Context: an optimization exercise on an open-source flow, tuned for small area. The choices shown serve that exercise and are no tape-out recipe. Function was checked by simulation only, so behaviour that the tests miss may differ from the original. Not every run is shown, and edits may drop behaviour that the tests do not exercise. Power figures rest on the tool's default switching activity, not on a simulated workload.

### design.v
`timescale 1ns / 1ps
module display_controller(
	input clk,  
	input rst,
	output hSync, vSync,
	output reg bright,
	output reg[9:0] hCount, 
	output reg [9:0] vCount  
	);
	always @ (posedge clk, posedge rst)
		begin
		if (rst)
			begin
			hCount <= 0;
			vCount <= 0;
			end
		else if (hCount < 10'd799)
			begin
			hCount <= hCount + 1;
			end
		else if (vCount < 10'd524)
			begin
			hCount <= 0;
			vCount <= vCount + 1;
			end
		else
			begin
			hCount <= 0;
			vCount <= 0;
			end
		end
	assign hSync = (hCount < 96) ? 0:1;
	assign vSync = (vCount < 2) ? 0:1;
	always @(posedge clk, posedge rst)
		begin
		if (rst)
			bright <= 0;
		else if(hCount > 10'd143 && hCount < 10'd784 && vCount > 10'd34 && vCount < 10'd516)
			bright <= 1;
		else
			bright <= 0;
		end	
endmodule
`timescale 1ns / 1ps
module game_control(
	input clk,
	input en,  
	input bright,
	input rst,
	input up, input left, input right, input down,
	input [9:0] hCount, vCount,
	output reg [11:0] rgb,
	output reg [3:0] lives 
   );
	wire block_fill;
	wire block_white_fill_2;
	wire block_white_fill_3;
	wire block_white_fill_4;
	wire block_white_fill_5;
	wire block_white_fill_6;
	wire block_white_fill_7;
	wire block_white_fill_8;
	wire block_white_fill_9;
	wire block_white_fill_10;
	wire block_white_fill_11;
	wire block_red_fill_2;
	wire block_red_fill_3;
	wire block_red_fill_4;
	wire block_red_fill_5;
	wire block_red_fill_6;
	wire block_red_fill_7;
	wire block_red_fill_8;
	wire block_red_fill_9;
	wire block_red_fill_10;
	wire block_red_fill_11;
	wire block_blue_fill_2;
	wire block_blue_fill_3;
	wire block_blue_fill_4;
	wire block_blue_fill_5;
	wire block_blue_fill_6;
	wire block_blue_fill_7;
	wire block_blue_fill_8;
	wire block_blue_fill_9;
	wire block_blue_fill_10;
	wire block_blue_fill_11;
	wire ball_fill;
	wire start_screen;
	wire win_screen;
	wire lost_screen;
	reg [1:0] enablewhite2;
	reg [1:0] enablewhite3;
	reg [1:0] enablewhite4;
	reg [1:0] enablewhite5;
	reg [1:0] enablewhite6;
	reg [1:0] enablewhite7;
	reg [1:0] enablewhite8;
	reg [1:0] enablewhite9;
	reg [1:0] enablewhite10;
	reg [1:0] enablewhite11;
	reg [1:0] enablered2;
	reg [1:0] enablered3;
	reg [1:0] enablered4;
	reg [1:0] enablered5;
	reg [1:0] enablered6;
	reg [1:0] enablered7;
	reg [1:0] enablered8;
	reg [1:0] enablered9;
	reg [1:0] enablered10;
	reg [1:0] enablered11;
	reg [1:0] enableblue2;
	reg [1:0] enableblue3;
	reg [1:0] enableblue4;
	reg [1:0] enableblue5;
	reg [1:0] enableblue6;
	reg [1:0] enableblue7;
	reg [1:0] enableblue8;
	reg [1:0] enableblue9;
	reg [1:0] enableblue10;
	reg [1:0] enableblue11;
	reg reg_down;
	reg [9:0] xpos, ypos;
	reg [9:0] xpos2, ypos2;
	reg [1:0] move;
	reg [1:0] ydirection;
	reg [1:0] ydir_b, ydir_n;
	reg ydir_nset;
	reg [1:0] xdirection;
	reg [1:0] xspeed;
	parameter BLACK  = 12'b0000_0000_0000;
	parameter WHITE  = 12'b1111_1111_1111;
	parameter RED    = 12'b1111_0000_0000;
	parameter GREEN  = 12'b0000_1111_0000;
	parameter GREY   = 12'b0101_0101_0101;
	parameter YELLOW = 12'b1111_1111_0000;
	parameter CYAN   = 12'b0000_1111_1111;
	parameter BLUE   = 12'b0000_0000_1111;
	always@ (*) begin
		if(reg_down == 1)
			if(~bright )	 
				rgb = 12'b0000_0000_0000;
			else if (lives < 1 && lost_screen && !(enableblue2 == 0 && enableblue3 == 0 && enableblue4 == 0 && enableblue5 == 0 && enableblue6 == 0 && enableblue7 == 0 
			&& enableblue8 == 0 && enableblue9 == 0 && enableblue10 == 0 && enableblue11 == 0 && enablered2 == 0 && enablered3 == 0 && enablered4 == 0 
			&& enablered5 == 0 && enablered6 == 0 && enablered7 == 0 && enablered8 == 0 && enablered9 == 0 && enablered10 == 0 && enablered11 == 0 &&
			enablewhite2 == 0 && enablewhite3 == 0 && enablewhite4 == 0 && enablewhite5 == 0 && enablewhite6 == 0 && enablewhite7 == 0 && enablewhite8 == 0 && 
			enablewhite9 == 0 && enablewhite10 == 0 && enablewhite11 == 0))
				rgb = RED;
			else if (lives >= 1 && block_fill && !(enableblue2 == 0 && enableblue3 == 0 && enableblue4 == 0 && enableblue5 == 0 && enableblue6 == 0 && enableblue7 == 0 
			&& enableblue8 == 0 && enableblue9 == 0 && enableblue10 == 0 && enableblue11 == 0 && enablered2 == 0 && enablered3 == 0 && enablered4 == 0 
			&& enablered5 == 0 && enablered6 == 0 && enablered7 == 0 && enablered8 == 0 && enablered9 == 0 && enablered10 == 0 && enablered11 == 0 &&
			enablewhite2 == 0 && enablewhite3 == 0 && enablewhite4 == 0 && enablewhite5 == 0 && enablewhite6 == 0 && enablewhite7 == 0 && enablewhite8 == 0 && 
			enablewhite9 == 0 && enablewhite10 == 0 && enablewhite11 == 0)) 
				rgb = GREY; 
			else if (lives >= 1 && block_white_fill_2 || block_white_fill_3 || block_white_fill_4 || block_white_fill_5 || block_white_fill_6 || block_white_fill_7|| 
			block_white_fill_8 || block_white_fill_9 || block_white_fill_10 || block_white_fill_11) 
				rgb = WHITE; 
			else if (lives >= 1 && block_red_fill_2 || block_red_fill_3 || block_red_fill_4 || block_red_fill_5 || block_red_fill_6 || block_red_fill_7|| 
			block_red_fill_8 || block_red_fill_9 || block_red_fill_10 || block_red_fill_11)
				rgb = RED; 
			else if (lives >= 1 && block_blue_fill_2 || block_blue_fill_3 || block_blue_fill_4 || block_blue_fill_5 || block_blue_fill_6 || block_blue_fill_7|| 
			block_blue_fill_8 || block_blue_fill_9 || block_blue_fill_10 || block_blue_fill_11)
				rgb = BLUE;
			else if (lives >= 1 && ball_fill && !(enableblue2 == 0 && enableblue3 == 0 && enableblue4 == 0 && enableblue5 == 0 && enableblue6 == 0 && enableblue7 == 0 
			&& enableblue8 == 0 && enableblue9 == 0 && enableblue10 == 0 && enableblue11 == 0 && enablered2 == 0 && enablered3 == 0 && enablered4 == 0 
			&& enablered5 == 0 && enablered6 == 0 && enablered7 == 0 && enablered8 == 0 && enablered9 == 0 && enablered10 == 0 && enablered11 == 0 &&
			enablewhite2 == 0 && enablewhite3 == 0 && enablewhite4 == 0 && enablewhite5 == 0 && enablewhite6 == 0 && enablewhite7 == 0 && enablewhite8 == 0 && 
			enablewhite9 == 0 && enablewhite10 == 0 && enablewhite11 == 0))
				rgb = CYAN;
			else if(lives >= 1 && enableblue2 == 0 && enableblue3 == 0 && enableblue4 == 0 && enableblue5 == 0 && enableblue6 == 0 && enableblue7 == 0 
			&& enableblue8 == 0 && enableblue9 == 0 && enableblue10 == 0 && enableblue11 == 0 && enablered2 == 0 && enablered3 == 0 && enablered4 == 0 
			&& enablered5 == 0 && enablered6 == 0 && enablered7 == 0 && enablered8 == 0 && enablered9 == 0 && enablered10 == 0 && enablered11 == 0 &&
			enablewhite2 == 0 && enablewhite3 == 0 && enablewhite4 == 0 && enablewhite5 == 0 && enablewhite6 == 0 && enablewhite7 == 0 && enablewhite8 == 0 && 
			enablewhite9 == 0 && enablewhite10 == 0 && enablewhite11 == 0 && win_screen)
				rgb = GREEN;
			else	
				rgb= BLACK;	
		else
		  if(~bright )	 
		      rgb = 12'b0000_0000_0000;
		  else if (start_screen)
		      rgb = YELLOW;
		  else
		      rgb = BLACK;
	end
	assign block_fill= vCount>=(ypos-5) && vCount<=(ypos+5) && hCount>=(xpos-50) && hCount<=(xpos+50);
	assign start_screen = ((hCount>= 10'd148) && (hCount <= 10'd776)) && ((vCount >= 10'd40) && (vCount <= 10'd600));
	assign win_screen = ((hCount>= 10'd148) && (hCount <= 10'd776)) && ((vCount >= 10'd40) && (vCount <= 10'd600));
	assign lost_screen = ((hCount>= 10'd148) && (hCount <= 10'd776)) && ((vCount >= 10'd40) && (vCount <= 10'd600));
	assign block_white_fill_2= ((hCount>= 10'd148) && (hCount <= 10'd209)) && ((vCount >= 10'd40) && (vCount <= 10'd90) && (enablewhite2)) ? 1 : 0;
	assign block_white_fill_3= ((hCount>= 10'd211) && (hCount <= 10'd272)) && ((vCount >= 10'd40) && (vCount <= 10'd90) && (enablewhite3)) ? 1 : 0;
	assign block_white_fill_4= ((hCount>= 10'd274) && (hCount <= 10'd335)) && ((vCount >= 10'd40) && (vCount <= 10'd90) && (enablewhite4)) ? 1 : 0;
	assign block_white_fill_5= ((hCount>= 10'd337) && (hCount <= 10'd398)) && ((vCount >= 10'd40) && (vCount <= 10'd90) && (enablewhite5)) ? 1 : 0;
	assign block_white_fill_6= ((hCount>= 10'd400) && (hCount <= 10'd461)) && ((vCount >= 10'd40) && (vCount <= 10'd90) && (enablewhite6)) ? 1 : 0;
	assign block_white_fill_7= ((hCount>= 10'd463) && (hCount <= 10'd524)) && ((vCount >= 10'd40) && (vCount <= 10'd90) && (enablewhite7)) ? 1 : 0;
	assign block_white_fill_8= ((hCount>= 10'd526) && (hCount <= 10'd587)) && ((vCount >= 10'd40) && (vCount <= 10'd90) && (enablewhite8)) ? 1 : 0;
	assign block_white_fill_9= ((hCount>= 10'd589) && (hCount <= 10'd650)) && ((vCount >= 10'd40) && (vCount <= 10'd90) && (enablewhite9)) ? 1 : 0;
	assign block_white_fill_10= ((hCount>= 10'd652) && (hCount <= 10'd713)) && ((vCount >= 10'd40) && (vCount <= 10'd90) && (enablewhite10)) ? 1 : 0;
	assign block_white_fill_11= ((hCount>= 10'd715) && (hCount <= 10'd776)) && ((vCount >= 10'd40) && (vCount <= 10'd90) && (enablewhite11)) ? 1 : 0;
	assign block_red_fill_2= ((hCount>= 10'd148) && (hCount <= 10'd209)) && ((vCount >= 10'd91) && (vCount <= 10'd141) && (enablered2)) ? 1 : 0;
	assign block_red_fill_3= ((hCount>= 10'd211) && (hCount <= 10'd272)) && ((vCount >= 10'd91) && (vCount <= 10'd141) && (enablered3)) ? 1 : 0;
	assign block_red_fill_4= ((hCount>= 10'd274) && (hCount <= 10'd335)) && ((vCount >= 10'd91) && (vCount <= 10'd141) && (enablered4)) ? 1 : 0;
	assign block_red_fill_5= ((hCount>= 10'd337) && (hCount <= 10'd398)) && ((vCount >= 10'd91) && (vCount <= 10'd141) && (enablered5)) ? 1 : 0;
	assign block_red_fill_6= ((hCount>= 10'd400) && (hCount <= 10'd461)) && ((vCount >= 10'd91) && (vCount <= 10'd141) && (enablered6)) ? 1 : 0;
	assign block_red_fill_7= ((hCount>= 10'd463) && (hCount <= 10'd524)) && ((vCount >= 10'd91) && (vCount <= 10'd141) && (enablered7)) ? 1 : 0;
	assign block_red_fill_8= ((hCount>= 10'd526) && (hCount <= 10'd587)) && ((vCount >= 10'd91) && (vCount <= 10'd141) && (enablered8)) ? 1 : 0;
	assign block_red_fill_9= ((hCount>= 10'd589) && (hCount <= 10'd650)) && ((vCount >= 10'd91) && (vCount <= 10'd141) && (enablered9)) ? 1 : 0;
	assign block_red_fill_10= ((hCount>= 10'd652) && (hCount <= 10'd713)) && ((vCount >= 10'd91) && (vCount <= 10'd141) && (enablered10)) ? 1 : 0;
	assign block_red_fill_11= ((hCount>= 10'd715) && (hCount <= 10'd776)) && ((vCount >= 10'd91) && (vCount <= 10'd141) && (enablered11)) ? 1 : 0;
	assign block_blue_fill_2= ((hCount>= 10'd148) && (hCount <= 10'd209)) && ((vCount >= 10'd142) && (vCount <= 10'd192) && (enableblue2)) ? 1 : 0;
	assign block_blue_fill_3= ((hCount>= 10'd211) && (hCount <= 10'd272)) && ((vCount >= 10'd142) && (vCount <= 10'd192) && (enableblue3)) ? 1 : 0;
	assign block_blue_fill_4= ((hCount>= 10'd274) && (hCount <= 10'd335)) && ((vCount >= 10'd142) && (vCount <= 10'd192) && (enableblue4)) ? 1 : 0;
	assign block_blue_fill_5= ((hCount>= 10'd337) && (hCount <= 10'd398)) && ((vCount >= 10'd142) && (vCount <= 10'd192) && (enableblue5)) ? 1 : 0;
	assign block_blue_fill_6= ((hCount>= 10'd400) && (hCount <= 10'd461)) && ((vCount >= 10'd142) && (vCount <= 10'd192) && (enableblue6)) ? 1 : 0;
	assign block_blue_fill_7= ((hCount>= 10'd463) && (hCount <= 10'd524)) && ((vCount >= 10'd142) && (vCount <= 10'd192) && (enableblue7)) ? 1 : 0;
	assign block_blue_fill_8= ((hCount>= 10'd526) && (hCount <= 10'd587)) && ((vCount >= 10'd142) && (vCount <= 10'd192) && (enableblue8)) ? 1 : 0;
	assign block_blue_fill_9= ((hCount>= 10'd589) && (hCount <= 10'd650)) && ((vCount >= 10'd142) && (vCount <= 10'd192) && (enableblue9)) ? 1 : 0;
	assign block_blue_fill_10= ((hCount>= 10'd652) && (hCount <= 10'd713)) && ((vCount >= 10'd142) && (vCount <= 10'd192) && (enableblue10)) ? 1 : 0;
	assign block_blue_fill_11= ((hCount>= 10'd715) && (hCount <= 10'd776)) && ((vCount >= 10'd142) && (vCount <= 10'd192) && (enableblue11)) ? 1 : 0;
	assign ball_fill =  (vCount>=(ypos2) && vCount<=(ypos2) && hCount>=(xpos2-10) && hCount<=(xpos2+10) || 
	                     vCount>=(ypos2-1) && vCount<=(ypos2+1) && hCount>=(xpos2-10) && hCount<=(xpos2+10)||
						 vCount>=(ypos2-2) && vCount<=(ypos2+2) && hCount>=(xpos2-10) && hCount<=(xpos2+10)|| 
	                     vCount>=(ypos2-3) && vCount<=(ypos2+3) && hCount>=(xpos2-8) && hCount<=(xpos2+8)||
						 vCount>=(ypos2-4) && vCount<=(ypos2+4) && hCount>=(xpos2-8) && hCount<=(xpos2+8) ||
	                     vCount>=(ypos2-5) && vCount<=(ypos2+5) && hCount>=(xpos2-6) && hCount<=(xpos2+6) ||
						 vCount>=(ypos2-6) && vCount<=(ypos2+6) && hCount>=(xpos2-6) && hCount<=(xpos2+6) ||
	                     vCount>=(ypos2-7) && vCount<=(ypos2+7) && hCount>=(xpos2-4) && hCount<=(xpos2+4)||
						 vCount>=(ypos2-7) && vCount<=(ypos2+7) && hCount>=(xpos2-4) && hCount<=(xpos2+4)||
	                     vCount>=(ypos2-8) && vCount<=(ypos2+8) && hCount>=(xpos2-2) && hCount<=(xpos2+2) ||
	                     vCount>=(ypos2-9) && vCount<=(ypos2+9) && hCount>=(xpos2-1) && hCount<=(xpos2+1));
	always@ (posedge clk, posedge rst)
		begin
			if(rst)
			begin
				reg_down <= 0;
				move <= 0;
			end	
		    else if (en && down) 
				reg_down <= 1;
			else if(en && up && reg_down == 1)
				move <=1;
		end
	always@(posedge clk, posedge rst) 
	begin
		if(rst)
			begin 
				lives <= 3'd3;
				enablewhite2 <= 1;
				enablewhite3 <= 1;
				enablewhite4 <= 1;
				enablewhite5 <= 1;
				enablewhite6 <= 1;
				enablewhite7 <= 1;
				enablewhite8 <= 1;
				enablewhite9 <= 1;
				enablewhite10 <= 1;
				enablewhite11 <= 1;
				enablered2 <= 1;
				enablered3 <= 1;
				enablered4 <= 1;
				enablered5 <= 1;
				enablered6 <= 1;
				enablered7 <= 1;
				enablered8 <= 1;
				enablered9 <= 1;
				enablered10 <= 1;
				enablered11 <= 1;
				enableblue2 <= 1;
				enableblue3 <= 1;
				enableblue4 <= 1;
				enableblue5 <= 1;
				enableblue6 <= 1;
				enableblue7 <= 1;
				enableblue8 <= 1;
				enableblue9 <= 1;
				enableblue10 <= 1;
				enableblue11 <= 1;
				xpos <= 450;
				ypos <= 470;
				xpos2 <= 450;
				ypos2 <= 456;
				ydirection <= 1;
				xdirection <= 2;
				xspeed <= 0;
			end
		else if (en && reg_down == 1)
			begin
			ydir_b = ydirection;
			ydir_n = ydirection;
			ydir_nset = 1'b0;
			if ((ypos2 + 4 > 465) && (ypos2 + 4 < 467) && ydir_b == 0) 
				begin
					if ((xpos2 >= xpos - 50) && (xpos2 <= xpos + 50))
						begin ydir_n = 1; ydir_nset = 1'b1; end
					if ((xpos2 >= xpos - 1) && (xpos2 <= xpos + 1))
						begin
							xdirection <= 2;
							xspeed <= 0;
						end
					if ((xpos2 >= xpos - 50) && (xpos2 <= xpos -27))
						begin
							xdirection <= 0;
							xspeed <= 2;
						end
					if ((xpos2 >= xpos - 26) && (xpos2 <= xpos - 2))
						begin
							xdirection <= 0;
							xspeed <= 1;
						end
					if ((xpos2 >= xpos + 2) && (xpos2 <= xpos + 26))
						begin
							xdirection <= 1;
							xspeed <= 1;
						end
					if ((xpos2 >= xpos + 27) && (xpos2 <= xpos +50))
					begin
						xdirection <= 1;
						xspeed <= 2;
					end
			end
			begin
				if ((ypos2 - 4 <= 192))
					begin
						if ((xpos2 - 10 >= 148) && (xpos2 + 10 <= 210) && (enableblue2))
						begin
							enableblue2 <= 0;
							ydir_b = 0;
						end
						if ((xpos2 - 10 >= 211) && (xpos2 + 10 <= 273) && (enableblue3))
						begin
							enableblue3 <= 0;
							ydir_b = 0;
						end
						if ((xpos2 - 10 >= 274) && (xpos2 + 10 <= 336) && (enableblue4))
						begin
							enableblue4 <= 0;
							ydir_b = 0;
						end
						if ((xpos2 - 10 >= 337) && (xpos2 + 10 <= 399) && (enableblue5))
						begin
							enableblue5 <= 0;
							ydir_b = 0;
						end
						if ((xpos2 - 10 >= 400) && (xpos2 + 10 <= 462) && (enableblue6))
						begin
							enableblue6 <= 0;
							ydir_b = 0;
						end
						if ((xpos2 - 10 >= 461) && (xpos2 + 10 <= 525) && (enableblue7))
						begin
							enableblue7 <= 0;
							ydir_b = 0;
						end
						if ((xpos2 - 10 >= 526) && (xpos2 + 10 <= 588) && (enableblue8))
						begin
							enableblue8 <= 0;
							ydir_b = 0;
						end
						if ((xpos2 - 10 >= 589) && (xpos2 + 10 <= 651) && (enableblue9))
						begin
							enableblue9 <= 0;
							ydir_b = 0;
						end
						if ((xpos2 - 10 >= 652) && (xpos2 + 10 <= 714) && (enableblue10))
						begin
							enableblue10 <= 0;
							ydir_b = 0;
						end
						if ((xpos2 - 10 >= 715) && (xpos2 + 10 <= 778) && (enableblue11))
						begin
							enableblue11 <= 0;
							ydir_b = 0;
						end
					end
			end
			begin
				if ((ypos2 + 4 <= 146) && (ypos2 + 4 >= 142) && (ydir_b == 0))
					begin
						if ((xpos2 - 10 >= 148) && (xpos2 + 10 <= 210) && (enableblue2))
						begin
							enableblue2 <= 0;
							ydir_b = 1;
						end
						if ((xpos2 - 10 >= 211) && (xpos2 + 10 <= 273) && (enableblue3))
						begin
							enableblue3 <= 0;
							ydir_b = 1;
						end
						if ((xpos2 - 10 >= 274) && (xpos2 + 10 <= 336) && (enableblue4))
						begin
							enableblue4 <= 0;
							ydir_b = 1;
						end
						if ((xpos2 - 10 >= 337) && (xpos2 + 10 <= 399) && (enableblue5))
						begin
							enableblue5 <= 0;
							ydir_b = 1;
						end
						if ((xpos2 - 10 >= 400) && (xpos2 + 10 <= 462) && (enableblue6))
						begin
							enableblue6 <= 0;
							ydir_b = 1;
						end
						if ((xpos2 - 10 >= 463) && (xpos2 + 10 <= 525) && (enableblue7))
						begin
							enableblue7 <= 0;
							ydir_b = 1;
						end
						if ((xpos2 - 10 >= 526) && (xpos2 + 10 <= 588) && (enableblue8))
						begin
							enableblue8 <= 0;
							ydir_b = 1;
						end
						if ((xpos2 - 10 >= 589) && (xpos2 + 10 <= 651) && (enableblue9))
						begin
							enableblue9 <= 0;
							ydir_b = 1;
						end
						if ((xpos2 - 10 >= 652) && (xpos2 + 10 <= 714) && (enableblue10))
						begin
							enableblue10 <= 0;
							ydir_b = 1;
						end
						if ((xpos2 - 10 >= 715) && (xpos2 + 10 <= 776) && (enableblue11))
						begin
							enableblue11 <= 0;
							ydir_b = 1;
						end
					end
			end
			begin
				if ((ypos2 - 4 <= 192) && (ypos2 - 4 >= 142))
					begin
						if ((xpos2 - 10 >= 205) && (xpos2 - 10 <= 209) && (enableblue2))
						begin
							enableblue2 <= 0;
							xdirection <= 1;
						end
						if ((xpos2 + 10 >= 148) && (xpos2 + 10 <= 152) && (enableblue2))
						begin
							enableblue2 <= 0;
							xdirection <= 0;
						end
						if ((xpos2 - 10 >= 268) && (xpos2 - 10 <= 272) && (enableblue3))
						begin
							enableblue3 <= 0;
							xdirection <= 1;
						end
						if ((xpos2 + 10 >= 211) && (xpos2 + 10 <= 215) && (enableblue3))
						begin
							enableblue3 <= 0;
							xdirection <= 0;
						end
						if ((xpos2 - 10 >= 331) && (xpos2 - 10 <= 335) && (enableblue4))
						begin
							enableblue4 <= 0;
							xdirection <= 1;
						end
						if ((xpos2 + 10 >= 274) && (xpos2 + 10 <= 278) && (enableblue4))
						begin
							enableblue4 <= 0;
							xdirection <= 0;
						end
						if ((xpos2 - 10 >= 394) && (xpos2 - 10 <= 398) && (enableblue5))
						begin
							enableblue5 <= 0;
							xdirection <= 1;
						end
						if ((xpos2 + 10 >= 337) && (xpos2 + 10 <= 341) && (enableblue5))
						begin
							enableblue5 <= 0;
							xdirection <= 0;
						end
						if ((xpos2 - 10 >= 457) && (xpos2 - 10 <= 461) && (enableblue6))
						begin
							enableblue6 <= 0;
							xdirection <= 1;
						end
						if ((xpos2 + 10 >= 400) && (xpos2 + 10 <= 404) && (enableblue6))
						begin
							enableblue6 <= 0;
							xdirection <= 0;
						end
						if ((xpos2 - 10 >= 520) && (xpos2 - 10 <= 524) && (enableblue7))
						begin
							enableblue7 <= 0;
							xdirection <= 1;
						end
						if ((xpos2 + 10 >= 463) && (xpos2 + 10 <= 467) && (enableblue7))
						begin
							enableblue7 <= 0;
							xdirection <= 0;
						end
						if ((xpos2 - 10 >= 583) && (xpos2 - 10 <= 587) && (enableblue8))
						begin
							enableblue8 <= 0;
							xdirection <= 1;
						end
						if ((xpos2 + 10 >= 526) && (xpos2 + 10 <= 530) && (enableblue8))
						begin
							enableblue8 <= 0;
							xdirection <= 0;
						end
						if ((xpos2 - 10 >= 646) && (xpos2 - 10 <= 650) && (enableblue9))
						begin
							enableblue9 <= 0;
							xdirection <= 1;
						end
						if ((xpos2 + 10 >= 589) && (xpos2 + 10 <= 593) && (enableblue9))
						begin
							enableblue9 <= 0;
							xdirection <= 0;
						end
						if ((xpos2 - 10 >= 709) && (xpos2 - 10 <= 713) && (enableblue10))
						begin
							enableblue10 <= 0;
							xdirection <= 1;
						end
						if ((xpos2 + 10 >= 652) && (xpos2 + 10 <= 656) && (enableblue10))
						begin
							enableblue10 <= 0;
							xdirection <= 0;
						end
						if ((xpos2 - 10 >= 772) && (xpos2 - 10 <= 776) && (enableblue11))
						begin
							enableblue11 <= 0;
							xdirection <= 1;
						end
						if ((xpos2 + 10 >= 715) && (xpos2 + 10 <= 719) && (enableblue11))
						begin
							enableblue11 <= 0;
							xdirection <= 0;
						end
					end
			end
			begin
				if ((ypos2 - 4 <= 141))
					begin
						if ((xpos2 - 10 >= 148) && (xpos2 + 10 <= 210) && (enablered2))
						begin
							enablered2 <= 0;
							ydir_b = 0;
						end
						if ((xpos2 - 10 >= 211) && (xpos2 + 10 <= 273) && (enablered3))
						begin
							enablered3 <= 0;
							ydir_b = 0;
						end
						if ((xpos2 - 10 >= 274) && (xpos2 + 10 <= 336) && (enablered4))
						begin
							enablered4 <= 0;
							ydir_b = 0;
						end
						if ((xpos2 - 10 >= 337) && (xpos2 + 10 <= 399) && (enablered5))
						begin
							enablered5 <= 0;
							ydir_b = 0;
						end
						if ((xpos2 - 10 >= 400) && (xpos2 + 10 <= 462) && (enablered6))
						begin
							enablered6 <= 0;
							ydir_b = 0;
						end
						if ((xpos2 - 10 >= 463) && (xpos2 + 10 <= 525) && (enablered7))
						begin
							enablered7 <= 0;
							ydir_b = 0;
						end
						if ((xpos2 - 10 >= 526) && (xpos2 + 10 <= 588) && (enablered8))
						begin
							enablered8 <= 0;
							ydir_b = 0;
						end
						if ((xpos2 - 10 >= 589) && (xpos2 + 10 <= 651) && (enablered9))
						begin
							enablered9 <= 0;
							ydir_b = 0;
						end
						if ((xpos2 - 10 >= 652) && (xpos2 + 10 <= 714) && (enablered10))
						begin
							enablered10 <= 0;
							ydir_b = 0;
						end
						if ((xpos2 - 10 >= 715) && (xpos2 + 10 <= 778) && (enablered11))
						begin
							enablered11 <= 0;
							ydir_b = 0;
						end
					end
			end	
			begin
				if ((ypos2 + 4 <= 92) && ydir_b == 0)
					begin
						if ((xpos2 - 10 >= 148) && (xpos2 + 10 <= 210) && (enablered2))
						begin
							enablered2 <= 0;
							ydir_b = 1;
						end
						if ((xpos2 - 10 >= 211) && (xpos2 + 10 <= 273) && (enablered3))
						begin
							enablered3 <= 0;
							ydir_b = 1;
						end
						if ((xpos2 - 10 >= 274) && (xpos2 + 10 <= 336) && (enablered4))
						begin
							enablered4 <= 0;
							ydir_b = 1;
						end
						if ((xpos2 - 10 >= 337) && (xpos2 + 10 <= 399) && (enablered5))
						begin
							enablered5 <= 0;
							ydir_b = 1;
						end
						if ((xpos2 - 10 >= 400) && (xpos2 + 10 <= 462) && (enablered6))
						begin
							enablered6 <= 0;
							ydir_b = 1;
						end
						if ((xpos2 - 10 >= 463) && (xpos2 + 10 <= 525) && (enablered7))
						begin
							enablered7 <= 0;
							ydir_b = 1;
						end
						if ((xpos2 - 10 >= 526) && (xpos2 + 10 <= 588) && (enablered8))
						begin
							enablered8 <= 0;
							ydir_b = 1;
						end
						if ((xpos2 - 10 >= 589) && (xpos2 + 10 <= 651) && (enablered9))
						begin
							enablered9 <= 0;
							ydir_b = 1;
						end
						if ((xpos2 - 10 >= 652) && (xpos2 + 10 <= 714) && (enablered10))
						begin
							enablered10 <= 0;
							ydir_b = 1;
						end
						if ((xpos2 - 10 >= 715) && (xpos2 + 10 <= 778) && (enablered11))
						begin
							enablered11 <= 0;
							ydir_b = 1;
						end
					end
			end	
			begin
				if ((ypos2 - 4 <= 141) && (ypos2 - 4 >= 91))
					begin
						if ((xpos2 - 10 >= 205) && (xpos2 - 10 <= 209) && (enablered2))
						begin
							enablered2 <= 0;
							xdirection <= 1;
						end
						if ((xpos2 + 10 >= 148) && (xpos2 + 10 <= 152) && (enablered2))
						begin
							enablered2 <= 0;
							xdirection <= 0;
						end
						if ((xpos2 - 10 >= 268) && (xpos2 - 10 <= 272) && (enablered3))
						begin
							enablered3 <= 0;
							xdirection <= 1;
						end
						if ((xpos2 + 10 >= 211) && (xpos2 + 10 <= 215) && (enablered3))
						begin
							enablered3 <= 0;
							xdirection <= 0;
						end
						if ((xpos2 - 10 >= 331) && (xpos2 - 10 <= 335) && (enablered4))
						begin
							enablered4 <= 0;
							xdirection <= 1;
						end
						if ((xpos2 + 10 >= 274) && (xpos2 + 10 <= 278) && (enablered4))
						begin
							enablered4 <= 0;
							xdirection <= 0;
						end
						if ((xpos2 - 10 >= 394) && (xpos2 - 10 <= 398) && (enablered5))
						begin
							enablered5 <= 0;
							xdirection <= 1;
						end
						if ((xpos2 + 10 >= 337) && (xpos2 + 10 <= 341) && (enablered5))
						begin
							enablered5 <= 0;
							xdirection <= 0;
						end
						if ((xpos2 - 10 >= 457) && (xpos2 - 10 <= 461) && (enablered6))
						begin
							enablered6 <= 0;
							xdirection <= 1;
						end
						if ((xpos2 + 10 >= 400) && (xpos2 + 10 <= 404) && (enablered6))
						begin
							enablered6 <= 0;
							xdirection <= 0;
						end
						if ((xpos2 - 10 >= 520) && (xpos2 - 10 <= 524) && (enablered7))
						begin
							enablered7 <= 0;
							xdirection <= 1;
						end
						if ((xpos2 + 10 >= 463) && (xpos2 + 10 <= 467) && (enablered7))
						begin
							enablered7 <= 0;
							xdirection <= 0;
						end
						if ((xpos2 - 10 >= 583) && (xpos2 - 10 <= 587) && (enablered8))
						begin
							enablered8 <= 0;
							xdirection <= 1;
						end
						if ((xpos2 + 10 >= 526) && (xpos2 + 10 <= 530) && (enablered8))
						begin
							enablered8 <= 0;
							xdirection <= 0;
						end
						if ((xpos2 - 10 >= 646) && (xpos2 - 10 <= 650) && (enablered9))
						begin
							enablered9 <= 0;
							xdirection <= 1;
						end
						if ((xpos2 + 10 >= 589) && (xpos2 + 10 <= 593) && (enablered9))
						begin
							enablered9 <= 0;
							xdirection <= 0;
						end
						if ((xpos2 - 10 >= 709) && (xpos2 - 10 <= 713) && (enablered10))
						begin
							enablered10 <= 0;
							xdirection <= 1;
						end
						if ((xpos2 + 10 >= 652) && (xpos2 + 10 <= 656) && (enablered10))
						begin
							enablered10 <= 0;
							xdirection <= 0;
						end
						if ((xpos2 - 10 >= 772) && (xpos2 - 10 <= 776) && (enablered11))
						begin
							enablered11 <= 0;
							xdirection <= 1;
						end
						if ((xpos2 + 10 >= 715) && (xpos2 + 10 <= 719) && (enablered11))
						begin
							enablered11 <= 0;
							xdirection <= 0;
						end
					end
			end
			begin
				if ((ypos2 - 4 <= 90))
					begin
						if ((xpos2 - 10 >= 148) && (xpos2 + 10 <= 210) && (enablewhite2))
						begin
							enablewhite2 <= 0;
							ydir_b = 0;
						end
						if ((xpos2 - 10 >= 211) && (xpos2 + 10 <= 273) && (enablewhite3))
						begin
							enablewhite3 <= 0;
							ydir_b = 0;
						end
						if ((xpos2 - 10 >= 274) && (xpos2 + 10 <= 336) && (enablewhite4))
						begin
							enablewhite4 <= 0;
							ydir_b = 0;
						end
						if ((xpos2 - 10 >= 337) && (xpos2 + 10 <= 399) && (enablewhite5))
						begin
							enablewhite5 <= 0;
							ydir_b = 0;
						end
						if ((xpos2 - 10 >= 400) && (xpos2 + 10 <= 462) && (enablewhite6))
						begin
							enablewhite6 <= 0;
							ydir_b = 0;
						end
						if ((xpos2 - 10 >= 463) && (xpos2 + 10 <= 525) && (enablewhite7))
						begin
							enablewhite7 <= 0;
							ydir_b = 0;
						end
						if ((xpos2 - 10 >= 526) && (xpos2 + 10 <= 588) && (enablewhite8))
						begin
							enablewhite8 <= 0;
							ydir_b = 0;
						end
						if ((xpos2 - 10 >= 589) && (xpos2 + 10 <= 651) && (enablewhite9))
						begin
							enablewhite9 <= 0;
							ydir_b = 0;
						end
						if ((xpos2 - 10 >= 652) && (xpos2 + 10 <= 714) && (enablewhite10))
						begin
							enablewhite10 <= 0;
							ydir_b = 0;
						end
						if ((xpos2 - 10 >= 715) && (xpos2 + 10 <= 778) && (enablewhite11))
						begin
							enablewhite11 <= 0;
							ydir_b = 0;
						end
					end
			end
			begin
				if ((ypos2 - 4 <= 90) && (ypos2 - 4 >= 40))
					begin
						if ((xpos2 - 10 >= 205) && (xpos2 - 10 <= 209) && (enablewhite2))
						begin
							enablewhite2 <= 0;
							xdirection <= 1;
						end
						if ((xpos2 + 10 >= 148) && (xpos2 + 10 <= 152) && (enablewhite2))
						begin
							enablewhite2 <= 0;
							xdirection <= 0;
						end
						if ((xpos2 - 10 >= 268) && (xpos2 - 10 <= 272) && (enablewhite3))
						begin
							enablewhite3 <= 0;
							xdirection <= 1;
						end
						if ((xpos2 + 10 >= 211) && (xpos2 + 10 <= 215) && (enablewhite3))
						begin
							enablewhite3 <= 0;
							xdirection <= 0;
						end
						if ((xpos2 - 10 >= 331) && (xpos2 - 10 <= 335) && (enablewhite4))
						begin
							enablewhite4 <= 0;
							xdirection <= 1;
						end
						if ((xpos2 + 10 >= 274) && (xpos2 + 10 <= 278) && (enablewhite4))
						begin
							enablewhite4 <= 0;
							xdirection <= 0;
						end
						if ((xpos2 - 10 >= 394) && (xpos2 - 10 <= 398) && (enablewhite5))
						begin
							enablewhite5 <= 0;
							xdirection <= 1;
						end
						if ((xpos2 + 10 >= 337) && (xpos2 + 10 <= 341) && (enablewhite5))
						begin
							enablewhite5 <= 0;
							xdirection <= 0;
						end
						if ((xpos2 - 10 >= 457) && (xpos2 - 10 <= 461) && (enablewhite6))
						begin
							enablewhite6 <= 0;
							xdirection <= 1;
						end
						if ((xpos2 + 10 >= 400) && (xpos2 + 10 <= 404) && (enablewhite6))
						begin
							enablewhite6 <= 0;
							xdirection <= 0;
						end
						if ((xpos2 - 10 >= 520) && (xpos2 - 10 <= 524) && (enablewhite7))
						begin
							enablewhite7 <= 0;
							xdirection <= 1;
						end
						if ((xpos2 + 10 >= 463) && (xpos2 + 10 <= 467) && (enablewhite7))
						begin
							enablewhite7 <= 0;
							xdirection <= 0;
						end
						if ((xpos2 - 10 >= 583) && (xpos2 - 10 <= 587) && (enablewhite8))
						begin
							enablewhite8 <= 0;
							xdirection <= 1;
						end
						if ((xpos2 + 10 >= 526) && (xpos2 + 10 <= 530) && (enablewhite8))
						begin
							enablewhite8 <= 0;
							xdirection <= 0;
						end
						if ((xpos2 - 10 >= 646) && (xpos2 - 10 <= 650) && (enablewhite9))
						begin
							enablewhite9 <= 0;
							xdirection <= 1;
						end
						if ((xpos2 + 10 >= 589) && (xpos2 + 10 <= 593) && (enablewhite9))
						begin
							enablewhite9 <= 0;
							xdirection <= 0;
						end
						if ((xpos2 - 10 >= 709) && (xpos2 - 10 <= 713) && (enablewhite10))
						begin
							enablewhite10 <= 0;
							xdirection <= 1;
						end
						if ((xpos2 + 10 >= 652) && (xpos2 + 10 <= 656) && (enablewhite10))
						begin
							enablewhite10 <= 0;
							xdirection <= 0;
						end
						if ((xpos2 - 10 >= 772) && (xpos2 - 10 <= 776) && (enablewhite11))
						begin
							enablewhite11 <= 0;
							xdirection <= 1;
						end
						if ((xpos2 + 10 >= 715) && (xpos2 + 10 <= 719) && (enablewhite11))
						begin
							enablewhite11 <= 0;
							xdirection <= 0;
						end
					end
			end
		if ((ypos2 - 4 <= 41) && (ydir_b)) 
			begin ydir_n = 0; ydir_nset = 1'b1; end
		if ((xpos2 - 5 <= 147) && (xdirection == 0)) 
			xdirection <= 1;
		if ((xpos2 + 5 >= 777) && (xdirection == 1)) 
			xdirection <= 0;
		if(move && ypos2 <= 475)
			begin
				if (ydir_b == 1)
					ypos2 <= ypos2 - 2;
				else if (ydir_b == 0)
					ypos2 <= ypos2 + 2;
				else if (ydir_b == 2)
					ypos2 <= ypos2 - 1;
				if (xdirection == 0)
				begin
					if (xspeed == 2)
					begin
						if( xpos2 - 4 >= 148)
							xpos2 <= xpos2 - 4;
					end
					else if (xspeed == 1)
					begin
						if( xpos2 - 2 >= 148)
							xpos2 <= xpos2 - 2;
					end
				end
				else if (xdirection == 1)
				begin
					if (xspeed == 2)
					begin
						if( xpos2 + 4 <= 776)
							xpos2 <= xpos2 + 4;
					end
					else if (xspeed == 1)
					begin
						if( xpos2 + 2 <= 776)
							xpos2 <= xpos2 + 2;
					end
				end
				else if (xdirection == 2)
				begin
					xpos2 <= xpos2;
				end
			end
		else if (ypos2 >= 471)
			begin 
				lives <= lives - 3'd1;
				if (ypos2 >= 472)
					begin
						xpos <= 450;
						ypos <= 470;
						xpos2 <= 450;
						ypos2 <= 456;
						begin ydir_n = 1; ydir_nset = 1'b1; end
						xdirection <= 2;
					end
			end
		if(right) 
			begin
				xpos<=xpos+4;  
				if(xpos>=730)  
					xpos<=730;
			end
		else if(left) 
			begin
				xpos<=xpos-4;
				if(xpos<=200)
					xpos<=200;
			end
			ydirection <= ydir_nset ? ydir_n : ydir_b;
		end
	end
endmodule
module display_lives(
	input clk,
	input[3:0] displayNumber,
	output reg [3:0] anode,
	output reg [6:0] ssdOut	
    );
	reg [20:0] refresh;
	reg [3:0] LEDNumber;
	wire [1:0] LEDCounter;
	always @ (posedge clk)
	begin
		refresh <= refresh + 21'd1;
	end
	assign LEDCounter = refresh[20:19];
	always @ (*)
	 begin
		begin
			anode = 4'b1110;
			LEDNumber = displayNumber;
		end	
	end
	always @ (*)
    begin
        case (LEDNumber)
        4'd0: ssdOut = 7'b0000001;     
        4'd1: ssdOut = 7'b1001111; 
        4'd2: ssdOut = 7'b0010010; 
        4'd3: ssdOut = 7'b0000110;  
        default: ssdOut = 7'b0000110; 
        endcase
    end
endmodule
`timescale 1ns / 1ps
module vga_top(
	input ClkPort,
	input BtnC,
	input BtnU,
	input BtnD,
	input BtnR,
	input BtnL,
	input MoveTick,  
	output hSync, vSync,
	output [3:0] vgaR, vgaG, vgaB,
	output An0, An1, An2, An3, An4, An5, An6, An7,
	output Ca, Cb, Cc, Cd, Ce, Cf, Cg, Dp,
	output MemOE, MemWR, RamCS, QuadSpiFlashCS
	);
	wire Reset;
	assign Reset=BtnC;
	wire bright;
	wire[9:0] hc, vc;
	wire[3:0] lives;
	wire [6:0] ssdOut;
	wire [3:0] anode;
	wire [11:0] rgb;
	display_controller dc(.clk(ClkPort), .rst(Reset), .hSync(hSync), .vSync(vSync), .bright(bright), .hCount(hc), .vCount(vc));
	game_control sc(.clk(ClkPort), .en(MoveTick), .bright(bright), .rst(BtnC), .up(BtnU), .down(BtnD),.left(BtnL),.right(BtnR),.hCount(hc), .vCount(vc), .rgb(rgb), .lives(lives));
	display_lives cnt(.clk(ClkPort), .displayNumber(lives), .anode(anode), .ssdOut(ssdOut));
	assign vgaR = rgb[11 : 8];
	assign vgaG = rgb[7  : 4];
	assign vgaB = rgb[3  : 0];
	assign {MemOE, MemWR, RamCS, QuadSpiFlashCS} = 4'b1111;
	assign {An7, An6, An5, An4, An3, An2, An1, An0} = {4'b1111, anode};
	assign {Ca, Cb, Cc, Cd, Ce, Cf, Cg} = ssdOut[6 : 0];
	assign Dp = 1'b1;  
endmodule
### run.sh
#!/bin/bash
# synth_recipe.tcl (not shown) runs the flow's synth.tcl, then flattens the netlist and writes it again
# the make line also repeats each setting of config.mk as NAME=value (left out here)
make -C /OpenROAD-flow-scripts/flow DESIGN_CONFIG=/design/flow/config.mk WORK_HOME=/design/flow/orfs CLKGATE_MAP_FILE= SYNTH_SCRIPT=/design/flow/synth_recipe.tcl finish
### config.mk
export PLATFORM = sky130hd
export DESIGN_NAME = vga_top
export DESIGN_NICKNAME = vga_top
export VERILOG_FILES = /design/flow/design.v
export SDC_FILE = /design/flow/constraint.sdc
export NUM_CORES = 4
export LEC_CHECK = 0
export CAP_MARGIN = 20
export CORE_MARGIN = 2
export CORE_UTILIZATION = 40
export PLACE_DENSITY = 0.6
export SLEW_MARGIN = 20
### constraint.sdc
create_clock -name core_clock -period 12.0 [get_ports {ClkPort}]
set_input_delay 2.4000 -clock core_clock [delete_from_list [all_inputs] [get_ports {ClkPort}]]
set_output_delay 2.4000 -clock core_clock [all_outputs]
set_load 0.01 [all_outputs]
**Run 1: placement density heat map**

24 x 24 tiles, from dark blue (low) to red (high), 0 to 100% covered.
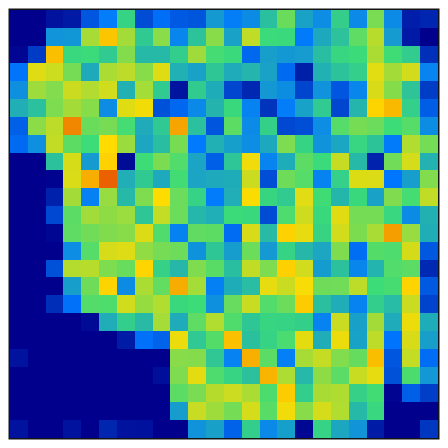
nearly empty tiles: 15%
tiles over 75% full: 4.0%
fullest tile: 89%
emptiest ninth of the die: lower left
mean over tiles: 40%
Initial Util: 40.5%
Util after Layout: 43.1%
core area: 53800 µm²

**Run 1: the whole layout, all layers**

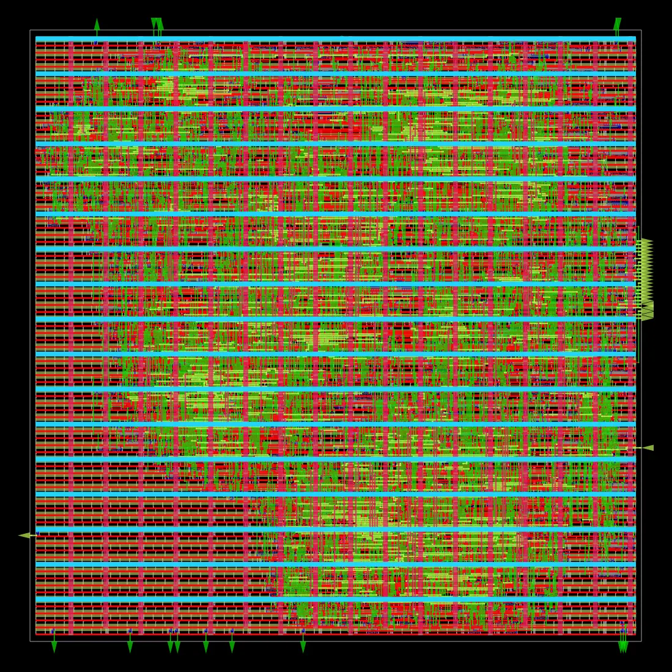
final WL: 86800 µm
Cell Rows: 85
Die Wd: 237 µm
Final Non-Filler Cells: 3490

**Run 1: placement by cell class**

The bar under the picture is 50 µm long.
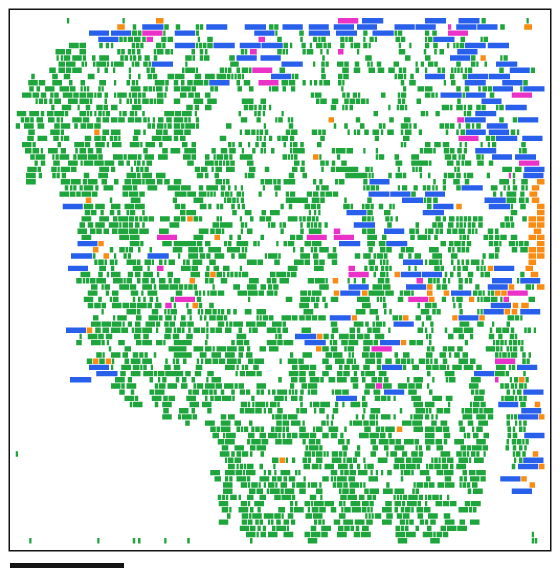
[magenta] clock drivers and dummy loads | cells: 32 | share of their area: 2.4%
[blue] flip-flops | cells: 121 | share of their area: 14%
[green] all other logic | cells: 2566 | share of their area: 81%
[orange] other buffers and delay cells | cells: 75 | share of their area: 2.8%
Seq/total area: 13.3%
Final Cell Area: 23200 µm²

==> flow_summary.json, run 1 <==
{
  "end_kind": "output port",
  "buffers": 75,
  "synth_cell_types": 105,
  "cts.htree.levels": 4,
  "cp_slowest_cell": "dfstp_2",
  "multi_input_area_share_pct": 76.2,
  "slew_headroom_pct": 17.3,
  "antenna_found_initial": 0,
  "cts_hold_buffers": 0,
  "boundaryPins": 41,
  "tapCellCount": 696,
  "power.group.top": "combinational cells",
  "synth_compound_area_share_pct": 26.4,
  "reg2reg_from": "sc.xpos2[1]$_DFFE_PP1P_",
  "worstPathArrival_ns": 6.76,
  "clockBufferCount": 18,
  "pre_cts_slack_ns": 3.54,
  "reg2reg_depth": 13,
  "dieArea_um2": 56300,
  "drtPass1Iterations": 6,
  "peakVddDrop_mv": 0.113,
  "path_clk_slew_ns": 0.06,
  "gp_congestion": 1.03,
  "synth_simple_gate_area_share_pct": 22.1,
  "muxShareOfSynthArea_pct": 0.615,
  "power_density_nw_per_um2": 249,
  "holdCritStartpoint": "sc.enablewhite7[0]$_DFFE_PP1P_",
  "cts.repair.resized": 0,
  "layout_setup_ws_ns": 2.84,
  "p_clk_share_pct": 8.6,
  "powerComb_w": 0.00462,
  "final_common_cell": "ha_1",
  "synthAdderAreaFrac_pct": 21.8,
  "worstPathCellList": "inv_1, ha_1, xnor2_1, inv_1, ha_1, a21o_1, a21o_1, a21oi_1, nor2b_1, o211ai_1, a221oi_1, a2111oi_0, buf_4, a21oi_1, a31oi_1, a21boi_0, clkdlybuf4s50_1",
  "ant_nets": 0,
  "root_buffer": "clkbuf_16",
  "hp-class": "reg -> reg",
  "synth-seq-area-share_pct": 14.2,
  "timing.final.crit_share_pct": 76.4,
  "seqPwrFrac_pct": 11.3,
  "status": "no timing/DRC/antenna violations",
  "critPathMaxFanout": 35,
  "cp-start-kind": "register",
  "final_cell_mix": "380 x ha_1, 253 x nor2_1, 247 x nand2_1",
  "required_ns": 9.60,
  "buf_share_pct": 2.71,
  "cts_tree": "built",
  "reg2reg_to": "sc.ypos2[1]$_DFFE_PP0P_",
  "first_global_vias": 22267,
  "inverters": 105
}
==> run 1: worst max path at each step <==
stage	cells past startpoint	slack [ns]	endpoint
4_1_cts	17	3.03	vgaG[1]
6_report	17	2.84	vgaG[1]
5_1_grt	17	2.43	vgaG[1]
2_1_floorplan	17	5.06	vgaG[3]
3_5_place_dp	17	3.54	vgaG[1]
3_3_place_gp	17	3.80	vgaG[1]
==> run 1: registers in the layout, summed over array words and instances, names as in the netlist, 4 cells and up <==
signal     count
dc.vCount     10
dc.hCount     10
sc.xpos        9
sc.ypos2      10
sc.xpos2       9
sc.lives       4
==> run 1: layer usage <==
layer / GRT usage [%] / part of all wire (%) / vias to the layer above
li1: - / - / 10221
met1: 41.2 / 43 / 10936
met2: 48.5 / 44 / 1236
met3: 5.39 / 9.1 / 234
met4: 12.3 / 3.8 / 0
met5: 0 / 0 / -
==> run 1: critical path: cells and delay by family, from the launching register on <==
kind,cells,cell delay (ns)
AOI/OAI and AO/OA,9,2.04
adders and majority gates,2,0.78
buffers and inverters,4,1.48
DFF,1,1.07
and+or+nand+nor,1,0.07
xor gates and xnor gates,1,0.85
**Run 1: zoomed window**

Region (34, 153) to (84, 203) µm. Cells in grey, sequential cells in the stronger grey; small squares are vias.
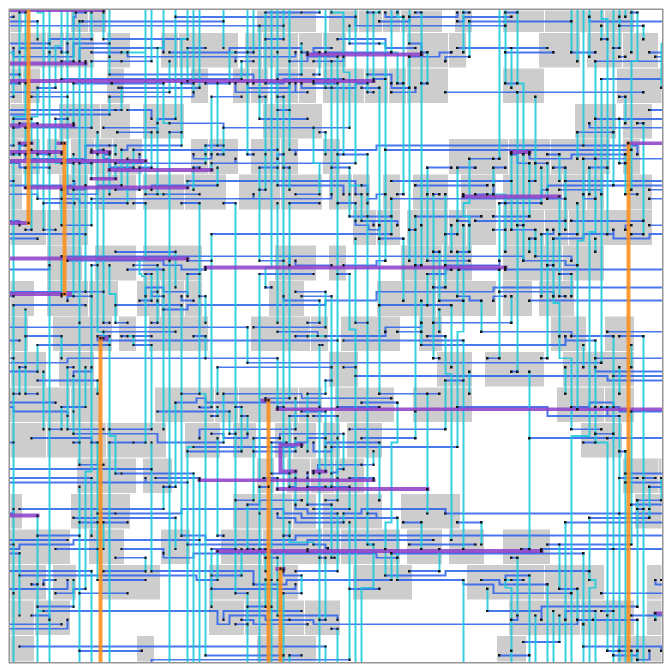

==> run 2: a larger rewrite; changed files in full <==
==> design.v <==
`timescale 1ns / 1ps
module display_controller(
	input clk,  
	input rst,
	output hSync, vSync,
	output reg bright,
	output reg [9:0] hCount,
	output reg [9:0] vCount
	);
	wire hEnd = (hCount == 10'd799);
	wire vEnd = (vCount == 10'd524);
	always @(posedge clk, posedge rst)
		if (rst) begin
			hCount <= 0;
			vCount <= 0;
		end else begin
			hCount <= hEnd ? 10'd0 : hCount + 10'd1;
			if (hEnd)
				vCount <= vEnd ? 10'd0 : vCount + 10'd1;
		end
	assign hSync = (hCount >= 10'd96);
	assign vSync = (vCount >= 10'd2);
	always @(posedge clk, posedge rst)
		if (rst)
			bright <= 0;
		else
			bright <= (hCount > 10'd143) && (hCount < 10'd784) && (vCount > 10'd34) && (vCount < 10'd516);
endmodule
`timescale 1ns / 1ps
module game_control(
	input clk,
	input en,  
	input bright,
	input rst,
	input up, input left, input right, input down,
	input [9:0] hCount, vCount,
	output reg [11:0] rgb,
	output reg [3:0] lives
	);
	localparam [11:0] BLACK  = 12'b0000_0000_0000;
	localparam [11:0] WHITE  = 12'b1111_1111_1111;
	localparam [11:0] RED    = 12'b1111_0000_0000;
	localparam [11:0] GREEN  = 12'b0000_1111_0000;
	localparam [11:0] GREY   = 12'b0101_0101_0101;
	localparam [11:0] YELLOW = 12'b1111_1111_0000;
	localparam [11:0] CYAN   = 12'b0000_1111_1111;
	localparam [11:0] BLUE   = 12'b0000_0000_1111;
	reg reg_down, move;
	reg [8:0] px, bx, by;
	reg ydir;
	reg [1:0] xdir, xspd;
	reg [9:0] ew, er, eb;  
	wire [9:0] P = {px, 1'b0};
	wire [9:0] X = {bx, 1'b0};
	wire [9:0] Y = {by, 1'b0};
	wire any_brick = |{ew, er, eb};
	wire live = |lives;
	wire scr = (hCount >= 10'd148) && (hCount <= 10'd776) && (vCount >= 10'd40);
	wire [10:0] tpx = {1'b0, hCount} + 11'd50 - {1'b0, P};
	wire paddle = (vCount >= 10'd465) && (vCount <= 10'd475) && (tpx <= 11'd100);
	wire [10:0] tx = {1'b0, hCount} + 11'd10 - {1'b0, X};
	wire [10:0] ty = {1'b0, vCount} + 11'd9 - {1'b0, Y};
	reg ball_shape;
	always @(*) begin
		if (ty >= 11'd7 && ty <= 11'd11)      ball_shape = (tx <= 11'd20);
		else if (ty >= 11'd5 && ty <= 11'd13) ball_shape = (tx >= 11'd2) && (tx <= 11'd18);
		else if (ty >= 11'd3 && ty <= 11'd15) ball_shape = (tx >= 11'd4) && (tx <= 11'd16);
		else if (ty >= 11'd2 && ty <= 11'd16) ball_shape = (tx >= 11'd6) && (tx <= 11'd14);
		else if (ty >= 11'd1 && ty <= 11'd17) ball_shape = (tx >= 11'd8) && (tx <= 11'd12);
		else if (ty <= 11'd18)                ball_shape = (tx >= 11'd9) && (tx <= 11'd11);
		else                                  ball_shape = 1'b0;
	end
	wire ball = ball_shape && ((ty <= 11'd9) || (Y >= 10'd10) || (ty[3:0] - 4'd9 <= Y[3:0]));
	reg [9:0] hcol;
	integer i;
	always @(*)
		for (i = 0; i < 10; i = i + 1)
			hcol[i] = (hCount >= 148 + 63*i) && (hCount <= 209 + 63*i);
	wire row_w = (vCount >= 10'd40) && (vCount <= 10'd90);
	wire row_r = (vCount >= 10'd91) && (vCount <= 10'd141);
	wire row_b = (vCount >= 10'd142) && (vCount <= 10'd192);
	wire pix_w = row_w && |(hcol & ew);
	wire pix_r = row_r && |(hcol & er);
	wire pix_b = row_b && |(hcol & eb);
	always @(*) begin
		if (~bright)
			rgb = BLACK;
		else if (~reg_down)
			rgb = scr ? YELLOW : BLACK;
		else if (~live)
			rgb = (scr && any_brick) ? RED : BLACK;
		else if (paddle && any_brick)
			rgb = GREY;
		else if (pix_w)
			rgb = WHITE;
		else if (pix_r)
			rgb = RED;
		else if (pix_b)
			rgb = BLUE;
		else if (ball && any_brick)
			rgb = CYAN;
		else if (~any_brick && scr)
			rgb = GREEN;
		else
			rgb = BLACK;
	end
	function in_rng(input [9:0] v, input integer lo, input integer hi);
		in_rng = (v >= lo) && (v <= hi);
	endfunction
	reg [9:0] xb_b, xt_b, xb_r, xt_r, xb_w, xs_r, xs_l;
	always @(*)
		for (i = 0; i < 10; i = i + 1) begin
			xb_b[i] = in_rng(X, 158 + 63*i + (i == 5 ? -2 : 0), 200 + 63*i + (i == 9 ? 1 : 0));
			xt_b[i] = in_rng(X, 158 + 63*i, 200 + 63*i + (i == 9 ? -1 : 0));
			xb_r[i] = in_rng(X, 158 + 63*i, 200 + 63*i + (i == 9 ? 1 : 0));
			xt_r[i] = xb_r[i];
			xb_w[i] = xb_r[i];
			xs_r[i] = in_rng(X, 215 + 63*i, 219 + 63*i);  
			xs_l[i] = in_rng(X, 138 + 63*i, 142 + 63*i);  
		end
	wire y_bb = in_rng(Y, 4, 196);    
	wire y_bt = in_rng(Y, 138, 142);  
	wire y_bs = in_rng(Y, 146, 196);  
	wire y_rb = in_rng(Y, 4, 145);    
	wire y_rt = (Y <= 10'd88);        
	wire y_rs = in_rng(Y, 95, 145);   
	wire y_wb = in_rng(Y, 4, 94);     
	wire y_ws = in_rng(Y, 44, 94);    
	wire y_top = in_rng(Y, 4, 45);    
	wire hb_b = y_bb && |(xb_b & eb);
	wire b1 = ydir && !hb_b;
	wire tb_on = y_bt && !b1;
	wire ht_b = tb_on && |(xt_b & eb);
	wire b2 = b1 || ht_b;
	wire hb_r = y_rb && |(xb_r & er);
	wire b3 = b2 && !hb_r;
	wire tr_on = y_rt && !b3;
	wire ht_r = tr_on && |(xt_r & er);
	wire b4 = b3 || ht_r;
	wire hb_w = y_wb && |(xb_w & ew);
	wire b5 = b4 && !hb_w;
	wire [9:0] sr = xs_r & (y_bs ? eb : y_rs ? er : y_ws ? ew : 10'd0);
	wire [9:0] sl = xs_l & (y_bs ? eb : y_rs ? er : y_ws ? ew : 10'd0);
	wire [9:0] ew_n = ew & ~((y_wb ? xb_w : 10'd0) | (y_ws ? (xs_r | xs_l) : 10'd0));
	wire [9:0] er_n = er & ~((y_rb ? xb_r : 10'd0) | (tr_on ? xt_r : 10'd0) | (y_rs ? (xs_r | xs_l) : 10'd0));
	wire [9:0] eb_n = eb & ~((y_bb ? xb_b : 10'd0) | (tb_on ? xt_b : 10'd0) | (y_bs ? (xs_r | xs_l) : 10'd0));
	wire [10:0] tp = {1'b0, X} + 11'd50 - {1'b0, P};
	wire bar = (Y == 10'd462) && !ydir;
	wire bar_hit = bar && (tp <= 11'd100);
	wire moving = move && (Y <= 10'd475);
	wire lost = !moving && (Y >= 10'd471);
	wire restart = !moving && (Y >= 10'd472);
	always @(posedge clk, posedge rst)
		if (rst) begin
			reg_down <= 0;
			move <= 0;
		end else if (en && down)
			reg_down <= 1;
		else if (en && up && reg_down)
			move <= 1;
	always @(posedge clk, posedge rst)
		if (rst) begin
			lives <= 4'd3;
			ew <= 10'h3ff;
			er <= 10'h3ff;
			eb <= 10'h3ff;
			px <= 9'd225;
			bx <= 9'd225;
			by <= 9'd228;
			ydir <= 1;
			xdir <= 2;
			xspd <= 0;
		end else if (en && reg_down) begin
			ew <= ew_n;
			er <= er_n;
			eb <= eb_n;
			if (bar) begin
				if (tp == 11'd50)
					xspd <= 0;
				else if (tp <= 11'd23)
					xspd <= 2;
				else if (tp <= 11'd48)
					xspd <= 1;
				else if (tp >= 11'd52 && tp <= 11'd76)
					xspd <= 1;
				else if (tp >= 11'd77 && tp <= 11'd100)
					xspd <= 2;
			end
			if (restart)
				xdir <= 2;
			else if (X <= 10'd152 && xdir == 0)
				xdir <= 1;
			else if (X >= 10'd772 && xdir == 1)
				xdir <= 0;
			else if (|sl)
				xdir <= 0;
			else if (|sr)
				xdir <= 1;
			else if (bar) begin
				if (tp == 11'd50)
					xdir <= 2;
				else if (tp <= 11'd48)
					xdir <= 0;
				else if (tp >= 11'd52 && tp <= 11'd100)
					xdir <= 1;
			end
			if (bar_hit)
				ydir <= 1;
			else if (y_top && b5)
				ydir <= 0;
			else if (restart)
				ydir <= 1;
			else
				ydir <= b5;
			if (moving) begin
				by <= b5 ? by - 9'd1 : by + 9'd1;
				if (xdir == 0) begin
					if (xspd == 2) begin
						if (X >= 10'd152) bx <= bx - 9'd2;
					end else if (xspd == 1) begin
						if (X >= 10'd150) bx <= bx - 9'd1;
					end
				end else if (xdir == 1) begin
					if (xspd == 2) begin
						if (X <= 10'd772) bx <= bx + 9'd2;
					end else if (xspd == 1) begin
						if (X <= 10'd774) bx <= bx + 9'd1;
					end
				end
			end else if (lost) begin
				lives <= lives - 4'd1;
				if (restart) begin
					bx <= 9'd225;
					by <= 9'd228;
				end
			end
			if (right)
				px <= (P >= 10'd730) ? 9'd365 : px + 9'd2;
			else if (left)
				px <= (P <= 10'd200) ? 9'd100 : px - 9'd2;
			else if (restart)
				px <= 9'd225;
		end
endmodule
module display_lives(
	input [3:0] displayNumber,
	output [3:0] anode,
	output reg [6:0] ssdOut
	);
	assign anode = 4'b1110;
	always @(*)
		case (displayNumber)
		4'd0: ssdOut = 7'b0000001;
		4'd1: ssdOut = 7'b1001111;
		4'd2: ssdOut = 7'b0010010;
		default: ssdOut = 7'b0000110;
		endcase
endmodule
`timescale 1ns / 1ps
module vga_top(
	input ClkPort,
	input BtnC,
	input BtnU,
	input BtnD,
	input BtnR,
	input BtnL,
	input MoveTick,  
	output hSync, vSync,
	output [3:0] vgaR, vgaG, vgaB,
	output An0, An1, An2, An3, An4, An5, An6, An7,
	output Ca, Cb, Cc, Cd, Ce, Cf, Cg, Dp,
	output MemOE, MemWR, RamCS, QuadSpiFlashCS
	);
	wire bright;
	wire [9:0] hc, vc;
	wire [3:0] lives;
	wire [6:0] ssdOut;
	wire [3:0] anode;
	wire [11:0] rgb;
	display_controller dc(.clk(ClkPort), .rst(BtnC), .hSync(hSync), .vSync(vSync), .bright(bright), .hCount(hc), .vCount(vc));
	game_control sc(.clk(ClkPort), .en(MoveTick), .bright(bright), .rst(BtnC), .up(BtnU), .down(BtnD), .left(BtnL), .right(BtnR), .hCount(hc), .vCount(vc), .rgb(rgb), .lives(lives));
	display_lives cnt(.displayNumber(lives), .anode(anode), .ssdOut(ssdOut));
	assign vgaR = rgb[11 : 8];
	assign vgaG = rgb[7  : 4];
	assign vgaB = rgb[3  : 0];
	assign {MemOE, MemWR, RamCS, QuadSpiFlashCS} = 4'b1111;
	assign {An7, An6, An5, An4, An3, An2, An1, An0} = {4'b1111, anode};
	assign {Ca, Cb, Cc, Cd, Ce, Cf, Cg} = ssdOut[6 : 0];
	assign Dp = 1'b1;  
endmodule
**Run 2: zoomed window**

Region (17, 102) to (67, 152) µm. Cells in grey, sequential cells in the stronger grey; small squares are vias.
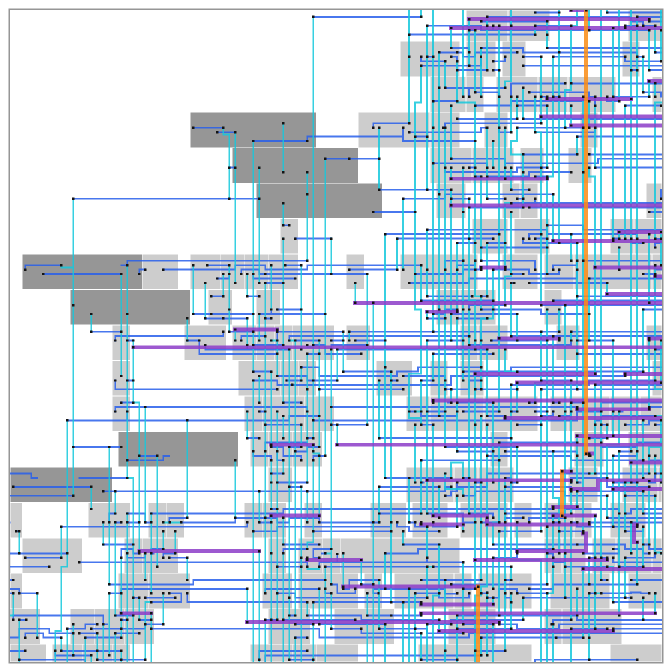
[blue] met1
[cyan] met2
[purple] met3
[orange] met4
sequential cells in the window: 7
cells with their middle in the window: 147
netlist names of flops here include: sc.bx (5), sc.xdir (2)
most frequent: nand2_1 (23), nor2_1 (11), o21ai_0 (9)

**Run 2: routing view**

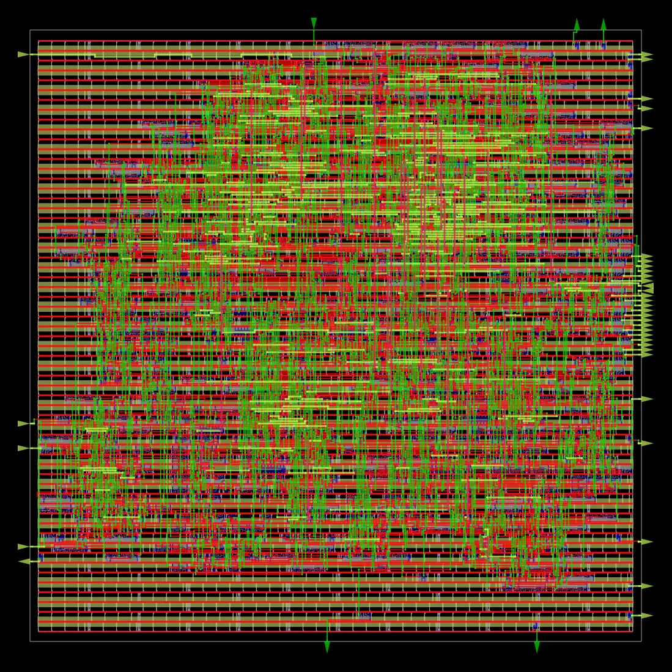
vias: 10.8k
final WL: 36500 µm
uppermost layer routed: met4
wire length per cell: 21.3 µm
routed wl met3: 2810 µm

==> run 2 against run 1 <==
- critical path depth grew 3
- routed wire length shrank 58%
- synthesized area is 50% lower
- still clean on timing, DRC and antenna
- power is 57% lower
- clock skew is 0.0035 ns lower
- worst hold slack worse by 0.011 ns
- register-to-register slack better by 0.54 ns
==> flow_summary.json, run 2 <==
{
  "synthAdderAreaFrac_pct": 13.6,
  "timing.final.crit_share_pct": 64.1,
  "root_buffer": "clkbuf_16",
  "cts.repair.resized": 0,
  "coreArea_um2": 26800,
  "synth-seq-area-share_pct": 21.0,
  "status": "no timing/DRC/antenna violations",
  "top_usage_layer": "met2",
  "worstPathArrival_ns": 5.29,
  "dieArea_um2": 28500,
  "cp_top_family": "simple AND/OR/NAND/NOR gates",
  "first_global_vias": 10280,
  "power_w": 0.00246,
  "finalNonFillerCells": 1715,
  "synth_simple_gate_area_share_pct": 22.9,
  "cts_hold_buffers": 0,
  "power_density_nw_per_um2": 214,
  "path_clk_slew_ns": 0.08,
  "muxShareOfSynthArea_pct": 1.31,
  "design_area_um2": 11500,
  "cp-start-kind": "register",
  "final_common_cell": "nand2_1",
  "reg2reg_to": "sc.by[8]$_DFFE_PP0P_",
  "synth_cell_types": 110,
  "boundaryPins": 41,
  "synthFlopType": "dfstp_2",
  "ant_nets": 0,
  "cts_tree": "built",
  "worst-path-buf-inv": 3,
  "hp-class": "reg -> reg",
  "pre_cts_slack_ns": 4.76,
  "final_cell_mix": "125 x nand2_1, 113 x nor2_1, 110 x ha_1",
  "end_kind": "output port",
  "initial_core_util_pct": 40.6,
  "drtPass1Iterations": 6,
  "utilization_pct": 42.9,
  "layout_setup_ws_ns": 4.31,
  "die_w_um": 169,
  "holdCritStartpoint": "sc.lives[3]$_DFFE_PP0P_",
  "reg2reg_from": "sc.bx[1]$_DFFE_PP0P_",
  "slew_headroom_pct": 25.3,
  "synth_compound_area_share_pct": 29.0,
  "use_met2_pct": 40.6,
  "grtUsageMet3_pct": 3.81
}
run 2: how the worst max path moves through the flow:
stage | from | slack [ns] | endpoint | cells after the start
floorplan | dc.vCount[1]$_DFFE_PP0N_ | 5.63 | vgaG[2] | 21
global placement | sc.by[0]$_DFFE_PP0P_ | 4.88 | vgaG[1] | 20
detailed placement | sc.by[0]$_DFFE_PP0P_ | 4.76 | vgaG[1] | 20
CTS | sc.by[0]$_DFFE_PP0P_ | 4.36 | vgaG[1] | 20
global route | sc.by[0]$_DFFE_PP0P_ | 3.85 | vgaG[1] | 20
finish | sc.by[0]$_DFFE_PP0P_ | 4.31 | vgaG[1] | 20
run 2: layout make-up:
cell class	instances	area, µm²
clock buffer	9	225
tap	341	427
inverter	92	348
fill	2722	15300
timing repair buffer	37	343
multi-input combinational	1140	7810
sequential	89	2280
clock inverter	7	67.6
run 2: where the power goes:
| group | internal (W) | switching (W) | leakage [nW] |
|---|---|---|---|
| Sequential | 0.000366 | 0.000118 | 1.03 |
| Combinational | 0.000657 | 0.00102 | 3.48 |
| Clock | 0.000147 | 0.000155 | 0.142 |
| Total | 0.00117 | 0.00129 | 4.65 |
**Run 2: the whole layout, all layers**

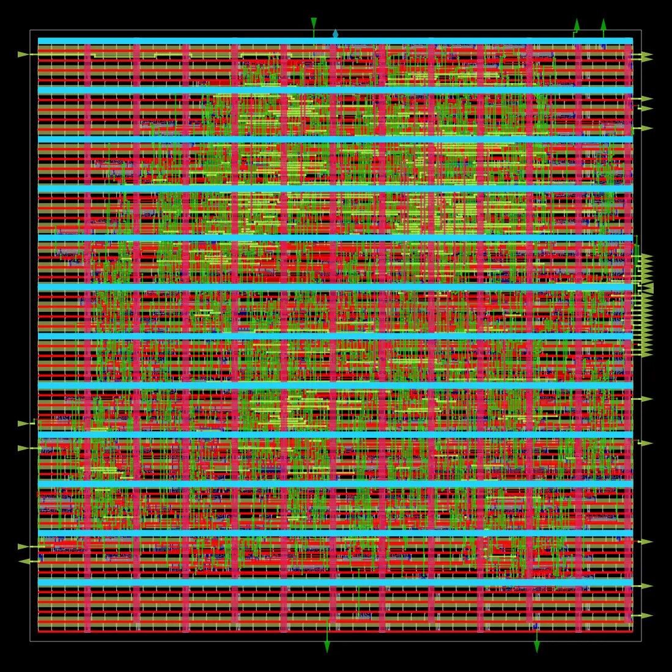

==> run 3: a larger rewrite; changed files in full <==
==> design.v <==
`timescale 1ns / 1ps
module display_controller(
	input clk,  
	input rst,
	output hSync, vSync,
	output reg bright,
	output reg [9:0] hCount,
	output reg [9:0] vCount
	);
	wire hEnd = (hCount == 10'd799);
	wire vEnd = (vCount == 10'd524);
	always @(posedge clk, posedge rst)
		if (rst) begin
			hCount <= 0;
			vCount <= 0;
		end else begin
			hCount <= hEnd ? 10'd0 : hCount + 10'd1;
			if (hEnd)
				vCount <= vEnd ? 10'd0 : vCount + 10'd1;
		end
	assign hSync = (hCount >= 10'd96);
	assign vSync = (vCount >= 10'd2);
	always @(posedge clk, posedge rst)
		if (rst)
			bright <= 0;
		else
			bright <= (hCount > 10'd143) && (hCount < 10'd784) && (vCount > 10'd34) && (vCount < 10'd516);
endmodule
`timescale 1ns / 1ps
module game_control(
	input clk,
	input en,  
	input bright,
	input rst,
	input up, input left, input right, input down,
	input [9:0] hCount, vCount,
	output reg [11:0] rgb,
	output reg [3:0] lives
	);
	localparam [11:0] BLACK  = 12'b0000_0000_0000;
	localparam [11:0] WHITE  = 12'b1111_1111_1111;
	localparam [11:0] RED    = 12'b1111_0000_0000;
	localparam [11:0] GREEN  = 12'b0000_1111_0000;
	localparam [11:0] GREY   = 12'b0101_0101_0101;
	localparam [11:0] YELLOW = 12'b1111_1111_0000;
	localparam [11:0] CYAN   = 12'b0000_1111_1111;
	localparam [11:0] BLUE   = 12'b0000_0000_1111;
	reg reg_down, move;
	reg [8:0] npx, nbx, nby;
	reg ydir;
	reg [1:0] xdir, xspd;
	reg [9:0] ew, er, eb;  
	wire [9:0] P = ~{npx, 1'b1};
	wire [9:0] X = ~{nbx, 1'b1};
	wire [9:0] Y = ~{nby, 1'b1};
	wire any_brick = |{ew, er, eb};
	wire live = |lives;
	wire scr = (hCount >= 10'd148) && (hCount <= 10'd776) && (vCount >= 10'd40);
	wire [9:0] dpx;  
	rca #(9) a_dpx(.a(hCount[9:1]), .b(npx), .ci(1'b1), .s(dpx[9:1]), .co());
	assign dpx[0] = hCount[0];
	wire paddle = (vCount >= 10'd465) && (vCount <= 10'd475) && ((dpx <= 10'd50) || (dpx >= 10'd974));
	wire [10:0] dx, dy;  
	rca #(9) a_dx(.a(hCount[9:1]), .b(nbx), .ci(1'b1), .s(dx[9:1]), .co(dx[10]));
	rca #(9) a_dy(.a(vCount[9:1]), .b(nby), .ci(1'b1), .s(dy[9:1]), .co(dy[10]));
	assign dx[0] = hCount[0];
	assign dy[0] = vCount[0];
	wire xs = (dx[10:4] == 7'b1000000) || (dx[10:4] == 7'b0111111);
	wire ys = (dy[10:4] == 7'b1000000) || (dy[10:4] == 7'b0111111);
	reg shape;
	integer ix, iy;
	always @(*) begin
		ix = dx[4] ? {27'h7ffffff, dx[4:0]} : {27'd0, dx[4:0]};
		iy = dy[4] ? {27'h7ffffff, dy[4:0]} : {27'd0, dy[4:0]};
		if (ix < 0) ix = -ix;
		if (iy < 0) iy = -iy;
		shape = (iy <= 2 && ix <= 10) || (iy <= 4 && ix <= 8) || (iy <= 6 && ix <= 6) || (iy <= 7 && ix <= 4) || (iy <= 8 && ix <= 2) || (iy <= 9 && ix <= 1);
	end
	wire ball = xs && ys && shape && (!dy[10] || (Y >= 10'd10) || (dy[3:0] <= Y[3:0]));
	reg [9:0] hcol;
	integer i;
	always @(*)
		for (i = 0; i < 10; i = i + 1)
			hcol[i] = (hCount >= 148 + 63*i) && (hCount <= 209 + 63*i);
	wire row_w = (vCount >= 10'd40) && (vCount <= 10'd90);
	wire row_r = (vCount >= 10'd91) && (vCount <= 10'd141);
	wire row_b = (vCount >= 10'd142) && (vCount <= 10'd192);
	wire pix_w = row_w && |(hcol & ew);
	wire pix_r = row_r && |(hcol & er);
	wire pix_b = row_b && |(hcol & eb);
	always @(*) begin
		if (~bright)
			rgb = BLACK;
		else if (~reg_down)
			rgb = scr ? YELLOW : BLACK;
		else if (~live)
			rgb = (scr && any_brick) ? RED : BLACK;
		else if (paddle && any_brick)
			rgb = GREY;
		else if (pix_w)
			rgb = WHITE;
		else if (pix_r)
			rgb = RED;
		else if (pix_b)
			rgb = BLUE;
		else if (ball && any_brick)
			rgb = CYAN;
		else if (~any_brick && scr)
			rgb = GREEN;
		else
			rgb = BLACK;
	end
	function in_rng(input [9:0] v, input integer lo, input integer hi);
		in_rng = (v >= lo) && (v <= hi);
	endfunction
	reg [9:0] xb_b, xt_b, xb_r, xs_r, xs_l;
	always @(*)
		for (i = 0; i < 10; i = i + 1) begin
			xb_b[i] = in_rng(X, 158 + 63*i + (i == 5 ? -2 : 0), 200 + 63*i + (i == 9 ? 1 : 0));
			xt_b[i] = in_rng(X, 158 + 63*i, 200 + 63*i + (i == 9 ? -1 : 0));
			xb_r[i] = in_rng(X, 158 + 63*i, 200 + 63*i + (i == 9 ? 1 : 0));  
			xs_r[i] = in_rng(X, 215 + 63*i, 219 + 63*i);  
			xs_l[i] = in_rng(X, 138 + 63*i, 142 + 63*i);  
		end
	wire y_bb = in_rng(Y, 4, 196);    
	wire y_bt = in_rng(Y, 138, 142);  
	wire y_bs = in_rng(Y, 146, 196);  
	wire y_rb = in_rng(Y, 4, 145);    
	wire y_rt = (Y <= 10'd88);        
	wire y_rs = in_rng(Y, 95, 145);   
	wire y_wb = in_rng(Y, 4, 94);     
	wire y_ws = in_rng(Y, 44, 94);    
	wire y_top = in_rng(Y, 4, 45);    
	wire hb_b = y_bb && |(xb_b & eb);
	wire b1 = ydir && !hb_b;
	wire tb_on = y_bt && !b1;
	wire ht_b = tb_on && |(xt_b & eb);
	wire b2 = b1 || ht_b;
	wire hb_r = y_rb && |(xb_r & er);
	wire b3 = b2 && !hb_r;
	wire tr_on = y_rt && !b3;
	wire ht_r = tr_on && |(xb_r & er);
	wire b4 = b3 || ht_r;
	wire hb_w = y_wb && |(xb_r & ew);
	wire b5 = b4 && !hb_w;
	wire [9:0] srow = y_bs ? eb : y_rs ? er : y_ws ? ew : 10'd0;
	wire sr = |(xs_r & srow);
	wire sl = |(xs_l & srow);
	wire [9:0] ew_n = ew & ~((y_wb ? xb_r : 10'd0) | (y_ws ? (xs_r | xs_l) : 10'd0));
	wire [9:0] er_n = er & ~((y_rb ? xb_r : 10'd0) | (tr_on ? xb_r : 10'd0) | (y_rs ? (xs_r | xs_l) : 10'd0));
	wire [9:0] eb_n = eb & ~((y_bb ? xb_b : 10'd0) | (tb_on ? xt_b : 10'd0) | (y_bs ? (xs_r | xs_l) : 10'd0));
	wire [9:0] tp;
	rca #(9) a_tp(.a(~nbx), .b(npx), .ci(1'b1), .s(tp[9:1]), .co());
	assign tp[0] = 1'b0;
	wire bar = (Y == 10'd462) && !ydir;
	wire tp_neg = (tp >= 10'd974);    
	wire tp_pos = (tp >= 10'd2) && (tp <= 10'd50);
	wire tp_zero = (tp == 10'd0);
	wire tp_fast = (tp >= 10'd974 && tp <= 10'd997) || (tp >= 10'd27 && tp <= 10'd50);
	wire bar_hit = bar && (tp_neg || tp_pos || tp_zero);
	wire moving = move && (Y <= 10'd475);
	wire lost = !moving && (Y >= 10'd471);
	wire restart = !moving && (Y >= 10'd472);
	wire bx_dec = (xdir == 2'd0) && ((xspd == 2'd2 && X >= 10'd152) || (xspd == 2'd1 && X >= 10'd150));
	wire bx_inc = (xdir == 2'd1) && ((xspd == 2'd2 && X <= 10'd772) || (xspd == 2'd1 && X <= 10'd774));
	wire bx_two = (xspd == 2'd2);
	wire [8:0] nbx_mv;
	rca #(9) a_bx(.a(nbx), .b({{7{bx_inc}}, bx_two ? 2'b10 : {bx_inc, 1'b1}}), .ci(1'b0), .s(nbx_mv), .co());
	wire [8:0] nby_mv;
	rca #(9) a_by(.a(nby), .b({{8{!b5}}, 1'b1}), .ci(1'b0), .s(nby_mv), .co());
	wire [8:0] npx_mv;
	rca #(9) a_px(.a(npx), .b({{7{right}}, 2'b10}), .ci(1'b0), .s(npx_mv), .co());
	always @(posedge clk, posedge rst)
		if (rst) begin
			reg_down <= 0;
			move <= 0;
		end else if (en && down)
			reg_down <= 1;
		else if (en && up && reg_down)
			move <= 1;
	always @(posedge clk, posedge rst)
		if (rst) begin
			lives <= 4'd3;
			ew <= 10'h3ff;
			er <= 10'h3ff;
			eb <= 10'h3ff;
			npx <= ~9'd225;
			nbx <= ~9'd225;
			nby <= ~9'd228;
			ydir <= 1;
			xdir <= 2;
			xspd <= 0;
		end else if (en && reg_down) begin
			ew <= ew_n;
			er <= er_n;
			eb <= eb_n;
			if (bar) begin
				if (tp_zero)
					xspd <= 0;
				else if (tp_fast)
					xspd <= 2;
				else if (tp_neg || tp_pos)
					xspd <= 1;
			end
			if (restart)
				xdir <= 2;
			else if (X <= 10'd152 && xdir == 0)
				xdir <= 1;
			else if (X >= 10'd772 && xdir == 1)
				xdir <= 0;
			else if (sl)
				xdir <= 0;
			else if (sr)
				xdir <= 1;
			else if (bar) begin
				if (tp_zero)
					xdir <= 2;
				else if (tp_neg)
					xdir <= 0;
				else if (tp_pos)
					xdir <= 1;
			end
			if (bar_hit)
				ydir <= 1;
			else if (y_top && b5)
				ydir <= 0;
			else if (restart)
				ydir <= 1;
			else
				ydir <= b5;
			if (moving) begin
				nby <= nby_mv;
				if (bx_dec || bx_inc)
					nbx <= nbx_mv;
			end else if (lost) begin
				lives <= lives - 4'd1;
				if (restart) begin
					nbx <= ~9'd225;
					nby <= ~9'd228;
				end
			end
			if (right)
				npx <= (P >= 10'd730) ? ~9'd365 : npx_mv;
			else if (left)
				npx <= (P <= 10'd200) ? ~9'd100 : npx_mv;
			else if (restart)
				npx <= ~9'd225;
		end
endmodule
module rca #(parameter W = 9) (
	input [W-1:0] a, b,
	input ci,
	output [W-1:0] s,
	output co
	);
	wire [W:0] c;
	assign c[0] = ci;
	genvar k;
	generate for (k = 0; k < W; k = k + 1) begin : bit_
		assign s[k] = a[k] ^ b[k] ^ c[k];
		assign c[k+1] = (a[k] & b[k]) | (a[k] & c[k]) | (b[k] & c[k]);
	end endgenerate
	assign co = c[W];
endmodule
module display_lives(
	input [3:0] displayNumber,
	output [3:0] anode,
	output reg [6:0] ssdOut
	);
	assign anode = 4'b1110;
	always @(*)
		case (displayNumber)
		4'd0: ssdOut = 7'b0000001;
		4'd1: ssdOut = 7'b1001111;
		4'd2: ssdOut = 7'b0010010;
		default: ssdOut = 7'b0000110;
		endcase
endmodule
`timescale 1ns / 1ps
module vga_top(
	input ClkPort,
	input BtnC,
	input BtnU,
	input BtnD,
	input BtnR,
	input BtnL,
	input MoveTick,  
	output hSync, vSync,
	output [3:0] vgaR, vgaG, vgaB,
	output An0, An1, An2, An3, An4, An5, An6, An7,
	output Ca, Cb, Cc, Cd, Ce, Cf, Cg, Dp,
	output MemOE, MemWR, RamCS, QuadSpiFlashCS
	);
	wire bright;
	wire [9:0] hc, vc;
	wire [3:0] lives;
	wire [6:0] ssdOut;
	wire [3:0] anode;
	wire [11:0] rgb;
	display_controller dc(.clk(ClkPort), .rst(BtnC), .hSync(hSync), .vSync(vSync), .bright(bright), .hCount(hc), .vCount(vc));
	game_control sc(.clk(ClkPort), .en(MoveTick), .bright(bright), .rst(BtnC), .up(BtnU), .down(BtnD), .left(BtnL), .right(BtnR), .hCount(hc), .vCount(vc), .rgb(rgb), .lives(lives));
	display_lives cnt(.displayNumber(lives), .anode(anode), .ssdOut(ssdOut));
	assign vgaR = rgb[11 : 8];
	assign vgaG = rgb[7  : 4];
	assign vgaB = rgb[3  : 0];
	assign {MemOE, MemWR, RamCS, QuadSpiFlashCS} = 4'b1111;
	assign {An7, An6, An5, An4, An3, An2, An1, An0} = {4'b1111, anode};
	assign {Ca, Cb, Cc, Cd, Ce, Cf, Cg} = ssdOut[6 : 0];
	assign Dp = 1'b1;  
endmodule
**Run 3: the whole layout, all layers**

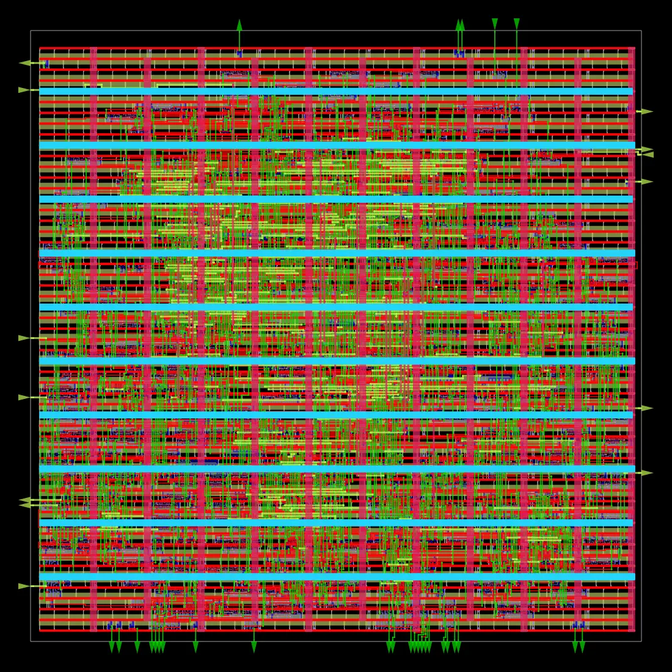
Final Cell Area: 9660 µm²
final WL: 31100 µm
# IOs: 41
Final Non-Filler Cells: 1360
Util after Layout: 44.0%

**Run 3: wires at chosen ports, followed through buffers**

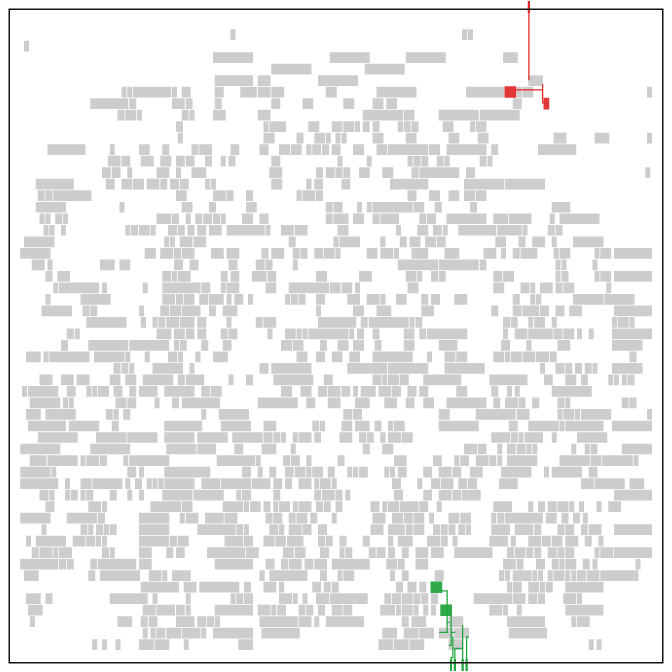
[green] vgaG | bits: 4 | direction: output | edge: bottom | end cells: 2 | buffers: 4 | wire: 47.6 µm
[red] BtnD | bits: 1 | direction: input | edge: top | end cells: 2 | buffers: 1 | wire: 28.4 µm
PortBufs: 26

==> run 3 against run 2 <==
- global-route usage grew 0.52 points
- first-iteration DRC count is 1.0% higher
- critical endpoint is now vgaB[1]
- sequential power rose by 6.8%
- still clean
- sequential share of layout area rose by 3.8 points
- clock power up 1%
- core utilization increased by 1.1 points
- clock-buffer cell count rose by 1
- clock skew fell by 0.0053 ns
- routed wire length down 15%
==> flow_summary.json, run 3 <==
{
  "met3RoutedLength_um": 2570,
  "synth_simple_gate_area_share_pct": 23.5,
  "synthFlopType": "dfstp_2",
  "cp_slowest_cell": "dfstp_2",
  "die_w_um": 154,
  "reg2reg_to": "sc.nby[8]$_DFFE_PP1P_",
  "p_sw_w": 0.000975,
  "cts.htree.levels": 3,
  "ant_nets": 0,
  "wl_met1_um": 13500,
  "top_usage_layer": "met2",
  "switching_share_pct": 50.5,
  "gr-usage-met1_pct": 36.9,
  "routed.top_layer": "met4",
  "cp-start-kind": "register",
  "synth_cell_types": 83,
  "cts_hold_buffers": 0,
  "gp_congestion": 0.999,
  "final_cell_mix": "89 x nand2_1, 81 x inv_1, 71 x nor2_1",
  "reg2reg_depth": 18,
  "antenna_found_initial": 0,
  "cp_top_family": "adder cells",
  "status": "no timing/DRC/antenna violations",
  "reg2reg_from": "sc.nbx[5]$_DFFE_PP0P_",
  "powerComb_w": 0.00111,
  "path_clk_slew_ns": 0.07,
  "slew_headroom_pct": 20.8,
  "synthAdderAreaFrac_pct": 14.0,
  "via_count": 8655,
  "power_density_nw_per_um2": 200,
  "routedWlPerCell_um": 22.8,
  "pwr-share-comb_pct": 57.5,
  "power.group.top": "combinational cells",
  "coreArea_um2": 22000,
  "cts.repair.resized": 0,
  "cp.depth": 17,
  "worstPathCellList": "inv_1, fa_1, fa_1, fa_1, fa_1, fa_1, fa_1, fa_1, fa_1, or4b_2, nor4_1, o221ai_1, a2111oi_0, and4_1, o21ai_0, a211oi_1, clkdlybuf4s50_1",
  "first_global_vias": 8104,
  "worstPathArrival_ns": 7.84,
  "dieArea_um2": 23700,
  "final_common_cell": "nand2_1",
  "seq-power_w": 0.000517,
  "grtUsageMet3_pct": 5.27,
  "required_ns": 9.60,
  "holdCritStartpoint": "sc.lives[3]$_DFFE_PP0P_",
  "cts_tree": "built",
  "intPower_w": 0.000957,
  "root_buffer": "clkbuf_16",
  "p_clk_share_pct": 15.8
}
-- run 3: cell count changes in the layout (fill, tap and decap cells not counted), sizes merged, moves of 14 or more --
| cell | change |
|---|---|
| xor2 | -17 |
| a22oi | +16 |
| a21oi | -49 |
| ha | -89 |
| nand2 | -36 |
| nand2b | -14 |
| nor2 | -43 |
| o21ai | -33 |
| fa | +45 |
-- run 3: through the flow --
stage	total power, W	cells	setup slack, ns	hold WS [ns]	area (µm²)
6_report	0.00193	1360	1.76	0.467	9660
5_1_grt	0.00210	1360	1.52	0.501	9660
4_1_cts	0.00192	1360	1.84	0.471	9650
3_5_place_dp	0.00160	1344	2.24	0.459	9350
3_3_place_gp	0.00160	1344	2.47	0.457	9350
2_1_floorplan	0.00129	1104	3.39	0.443	9050
-- run 3: layout make-up --
cell class | instances | area (µm²)
Fill cell | 2155 | 12300
Multi-Input combinational cell | 854 | 6070
Sequential cell | 89 | 2290
Tap cell | 280 | 350
Timing Repair Buffer | 35 | 328
Inverter | 86 | 324
Clock buffer | 10 | 239
Clock inverter | 6 | 65.1
**Run 3: placement by cell class**

The bar under the picture is 50 µm long.
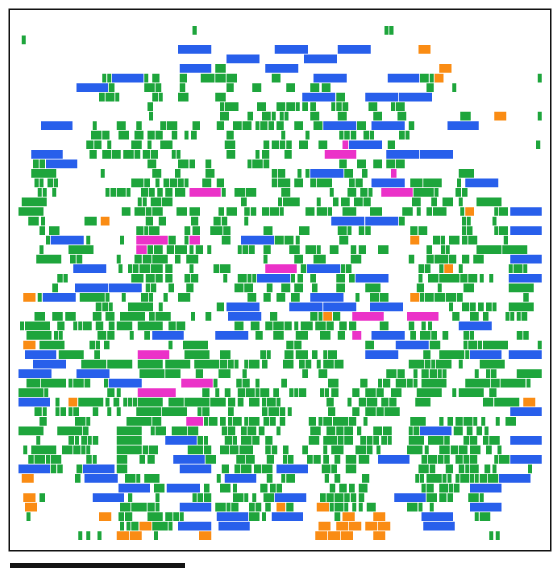

==> run 3 -> run 4 <==
--- a/design.v
+++ b/design.v
@@ -51,3 +51,4 @@
 	reg [1:0] xdir, xspd;
-	reg [9:0] ew, er, eb;  
+	reg [9:0] gw, gr, gb;  
+	wire [9:0] ew = ~gw, er = ~gr, eb = ~gb;  
 	wire [9:0] P = ~{npx, 1'b1};
@@ -55,3 +56,3 @@
 	wire [9:0] Y = ~{nby, 1'b1};
-	wire any_brick = |{ew, er, eb};
+	wire any_brick = ~&{gw, gr, gb};
 	wire live = |lives;
@@ -148,5 +149,5 @@
 	wire sl = |(xs_l & srow);
-	wire [9:0] ew_n = ew & ~((y_wb ? xb_r : 10'd0) | (y_ws ? (xs_r | xs_l) : 10'd0));
-	wire [9:0] er_n = er & ~((y_rb ? xb_r : 10'd0) | (tr_on ? xb_r : 10'd0) | (y_rs ? (xs_r | xs_l) : 10'd0));
-	wire [9:0] eb_n = eb & ~((y_bb ? xb_b : 10'd0) | (tb_on ? xt_b : 10'd0) | (y_bs ? (xs_r | xs_l) : 10'd0));
+	wire [9:0] gw_n = gw | (y_wb ? xb_r : 10'd0) | (y_ws ? (xs_r | xs_l) : 10'd0);
+	wire [9:0] gr_n = gr | (y_rb ? xb_r : 10'd0) | (tr_on ? xb_r : 10'd0) | (y_rs ? (xs_r | xs_l) : 10'd0);
+	wire [9:0] gb_n = gb | (y_bb ? xb_b : 10'd0) | (tb_on ? xt_b : 10'd0) | (y_bs ? (xs_r | xs_l) : 10'd0);
 	wire [9:0] tp;
@@ -183,5 +184,5 @@
 			lives <= 4'd3;
-			ew <= 10'h3ff;
-			er <= 10'h3ff;
-			eb <= 10'h3ff;
+			gw <= 10'h000;
+			gr <= 10'h000;
+			gb <= 10'h000;
 			npx <= ~9'd225;
@@ -193,5 +194,5 @@
 		end else if (en && reg_down) begin
-			ew <= ew_n;
-			er <= er_n;
-			eb <= eb_n;
+			gw <= gw_n;
+			gr <= gr_n;
+			gb <= gb_n;
 			if (bar) begin
--- a/config.mk
+++ b/config.mk
@@ -10,2 +10,3 @@
 export CORE_UTILIZATION = 40
+export CTS_BUF_LIST = sky130_fd_sc_hd__clkbuf_8
 export PLACE_DENSITY = 0.6
**Run 4: placement by cell class**

The bar under the picture is 50 µm long.
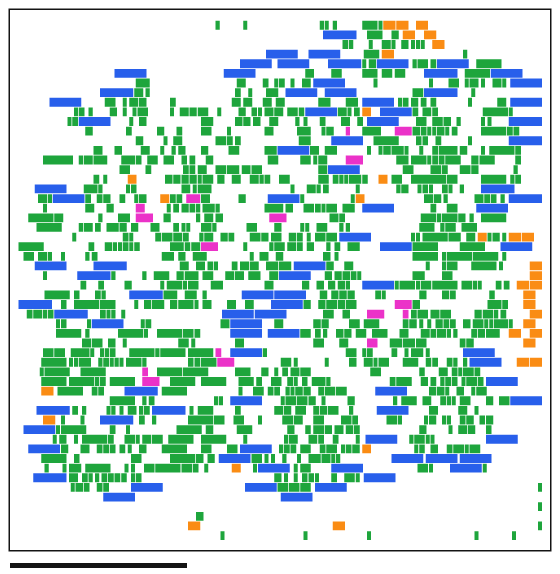
[magenta] clock drivers and dummy loads | cells: 16 | share of their area: 1.9%
[orange] other buffers and delay cells | cells: 34 | share of their area: 3.6%
[green] all other logic | cells: 893 | share of their area: 69%
[blue] flip-flops | cells: 89 | share of their area: 25%
Util after Layout: 42.8%
core area: 21800 µm²
Cell Rows: 54

==> run 4 against run 3 <==
- worst setup slack better by 1.1 ns
- worst hold slack better by 0.018 ns
- critical endpoint is now vgaG[3]
- still clean
- register-to-register slack better by 0.41 ns
- final area down 3.6%
- combinational power down 4%
- synthesized cell count down 4.5%
- power down 6.8%
==> flow_summary.json, run 4 <==
{
  "via_count": 8345,
  "required_ns": 9.60,
  "critPathMaxFanout": 20,
  "power_density_nw_per_um2": 193,
  "dieArea_um2": 23300,
  "timing.final.crit_share_pct": 76.2,
  "final_common_cell": "inv_1",
  "portBuffers": 26,
  "p_clk_w": 0.000206,
  "status": "no timing/DRC/antenna violations",
  "pwr-share-comb_pct": 59.4,
  "worst-path-buf-inv": 2,
  "cp-start-kind": "register",
  "peakVddDrop_mv": 0.152,
  "antenna_found_initial": 0,
  "reg2reg_to": "sc.nby[8]$_DFFE_PP1P_",
  "reg2reg_depth": 19,
  "power_w": 0.00180,
  "switching_share_pct": 51.9,
  "cp_top_family": "adder cells",
  "powerComb_w": 0.00107,
  "synthAdderAreaFrac_pct": 14.4,
  "first_global_vias": 8002,
  "synth_cell_types": 100,
  "cp.depth": 18,
  "p_sw_w": 0.000935,
  "slew_headroom_pct": 29.2,
  "intPower_w": 0.000866
}
**Run 4: routing view**

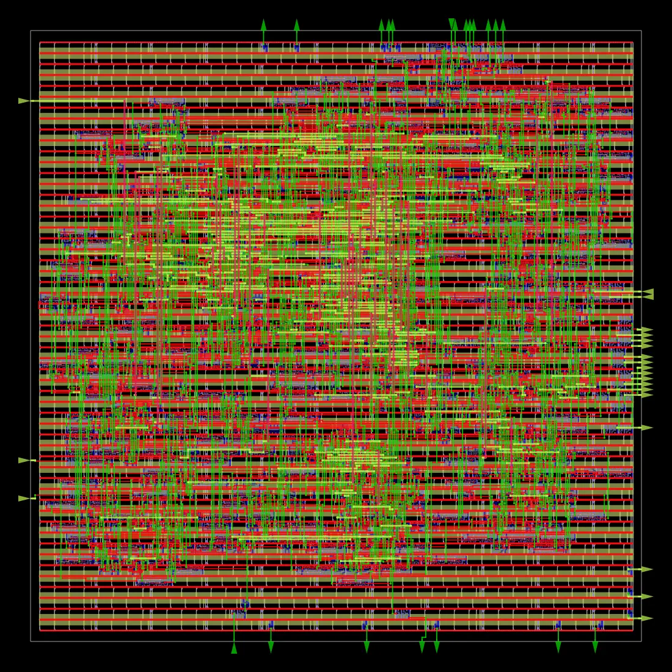
wire length per cell: 22.1 µm
M1 WL: 12400 µm

-- run 4: cell types whose count changed in the layout (fill, tap and decap cells not counted), sizes merged, moves of 8 or more --
cell	before	now
o221ai	2	10
inv	84	97
nor2	71	80
o22ai	4	16
o21a	25	2
o21ai	67	59
a22oi	32	24
a22o	9	1
a21oi	57	45
dfstp	49	19
dfrtp	40	70
-- run 4: through the flow --
step	hold slack [ns]	cell area, µm²
after global routing	0.506	9310
after global placement	0.464	9140
after detailed placement	0.464	9140
after floorplan	0.443	8870
final	0.485	9310
after CTS	0.486	9310
-- run 4: metal layers --
metal	global-route usage [%]	part of all wire, %	up-vias
met5	0	0	-
met4	8.91	3.9	0
met3	5.38	8.5	87
met2	38.6	45	468
met1	34.2	43	3999
li1	-	-	3791
-- run 4: final cells by class --
class | instances | area, µm²
clock buffers | 9 | 124
clock inverters | 7 | 46.3
fillers | 2209 | 12400
inverters | 95 | 359
multi-input cells | 798 | 5860
flip-flops and latches | 89 | 2250
well taps | 280 | 350
repair buffers | 34 | 320
**Run 4: wires at chosen ports, followed through buffers**

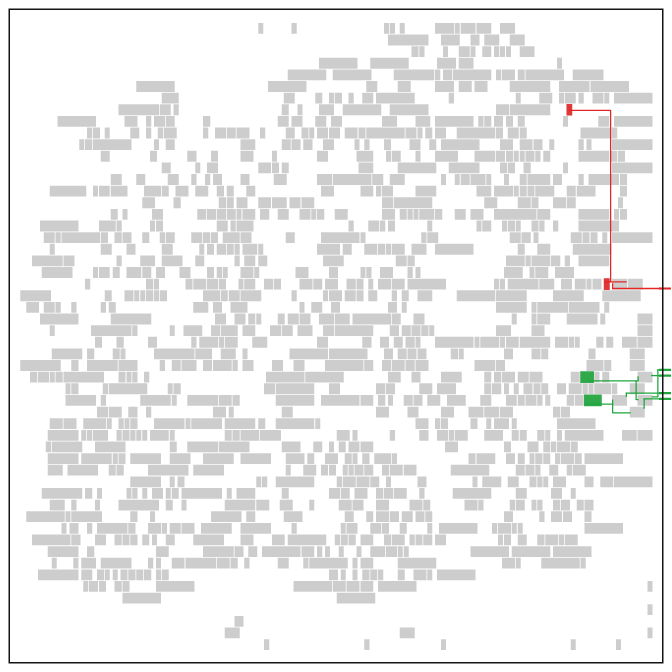

==> run 4 -> run 5 <==
--- a/config.mk
+++ b/config.mk
@@ -9,5 +9,5 @@
 export CORE_MARGIN = 2
-export CORE_UTILIZATION = 40
+export CORE_UTILIZATION = 65
 export CTS_BUF_LIST = sky130_fd_sc_hd__clkbuf_8
-export PLACE_DENSITY = 0.6
+export PLACE_DENSITY = 0.75
 export SLEW_MARGIN = 20
**Run 5: wires at chosen ports, followed through buffers**

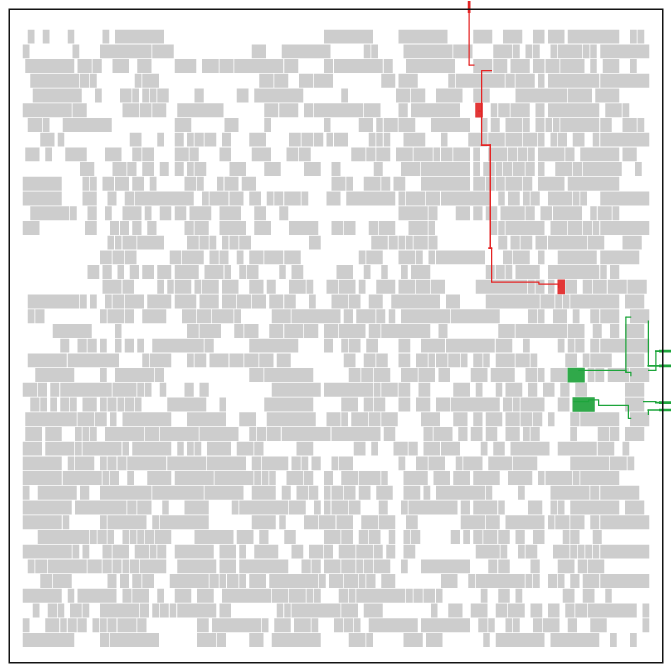
[red] BtnD | bits: 1 | direction: input | edge: top | end cells: 2 | buffers: 1 | wire: 67.7 µm
[green] vgaG | bits: 4 | direction: output | edge: right | end cells: 2 | buffers: 4 | wire: 58.2 µm

==> run 5 against run 4 <==
- still clean
- global-route usage is 15 points higher
- first-iteration DRC count is 35% higher
- combinational power hardly changed
- sequential share of layout area is 0.23 points higher
- routed wire length is 3.4% lower
- final cell count is 7.9% lower
- clock skew is 0.012 ns lower
- final area is 0.94% lower
- worst setup slack worse by 0.025 ns
- power is 2.9% higher
- sequential cell count stayed put
- highest routed layer unchanged
==> flow_summary.json, run 5 <==
{
  "final_cell_mix": "89 x inv_1, 84 x nand2_1, 76 x nor2_1",
  "antenna_found_initial": 0,
  "status": "no timing/DRC/antenna violations",
  "synth_cell_types": 100,
  "cp_top_family": "adder cells",
  "seqPwrFrac_pct": 27.9,
  "drtPass1Iterations": 9,
  "worstPathCellList": "inv_1, fa_1, fa_1, fa_1, fa_1, fa_1, fa_1, fa_1, fa_1, nor4b_1, nand2_1, o21ai_0, nand4_1, a211oi_1, nor2_1, a211o_1, o221ai_1, clkdlybuf4s50_1",
  "reg2reg_to": "sc.nby[8]$_DFFE_PP1P_",
  "power_w": 0.00185,
  "cp-start-kind": "register",
  "synth_simple_gate_area_share_pct": 21.9,
  "die_w_um": 121,
  "synthAdderAreaFrac_pct": 14.4,
  "portBuffers": 26,
  "pre_cts_slack_ns": 3.36,
  "worst-path-buf-inv": 2,
  "cts_hold_buffers": 0,
  "dieArea_um2": 14500,
  "wl_um": 28000,
  "holdCritStartpoint": "sc.lives[3]$_DFFE_PP0P_",
  "rows": 42,
  "synth-seq-area-share_pct": 25.5,
  "ant_nets": 0,
  "multiInputGateArea_um2": 5860,
  "layout_setup_ws_ns": 2.83,
  "path_clk_slew_ns": 0.10
}
**Run 5: placement density heat map**

12 x 12 tiles, from dark blue (low) to red (high), 0 to 100% covered.
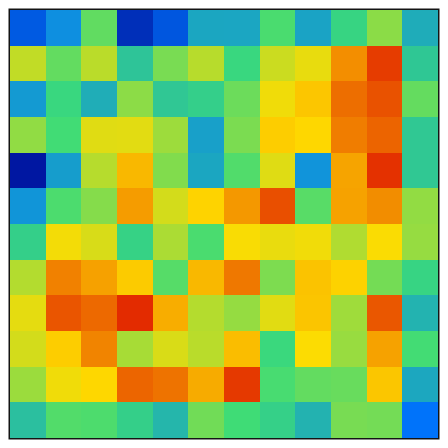
fullest tile: 95%
mean over tiles: 62%
tiles over 75% full: 28%
core area: 13200 µm²
Initial Util: 66.6%
Util after Layout: 69.6%

## run 5: area by class of cell
type / instances / area share, %
tap: 176 / 2.39
multi-input combinational: 798 / 63.6
clock buffer: 10 / 1.49
sequential: 89 / 24.4
clock inverter: 6 / 0.719
timing repair buffer: 35 / 3.55
inverter: 95 / 3.88
## run 5: logic make-up after synthesis
kind of cell	Yosys count
AND/OR/NAND/NOR	365
AO/OA/AOI/OAI	311
buffers and inverters	168
flip-flops	89
adder cells (fa/ha/maj)	72
XOR/XNOR	31
multiplexers	5
other	2
## run 5: per-layer routing
| metal | share of wire [%] | vias to the layer above |
|---|---|---|
| met4 | 6.3 | 0 |
| met1 | 38 | 4132 |
| met5 | 0 | - |
| met3 | 11 | 158 |
| met2 | 44 | 617 |
| li1 | - | 3787 |
## run 5: power groups by stage
| stage | registers (W) | logic [W] | clock network [W] |
|---|---|---|---|
| after floorplan | 0.000431 | 0.000863 | 0 |
| after global placement | 0.000512 | 0.00103 | 0 |
| after detailed placement | 0.000515 | 0.00106 | 0 |
| after CTS | 0.000510 | 0.00107 | 0.000233 |
| after global routing | 0.000530 | 0.00121 | 0.000242 |
| final | 0.000517 | 0.00110 | 0.000233 |
**Run 5: routing view**

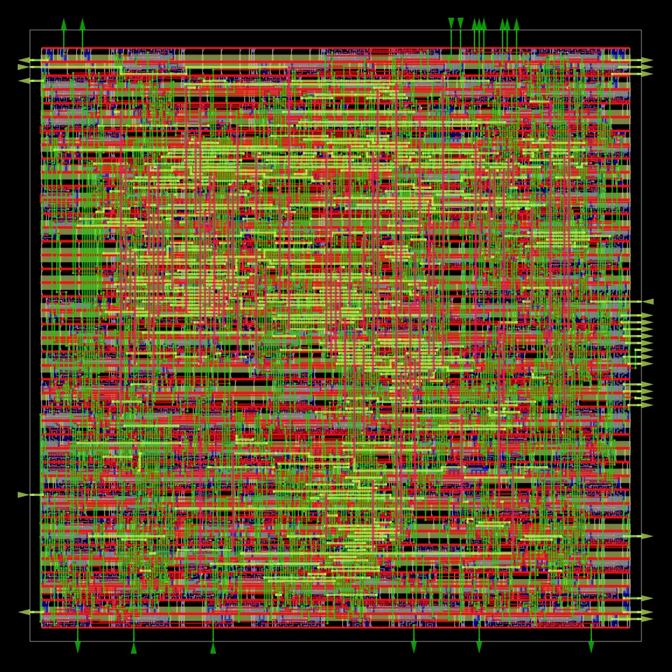

==> run 5 -> run 6 <==
==> flow/run.sh (new file) <==
#!/bin/bash
# Standard layout, with power recovery (downsizing of gates that have timing slack)
# after global routing.
set -euo pipefail
export RECOVER_POWER=100
bash standard.sh > flow_make.log 2>&1
==> standard.sh (new file) <==
#!/bin/bash
# synth_recipe.tcl (not shown) runs the flow's synth.tcl, then flattens the netlist and writes it again
# the make line also repeats each setting of config.mk as NAME=value (left out here)
make -C /OpenROAD-flow-scripts/flow DESIGN_CONFIG=/design/flow/config.mk WORK_HOME=/design/flow/orfs CLKGATE_MAP_FILE= SYNTH_SCRIPT=/design/flow/synth_recipe.tcl "${@:-finish}"
--- a/config.mk
+++ b/config.mk
@@ -9,5 +9,5 @@
 export CORE_MARGIN = 2
-export CORE_UTILIZATION = 65
+export CORE_UTILIZATION = 40
 export CTS_BUF_LIST = sky130_fd_sc_hd__clkbuf_8
-export PLACE_DENSITY = 0.75
+export PLACE_DENSITY = 0.6
 export SLEW_MARGIN = 20
removed: run.sh
**Run 6: routing view**

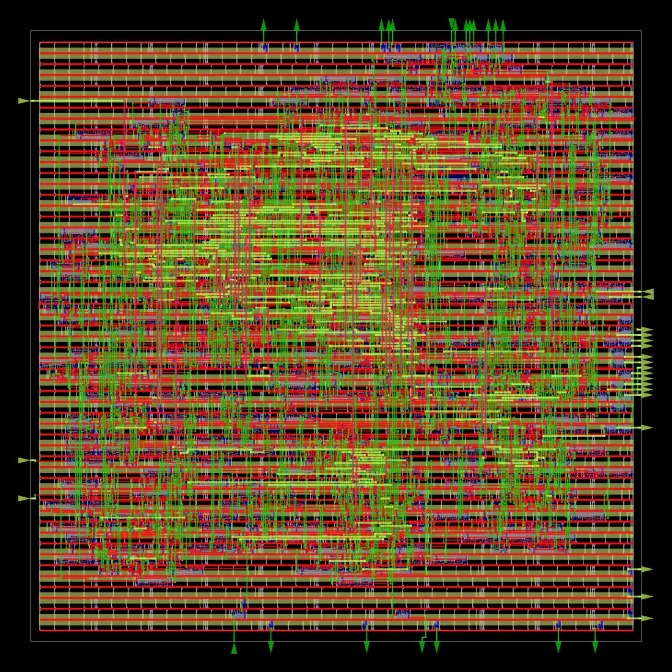
vias: 8321
wire length per cell: 22.1 µm

==> run 6 against run 5 <==
- the layout now fails its checks (max-capacitance violations, max-slew violations)
- maximum frequency is 3.2% lower
- critical path depth stayed put
- core utilization is 27 points lower
- synthesized cell count stayed put
- largest cell class unchanged
- largest power group unchanged
==> flow_summary.json, run 6 <==
{
  "status": "finished with violations",
  "so_faults": "max-capacitance violations, max-slew violations",
  "powerComb_w": 0.00106,
  "portBuffers": 26,
  "power.group.top": "combinational cells",
  "final_cell_mix": "89 x inv_1, 84 x nand2_1, 77 x nor2_1",
  "cp.depth": 18,
  "synth_cell_types": 100,
  "boundaryPins": 41,
  "p_clk_share_pct": 11.6,
  "cp-endpoint": "vgaG[3]",
  "synth_compound_area_share_pct": 25.7,
  "worstPathCellList": "inv_1, fa_1, fa_1, fa_1, fa_1, fa_1, fa_1, fa_1, fa_1, nor4b_1, nand2_1, o21ai_0, nand4_1, a211oi_1, nor2_1, a211o_1, o221ai_1, dlygate4sd3_1",
  "worstPathArrival_ns": 7.07,
  "use_met2_pct": 38.6,
  "cap_violations": 3,
  "holdCritStartpoint": "sc.lives[3]$_DFFE_PP0P_",
  "top_usage_layer": "met2",
  "seq-power_w": 0.000524,
  "gr-usage-met1_pct": 34.2,
  "antenna_found_initial": 0,
  "cts_tree": "built",
  "first_global_vias": 8002,
  "die_w_um": 153,
  "drtPass1Iterations": 8,
  "cp_slowest_cell": "dfstp_1",
  "reg2reg_depth": 18,
  "p_clk_w": 0.000207,
  "worst-path-buf-inv": 2,
  "slew_headroom_pct": -144,
  "switching_share_pct": 52.1,
  "grtUsageMet3_pct": 5.38,
  "slew_viol_final": 106,
  "seqPwrFrac_pct": 29.3,
  "reg2reg_from": "sc.nbx[5]$_DFFE_PP0P_",
  "gp_congestion": 0.993,
  "critPathMaxFanout": 20
}
**Run 6: placement by cell class**

The bar under the picture is 50 µm long.
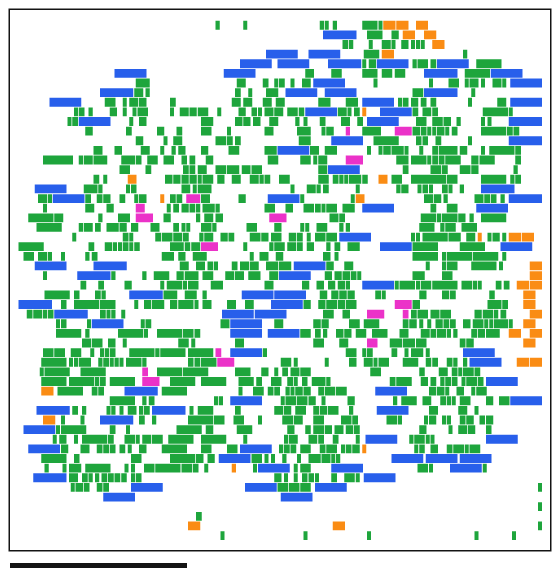
[blue] flip-flops | cells: 89 | share of their area: 25%
[magenta] clock drivers and dummy loads | cells: 16 | share of their area: 1.9%
[orange] other buffers and delay cells | cells: 34 | share of their area: 3.4%
[green] all other logic | cells: 893 | share of their area: 69%
core area: 21800 µm²
Util after Layout: 42.6%
Seq/total area: 24.3%
Final Cell Area: 9270 µm²

[run 6: cell counts after synthesis]
Identical to the previous run, type by type.
[run 6: through the flow]
| stage | worst slack, ns | area, µm² | cells | hold slack, ns | power [W] |
|---|---|---|---|---|---|
| after floorplan | 4.10 | 8870 | 1055 | 0.443 | 0.00129 |
| after global placement | 3.39 | 9140 | 1296 | 0.464 | 0.00157 |
| after detailed placement | 3.30 | 9140 | 1296 | 0.464 | 0.00157 |
| after CTS | 2.88 | 9310 | 1312 | 0.486 | 0.00179 |
| after global routing | 2.08 | 9270 | 1312 | 0.506 | 0.00194 |
| final | 2.53 | 9270 | 1312 | 0.487 | 0.00179 |
[run 6: routing by layer]
metal  vias up  wire, µm
li1       3783         -
met1      3966     12300
met2       478     12900
met3        94      2560
met4         0      1240
met5         -         0
[run 6: layout make-up]
cell class | instances | area (µm²)
clock inverters | 7 | 46.3
inverters | 95 | 358
clock buffers | 9 | 124
fillers | 2215 | 12500
multi-input cells | 798 | 5840
well taps | 280 | 350
flip-flops and latches | 89 | 2250
repair buffers | 34 | 302
**Run 6: wires at chosen ports, followed through buffers**

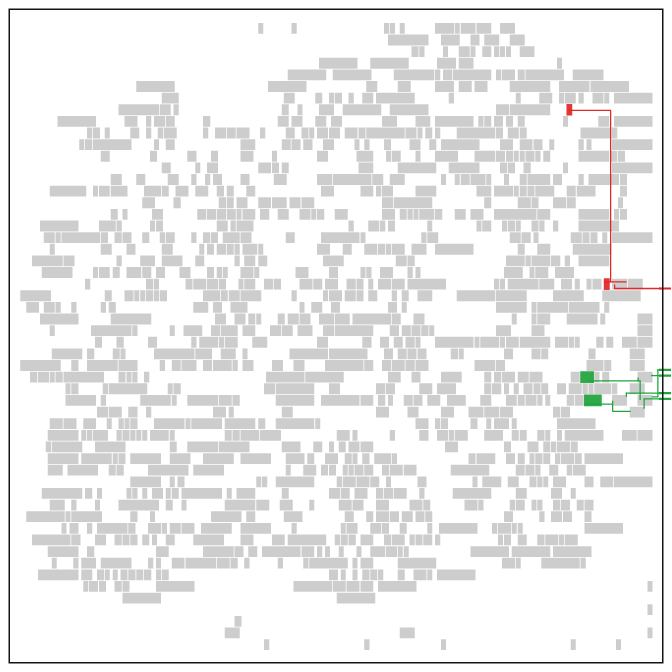

==> run 6 -> run 7 <==
==> flow/run.sh (replaced) <==
#!/bin/bash
# Standard layout, with the smallest buffer cell on the ports.
set -euo pipefail
export BUFFER_PORTS_ARGS="-buffer_cell sky130_fd_sc_hd__buf_1"
bash standard.sh > flow_make.log 2>&1
**Run 7: wires at chosen ports, followed through buffers**

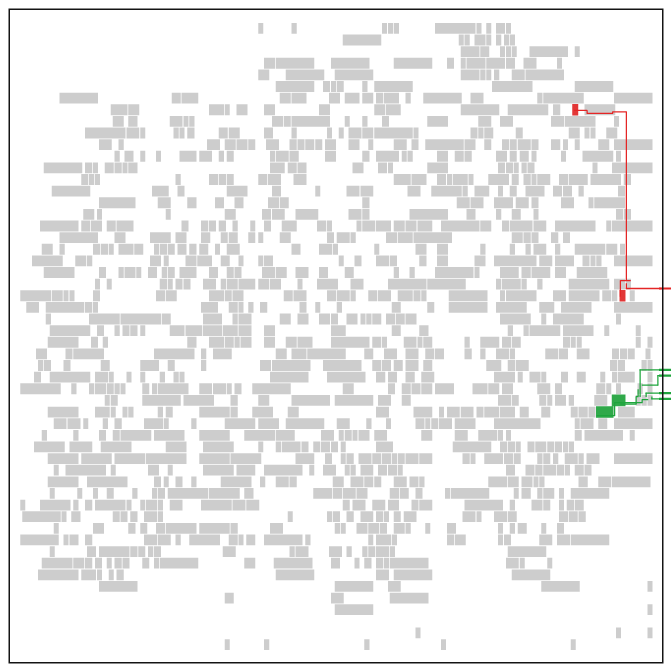
[green] vgaG | bits: 4 | direction: output | edge: right | end cells: 2 | buffers: 4 | wire: 47.8 µm
[red] BtnD | bits: 1 | direction: input | edge: right | end cells: 2 | buffers: 1 | wire: 67.9 µm

==> run 7 against run 6 <==
- now clean on timing, DRC and antenna
- sequential share of layout area rose by 0.24 points
- critical path depth is the same
- worst hold slack lost 0.011 ns
- final area is 1.0% lower
- maximum frequency up 8.1%
- power up 1.5%
- worst setup slack improved by 0.71 ns
- clock-buffer cell count grew 2
- non-clock buffer count is 1 lower
- critical endpoint unchanged
==> flow_summary.json, run 7 <==
{
  "pre_cts_slack_ns": 3.70,
  "required_ns": 9.60,
  "end_kind": "output port",
  "grtUsageMet3_pct": 5.35,
  "routed.top_layer": "met4",
  "design_area_um2": 9180,
  "use_met2_pct": 37.5,
  "initial_core_util_pct": 40.6,
  "cp_slowest_cell": "dfstp_2",
  "coreArea_um2": 21800,
  "top_usage_layer": "met2",
  "path_clk_slew_ns": 0.10,
  "power.group.top": "combinational cells",
  "root_buffer": "clkbuf_8",
  "cts_tree": "built",
  "rows": 54,
  "cap_violations": 0,
  "final_cell_mix": "88 x inv_1, 84 x nand2_1, 77 x nor2_1",
  "peakVddDrop_mv": 0.154,
  "cp_top_family": "adder cells",
  "via_count": 8236,
  "ant_nets": 0,
  "synth_simple_gate_area_share_pct": 21.9,
  "worstPathCellList": "inv_1, fa_1, fa_1, fa_1, fa_1, fa_1, fa_1, fa_1, fa_1, nor4b_1, nand2_1, o21ai_0, nand4_1, a211oi_1, nor2_1, a211o_1, o221ai_1, buf_1",
  "seq-power_w": 0.000525,
  "powerComb_w": 0.00105,
  "p_sw_w": 0.000929,
  "slew_headroom_pct": 21.7,
  "muxShareOfSynthArea_pct": 0.595,
  "dp.cells": 1295,
  "synth_compound_area_share_pct": 25.7,
  "gp_congestion": 0.995,
  "intPower_w": 0.000885,
  "critPathMaxFanout": 20,
  "pwr-share-comb_pct": 58.1,
  "p_clk_share_pct": 13.0,
  "timing.final.crit_share_pct": 73.0,
  "boundaryPins": 41,
  "hold-worst-slack_ns": 0.476,
  "p_clk_w": 0.000235,
  "met3RoutedLength_um": 2130,
  "slew_viol_final": 0,
  "cts_hold_buffers": 0,
  "cp.depth": 18,
  "cts.repair.resized": 0,
  "first_global_vias": 7769,
  "power_density_nw_per_um2": 198,
  "gr-usage-met1_pct": 34.7,
  "status": "no timing/DRC/antenna violations",
  "synthFlopType": "dfrtp_1",
  "worst-path-buf-inv": 2,
  "finalNonFillerCells": 1311,
  "synthAdderAreaFrac_pct": 14.4,
  "cts.htree.levels": 3,
  "seqPwrFrac_pct": 29.0,
  "placed_area_um2": 8970,
  "die_w_um": 153,
  "drtPass1Iterations": 7
}
**Run 7: routing view**

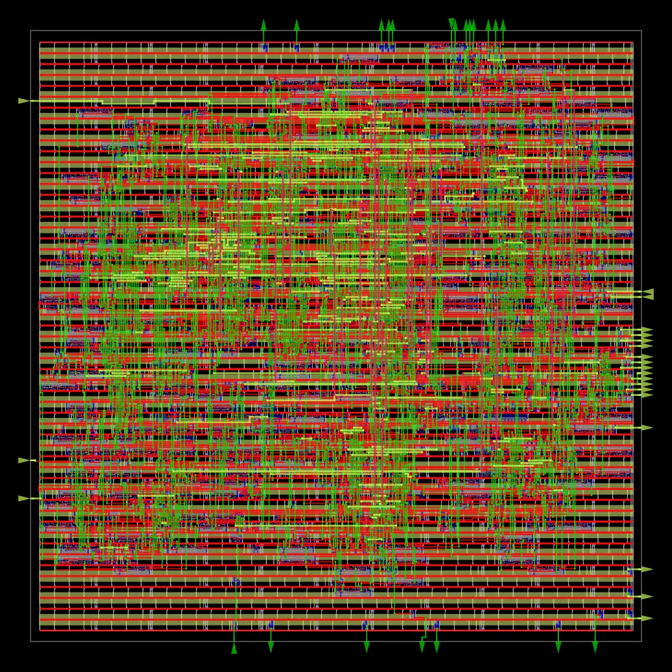
M1 WL: 12700 µm
wire length per cell: 21.8 µm
final WL: 28600 µm
WL met2: 12600 µm

## run 7: cell types whose count changed in the layout (fill, tap and decap cells not counted), moves of 3 or more
cell	previous run	this run
buf_1	0	26
clkbuf_1	5	0
buf_4	3	7
clkdlybuf4s50_1	4	0
o21ai_0	56	53
dlygate4sd3_1	22	0
## run 7: layout make-up
cell class	count	area, µm²
fillers	2254	12600
flip-flops and latches	89	2250
well taps	280	350
multi-input cells	798	5860
clock inverters	5	60.1
inverters	95	359
repair buffers	33	150
clock buffers	11	151
## run 7: worst paths after layout
check                                           to  slack, ns               startpoint
max                                        vgaG[3]       3.24    sc.nbx[1]$_DFFE_PP1P_
min                        sc.lives[3]$_DFFE_PP0P_       0.48  sc.lives[3]$_DFFE_PP0P_
max reg2reg                  sc.nby[8]$_DFFE_PP1P_       6.07    sc.nbx[5]$_DFFE_PP0P_
min reg2reg                sc.lives[3]$_DFFE_PP0P_       0.48  sc.lives[3]$_DFFE_PP0P_
max in group asynchronous     sc.gb[6]$_DFFE_PP0P_       8.88                     BtnC
min in group asynchronous    sc.npx[0]$_DFFE_PP0P_       1.95                     BtnC
**Run 7: zoomed window**

Region (13, 89) to (63, 139) µm. Cells in grey, sequential cells in the stronger grey; small squares are vias.
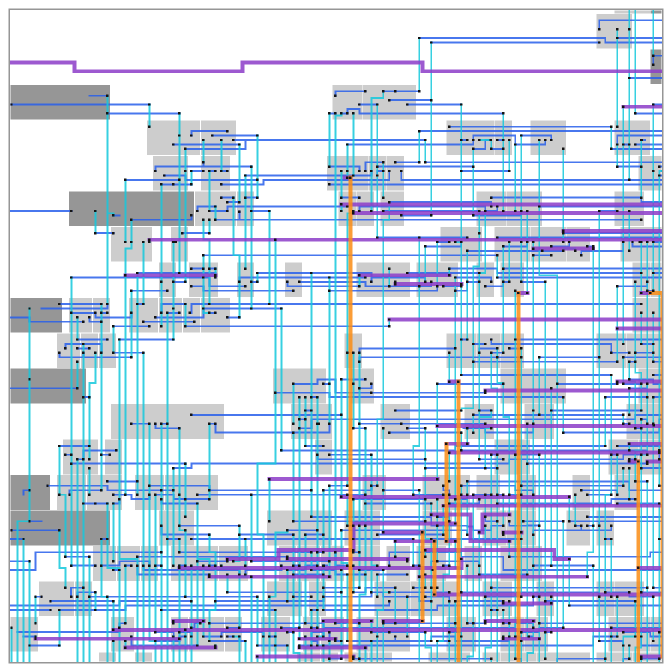

==> run 7 -> run 8 <==
==> flow/run.sh (replaced) <==
#!/bin/bash
set -euo pipefail
export BUFFER_PORTS_ARGS="-buffer_cell sky130_fd_sc_hd__buf_1"
export CTS_ARGS="-sink_clustering_enable -repair_clock_nets -buf_list sky130_fd_sc_hd__clkbuf_8 -dont_use_dummy_load"
bash standard.sh > flow_make.log 2>&1
**Run 8: zoomed window**

Region (13, 89) to (63, 139) µm. Cells in grey, sequential cells in the stronger grey; small squares are vias.
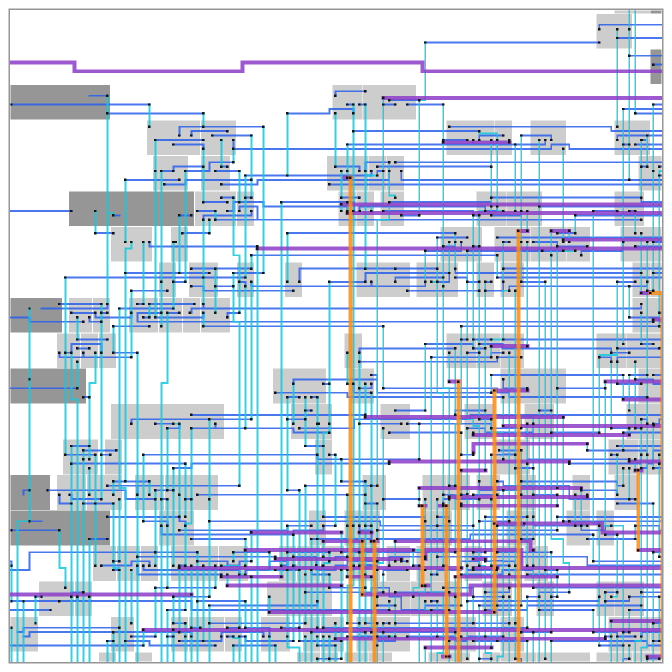
[cyan] met2
[orange] met4
[purple] met3
[blue] met1
sequential cells in the window: 4
most frequent: nand2_1 (16), nor2_1 (13), nor3_1 (9)
netlist names of flops here include: sc.xdir (2)
cells with their middle in the window: 127

==> run 8 against run 7 <==
- still clean on timing, DRC and antenna
- clock skew is 0.016 ns higher
- power fell by 3.2%
- non-clock buffer count stayed put
- die area unchanged
- synthesized cell count unchanged
- largest cell class unchanged
==> flow_summary.json, run 8 <==
{
  "worstPathCellList": "inv_1, fa_1, fa_1, fa_1, fa_1, fa_1, fa_1, fa_1, fa_1, nor4b_1, nand2_1, o21ai_0, nand4_1, a211oi_1, nor2_1, a211o_1, o221ai_1, buf_1",
  "reg2reg_depth": 17,
  "status": "no timing/DRC/antenna violations",
  "hp-class": "reg -> reg",
  "wl_um": 28600,
  "multi_input_cells": 798,
  "worst-path-buf-inv": 2,
  "dp.cells": 1295,
  "end_kind": "output port",
  "cp-startpoint": "sc.nbx[1]$_DFFE_PP1P_",
  "drtPass1Iterations": 9,
  "finalNonFillerCells": 1304,
  "final_common_cell": "inv_1",
  "seq_area_um2": 2250,
  "cp-start-kind": "register",
  "buffers": 33,
  "boundaryPins": 41,
  "clockBufferCount": 9,
  "rows": 54,
  "seqPwrFrac_pct": 29.9,
  "reg2reg_to": "sc.nby[8]$_DFFE_PP1P_",
  "fill_cells": 2260,
  "p_clk_share_pct": 10.1,
  "path_clk_slew_ns": 0.10,
  "design_area_um2": 9090,
  "tapCellCount": 280,
  "cts_hold_buffers": 0,
  "routedWlPerCell_um": 22.0,
  "cts_tree": "built",
  "critPathMaxFanout": 20,
  "peakVddDrop_mv": 0.154,
  "pre_cts_slack_ns": 3.70,
  "hold-worst-slack_ns": 0.473,
  "first_global_vias": 7760,
  "worstPathArrival_ns": 6.31
}
**Run 8: wires at chosen ports, followed through buffers**

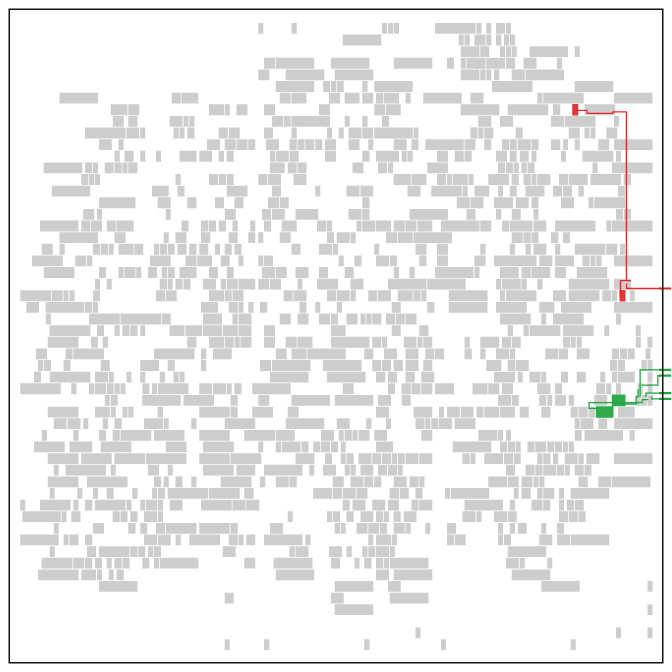
[red] BtnD | bits: 1 | direction: input | edge: right | end cells: 2 | buffers: 1 | wire: 67.9 µm
[green] vgaG | bits: 4 | direction: output | edge: right | end cells: 2 | buffers: 4 | wire: 49.8 µm

-- run 8: kinds of logic after synthesis --
family	Yosys count
multiplexers	5
buffers and inverters	168
AO/OA/AOI/OAI	311
XOR/XNOR	31
other	2
flip-flops	89
AND/OR/NAND/NOR	365
adder cells (fa/ha/maj)	72
-- run 8: per-layer routing --
metal  track usage (%)  part of all wire, %  vias up
li1                  -                    -     3769
met2              37.6                   44      384
met3              5.46                  7.3       81
met4              9.74                  4.0        0
met1              34.6                   45     4056
met5                 0                    0        -
-- run 8: how the worst max path moves through the flow --
stage,end
after global placement,vgaG[1]
after floorplan,vgaG[3]
after detailed placement,vgaG[3]
final,vgaG[3]
after global routing,vgaG[3]
after CTS,vgaB[2]
-- run 8: power groups by stage --
stage / combinational [W] / sequential (W) / clock [W]
final: 0.00105 / 0.000526 / 0.000177
after global routing: 0.00118 / 0.000540 / 0.000195
after CTS: 0.00104 / 0.000520 / 0.000185
after detailed placement: 0.00103 / 0.000526 / 0
after global placement: 0.00102 / 0.000526 / 0
after floorplan: 0.000863 / 0.000431 / 0
**Run 8: routing view**

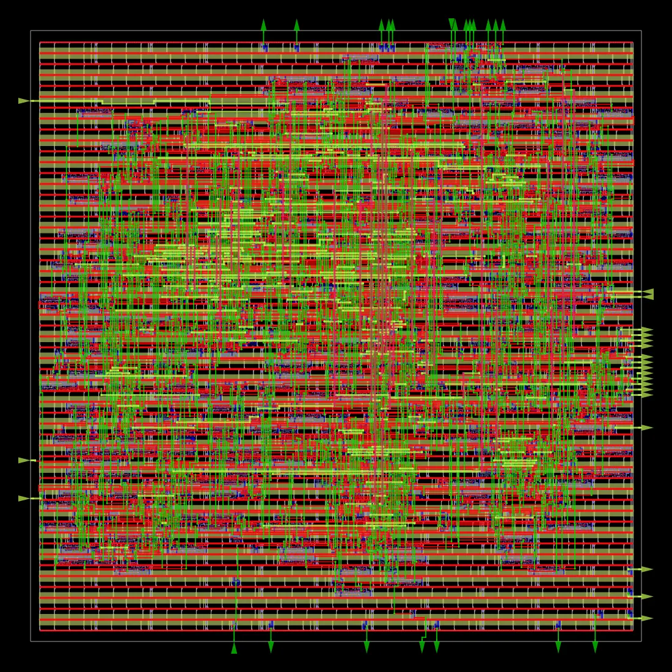

==> run 8 -> run 9 <==
--- a/design.v
+++ b/design.v
@@ -164,11 +164,20 @@
 	wire restart = !moving && (Y >= 10'd472);
-	wire bx_dec = (xdir == 2'd0) && ((xspd == 2'd2 && X >= 10'd152) || (xspd == 2'd1 && X >= 10'd150));
-	wire bx_inc = (xdir == 2'd1) && ((xspd == 2'd2 && X <= 10'd772) || (xspd == 2'd1 && X <= 10'd774));
+	wire step = en && reg_down;
+	wire bx_dec = step && moving && (xdir == 2'd0) && ((xspd == 2'd2 && X >= 10'd152) || (xspd == 2'd1 && X >= 10'd150));
+	wire bx_inc = step && moving && (xdir == 2'd1) && ((xspd == 2'd2 && X <= 10'd772) || (xspd == 2'd1 && X <= 10'd774));
 	wire bx_two = (xspd == 2'd2);
-	wire [8:0] nbx_mv;
-	rca #(9) a_bx(.a(nbx), .b({{7{bx_inc}}, bx_two ? 2'b10 : {bx_inc, 1'b1}}), .ci(1'b0), .s(nbx_mv), .co());
-	wire [8:0] nby_mv;
-	rca #(9) a_by(.a(nby), .b({{8{!b5}}, 1'b1}), .ci(1'b0), .s(nby_mv), .co());
-	wire [8:0] npx_mv;
-	rca #(9) a_px(.a(npx), .b({{7{right}}, 2'b10}), .ci(1'b0), .s(npx_mv), .co());
+	wire [8:0] nbx_sum;
+	rca #(9) a_bx(.a(nbx), .b({{7{bx_inc}}, (bx_inc || bx_dec) && (bx_two || bx_inc), (bx_inc || bx_dec) && !bx_two}),
+		.ci(1'b0), .s(nbx_sum), .co());
+	wire by_mv = step && moving;
+	wire [8:0] nby_sum;
+	rca #(9) a_by(.a(nby), .b({{8{by_mv && !b5}}, by_mv}), .ci(1'b0), .s(nby_sum), .co());
+	wire px_r = step && right;
+	wire px_l = step && !right && left;
+	wire px_dn = (px_r && P <= 10'd728) || (px_l && P == 10'd198);  
+	wire px_up = (px_r && P == 10'd732) || (px_l && P >= 10'd202);  
+	wire px_two = (px_r && P <= 10'd728) || (px_l && P >= 10'd202);
+	wire [8:0] npx_sum;
+	rca #(9) a_px(.a(npx), .b({{7{px_dn}}, (px_dn || px_up) && (px_two || px_dn), (px_dn || px_up) && !px_two}),
+		.ci(1'b0), .s(npx_sum), .co());
 	always @(posedge clk, posedge rst)
@@ -183,3 +192,14 @@
 		if (rst) begin
+			npx <= ~9'd225;
+			nbx <= ~9'd225;
+			nby <= ~9'd228;
 			lives <= 4'd3;
+		end else begin
+			nbx <= (step && restart) ? ~9'd225 : nbx_sum;
+			nby <= (step && restart) ? ~9'd228 : nby_sum;
+			npx <= (step && restart && !right && !left) ? ~9'd225 : npx_sum;
+			lives <= lives + {4{step && lost}};
+		end
+	always @(posedge clk, posedge rst)
+		if (rst) begin
 			gw <= 10'h000;
@@ -187,5 +207,2 @@
 			gb <= 10'h000;
-			npx <= ~9'd225;
-			nbx <= ~9'd225;
-			nby <= ~9'd228;
 			ydir <= 1;
@@ -231,19 +248,2 @@
 				ydir <= b5;
-			if (moving) begin
-				nby <= nby_mv;
-				if (bx_dec || bx_inc)
-					nbx <= nbx_mv;
-			end else if (lost) begin
-				lives <= lives - 4'd1;
-				if (restart) begin
-					nbx <= ~9'd225;
-					nby <= ~9'd228;
-				end
-			end
-			if (right)
-				npx <= (P >= 10'd730) ? ~9'd365 : npx_mv;
-			else if (left)
-				npx <= (P <= 10'd200) ? ~9'd100 : npx_mv;
-			else if (restart)
-				npx <= ~9'd225;
 		end
==> flow/run.sh (replaced) <==
#!/bin/bash
set -euo pipefail
export BUFFER_PORTS_ARGS="-buffer_cell sky130_fd_sc_hd__buf_1"
export CTS_ARGS="-sink_clustering_enable -repair_clock_nets -buf_list sky130_fd_sc_hd__clkbuf_8 -dont_use_dummy_load -sink_clustering_size 16 -sink_clustering_max_diameter 150"
bash standard.sh > flow_make.log 2>&1
**Run 9: routing view**

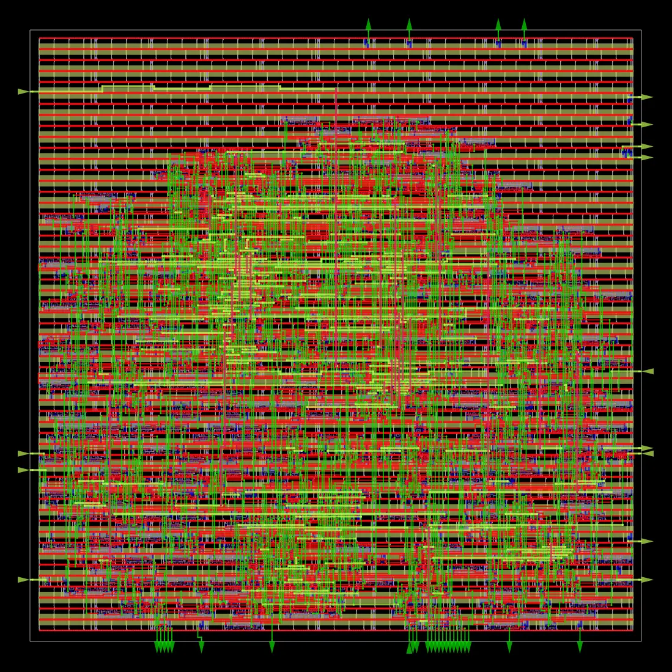
GRT Util Overall: 24.6%
final WL: 27400 µm
M1 WL: 12100 µm

**Run 9: placement by cell class**

The bar under the picture is 50 µm long.
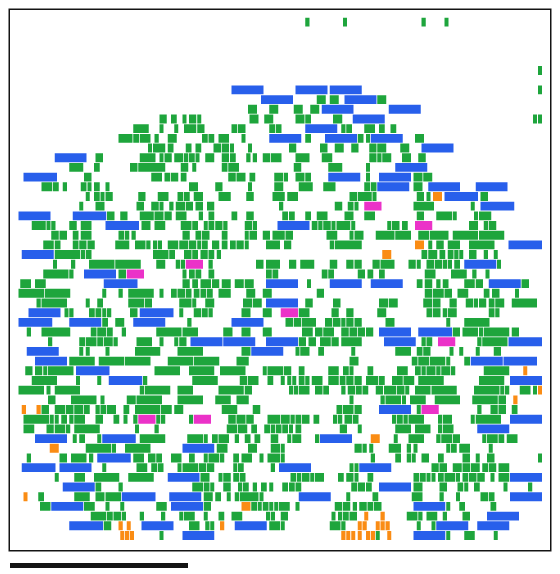
[green] all other logic | cells: 891 | share of their area: 71%
[magenta] cells driving clock nets | cells: 9 | share of their area: 1.4%
[blue] flip-flops | cells: 89 | share of their area: 26%
[orange] other buffers and delay cells | cells: 32 | share of their area: 1.6%
core area: 21600 µm²
Seq/total area: 25.0%

==> run 9 against run 8 <==
- synthesized cell count down 0.29%
- worst hold slack improved by 0.065 ns
- sequential power is 9.1% lower
- sequential cell count did not move
- final cell count decreased by 0.23%
- maximum frequency is 4.7% lower
- final area decreased by 0.88%
- critical path type unchanged
- largest cell class unchanged
==> flow_summary.json, run 9 <==
{
  "status": "no timing/DRC/antenna violations",
  "cp_top_family": "adder cells",
  "multiInputGateArea_um2": 5840,
  "holdCritStartpoint": "sc.xspd[1]$_DFFE_PP0P_",
  "cp.depth": 19,
  "gp_congestion": 0.972,
  "required_ns": 9.60,
  "synthAdderAreaFrac_pct": 15.4,
  "end_kind": "output port",
  "synth_cell_types": 91,
  "reg2reg_depth": 16,
  "cp-endpoint": "vgaB[2]",
  "hp-class": "reg -> reg",
  "timing.final.crit_share_pct": 76.2,
  "initial_core_util_pct": 40.3,
  "hold_end": "sc.xspd[1]$_DFFE_PP0P_",
  "timing.reg2reg.setup_slack_ns": 5.72,
  "muxShareOfSynthArea_pct": 0.660,
  "synth-seq-area-share_pct": 25.8,
  "cts.repair.resized": 0,
  "final_cell_mix": "88 x nor2_1, 81 x nand2_1, 77 x inv_1",
  "drtPass1Iterations": 6,
  "multi_input_cells": 811,
  "reg2reg_from": "sc.nbx[1]$_DFF_PP1_",
  "multi_input_area_share_pct": 64.8,
  "cp-startpoint": "sc.nbx[0]$_DFF_PP0_",
  "worst-path-buf-inv": 2,
  "via_count": 7968,
  "critPathMaxFanout": 18,
  "layout_setup_ws_ns": 2.86,
  "cts.htree.levels": 3,
  "slew_viol_final": 0,
  "ant_nets": 0,
  "cts_tree": "built",
  "first_global_vias": 7417,
  "buffers": 32,
  "synth_compound_area_share_pct": 22.7,
  "worstPathArrival_ns": 6.74,
  "inverters": 80,
  "slew_headroom_pct": 34.1,
  "cts_hold_buffers": 0,
  "clock_cell_area_share_pct": 1.37,
  "tapCellCount": 280,
  "cp_slowest_cell": "dfrtp_1",
  "clockBufferCount": 9,
  "routedWlPerCell_um": 21.0,
  "pre_cts_slack_ns": 3.33,
  "design.seq.count": 89,
  "largest_class": "multi-input gates",
  "antenna_found_initial": 0,
  "boundaryPins": 41,
  "buf_share_pct": 1.58,
  "cap_violations": 0,
  "path_clk_slew_ns": 0.08,
  "synthFlopType": "dfrtp_1",
  "cp-start-kind": "register",
  "final_common_cell": "nor2_1",
  "die_w_um": 152
}
## run 9: changes by cell type after synthesis, moves of 9 or more
cell,previous run,this run
clkbuf_1,16,37
nand2b_1,11,29
buf_2,26,10
inv_1,89,78
nor2_1,77,88
nand4_1,20,30
o221a_2,0,9
## run 9: report_power, final
| part | internal (W) | leakage (nW) | switching (W) |
|---|---|---|---|
| sequential | 0.000374 | 1.12 | 0.000105 |
| combinational | 0.000252 | 2.41 | 0.000346 |
| clock | 0.0000677 | 0.0647 | 0.000114 |
## run 9: metrics by stage
| step | instance area (µm²) | std cells | hold slack, ns | power, W |
|---|---|---|---|---|
| 6_report | 9010 | 1301 | 0.537 | 0.00126 |
| 5_1_grt | 9010 | 1301 | 0.565 | 0.00137 |
| 4_1_cts | 9010 | 1301 | 0.538 | 0.00126 |
| 3_5_place_dp | 8890 | 1292 | 0.519 | 0.00107 |
| 3_3_place_gp | 8890 | 1292 | 0.509 | 0.00107 |
| 2_1_floorplan | 8760 | 1052 | 0.465 | 0.000910 |
## run 9: routing by layer
layer	GRT usage [%]	part of all wire, %	up-vias
met5	0	0	-
met4	6.71	2.3	0
met1	35.2	44	3854
li1	-	-	3679
met2	37.6	45	379
met3	5.39	8.9	56
==> run 9 -> run 10 <==
==> flow/run.sh (replaced) <==
#!/bin/bash
set -euo pipefail
export BUFFER_PORTS_ARGS="-buffer_cell sky130_fd_sc_hd__buf_1"
export CTS_ARGS="-sink_clustering_enable -repair_clock_nets -buf_list sky130_fd_sc_hd__clkbuf_8 -dont_use_dummy_load -sink_clustering_size 24 -sink_clustering_max_diameter 250"
bash standard.sh > flow_make.log 2>&1
**Run 10: wires at chosen ports, followed through buffers**

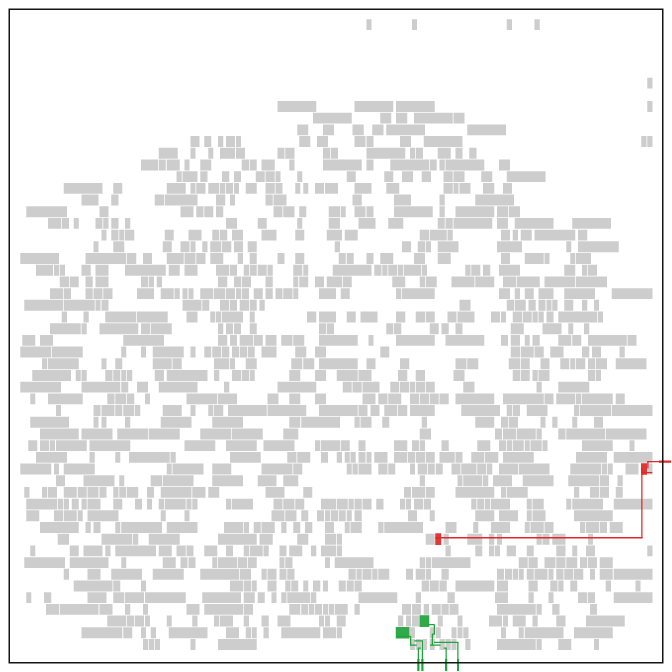
[green] vgaG | bits: 4 | direction: output | edge: bottom | end cells: 2 | buffers: 4 | wire: 38.4 µm
[red] BtnD | bits: 1 | direction: input | edge: right | end cells: 2 | buffers: 1 | wire: 71.2 µm

**Run 10: zoomed window**

Region (13, 89) to (63, 139) µm. Cells in grey, sequential cells in the stronger grey; small squares are vias.
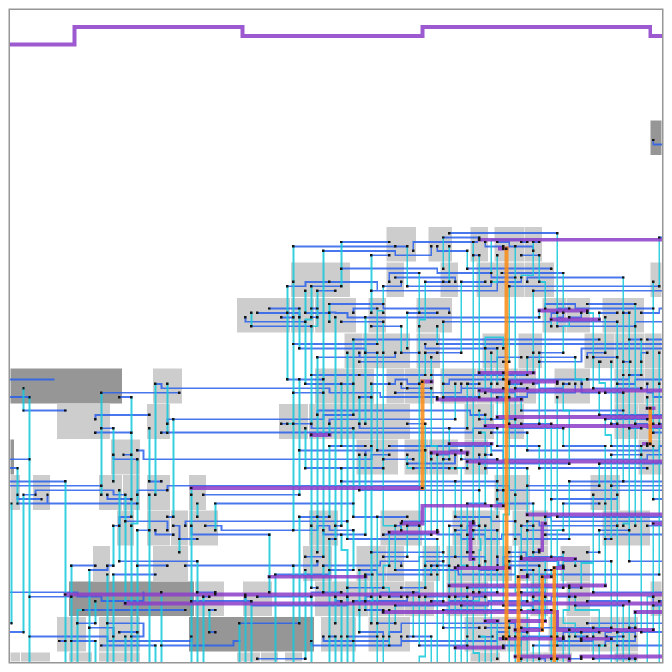
[purple] met3
[orange] met4
[cyan] met2
[blue] met1
sequential cells in the window: 3
cells with their middle in the window: 99
netlist names of flops here include: sc.nbx (2), sc.xdir (1)
most frequent: nand2_1 (12), nor2_1 (10), o21ai_0 (9)

==> run 10 against run 9 <==
- clock-buffer cell count unchanged
- still clean
- final area did not move
- worst setup slack unchanged
- sequential power about the same
- synthesized area unchanged
- power unchanged
- largest cell class unchanged
- combinational power is essentially flat
- sequential share of layout area unchanged
==> flow_summary.json, run 10 <==
{
  "status": "no timing/DRC/antenna violations",
  "boundaryPins": 41,
  "buffers": 32,
  "required_ns": 9.60,
  "hp-class": "reg -> reg",
  "synth_compound_area_share_pct": 22.7,
  "synth_cell_types": 91,
  "slew_viol_final": 0,
  "peakVddDrop_mv": 0.0996,
  "die_w_um": 152,
  "path_clk_slew_ns": 0.08,
  "grtUsageMet3_pct": 5.39,
  "slew_headroom_pct": 34.1,
  "clock_cell_area_share_pct": 1.37,
  "largest_class": "multi-input gates",
  "switching_share_pct": 44.9,
  "worstPathArrival_ns": 6.74,
  "initial_core_util_pct": 40.3,
  "wl_met2_um": 12300,
  "cts.htree.levels": 3,
  "design.seq.count": 89,
  "seqPwrFrac_pct": 38.0,
  "critPathMaxFanout": 18,
  "root_buffer": "clkbuf_8",
  "use_met2_pct": 37.6,
  "gp_congestion": 0.972,
  "ant_nets": 0,
  "seq-power_w": 0.000478,
  "synthFlopType": "dfrtp_1",
  "placed_area_um2": 8890,
  "sh_seq_area_pct": 25.0,
  "pwr-share-comb_pct": 47.5,
  "final_cell_mix": "88 x nor2_1, 81 x nand2_1, 77 x inv_1",
  "first_global_vias": 7417,
  "inverters": 80,
  "cts_hold_buffers": 0,
  "end_kind": "output port",
  "wl_um": 27400,
  "clockBufferCount": 9,
  "timing.final.crit_share_pct": 76.2,
  "coreArea_um2": 21600,
  "multi_input_area_share_pct": 64.8,
  "cp-start-kind": "register",
  "cap_violations": 0
}
run 10: path summary, 6_finish.rpt:
check | from | endpoint | cells after the start
worst min-delay path | sc.xspd[1]$_DFFE_PP0P_ | sc.xspd[1]$_DFFE_PP0P_ | 1
worst min register to register | sc.xspd[1]$_DFFE_PP0P_ | sc.xspd[1]$_DFFE_PP0P_ | 1
worst max register to register | sc.nbx[1]$_DFF_PP1_ | sc.xspd[1]$_DFFE_PP0P_ | 16
worst max-delay path | sc.nbx[0]$_DFF_PP0_ | vgaB[2] | 19
min in group asynchronous | BtnC | dc.hCount[9]$_DFF_PP0_ | 2
max in group asynchronous | BtnC | sc.nby[5]$_DFF_PP0_ | 3
run 10: per-stage QoR:
stage | cells | hold WS [ns] | setup WS (ns) | power (W) | utilization (%)
floorplan | 1052 | 0.465 | 3.52 | 0.000910 | -
global placement | 1292 | 0.509 | 3.43 | 0.00107 | 41.1
detailed placement | 1292 | 0.519 | 3.33 | 0.00107 | 41.1
CTS | 1301 | 0.538 | 2.92 | 0.00126 | 41.7
global route | 1301 | 0.565 | 2.51 | 0.00137 | 41.7
finish | 1301 | 0.537 | 2.86 | 0.00126 | 41.7
==> run 10 -> run 11 <==
==> flow/run.sh (replaced) <==
#!/bin/bash
set -euo pipefail
export BUFFER_PORTS_ARGS="-buffer_cell sky130_fd_sc_hd__buf_1"
export CTS_ARGS="-sink_clustering_enable -repair_clock_nets -buf_list sky130_fd_sc_hd__clkbuf_8 -dont_use_dummy_load"
bash standard.sh > flow_make.log 2>&1
**Run 11: placement density heat map**

15 x 15 tiles, from dark blue (low) to red (high), 0 to 100% covered.
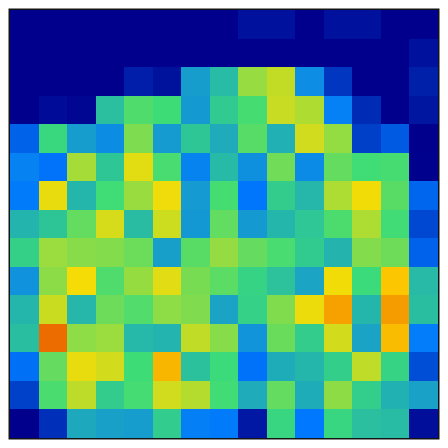
mean over tiles: 38%
fullest tile: 88%
emptiest ninth of the die: upper left
nearly empty tiles: 16%
Initial Util: 40.3%
Util after Layout: 41.7%

==> run 11 against run 10 <==
- critical path depth stayed put
- worst hold slack is the same
- synthesized area is the same
- final cell count unchanged
- sequential power about the same
- sequential cell count did not move
- register-to-register slack hardly changed
- routed wire length unchanged
- maximum frequency did not move
- clock power about the same
==> flow_summary.json, run 11 <==
{
  "pwr-share-comb_pct": 47.5,
  "reg2reg_from": "sc.nbx[1]$_DFF_PP1_",
  "synthFlopType": "dfrtp_1",
  "status": "no timing/DRC/antenna violations",
  "p_clk_share_pct": 14.4,
  "p_sw_w": 0.000564,
  "track_usage_pct": 24.6,
  "routed.top_layer": "met4",
  "cap_violations": 0,
  "synth_cell_types": 91,
  "wl_met2_um": 12300,
  "use_met2_pct": 37.6,
  "seqPwrFrac_pct": 38.0,
  "cts.htree.levels": 3,
  "grtUsageMet3_pct": 5.39,
  "first_global_vias": 7417,
  "pre_cts_slack_ns": 3.33,
  "hold-worst-slack_ns": 0.537,
  "synth-seq-area-share_pct": 25.8,
  "seq_area_um2": 2250,
  "hold_end": "sc.xspd[1]$_DFFE_PP0P_",
  "hp-class": "reg -> reg",
  "end_kind": "output port",
  "critPathMaxFanout": 18,
  "multiInputGateArea_um2": 5840,
  "drtPass1Iterations": 6,
  "coreArea_um2": 21600,
  "power_density_nw_per_um2": 139,
  "timing.reg2reg.setup_slack_ns": 5.72,
  "required_ns": 9.60,
  "worstPathArrival_ns": 6.74,
  "root_buffer": "clkbuf_8",
  "top_usage_layer": "met2",
  "hold_depth": 1,
  "power_w": 0.00126,
  "cts_tree": "built",
  "met3RoutedLength_um": 2440,
  "slew_headroom_pct": 34.1,
  "ant_nets": 0,
  "rows": 54,
  "peakVddDrop_mv": 0.0996,
  "path_clk_slew_ns": 0.08,
  "wl_um": 27400,
  "dieArea_um2": 23000,
  "cp_slowest_cell": "dfrtp_1",
  "fill_cells": 2242,
  "gp_congestion": 0.972,
  "cp-endpoint": "vgaB[2]",
  "slew_viol_final": 0,
  "placed_area_um2": 8890,
  "routedWlPerCell_um": 21.0,
  "cp-startpoint": "sc.nbx[0]$_DFF_PP0_",
  "wl_met1_um": 12100,
  "dp.cells": 1292
}
**Run 11: the whole layout, all layers**

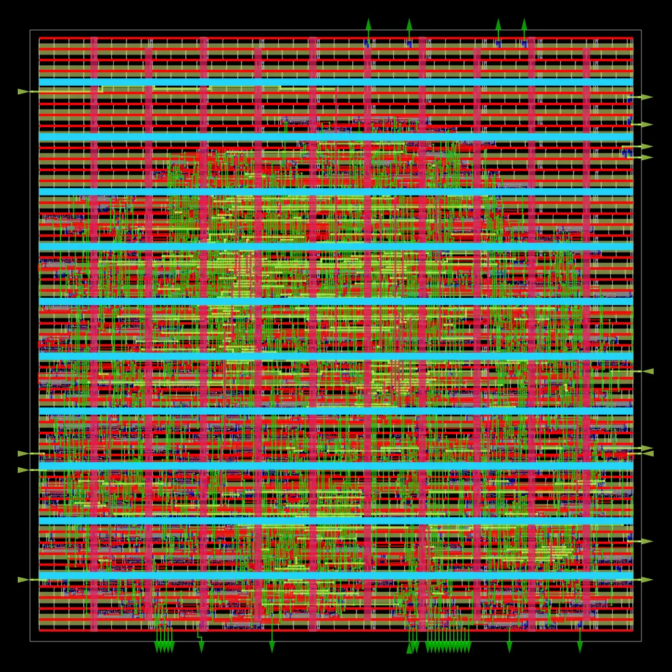
Die Wd: 152 µm
Final Cell Area: 9010 µm²

[run 11: critical path, delay by kind of cell, from the launching register on]
kind | cells | cell delay, ns
flops | 1 | 0.71
buf+inv | 2 | 0.31
fa+ha+maj | 9 | 3.42
compound gates | 3 | 0.54
simple gates | 5 | 1.39
[run 11: cell type report]
class | instances | share of cell area [%]
multi-input cells | 811 | 64.8
flip-flops and latches | 89 | 25.0
clock buffers | 9 | 1.37
well taps | 280 | 3.89
repair buffers | 32 | 1.58
inverters | 80 | 3.35
[run 11: logic make-up after synthesis]
kind of cell	after synthesis	share of synthesized area, %
buf+inv	152	7.81
other cells	2	0.0861
fa+ha+maj	76	15.4
compound gates	279	22.7
simple gates	404	24.1
flops	89	25.8
xor+xnor	33	3.47
mux	5	0.660
[run 11: power groups by stage]
stage | logic (W) | registers (W) | clock network, W
2_1_floorplan | 0.000482 | 0.000427 | 0
3_3_place_gp | 0.000582 | 0.000483 | 0
3_5_place_dp | 0.000592 | 0.000481 | 0
4_1_cts | 0.000598 | 0.000476 | 0.000186
5_1_grt | 0.000689 | 0.000488 | 0.000195
6_report | 0.000598 | 0.000478 | 0.000182
==> run 11 -> run 12 <==
==> flow/run.sh (replaced) <==
#!/bin/bash
# The standard layout (standard.sh: ORFS synthesis through finish), with:
#  - synthesis: synth_recipe.tcl unchanged, except that its technology mapping
#    step runs an area-oriented ABC script (flow/synth.tcl, flow/abc_area.script);
#  - the port buffers that global placement inserts on every input and output use
#    the smallest buffer cell;
#  - clock tree synthesis adds no dummy loads (its other arguments are the
#    standard ones, with the clkbuf_8 buffer list of config.mk).
# Each make call's output goes to its own flow_make_*.log; each ORFS step keeps its
# own log under orfs/logs/.
set -euo pipefail
W="$PWD"
export FLOW_ABC_SCRIPT="$W/flow/abc_area.script"
export FLOW_SYNTH_TCL="$W/synth_recipe.tcl"
export BUFFER_PORTS_ARGS="-buffer_cell sky130_fd_sc_hd__buf_1"
export CTS_ARGS="-sink_clustering_enable -repair_clock_nets -buf_list sky130_fd_sc_hd__clkbuf_8 -dont_use_dummy_load"
bash standard.sh synth SYNTH_SCRIPT="$W/flow/synth.tcl" > flow_make_synth.log 2>&1
bash standard.sh finish SYNTH_SCRIPT="$W/flow/synth.tcl" > flow_make_finish.log 2>&1
==> flow/abc_area.script (new file) <==
&get -n
&st
&synch2
&dch
&nf -p -R 1000
&st
&syn2
&synch2
&dch
&nf -p -R 1000
&st
&synch2
&dch
&nf -p -R 1000
&put
==> flow/synth.tcl (new file) <==
# The standard flow's synthesis script (synth_recipe.tcl in the flow's work folder), with the
# technology mapping step (ORFS's final "abc -script ..." call) run with
# flow/abc_area.script, an area-oriented ABC script, in place of ORFS's script.
# Flip-flops are mapped before this step, so the registers are the standard ones.
proc abc {args} {
  set i [lsearch -exact $args -script]
  if {$i >= 0} {
    set args [lreplace $args [expr {$i + 1}] [expr {$i + 1}] $::env(FLOW_ABC_SCRIPT)]
  }
  puts "abc mapping script: $::env(FLOW_ABC_SCRIPT)"
  yosys abc {*}$args
}
source $::env(FLOW_SYNTH_TCL)
**Run 12: placement by cell class**

The bar under the picture is 50 µm long.
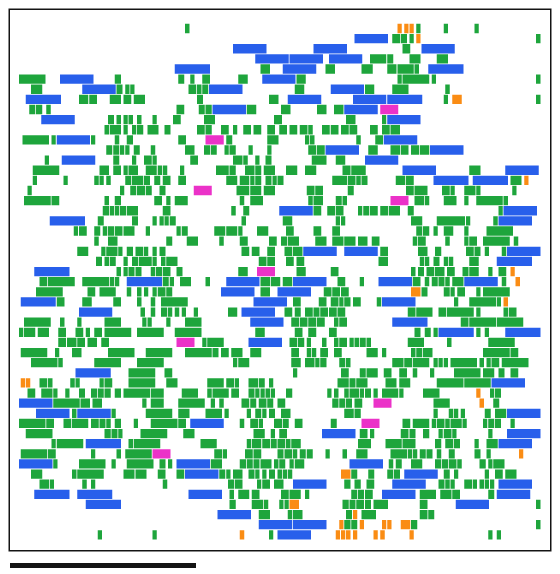
[magenta] cells driving clock nets | cells: 9 | share of their area: 1.5%
[blue] flip-flops | cells: 89 | share of their area: 28%
[orange] other buffers and delay cells | cells: 31 | share of their area: 1.7%
[green] all other logic | cells: 850 | share of their area: 69%
core area: 19500 µm²
Util after Layout: 43.4%

==> run 12 against run 11 <==
- die area down 8.5%
- synthesized area is 8.7% lower
- global-route usage rose by 1.2 points
- sequential power grew 7.3%
- combinational power increased by 35%
- worst setup slack worse by 0.17 ns
- first-iteration DRC count decreased by 29%
- routed wire length decreased by 2.3%
- critical path depth is the same
- critical path type unchanged
- largest cell class unchanged
- largest power group unchanged
==> flow_summary.json, run 12 <==
{
  "status": "no timing/DRC/antenna violations",
  "end_kind": "output port",
  "p_clk_share_pct": 12.1,
  "multiInputGateArea_um2": 5330,
  "boundaryPins": 41,
  "peakVddDrop_mv": 0.113,
  "wl_um": 26700,
  "power.group.top": "combinational cells",
  "synthAdderAreaFrac_pct": 16.7,
  "routed.top_layer": "met4",
  "dp.cells": 1235,
  "cp_top_family": "adder cells",
  "reg2reg_depth": 26,
  "seqPwrFrac_pct": 34.1,
  "cp-start-kind": "register",
  "track_usage_pct": 25.8,
  "timing.final.crit_share_pct": 77.6,
  "hp-class": "reg -> reg",
  "p_sw_w": 0.000743,
  "placed_area_um2": 8330,
  "routedWlPerCell_um": 21.5,
  "design_area_um2": 8450,
  "cap_violations": 0,
  "timing.reg2reg.setup_slack_ns": 5.23,
  "yosys.area_share.xor_xnor_pct": 2.97,
  "slew_headroom_pct": 35.5,
  "reg2reg_from": "sc.nbx[4]$_DFF_PP1_",
  "dieArea_um2": 21000,
  "hold-worst-slack_ns": 0.494,
  "gr-usage-met1_pct": 37.0,
  "buf_share_pct": 1.60,
  "layout_setup_ws_ns": 2.69,
  "clock_cell_area_share_pct": 1.47,
  "wl_met2_um": 12100
}
**Run 12: placement density heat map**

15 x 15 tiles, from dark blue (low) to red (high), 0 to 100% covered.
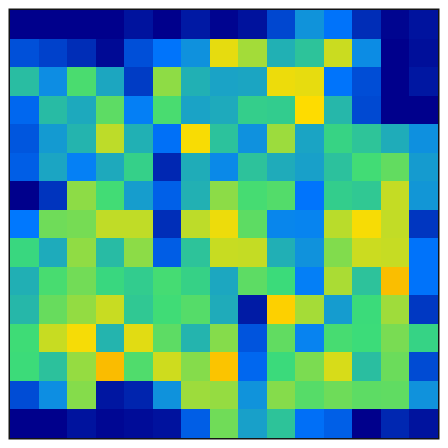
mean over tiles: 39%
fullest tile: 79%
tiles over 75% full: 1.8%
nearly empty tiles: 7.1%
Initial Util: 40.9%

==> run 12: worst min path at each step <==
stage | from | endpoint | slack, ns
after detailed placement | sc.xdir[1]$_DFFE_PP1P_ | sc.xdir[1]$_DFFE_PP1P_ | 0.48
after global routing | sc.xdir[1]$_DFFE_PP1P_ | sc.xdir[1]$_DFFE_PP1P_ | 0.52
after global placement | sc.xdir[1]$_DFFE_PP1P_ | sc.xdir[1]$_DFFE_PP1P_ | 0.48
after CTS | sc.xdir[1]$_DFFE_PP1P_ | sc.xdir[1]$_DFFE_PP1P_ | 0.50
final | sc.xdir[1]$_DFFE_PP1P_ | sc.xdir[1]$_DFFE_PP1P_ | 0.49
after floorplan | sc.move$_DFFE_PP0P_ | sc.move$_DFFE_PP0P_ | 0.45
==> run 12: logic make-up after synthesis <==
logic type / count (synthesis)
AOI/OAI and AO/OA: 280
xor gates and xnor gates: 27
adders and majority gates: 75
buffers and inverters: 96
DFF: 89
muxes: 1
other: 2
and+or+nand+nor: 378
==> run 12: tightest hold or removal path, delay by kind of cell (launching register included) <==
| family | cells | cell delay, ns |
|---|---|---|
| flops | 1 | 0.39 |
| compound gates | 1 | 0.07 |
| buf+inv | 1 | 0.04 |
**Run 12: routing view**

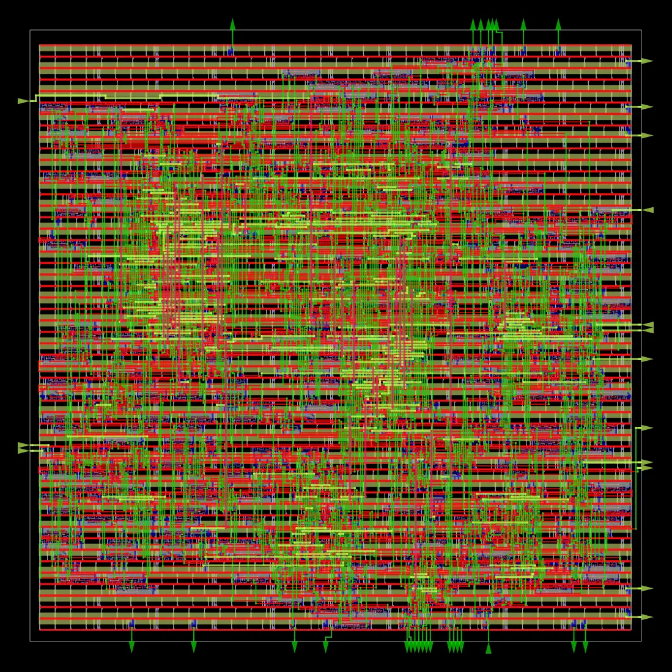

==> run 12 -> run 13 <==
--- a/design.v
+++ b/design.v
@@ -116,2 +116,14 @@
 	endfunction
+	wire [3:0] xa = X[9:6];
+	wire [6:0] xsum;
+	rca #(6) a_xs(.a(X[5:0]), .b({2'b00, xa}), .ci(1'b0), .s(xsum[5:0]), .co(xsum[6]));
+	reg [12:0] xa_is;
+	always @(*)
+		for (i = 0; i < 13; i = i + 1)
+			xa_is[i] = (xa == i);
+	wire s_le = (xsum >= 7'd12) && (xsum <= 7'd16);  
+	wire s_re = (xsum >= 7'd26) && (xsum <= 7'd30);  
+	wire s_hi = (xsum >= 7'd32);                      
+	wire s_hi5 = (xsum >= 7'd31);                     
+	wire s_lo = (xsum <= 7'd11);                      
 	reg [9:0] xb_b, xt_b, xb_r, xs_r, xs_l;
@@ -119,7 +131,7 @@
 		for (i = 0; i < 10; i = i + 1) begin
-			xb_b[i] = in_rng(X, 158 + 63*i + (i == 5 ? -2 : 0), 200 + 63*i + (i == 9 ? 1 : 0));
-			xt_b[i] = in_rng(X, 158 + 63*i, 200 + 63*i + (i == 9 ? -1 : 0));
-			xb_r[i] = in_rng(X, 158 + 63*i, 200 + 63*i + (i == 9 ? 1 : 0));  
-			xs_r[i] = in_rng(X, 215 + 63*i, 219 + 63*i);  
-			xs_l[i] = in_rng(X, 138 + 63*i, 142 + 63*i);  
+			xt_b[i] = (xa_is[i + 2] && s_hi) || (xa_is[i + 3] && s_lo);
+			xb_r[i] = xt_b[i] || (i == 9 && xa_is[12] && xsum == 7'd12);  
+			xb_b[i] = (i == 5) ? ((xa_is[7] && s_hi5) || (xa_is[8] && s_lo)) : xb_r[i];
+			xs_r[i] = (i != 9) && xa_is[i + 3 > 12 ? 12 : i + 3] && s_re;
+			xs_l[i] = (i != 0) && xa_is[i + 2] && s_le;
 		end
==> flow/abc_area.script (replaced) <==
&get -n
&st
&synch2
&dch -f
&nf -p -R 1000
&st
&syn2
&synch2
&dch -f
&nf -p -R 1000
&st
&synch2
&dch -f
&nf -p -R 1000
&put
**Run 13: routing view**

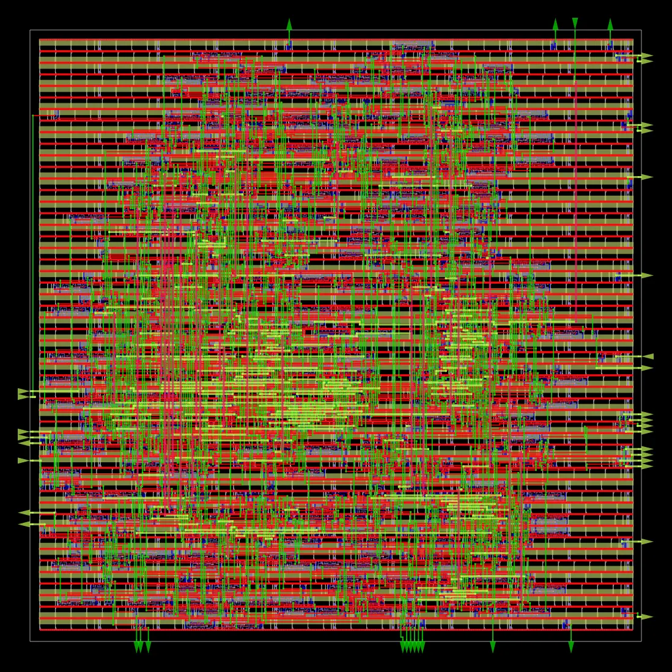
wire length per cell: 19.6 µm
final WL: 23600 µm

**Run 13: wires at chosen ports, followed through buffers**

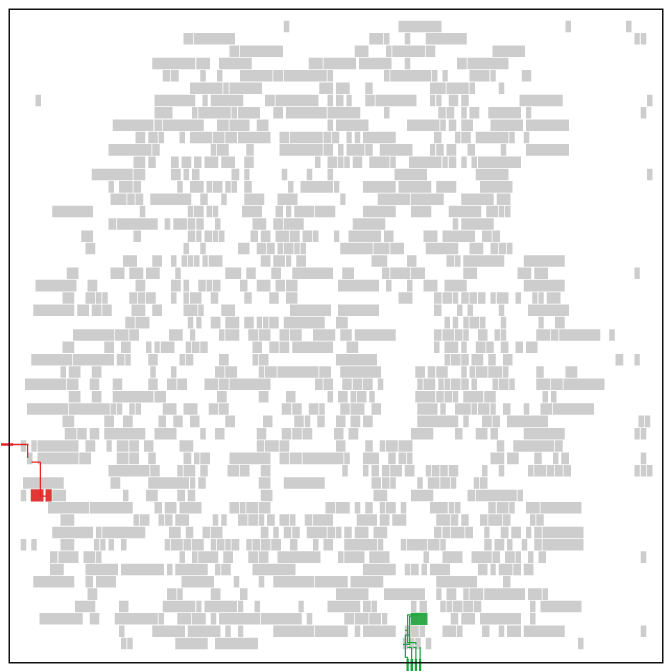
[green] vgaG | bits: 4 | direction: output | edge: bottom | end cells: 2 | buffers: 4 | wire: 36.5 µm
[red] BtnD | bits: 1 | direction: input | edge: left | end cells: 2 | buffers: 1 | wire: 17.0 µm

==> run 13 against run 12 <==
- sequential cell count is the same
- worst hold slack gained 0.019 ns
- synthesized cell count decreased by 4.3%
- clock-buffer cell count unchanged
- clock power shrank 3%
- clock skew rose by 0.0040 ns
- non-clock buffer count increased by 1
- core utilization down 0.54 points
- final cell count down 3.2%
- final area decreased by 1.9%
- critical path type unchanged
- largest cell class unchanged
- highest routed layer unchanged
==> flow_summary.json, run 13 <==
{
  "placed_area_um2": 8170,
  "pre_cts_slack_ns": 3.75,
  "coreArea_um2": 19300,
  "antenna_found_initial": 0,
  "reg2reg_depth": 35,
  "via_count": 7240,
  "root_buffer": "clkbuf_8",
  "buffers": 32,
  "muxShareOfSynthArea_pct": 0.288,
  "synth_compound_area_share_pct": 22.1,
  "wl_met2_um": 9820,
  "yosys.area_share.xor_xnor_pct": 3.03,
  "clockBufferCount": 9,
  "cp.depth": 19,
  "utilization_pct": 42.9,
  "sh_seq_area_pct": 27.1,
  "top_usage_layer": "met1",
  "power_w": 0.00124,
  "met3RoutedLength_um": 1800,
  "grtUsageMet3_pct": 4.37,
  "dieArea_um2": 20700,
  "synthFlopType": "dfrtp_1",
  "timing.final.crit_share_pct": 72.8,
  "final_common_cell": "nor2_1",
  "synth_simple_gate_area_share_pct": 21.5,
  "cp_slowest_cell": "dfrtp_1",
  "hold_depth": 1,
  "path_clk_slew_ns": 0.09,
  "ant_nets": 0,
  "slew_viol_final": 0,
  "worstPathArrival_ns": 6.34,
  "multi_input_cells": 730,
  "initial_core_util_pct": 40.4,
  "inverters": 79,
  "largest_class": "multi-input gates",
  "finalNonFillerCells": 1204,
  "design_area_um2": 8290,
  "worst-path-buf-inv": 3,
  "cp-start-kind": "register",
  "cts.repair.resized": 0,
  "track_usage_pct": 23.7,
  "dp.cells": 1195,
  "seq_area_um2": 2250,
  "status": "no timing/DRC/antenna violations",
  "buf_share_pct": 1.72,
  "worstPathCellList": "clkinv_1, ha_1, fa_1, fa_1, fa_1, fa_1, fa_1, fa_1, fa_1, clkinv_1, fa_1, o31ai_1, nand4_1, a41oi_1, o2111ai_1, a21oi_1, nor2b_1, a211oi_1, buf_1",
  "portBuffers": 26,
  "critPathMaxFanout": 7,
  "routed.top_layer": "met4",
  "drtPass1Iterations": 6,
  "clock_cell_area_share_pct": 1.49,
  "hp-class": "reg -> reg",
  "final_cell_mix": "97 x nor2_1, 78 x clkinv_1, 74 x nand2_1",
  "cts_tree": "built"
}
run 13: cell types whose count changed in the layout (fill, tap and decap cells not counted), sizes merged, moves of 4 or more:
cell	delta
nand2	-25
ha	+5
or3	+4
a31oi	-8
clkinv	+4
nand2b	+8
and3	-6
a21oi	-6
o22ai	+9
o22a	+12
a32oi	-5
nand4	-14
run 13: where the power goes:
part | internal [W] | total, W | leakage (nW) | switching, W
logic | 0.000246 | 0.000598 | 2.06 | 0.000352
clock network | 0.0000674 | 0.000175 | 0.0647 | 0.000108
registers | 0.000374 | 0.000467 | 1.12 | 0.0000926
run 13: worst paths after layout:
check | start | to | slack [ns]
min in group asynchronous | BtnC | sc.gr[8]$_DFFE_PP0P_ | 2.09
max in group asynchronous | BtnC | sc.gr[7]$_DFFE_PP0P_ | 8.78
hold / removal | sc.xspd[1]$_DFFE_PP0P_ | sc.xspd[1]$_DFFE_PP0P_ | 0.51
setup reg to reg | sc.nbx[6]$_DFF_PP0_ | sc.nby[8]$_DFF_PP1_ | 3.71
hold reg to reg | sc.xspd[1]$_DFFE_PP0P_ | sc.xspd[1]$_DFFE_PP0P_ | 0.51
setup / recovery | dc.vCount[1]$_DFFE_PP0N_ | vgaB[2] | 3.26
**Run 13: the whole layout, all layers**

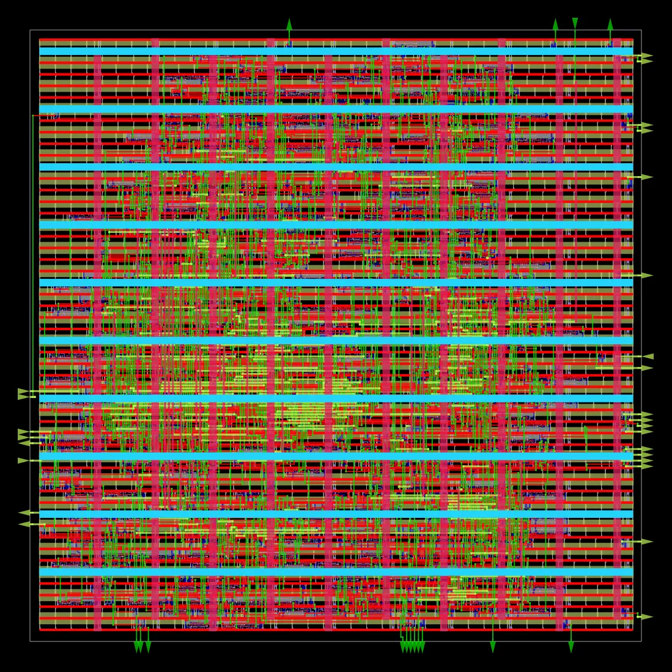

==> run 13 -> run 14 <==
--- a/design.v
+++ b/design.v
@@ -161,5 +161,6 @@
 	wire sl = |(xs_l & srow);
-	wire [9:0] gw_n = gw | (y_wb ? xb_r : 10'd0) | (y_ws ? (xs_r | xs_l) : 10'd0);
-	wire [9:0] gr_n = gr | (y_rb ? xb_r : 10'd0) | (tr_on ? xb_r : 10'd0) | (y_rs ? (xs_r | xs_l) : 10'd0);
-	wire [9:0] gb_n = gb | (y_bb ? xb_b : 10'd0) | (tb_on ? xt_b : 10'd0) | (y_bs ? (xs_r | xs_l) : 10'd0);
+	wire [9:0] xsd = xs_r | xs_l;
+	wire [9:0] gw_n = gw | ({10{en && reg_down && y_wb}} & xb_r) | ({10{en && reg_down && y_ws}} & xsd);
+	wire [9:0] gr_n = gr | ({10{en && reg_down && (y_rb || tr_on)}} & xb_r) | ({10{en && reg_down && y_rs}} & xsd);
+	wire [9:0] gb_n = gb | ({10{en && reg_down && y_bb}} & xb_b) | ({10{en && reg_down && tb_on}} & xt_b) | ({10{en && reg_down && y_bs}} & xsd);
 	wire [9:0] tp;
@@ -208,2 +209,5 @@
 			lives <= 4'd3;
+			gw <= 10'h000;
+			gr <= 10'h000;
+			gb <= 10'h000;
 		end else begin
@@ -213,2 +217,5 @@
 			lives <= lives + {4{step && lost}};
+			gw <= gw_n;
+			gr <= gr_n;
+			gb <= gb_n;
 		end
@@ -216,5 +223,2 @@
 		if (rst) begin
-			gw <= 10'h000;
-			gr <= 10'h000;
-			gb <= 10'h000;
 			ydir <= 1;
@@ -223,5 +227,2 @@
 		end else if (en && reg_down) begin
-			gw <= gw_n;
-			gr <= gr_n;
-			gb <= gb_n;
 			if (bar) begin
--- a/flow/run.sh
+++ b/flow/run.sh
@@ -14,2 +14,3 @@
 export FLOW_SYNTH_TCL="$W/synth_recipe.tcl"
+export SKIP_REPAIR_TIE_FANOUT=1
 export BUFFER_PORTS_ARGS="-buffer_cell sky130_fd_sc_hd__buf_1"
--- a/flow/abc_area.script
+++ b/flow/abc_area.script
@@ -14,2 +14,10 @@
 &nf -p -R 1000
+&st
+&synch2
+&dch -f
+&nf -p -R 1000
+&st
+&synch2
+&dch -f
+&nf -p -R 1000
 &put
**Run 14: the whole layout, all layers**

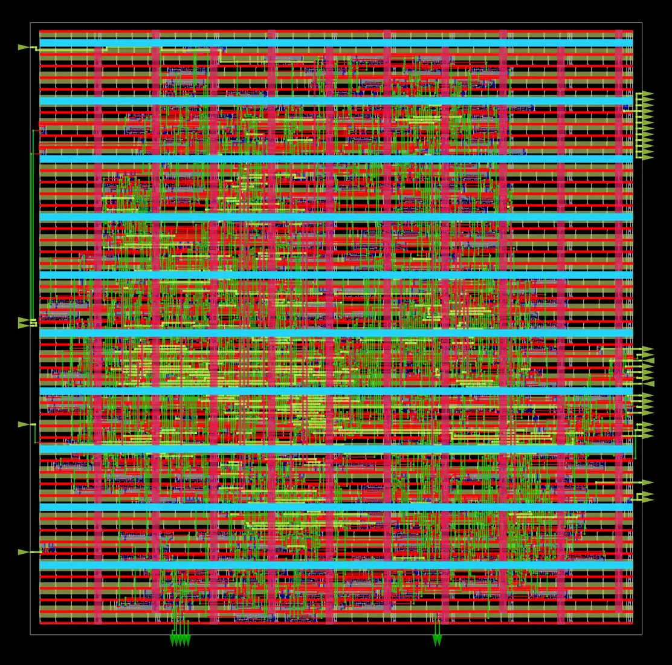
Util after Layout: 42.6%
Final Cell Area: 8220 µm²

**Run 14: routing view**

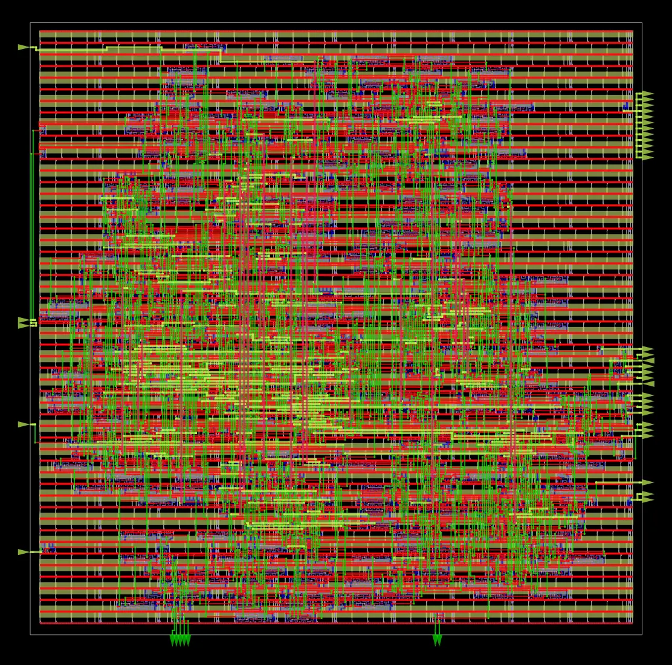
vias: 7409
GRT Util Overall: 24.4%

==> run 14 against run 13 <==
- still clean
- die area is 0.33% lower
- clock skew decreased by 0.0021 ns
- first-iteration DRC count decreased by 0.35%
==> flow_summary.json, run 14 <==
{
  "status": "no timing/DRC/antenna violations",
  "power.group.top": "combinational cells",
  "coreArea_um2": 19300,
  "hold_depth": 1,
  "timing.reg2reg.setup_slack_ns": 3.94,
  "wl_met2_um": 10300,
  "pwr-share-comb_pct": 47.6,
  "cp-start-kind": "register",
  "intPower_w": 0.000682,
  "wl_um": 24000,
  "synthFlopType": "dfrtp_1",
  "cts_tree": "built",
  "rows": 51,
  "cp.depth": 23,
  "synth-seq-area-share_pct": 28.9,
  "portBuffers": 26,
  "routed.top_layer": "met4",
  "drtPass1Iterations": 6,
  "wl_met1_um": 10800,
  "powerComb_w": 0.000592,
  "path_clk_slew_ns": 0.08,
  "p_sw_w": 0.000561,
  "die_w_um": 143,
  "cp-endpoint": "vgaG[0]",
  "reg2reg_to": "sc.nby[8]$_DFF_PP1_",
  "cp-startpoint": "dc.hCount[1]$_DFF_PP0_",
  "peakVddDrop_mv": 0.0654,
  "cts.repair.resized": 0,
  "power_density_nw_per_um2": 151,
  "hold_end": "sc.move$_DFFE_PP0P_",
  "cts.htree.levels": 3,
  "worst-path-buf-inv": 2,
  "boundaryPins": 41,
  "end_kind": "output port",
  "synth_cell_types": 57,
  "routedWlPerCell_um": 19.7,
  "antenna_found_initial": 0,
  "p_clk_share_pct": 13.8,
  "switching_share_pct": 45.1,
  "power_w": 0.00124,
  "gp_congestion": 0.979,
  "cts_hold_buffers": 0,
  "seqPwrFrac_pct": 38.6,
  "hp-class": "reg -> reg"
}
[run 14: stage by stage]
stage / utilization (%) / instance area (µm²) / setup WS (ns) / hold WS (ns) / cells
after floorplan: - / 7780 / 4.07 / 0.454 / 938
after global placement: 42.0 / 8090 / 3.77 / 0.490 / 1213
after detailed placement: 42.0 / 8090 / 3.67 / 0.495 / 1213
after CTS: 42.6 / 8220 / 3.26 / 0.523 / 1222
after global routing: 42.6 / 8220 / 2.79 / 0.547 / 1222
final: 42.6 / 8220 / 3.17 / 0.527 / 1222
[run 14: per-layer routing]
layer / track usage, % / vias up
li1: - / 3418
met1: 35.4 / 3549
met2: 35.5 / 386
met3: 4.10 / 56
met4: 11.5 / 0
met5: 0 / -
[run 14: area by class of cell]
class                   count  area [µm²]
inverters                  82         309
clock buffers               9         124
flip-flops and latches     89        2250
well taps                 265         332
fillers                  1969       11100
multi-input cells         746        5060
repair buffers             31         135
[run 14: cell families after synthesis]
logic type      Yosys count  share of synthesized area (%)
fa+ha+maj                80                           18.1
simple gates            378                           22.7
mux                       1                          0.129
compound gates          258                           21.0
flops                    89                           28.9
other cells               2                         0.0965
buf+inv                 103                           5.98
xor+xnor                 27                           3.04
**Run 14: placement density heat map**

14 x 14 tiles, from dark blue (low) to red (high), 0 to 100% covered.
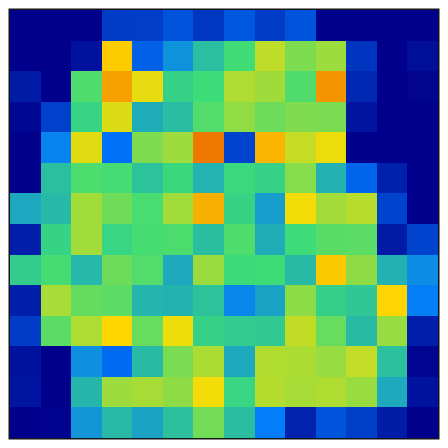

==> run 14 -> run 15 <==
--- a/flow/run.sh
+++ b/flow/run.sh
@@ -14,3 +14,2 @@
 export FLOW_SYNTH_TCL="$W/synth_recipe.tcl"
-export SKIP_REPAIR_TIE_FANOUT=1
 export BUFFER_PORTS_ARGS="-buffer_cell sky130_fd_sc_hd__buf_1"
**Run 15: placement density heat map**

14 x 14 tiles, from dark blue (low) to red (high), 0 to 100% covered.
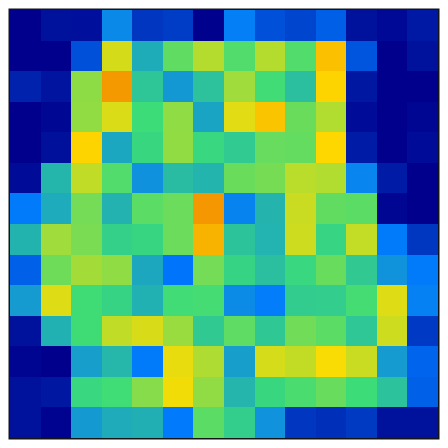
fullest tile: 83%
emptiest ninth of the die: upper right
mean over tiles: 39%
Initial Util: 40.4%
Util after Layout: 42.9%
core area: 19300 µm²

==> run 15 against run 14 <==
- still clean on timing, DRC and antenna
- power is 0.23% higher
- combinational power is essentially flat
- non-clock buffer count unchanged
- critical endpoint is now vgaG[2]
==> flow_summary.json, run 15 <==
{
  "cts.htree.levels": 3,
  "seq_area_um2": 2250,
  "routedWlPerCell_um": 19.7,
  "boundaryPins": 41,
  "timing.reg2reg.setup_slack_ns": 3.81,
  "worst-path-buf-inv": 2,
  "gr-usage-met1_pct": 35.0,
  "die_w_um": 143,
  "track_usage_pct": 24.6,
  "worstPathCellList": "clkinv_1, ha_1, fa_1, fa_1, fa_1, fa_1, fa_1, fa_1, fa_1, fa_1, nor2_1, nand3_1, a31oi_1, o22ai_1, a41oi_1, nand3_1, a21oi_1, o21a_1, a31oi_1, o21ai_0, o21ai_0, a21oi_1, buf_1",
  "reg2reg_from": "sc.nbx[6]$_DFF_PP0_",
  "grtUsageMet3_pct": 4.23,
  "holdCritStartpoint": "sc.move$_DFFE_PP0P_",
  "path_clk_slew_ns": 0.07,
  "slew_viol_final": 0,
  "cp_top_family": "adder cells",
  "status": "no timing/DRC/antenna violations",
  "cap_violations": 0,
  "wl_um": 24300,
  "synth_top_family_by_area": "simple AND/OR/NAND/NOR gates",
  "hold_end": "sc.move$_DFFE_PP0P_",
  "synth_cell_types": 57,
  "reg2reg_to": "sc.nby[8]$_DFF_PP1_",
  "antenna_found_initial": 0,
  "cp-start-kind": "register",
  "multiInputGateArea_um2": 5110,
  "cp-endpoint": "vgaG[2]",
  "yosys.area_share.xor_xnor_pct": 3.04,
  "gp_congestion": 1.00,
  "cts.repair.resized": 0,
  "first_global_vias": 6999,
  "hold_depth": 1,
  "timing.final.crit_share_pct": 73.1,
  "worstPathArrival_ns": 6.38,
  "fill_cells": 1976,
  "cts_hold_buffers": 0,
  "final_cell_mix": "122 x nor2_1, 91 x nand2_1, 81 x clkinv_1",
  "cp-startpoint": "dc.hCount[1]$_DFF_PP0_",
  "drtPass1Iterations": 6,
  "top_usage_layer": "met2",
  "ant_nets": 0
}
**Run 15: wires at chosen ports, followed through buffers**

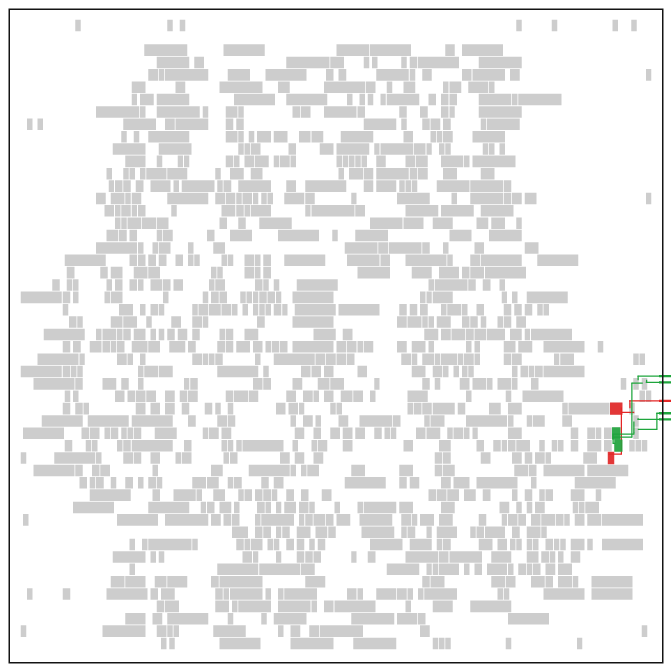
[red] BtnD | bits: 1 | direction: input | edge: right | end cells: 2 | buffers: 1 | wire: 23.9 µm
[green] vgaG | bits: 4 | direction: output | edge: right | end cells: 2 | buffers: 4 | wire: 50.7 µm

## run 15: final cells by class
| type | count | area share (%) |
|---|---|---|
| well taps | 265 | 4.01 |
| multi-input cells | 758 | 61.9 |
| repair buffers | 31 | 1.64 |
| clock buffers | 9 | 1.50 |
| flip-flops and latches | 89 | 27.2 |
| inverters | 82 | 3.74 |
## run 15: cell families after synthesis
group / Yosys count
flip-flops: 89
buffers and inverters: 103
adder cells (fa/ha/maj): 80
multiplexers: 1
XOR/XNOR: 27
AO/OA/AOI/OAI: 258
other: 2
AND/OR/NAND/NOR: 378
## run 15: report_power, final
part	total, W	internal (W)	switching (W)
Combinational	0.000595	0.000242	0.000352
Sequential	0.000480	0.000373	0.000107
Clock	0.000170	0.0000674	0.000103
## run 15: stage by stage
step	hold slack, ns	cell area [µm²]	std cells	setup slack (ns)
finish	0.511	8260	1234	3.22
global route	0.549	8260	1234	2.81
CTS	0.513	8260	1234	3.26
detailed placement	0.493	8140	1225	3.69
global placement	0.487	8140	1225	3.77
floorplan	0.454	7830	950	4.07
## run 15: per-layer routing
metal	vias to the layer above	part of all wire, %
li1	3436	-
met1	3512	46
met2	369	44
met3	61	7.3
met4	0	3.4
met5	-	0
**Run 15: zoomed window**

Region (11, 83) to (61, 133) µm. Cells in grey, sequential cells in the stronger grey; small squares are vias.
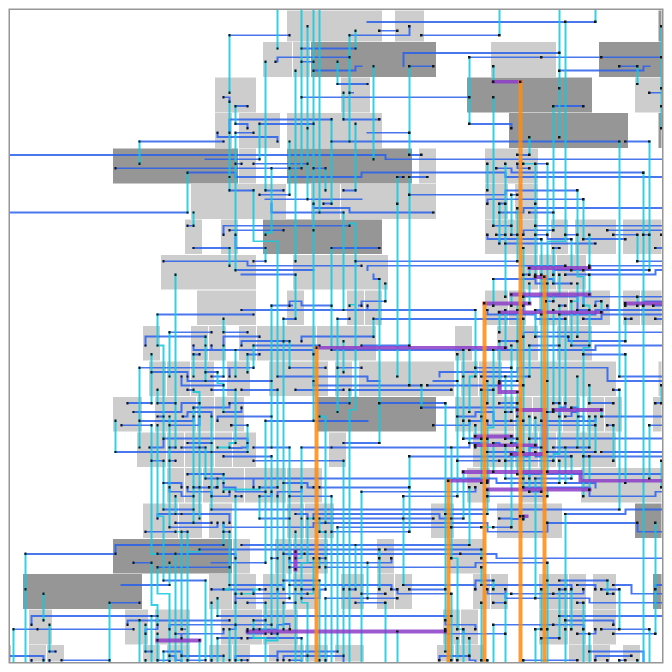

==> run 15 -> run 16 <==
--- a/flow/run.sh
+++ b/flow/run.sh
@@ -6,2 +6,3 @@
 #    the smallest buffer cell;
+#  - the constant outputs share the tie cells synthesis gives them (no tie fanout repair);
 #  - clock tree synthesis adds no dummy loads (its other arguments are the
@@ -14,2 +15,3 @@
 export FLOW_SYNTH_TCL="$W/synth_recipe.tcl"
+export SKIP_REPAIR_TIE_FANOUT=1
 export BUFFER_PORTS_ARGS="-buffer_cell sky130_fd_sc_hd__buf_1"
**Run 16: zoomed window**

Region (11, 83) to (61, 133) µm. Cells in grey, sequential cells in the stronger grey; small squares are vias.
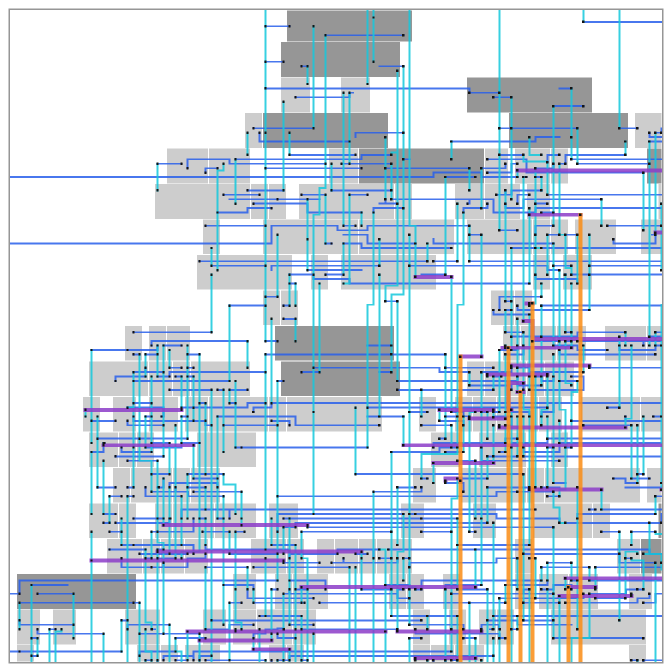
[orange] met4
[blue] met1
[purple] met3
[cyan] met2
most frequent: nand2_1 (20), clkinv_1 (14), nor2_1 (14)
cells with their middle in the window: 135
sequential cells in the window: 9
netlist names of flops here include: sc.nbx (6), sc.xdir (2)

==> run 16 against run 15 <==
- still clean on timing, DRC and antenna
- sequential power about the same
- sequential cell count did not move
- power is 0.23% lower
- register-to-register slack improved by 0.13 ns
- sequential share of layout area up 0.15 points
- via count rose by 0.42%
- die area unchanged
- critical path depth unchanged
- synthesized cell count is the same
- critical endpoint is now vgaG[0]
- highest routed layer unchanged
==> flow_summary.json, run 16 <==
{
  "status": "no timing/DRC/antenna violations",
  "routedWlPerCell_um": 19.7,
  "buf_share_pct": 1.64,
  "layout_setup_ws_ns": 3.17,
  "portBuffers": 26,
  "hp-class": "reg -> reg",
  "multi_input_cells": 746,
  "track_usage_pct": 24.4,
  "cp_top_family": "adder cells",
  "via_count": 7409,
  "pwr-share-comb_pct": 47.6,
  "met3RoutedLength_um": 1950,
  "root_buffer": "clkbuf_8",
  "holdCritStartpoint": "sc.move$_DFFE_PP0P_",
  "synthFlopType": "dfrtp_1",
  "cp.depth": 23,
  "buffers": 31,
  "first_global_vias": 7040,
  "synth-seq-area-share_pct": 28.9,
  "ant_nets": 0,
  "synthAdderAreaFrac_pct": 18.1,
  "fill_cells": 1969,
  "cp-start-kind": "register",
  "antenna_found_initial": 0,
  "boundaryPins": 41,
  "seq_area_um2": 2250
}
**Run 16: wires at chosen ports, followed through buffers**

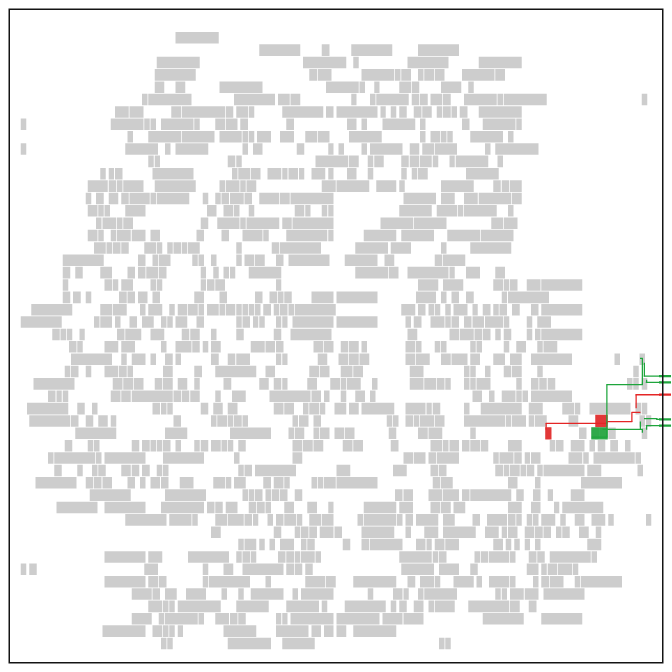
[green] vgaG | bits: 4 | direction: output | edge: right | end cells: 2 | buffers: 4 | wire: 57.2 µm
[red] BtnD | bits: 1 | direction: input | edge: right | end cells: 2 | buffers: 1 | wire: 32.6 µm

==> run 16: logic make-up after synthesis <==
group	after synthesis
AND/OR/NAND/NOR	378
adder cells (fa/ha/maj)	80
XOR/XNOR	27
other	2
multiplexers	1
buffers and inverters	103
flip-flops	89
AO/OA/AOI/OAI	258
==> run 16: power by group through the flow <==
stage                     logic [W]  clock network [W]  registers (W)
after detailed placement   0.000585                  0       0.000479
after global routing       0.000680           0.000189       0.000488
after floorplan            0.000458                  0       0.000442
final                      0.000592           0.000171       0.000480
after CTS                  0.000590           0.000179       0.000475
after global placement     0.000579                  0       0.000482
==> run 16: final timing paths <==
kind	endpoint	slack (ns)
worst max register to register	sc.nby[8]$_DFF_PP1_	3.94
worst min-delay path	sc.move$_DFFE_PP0P_	0.53
min in group asynchronous	sc.gr[2]$_DFF_PP0_	2.07
worst max-delay path	vgaG[0]	3.17
max in group asynchronous	sc.npx[6]$_DFF_PP0_	8.76
worst min register to register	sc.move$_DFFE_PP0P_	0.53
==> run 16: routing by layer <==
metal	GRT usage (%)	up-vias
met3	4.10	56
met5	0	-
met4	11.5	0
met1	35.4	3549
met2	35.5	386
li1	-	3418
**Run 16: placement by cell class**

The bar under the picture is 50 µm long.
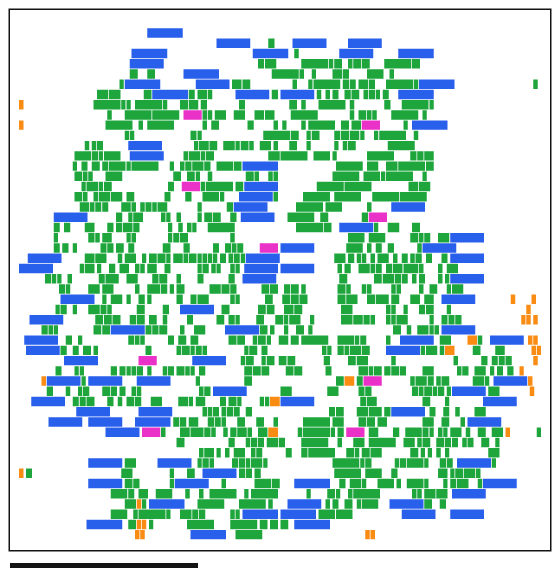

==> run 16 -> run 17 <==
--- a/flow/abc_area.script
+++ b/flow/abc_area.script
@@ -22,2 +22,22 @@
 &nf -p -R 1000
+&st
+&synch2
+&dch -f
+&nf -p -R 1000
+&st
+&synch2
+&dch -f
+&nf -p -R 1000
+&st
+&synch2
+&dch -f
+&nf -p -R 1000
+&st
+&synch2
+&dch -f
+&nf -p -R 1000
+&st
+&synch2
+&dch -f
+&nf -p -R 1000
 &put
**Run 17: placement by cell class**

The bar under the picture is 50 µm long.
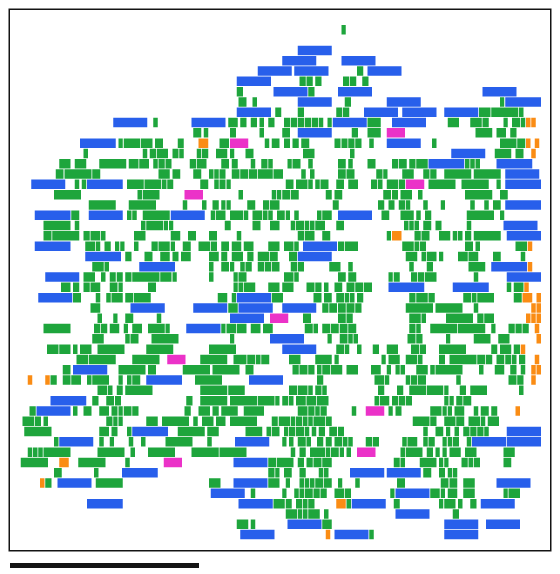
[orange] other buffers and delay cells | cells: 31 | share of their area: 1.7%
[green] all other logic | cells: 788 | share of their area: 68%
[magenta] cells driving clock nets | cells: 9 | share of their area: 1.6%
[blue] flip-flops | cells: 89 | share of their area: 29%
Seq/total area: 27.8%
core area: 18800 µm²
Util after Layout: 43.1%
Cell Rows: 50
Final Cell Area: 8090 µm²

==> run 17 against run 16 <==
- worst setup slack gained 0.091 ns
- power grew 0.40%
- sequential share of layout area grew 0.44 points
- critical path type unchanged
- sequential cell count is the same
- synthesized area shrank 1.3%
==> flow_summary.json, run 17 <==
{
  "drtPass1Iterations": 6,
  "synth-seq-area-share_pct": 29.3,
  "synth_simple_gate_area_share_pct": 21.9,
  "cp-endpoint": "vgaG[0]",
  "finalNonFillerCells": 1151,
  "holdCritStartpoint": "sc.ydir$_DFFE_PP1P_",
  "reg2reg_depth": 33,
  "antenna_found_initial": 0,
  "slew_viol_final": 0,
  "hold-worst-slack_ns": 0.524,
  "via_count": 7209,
  "placed_area_um2": 7960,
  "gp_congestion": 0.983,
  "muxShareOfSynthArea_pct": 0.130,
  "ant_nets": 0,
  "cp_top_family": "adder cells",
  "initial_core_util_pct": 40.9,
  "hold_depth": 2,
  "status": "no timing/DRC/antenna violations",
  "boundaryPins": 41,
  "cp_slowest_cell": "dfstp_2",
  "die_w_um": 143,
  "end_kind": "output port",
  "yosys.area_share.xor_xnor_pct": 3.19,
  "path_clk_slew_ns": 0.09,
  "hold_end": "sc.ydir$_DFFE_PP1P_",
  "critPathMaxFanout": 5,
  "cts.repair.resized": 0,
  "worst-path-buf-inv": 2,
  "reg2reg_from": "sc.nbx[6]$_DFF_PP0_",
  "portBuffers": 26,
  "cp-start-kind": "register",
  "root_buffer": "clkbuf_8",
  "timing.final.crit_share_pct": 72.8,
  "hp-class": "reg -> reg",
  "required_ns": 9.60
}
**Run 17: routing view**

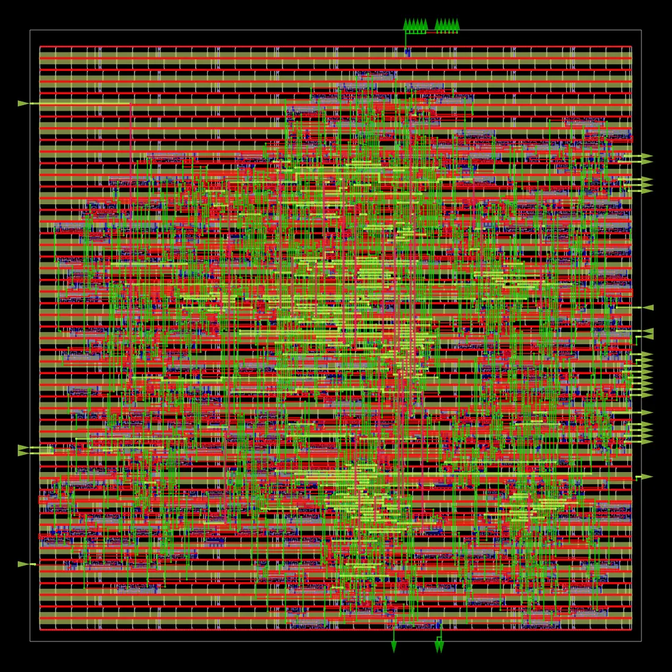
GRT Util Overall: 23.6%
routed wl met3: 1780 µm
wire length per cell: 20.1 µm

[run 17: worst min-delay path: cells and delay by family, from the launching register on]
family	cells	cell delay, ns
DFF	1	0.39
AOI/OAI and AO/OA	1	0.04
and+or+nand+nor	1	0.09
[run 17: cell families (layout without fill, tap and decap cells)]
group           count (synthesis)  in the layout
fa+ha+maj                      80             80
buf+inv                        99            118
mux                             1              1
flops                          89             89
xor+xnor                       28             28
simple gates                  346            346
compound gates                253            253
other cells                     2              2
[run 17: report_power, final]
group / switching, W / total, W / internal, W
clock: 0.000109 / 0.000176 / 0.0000675
sequential: 0.000102 / 0.000476 / 0.000374
combinational: 0.000353 / 0.000595 / 0.000242
total: 0.000564 / 0.00125 / 0.000684
[run 17: final cells by class]
type                    count  area (µm²)  share of cell area [%]
flip-flops and latches     89        2250                    27.8
multi-input cells         710        4990                    61.7
clock buffers               9         124                    1.53
inverters                  78         294                    3.64
repair buffers             31         135                    1.67
well taps                 234         293                    3.62
[run 17: layer usage]
metal / vias up / global-route usage [%] / share of wire [%]
li1: 3284 / - / -
met1: 3496 / 33.2 / 45
met2: 362 / 37.0 / 44
met3: 67 / 3.67 / 7.7
met4: 0 / 8.44 / 3.0
met5: - / 0 / 0
**Run 17: placement density heat map**

14 x 14 tiles, from dark blue (low) to red (high), 0 to 100% covered.
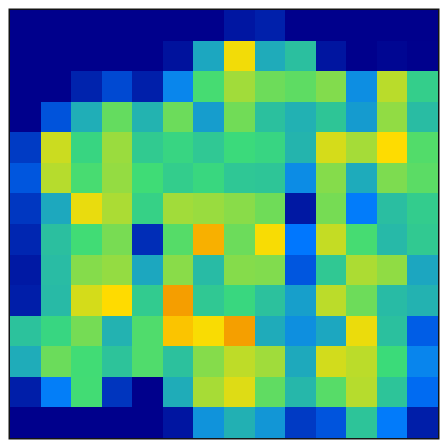

==> run 17 -> run 18 <==
==> flow/abc_area.script (replaced) <==
&get -n
&st
&synch2
&dch -f
&nf -p -R 1000
&st
&syn2
&synch2
&dch -f
&nf -p -R 1000
&st
&synch2
&dch -f
&nf -p -R 1000
&st
&synch2
&dch -f
&nf -p -R 1000
&st
&synch2
&dch -f
&nf -p -R 1000
&put
--- a/config.mk
+++ b/config.mk
@@ -9,5 +9,5 @@
 export CORE_MARGIN = 2
-export CORE_UTILIZATION = 40
+export CORE_UTILIZATION = 50
 export CTS_BUF_LIST = sky130_fd_sc_hd__clkbuf_8
-export PLACE_DENSITY = 0.6
+export PLACE_DENSITY = 0.65
 export SLEW_MARGIN = 20
**Run 18: placement density heat map**

13 x 13 tiles, from dark blue (low) to red (high), 0 to 100% covered.
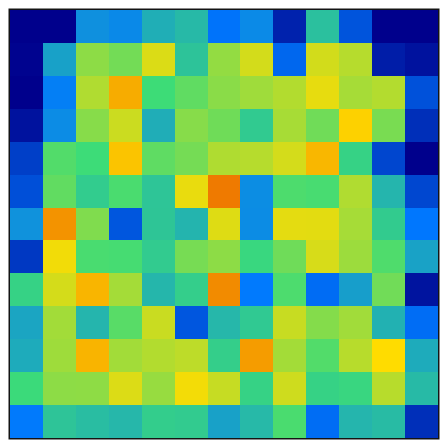
mean over tiles: 48%
fullest tile: 86%
tiles over 75% full: 6.5%
nearly empty tiles: 4.1%
Initial Util: 51.2%
core area: 15200 µm²
Util after Layout: 53.4%

**Run 18: zoomed window**

Region (7, 72) to (57, 122) µm. Cells in grey, sequential cells in the stronger grey; small squares are vias.
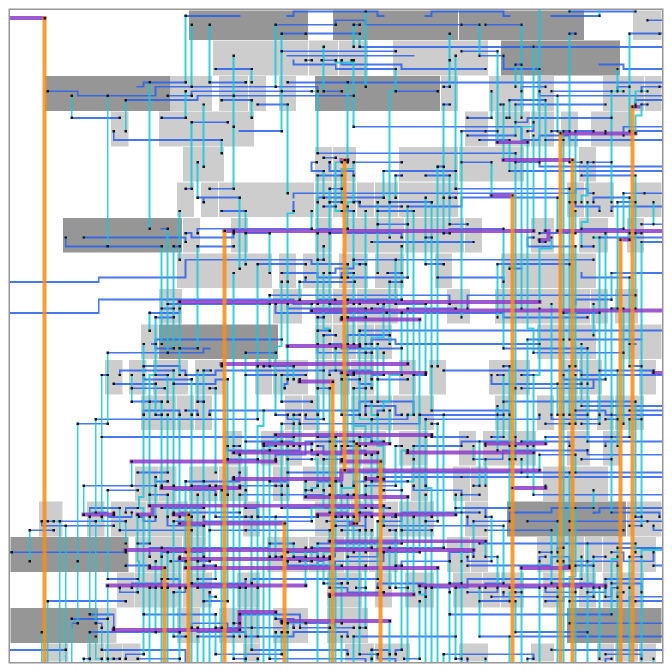
[blue] met1
[purple] met3
[cyan] met2
[orange] met4
cells with their middle in the window: 188
sequential cells in the window: 12
most frequent: nor2_1 (29), nand2_1 (26), clkinv_1 (16)
netlist names of flops here include: sc.nbx (6), sc.gb (2), sc.gr (2)

==> run 18 against run 17 <==
- still clean
- worst hold slack better by 0.0052 ns
- critical path type unchanged
- critical endpoint unchanged
- global-route usage grew 6.6 points
- highest routed layer unchanged
- maximum frequency rose by 1.7%
==> flow_summary.json, run 18 <==
{
  "holdCritStartpoint": "sc.xspd[1]$_DFFE_PP0P_",
  "reg2reg_from": "sc.nbx[6]$_DFF_PP0_",
  "hp-class": "reg -> reg",
  "track_usage_pct": 30.3,
  "grtUsageMet3_pct": 4.16,
  "path_clk_slew_ns": 0.08,
  "end_kind": "output port",
  "cp.depth": 23,
  "first_global_vias": 6953,
  "p_clk_share_pct": 14.0,
  "intPower_w": 0.000681,
  "met3RoutedLength_um": 2150,
  "root_buffer": "clkbuf_8",
  "synthFlopType": "dfrtp_1",
  "slew_headroom_pct": 17.9,
  "p_clk_w": 0.000174,
  "seq-power_w": 0.000481,
  "synth-seq-area-share_pct": 28.9,
  "antenna_found_initial": 0,
  "portBuffers": 26,
  "layout_setup_ws_ns": 3.41,
  "fill_cells": 1469,
  "cts.htree.levels": 3,
  "synth_cell_types": 57,
  "cp-start-kind": "register",
  "use_met2_pct": 44.4,
  "routed.top_layer": "met4",
  "switching_share_pct": 45.3,
  "cap_violations": 0,
  "cp_slowest_cell": "fa_1",
  "finalNonFillerCells": 1144,
  "cts_tree": "built",
  "routedWlPerCell_um": 21.1,
  "peakVddDrop_mv": 0.104,
  "reg2reg_depth": 33,
  "gr-usage-met1_pct": 44.6,
  "status": "no timing/DRC/antenna violations",
  "pre_cts_slack_ns": 3.76,
  "hold_depth": 1,
  "boundaryPins": 41,
  "die_w_um": 129
}
## run 18: changes by cell type after synthesis, moves of 7 or more
| cell | change |
|---|---|
| a21o_1 | -7 |
| a21oi_1 | -13 |
| nand2_1 | +10 |
| nand2b_1 | -8 |
| nand4_1 | +11 |
| nor2_1 | +28 |
| nor3_1 | -7 |
| o21ai_0 | +26 |
## run 18: layout make-up
cell class / instances / share of cell area [%]
clock buffers: 9 / 1.53
inverters: 82 / 3.81
multi-input cells: 746 / 62.4
flip-flops and latches: 89 / 27.7
well taps: 188 / 2.90
repair buffers: 30 / 1.57
## run 18: cells by family (layout without fill, tap and decap cells)
| group | after synthesis | after routing | synth area share, % |
|---|---|---|---|
| multiplexers | 1 | 1 | 0.129 |
| buffers and inverters | 103 | 121 | 5.98 |
| adder cells (fa/ha/maj) | 80 | 80 | 18.1 |
| flip-flops | 89 | 89 | 28.9 |
| other | 2 | 2 | 0.0965 |
| AND/OR/NAND/NOR | 378 | 378 | 22.7 |
| XOR/XNOR | 27 | 27 | 3.04 |
| AO/OA/AOI/OAI | 258 | 258 | 21.0 |
**Run 18: routing view**

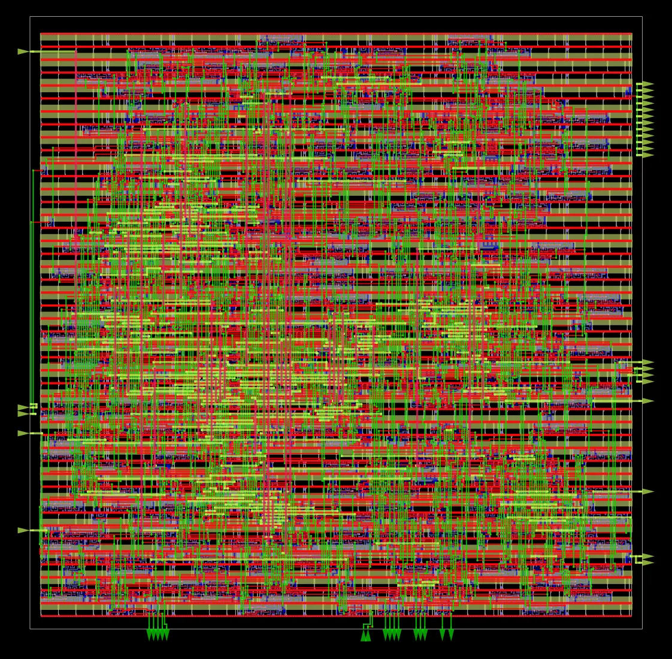

==> run 18 -> run 19 <==
--- a/flow/run.sh
+++ b/flow/run.sh
@@ -17,3 +17,3 @@
 export BUFFER_PORTS_ARGS="-buffer_cell sky130_fd_sc_hd__buf_1"
-export CTS_ARGS="-sink_clustering_enable -repair_clock_nets -buf_list sky130_fd_sc_hd__clkbuf_8 -dont_use_dummy_load"
+export CTS_ARGS="-sink_clustering_enable -repair_clock_nets -root_buf sky130_fd_sc_hd__clkbuf_8 -buf_list sky130_fd_sc_hd__clkbuf_4 -dont_use_dummy_load"
 bash standard.sh synth SYNTH_SCRIPT="$W/flow/synth.tcl" > flow_make_synth.log 2>&1
--- a/flow/abc_area.script
+++ b/flow/abc_area.script
@@ -22,2 +22,22 @@
 &nf -p -R 1000
+&st
+&synch2
+&dch -f
+&nf -p -R 1000
+&st
+&synch2
+&dch -f
+&nf -p -R 1000
+&st
+&synch2
+&dch -f
+&nf -p -R 1000
+&st
+&synch2
+&dch -f
+&nf -p -R 1000
+&st
+&synch2
+&dch -f
+&nf -p -R 1000
 &put
**Run 19: routing view**

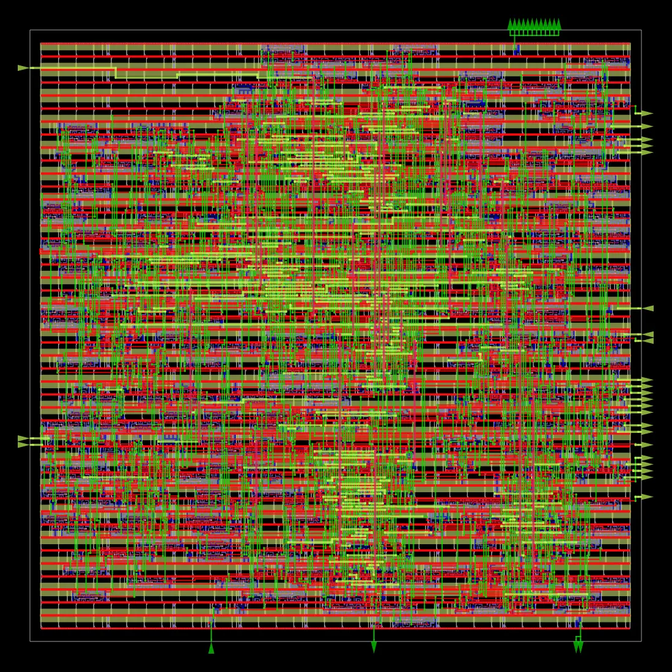
M1 WL: 9570 µm
routed wl met3: 1960 µm

==> run 19 against run 18 <==
- die area is 1.2% lower
- still clean
- register-to-register slack improved by 0.05 ns
- via count down 4.8%
- power shrank 1.3%
- critical path depth fell by 4
- sequential cell count stayed put
- largest power group unchanged
- worst hold slack got worse by 0.0065 ns
- global-route usage shrank 1.8 points
- maximum frequency fell by 0.55%
- critical endpoint unchanged
- sequential share of layout area is 0.31 points higher
==> flow_summary.json, run 19 <==
{
  "power_density_nw_per_um2": 153,
  "final_common_cell": "nor2_1",
  "portBuffers": 26,
  "multi_input_area_share_pct": 62.1,
  "initial_core_util_pct": 50.9,
  "gp_congestion": 0.991,
  "critPathMaxFanout": 5,
  "slew_headroom_pct": 27.4,
  "drtPass1Iterations": 5,
  "antenna_found_initial": 0,
  "inverters": 78,
  "cts.htree.levels": 3,
  "hold_depth": 1,
  "holdCritStartpoint": "sc.move$_DFFE_PP0P_",
  "power_w": 0.00123,
  "design.seq.count": 89,
  "cts_hold_buffers": 0,
  "first_global_vias": 6832,
  "use_met2_pct": 43.3,
  "wl_um": 22300,
  "ant_nets": 0,
  "slew_viol_final": 0,
  "status": "no timing/DRC/antenna violations",
  "switching_share_pct": 44.6,
  "track_usage_pct": 28.4,
  "dieArea_um2": 16400,
  "routed.top_layer": "met4",
  "via_count": 7088,
  "seq_area_um2": 2250,
  "cp-start-kind": "register",
  "die_w_um": 128,
  "intPower_w": 0.000680,
  "synth-seq-area-share_pct": 29.3,
  "pwr-share-comb_pct": 47.6,
  "buffers": 31,
  "hold_end": "sc.move$_DFFE_PP0P_",
  "clock_cell_area_share_pct": 1.54,
  "required_ns": 9.60,
  "seqPwrFrac_pct": 38.6,
  "seq-power_w": 0.000474,
  "cp-startpoint": "sc.nbx[1]$_DFF_PP1_",
  "reg2reg_from": "sc.nbx[6]$_DFF_PP0_",
  "cts.repair.resized": 0,
  "root_buffer": "clkbuf_8",
  "synth_cell_types": 60,
  "timing.final.crit_share_pct": 72.0,
  "clockBufferCount": 9,
  "gr-usage-met1_pct": 38.9,
  "p_clk_share_pct": 13.9
}
**Run 19: zoomed window**

Region (7, 71) to (57, 121) µm. Cells in grey, sequential cells in the stronger grey; small squares are vias.
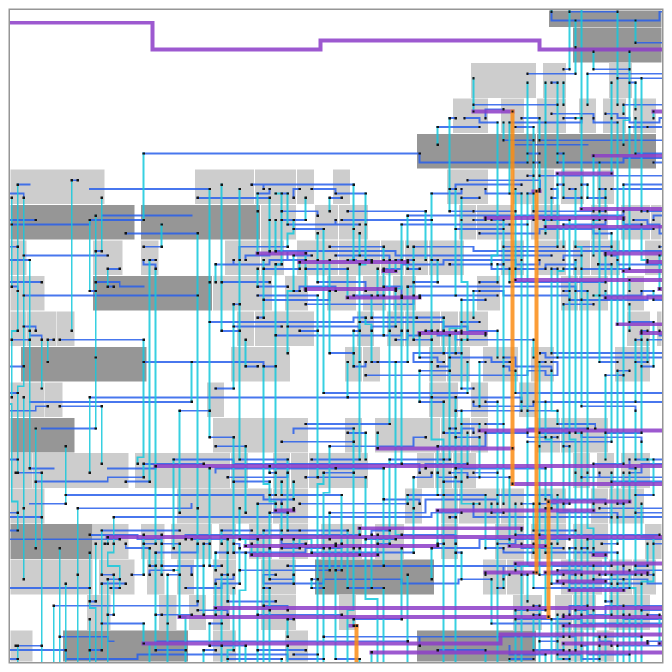
[blue] met1
[orange] met4
[purple] met3
[cyan] met2
sequential cells in the window: 12
most frequent: nor2_1 (22), clkinv_1 (13), nand2_1 (13)
netlist names of flops here include: sc.nbx (6), sc.gb (3), sc.xdir (2)
cells with their middle in the window: 156

-- run 19: cell families after synthesis --
group / synth area share [%]
fa+ha+maj: 18.3
flops: 29.3
xor+xnor: 3.19
other cells: 0.0977
mux: 0.130
compound gates: 21.3
buf+inv: 5.86
simple gates: 21.9
-- run 19: stage by stage --
stage	area [µm²]	hold slack (ns)	instances	utilization (%)
3_5_place_dp	7900	0.489	1096	52.3
3_3_place_gp	7900	0.488	1096	52.3
2_1_floorplan	7680	0.453	898	-
5_1_grt	8020	0.560	1105	53.2
6_report	8020	0.523	1105	53.2
4_1_cts	8020	0.512	1105	53.2
-- run 19: critical path, stage by stage (launching register included) --
cell and delay (ns):
dfstp_2 0.61, clkinv_1 0.22, fa_1 0.46, fa_1 0.39
fa_1 0.39, fa_1 0.40, fa_1 0.40, fa_1 0.40
fa_1 0.39, fa_1 0.51, and4b_1 0.19, nand4_1 0.16
a21oi_1 0.17, o2111ai_1 0.12, a221oi_1 0.31, a21oi_1 0.08
o21ai_0 0.21, o21ai_0 0.10, a21oi_1 0.18, buf_1 0.17
**Run 19: wires at chosen ports, followed through buffers**

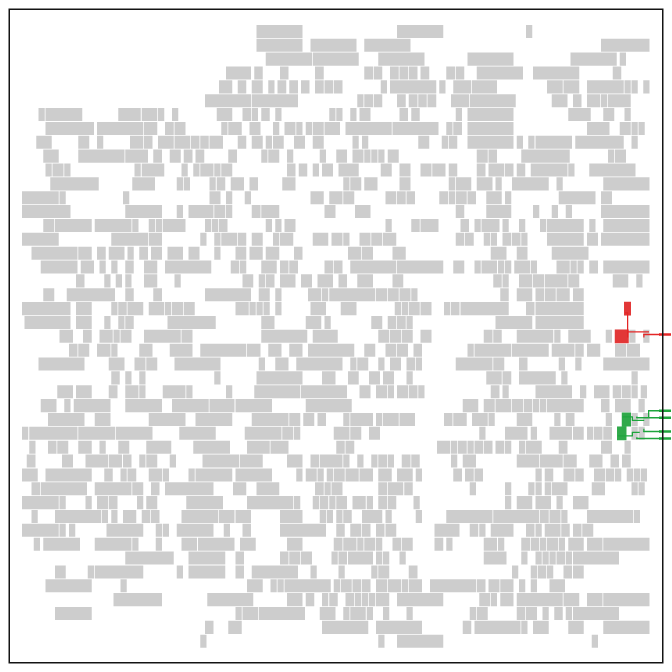

==> run 19 -> run 20 <==
--- a/config.mk
+++ b/config.mk
@@ -9,5 +9,5 @@
 export CORE_MARGIN = 2
-export CORE_UTILIZATION = 50
+export CORE_UTILIZATION = 40
 export CTS_BUF_LIST = sky130_fd_sc_hd__clkbuf_8
-export PLACE_DENSITY = 0.65
+export PLACE_DENSITY = 0.6
 export SLEW_MARGIN = 20
**Run 20: wires at chosen ports, followed through buffers**

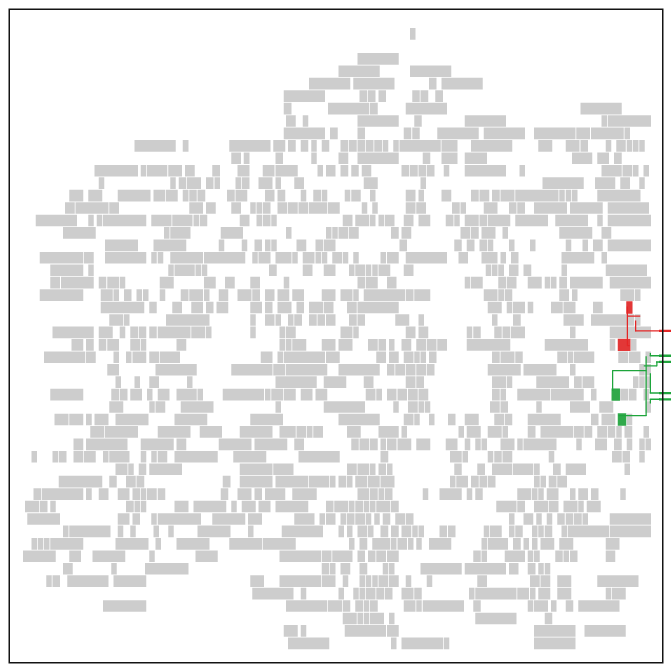
[green] vgaG | bits: 4 | direction: output | edge: right | end cells: 2 | buffers: 4 | wire: 46.8 µm
[red] BtnD | bits: 1 | direction: input | edge: right | end cells: 2 | buffers: 1 | wire: 19.2 µm

==> run 20 against run 19 <==
- register-to-register slack improved by 0.08 ns
- critical path type unchanged
- power increased by 1.6%
- maximum frequency decreased by 1.1%
- routed wire length increased by 3.8%
- clock skew decreased by 0.0015 ns
- sequential cell count unchanged
- first-iteration DRC count decreased by 2.1%
- synthesized cell count unchanged
- combinational power increased by 2%
- still clean on timing, DRC and antenna
- final area increased by 0.80%
- via count increased by 1.7%
- clock-buffer cell count unchanged
==> flow_summary.json, run 20 <==
{
  "status": "no timing/DRC/antenna violations",
  "cp-startpoint": "sc.nbx[1]$_DFF_PP1_",
  "synth_cell_types": 60,
  "hold_end": "sc.ydir$_DFFE_PP1P_",
  "cts_tree": "built",
  "first_global_vias": 6935,
  "fill_cells": 1905,
  "power.group.top": "combinational cells",
  "yosys.area_share.xor_xnor_pct": 3.19,
  "cpMostUsedCell": "fa_1",
  "timing.final.crit_share_pct": 72.8,
  "gp_congestion": 0.983,
  "intPower_w": 0.000684,
  "reg2reg_depth": 33,
  "drtPass1Iterations": 6,
  "hp-class": "reg -> reg",
  "required_ns": 9.60,
  "peakVddDrop_mv": 0.0898,
  "holdCritStartpoint": "sc.ydir$_DFFE_PP1P_",
  "muxShareOfSynthArea_pct": 0.130,
  "initial_core_util_pct": 40.9,
  "power_density_nw_per_um2": 154,
  "reg2reg_from": "sc.nbx[6]$_DFF_PP0_",
  "cp-start-kind": "register",
  "cts.htree.levels": 3,
  "cap_violations": 0,
  "critPathMaxFanout": 5,
  "worst-path-buf-inv": 2
}
**Run 20: the whole layout, all layers**

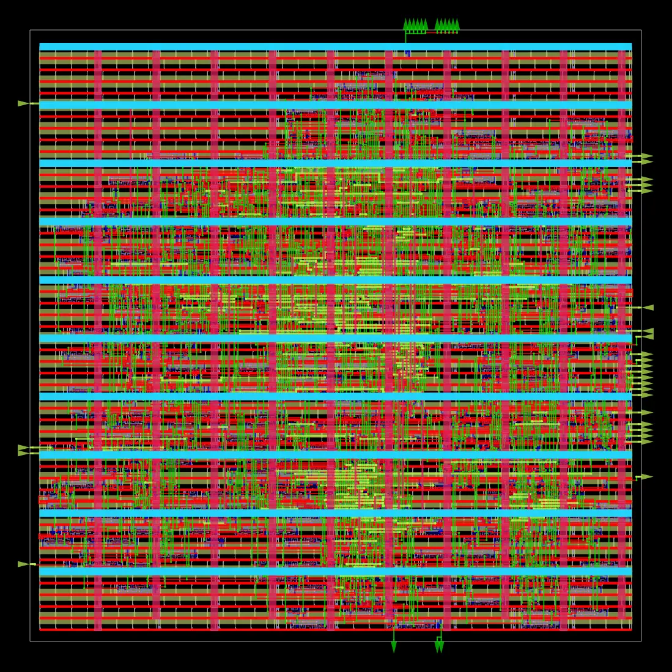
Util after Layout: 43.1%
Die Wd: 143 µm
Die ar.: 20300 µm²
Final Non-Filler Cells: 1151
final WL: 23100 µm

## run 20: cell counts after synthesis
No cell type changed its count.
## run 20: through the flow
stage | total power, W | setup slack [ns] | hold WS (ns) | area [µm²] | cells
2_1_floorplan | 0.000900 | 4.15 | 0.453 | 7680 | 898
3_3_place_gp | 0.00105 | 3.83 | 0.494 | 7960 | 1142
3_5_place_dp | 0.00106 | 3.72 | 0.496 | 7960 | 1142
4_1_cts | 0.00124 | 3.28 | 0.520 | 8080 | 1151
5_1_grt | 0.00135 | 2.91 | 0.541 | 8090 | 1151
6_report | 0.00125 | 3.27 | 0.524 | 8090 | 1151
## run 20: area by class of cell
type	count	area, µm²	share of cell area, %
Clock buffer	9	124	1.53
Inverter	78	294	3.64
Multi-Input combinational cell	710	4990	61.7
Sequential cell	89	2250	27.8
Tap cell	234	293	3.62
Timing Repair Buffer	31	135	1.67
## run 20: layer usage
metal | GRT usage, % | share of wire [%] | vias to the layer above
li1 | - | - | 3284
met1 | 33.2 | 45 | 3496
met2 | 37.0 | 44 | 362
met3 | 3.67 | 7.7 | 67
met4 | 8.44 | 3.0 | 0
met5 | 0 | 0 | -

==> screenshots <==
Wires at chosen ports, followed through buffers.
picture 1
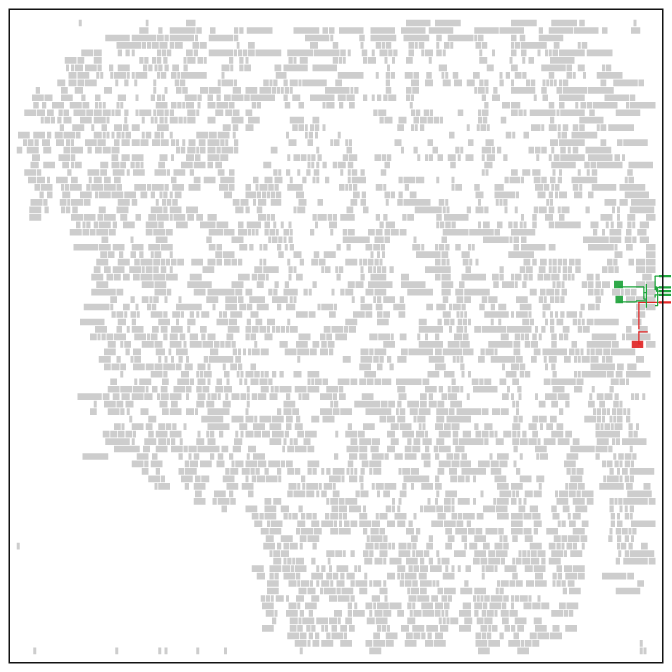
picture 2
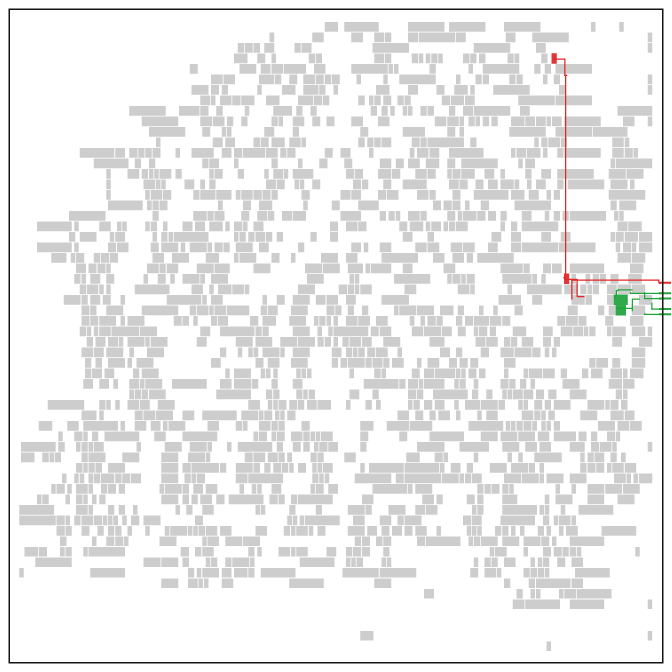
picture 3
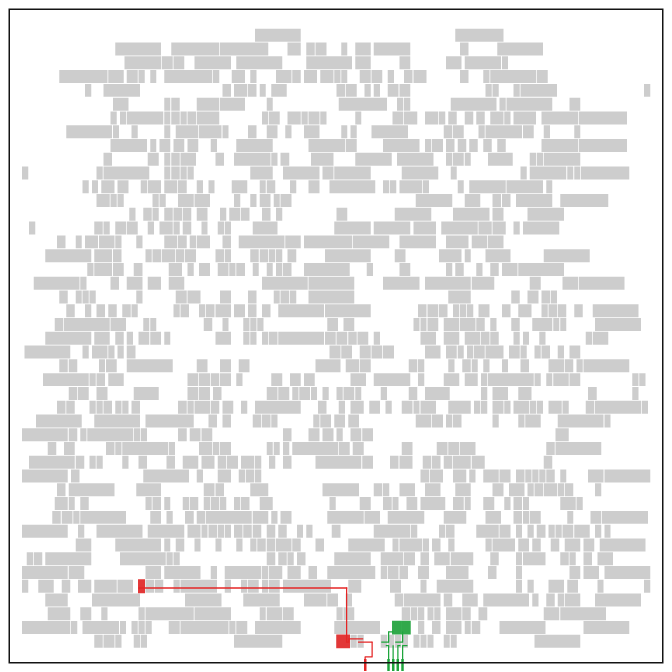
picture 4
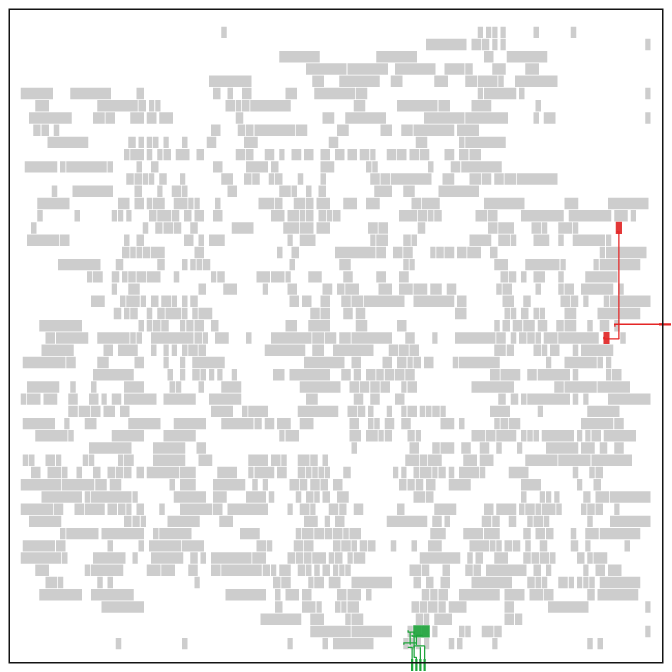
- picture 3 = run 18
- picture 1 = run 1
- picture 2 = run 2
- picture 4 = run 12
The one with the most cells is picture 1.


==> gallery <==
The whole layout, all layers.
(a)
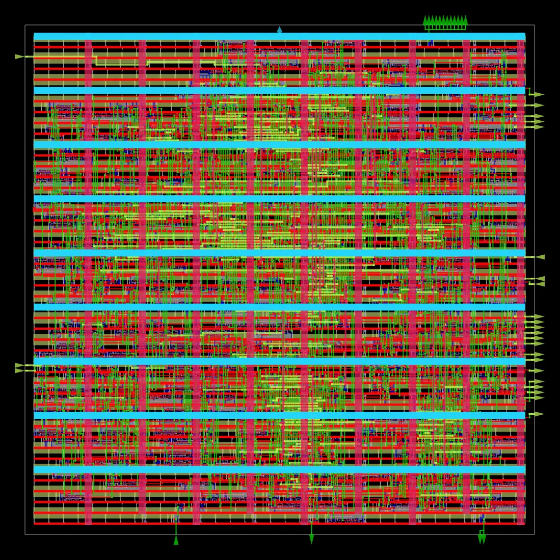
(b)
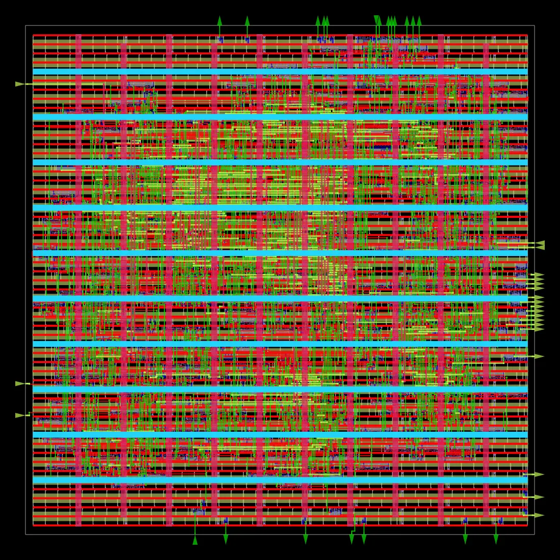
(c)
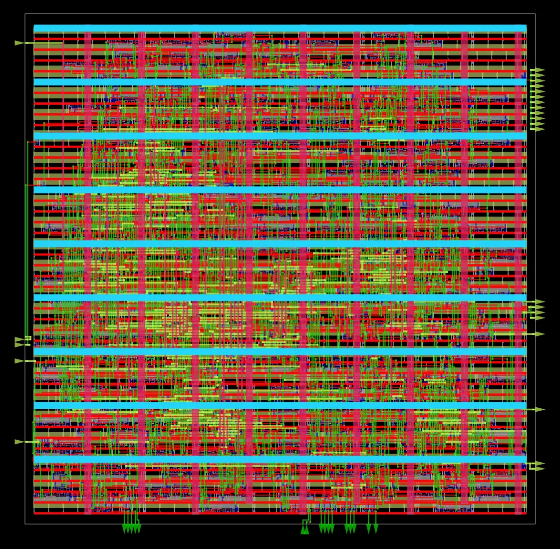
(d)
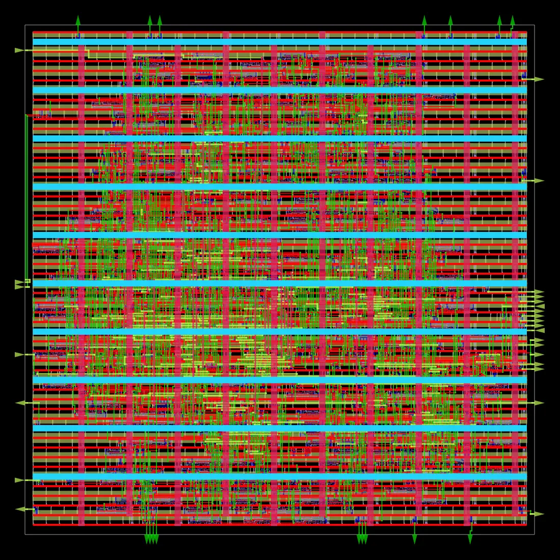
(a) comes from run 19.
(d) comes from run 15.
(c) comes from run 18.
(b) comes from run 6.

-- static timing again, ports no longer ideal --
No port has a modelled driver above. Below, the same layouts with a new extraction and two added sets of constraints. Step 1 sets driving cells, clkbuf_16 on the clock port and buf_2 on the other inputs (assumed; they add their load-dependent delay and slew). Step 2 adds t to the input delays and takes it off the output delays; t is the mean of the earliest and latest rising clock arrival at the registers after step 1. Input paths then give back, and output paths get back, about the clock's delay inside the block. Three values: ideal, step 1, step 2; two values: the first two.
run	t, ns	setup WS [ns]	worst setup path after step 2	worst slew at a driven data input, ns
run 1	0.527	2.837 / 2.782 / 3.309	register to output	0.04
run 2	0.411	4.309 / 4.260 / 4.671	register to output	0.05
run 3	0.401	1.758 / 1.712 / 2.114	register to output	0.03
run 4	0.422	2.859 / 2.820 / 3.242	register to output	0.03
run 5	0.434	2.834 / 2.795 / 3.229	register to output	0.03
run 6	0.424	2.526 / 2.488 / 2.912	register to output	0.03
run 7	0.431	3.240 / 3.203 / 3.634	register to output	0.03
run 8	0.421	3.288 / 3.250 / 3.671	register to output	0.03
run 9	0.422	2.855 / 2.812 / 3.234	register to output	0.04
run 10	0.422	2.855 / 2.812 / 3.234	register to output	0.04
run 11	0.422	2.855 / 2.812 / 3.234	register to output	0.04
run 12	0.416	2.685 / 2.649 / 3.065	register to output	0.03
run 13	0.426	3.261 / 3.222 / 3.648	register to output	0.05
run 14	0.416	3.175 / 3.139 / 3.555	register to output	0.05
run 15	0.408	3.222 / 3.186 / 3.594	register to output	0.06
run 16	0.416	3.175 / 3.139 / 3.555	register to output	0.05
run 17	0.425	3.266 / 3.225 / 3.650	register to output	0.03
run 18	0.410	3.409 / 3.368 / 3.779	register to output	0.05
run 19	0.417	3.361 / 3.324 / 3.741	register to output	0.03
run 20	0.425	3.266 / 3.225 / 3.650	register to output	0.03
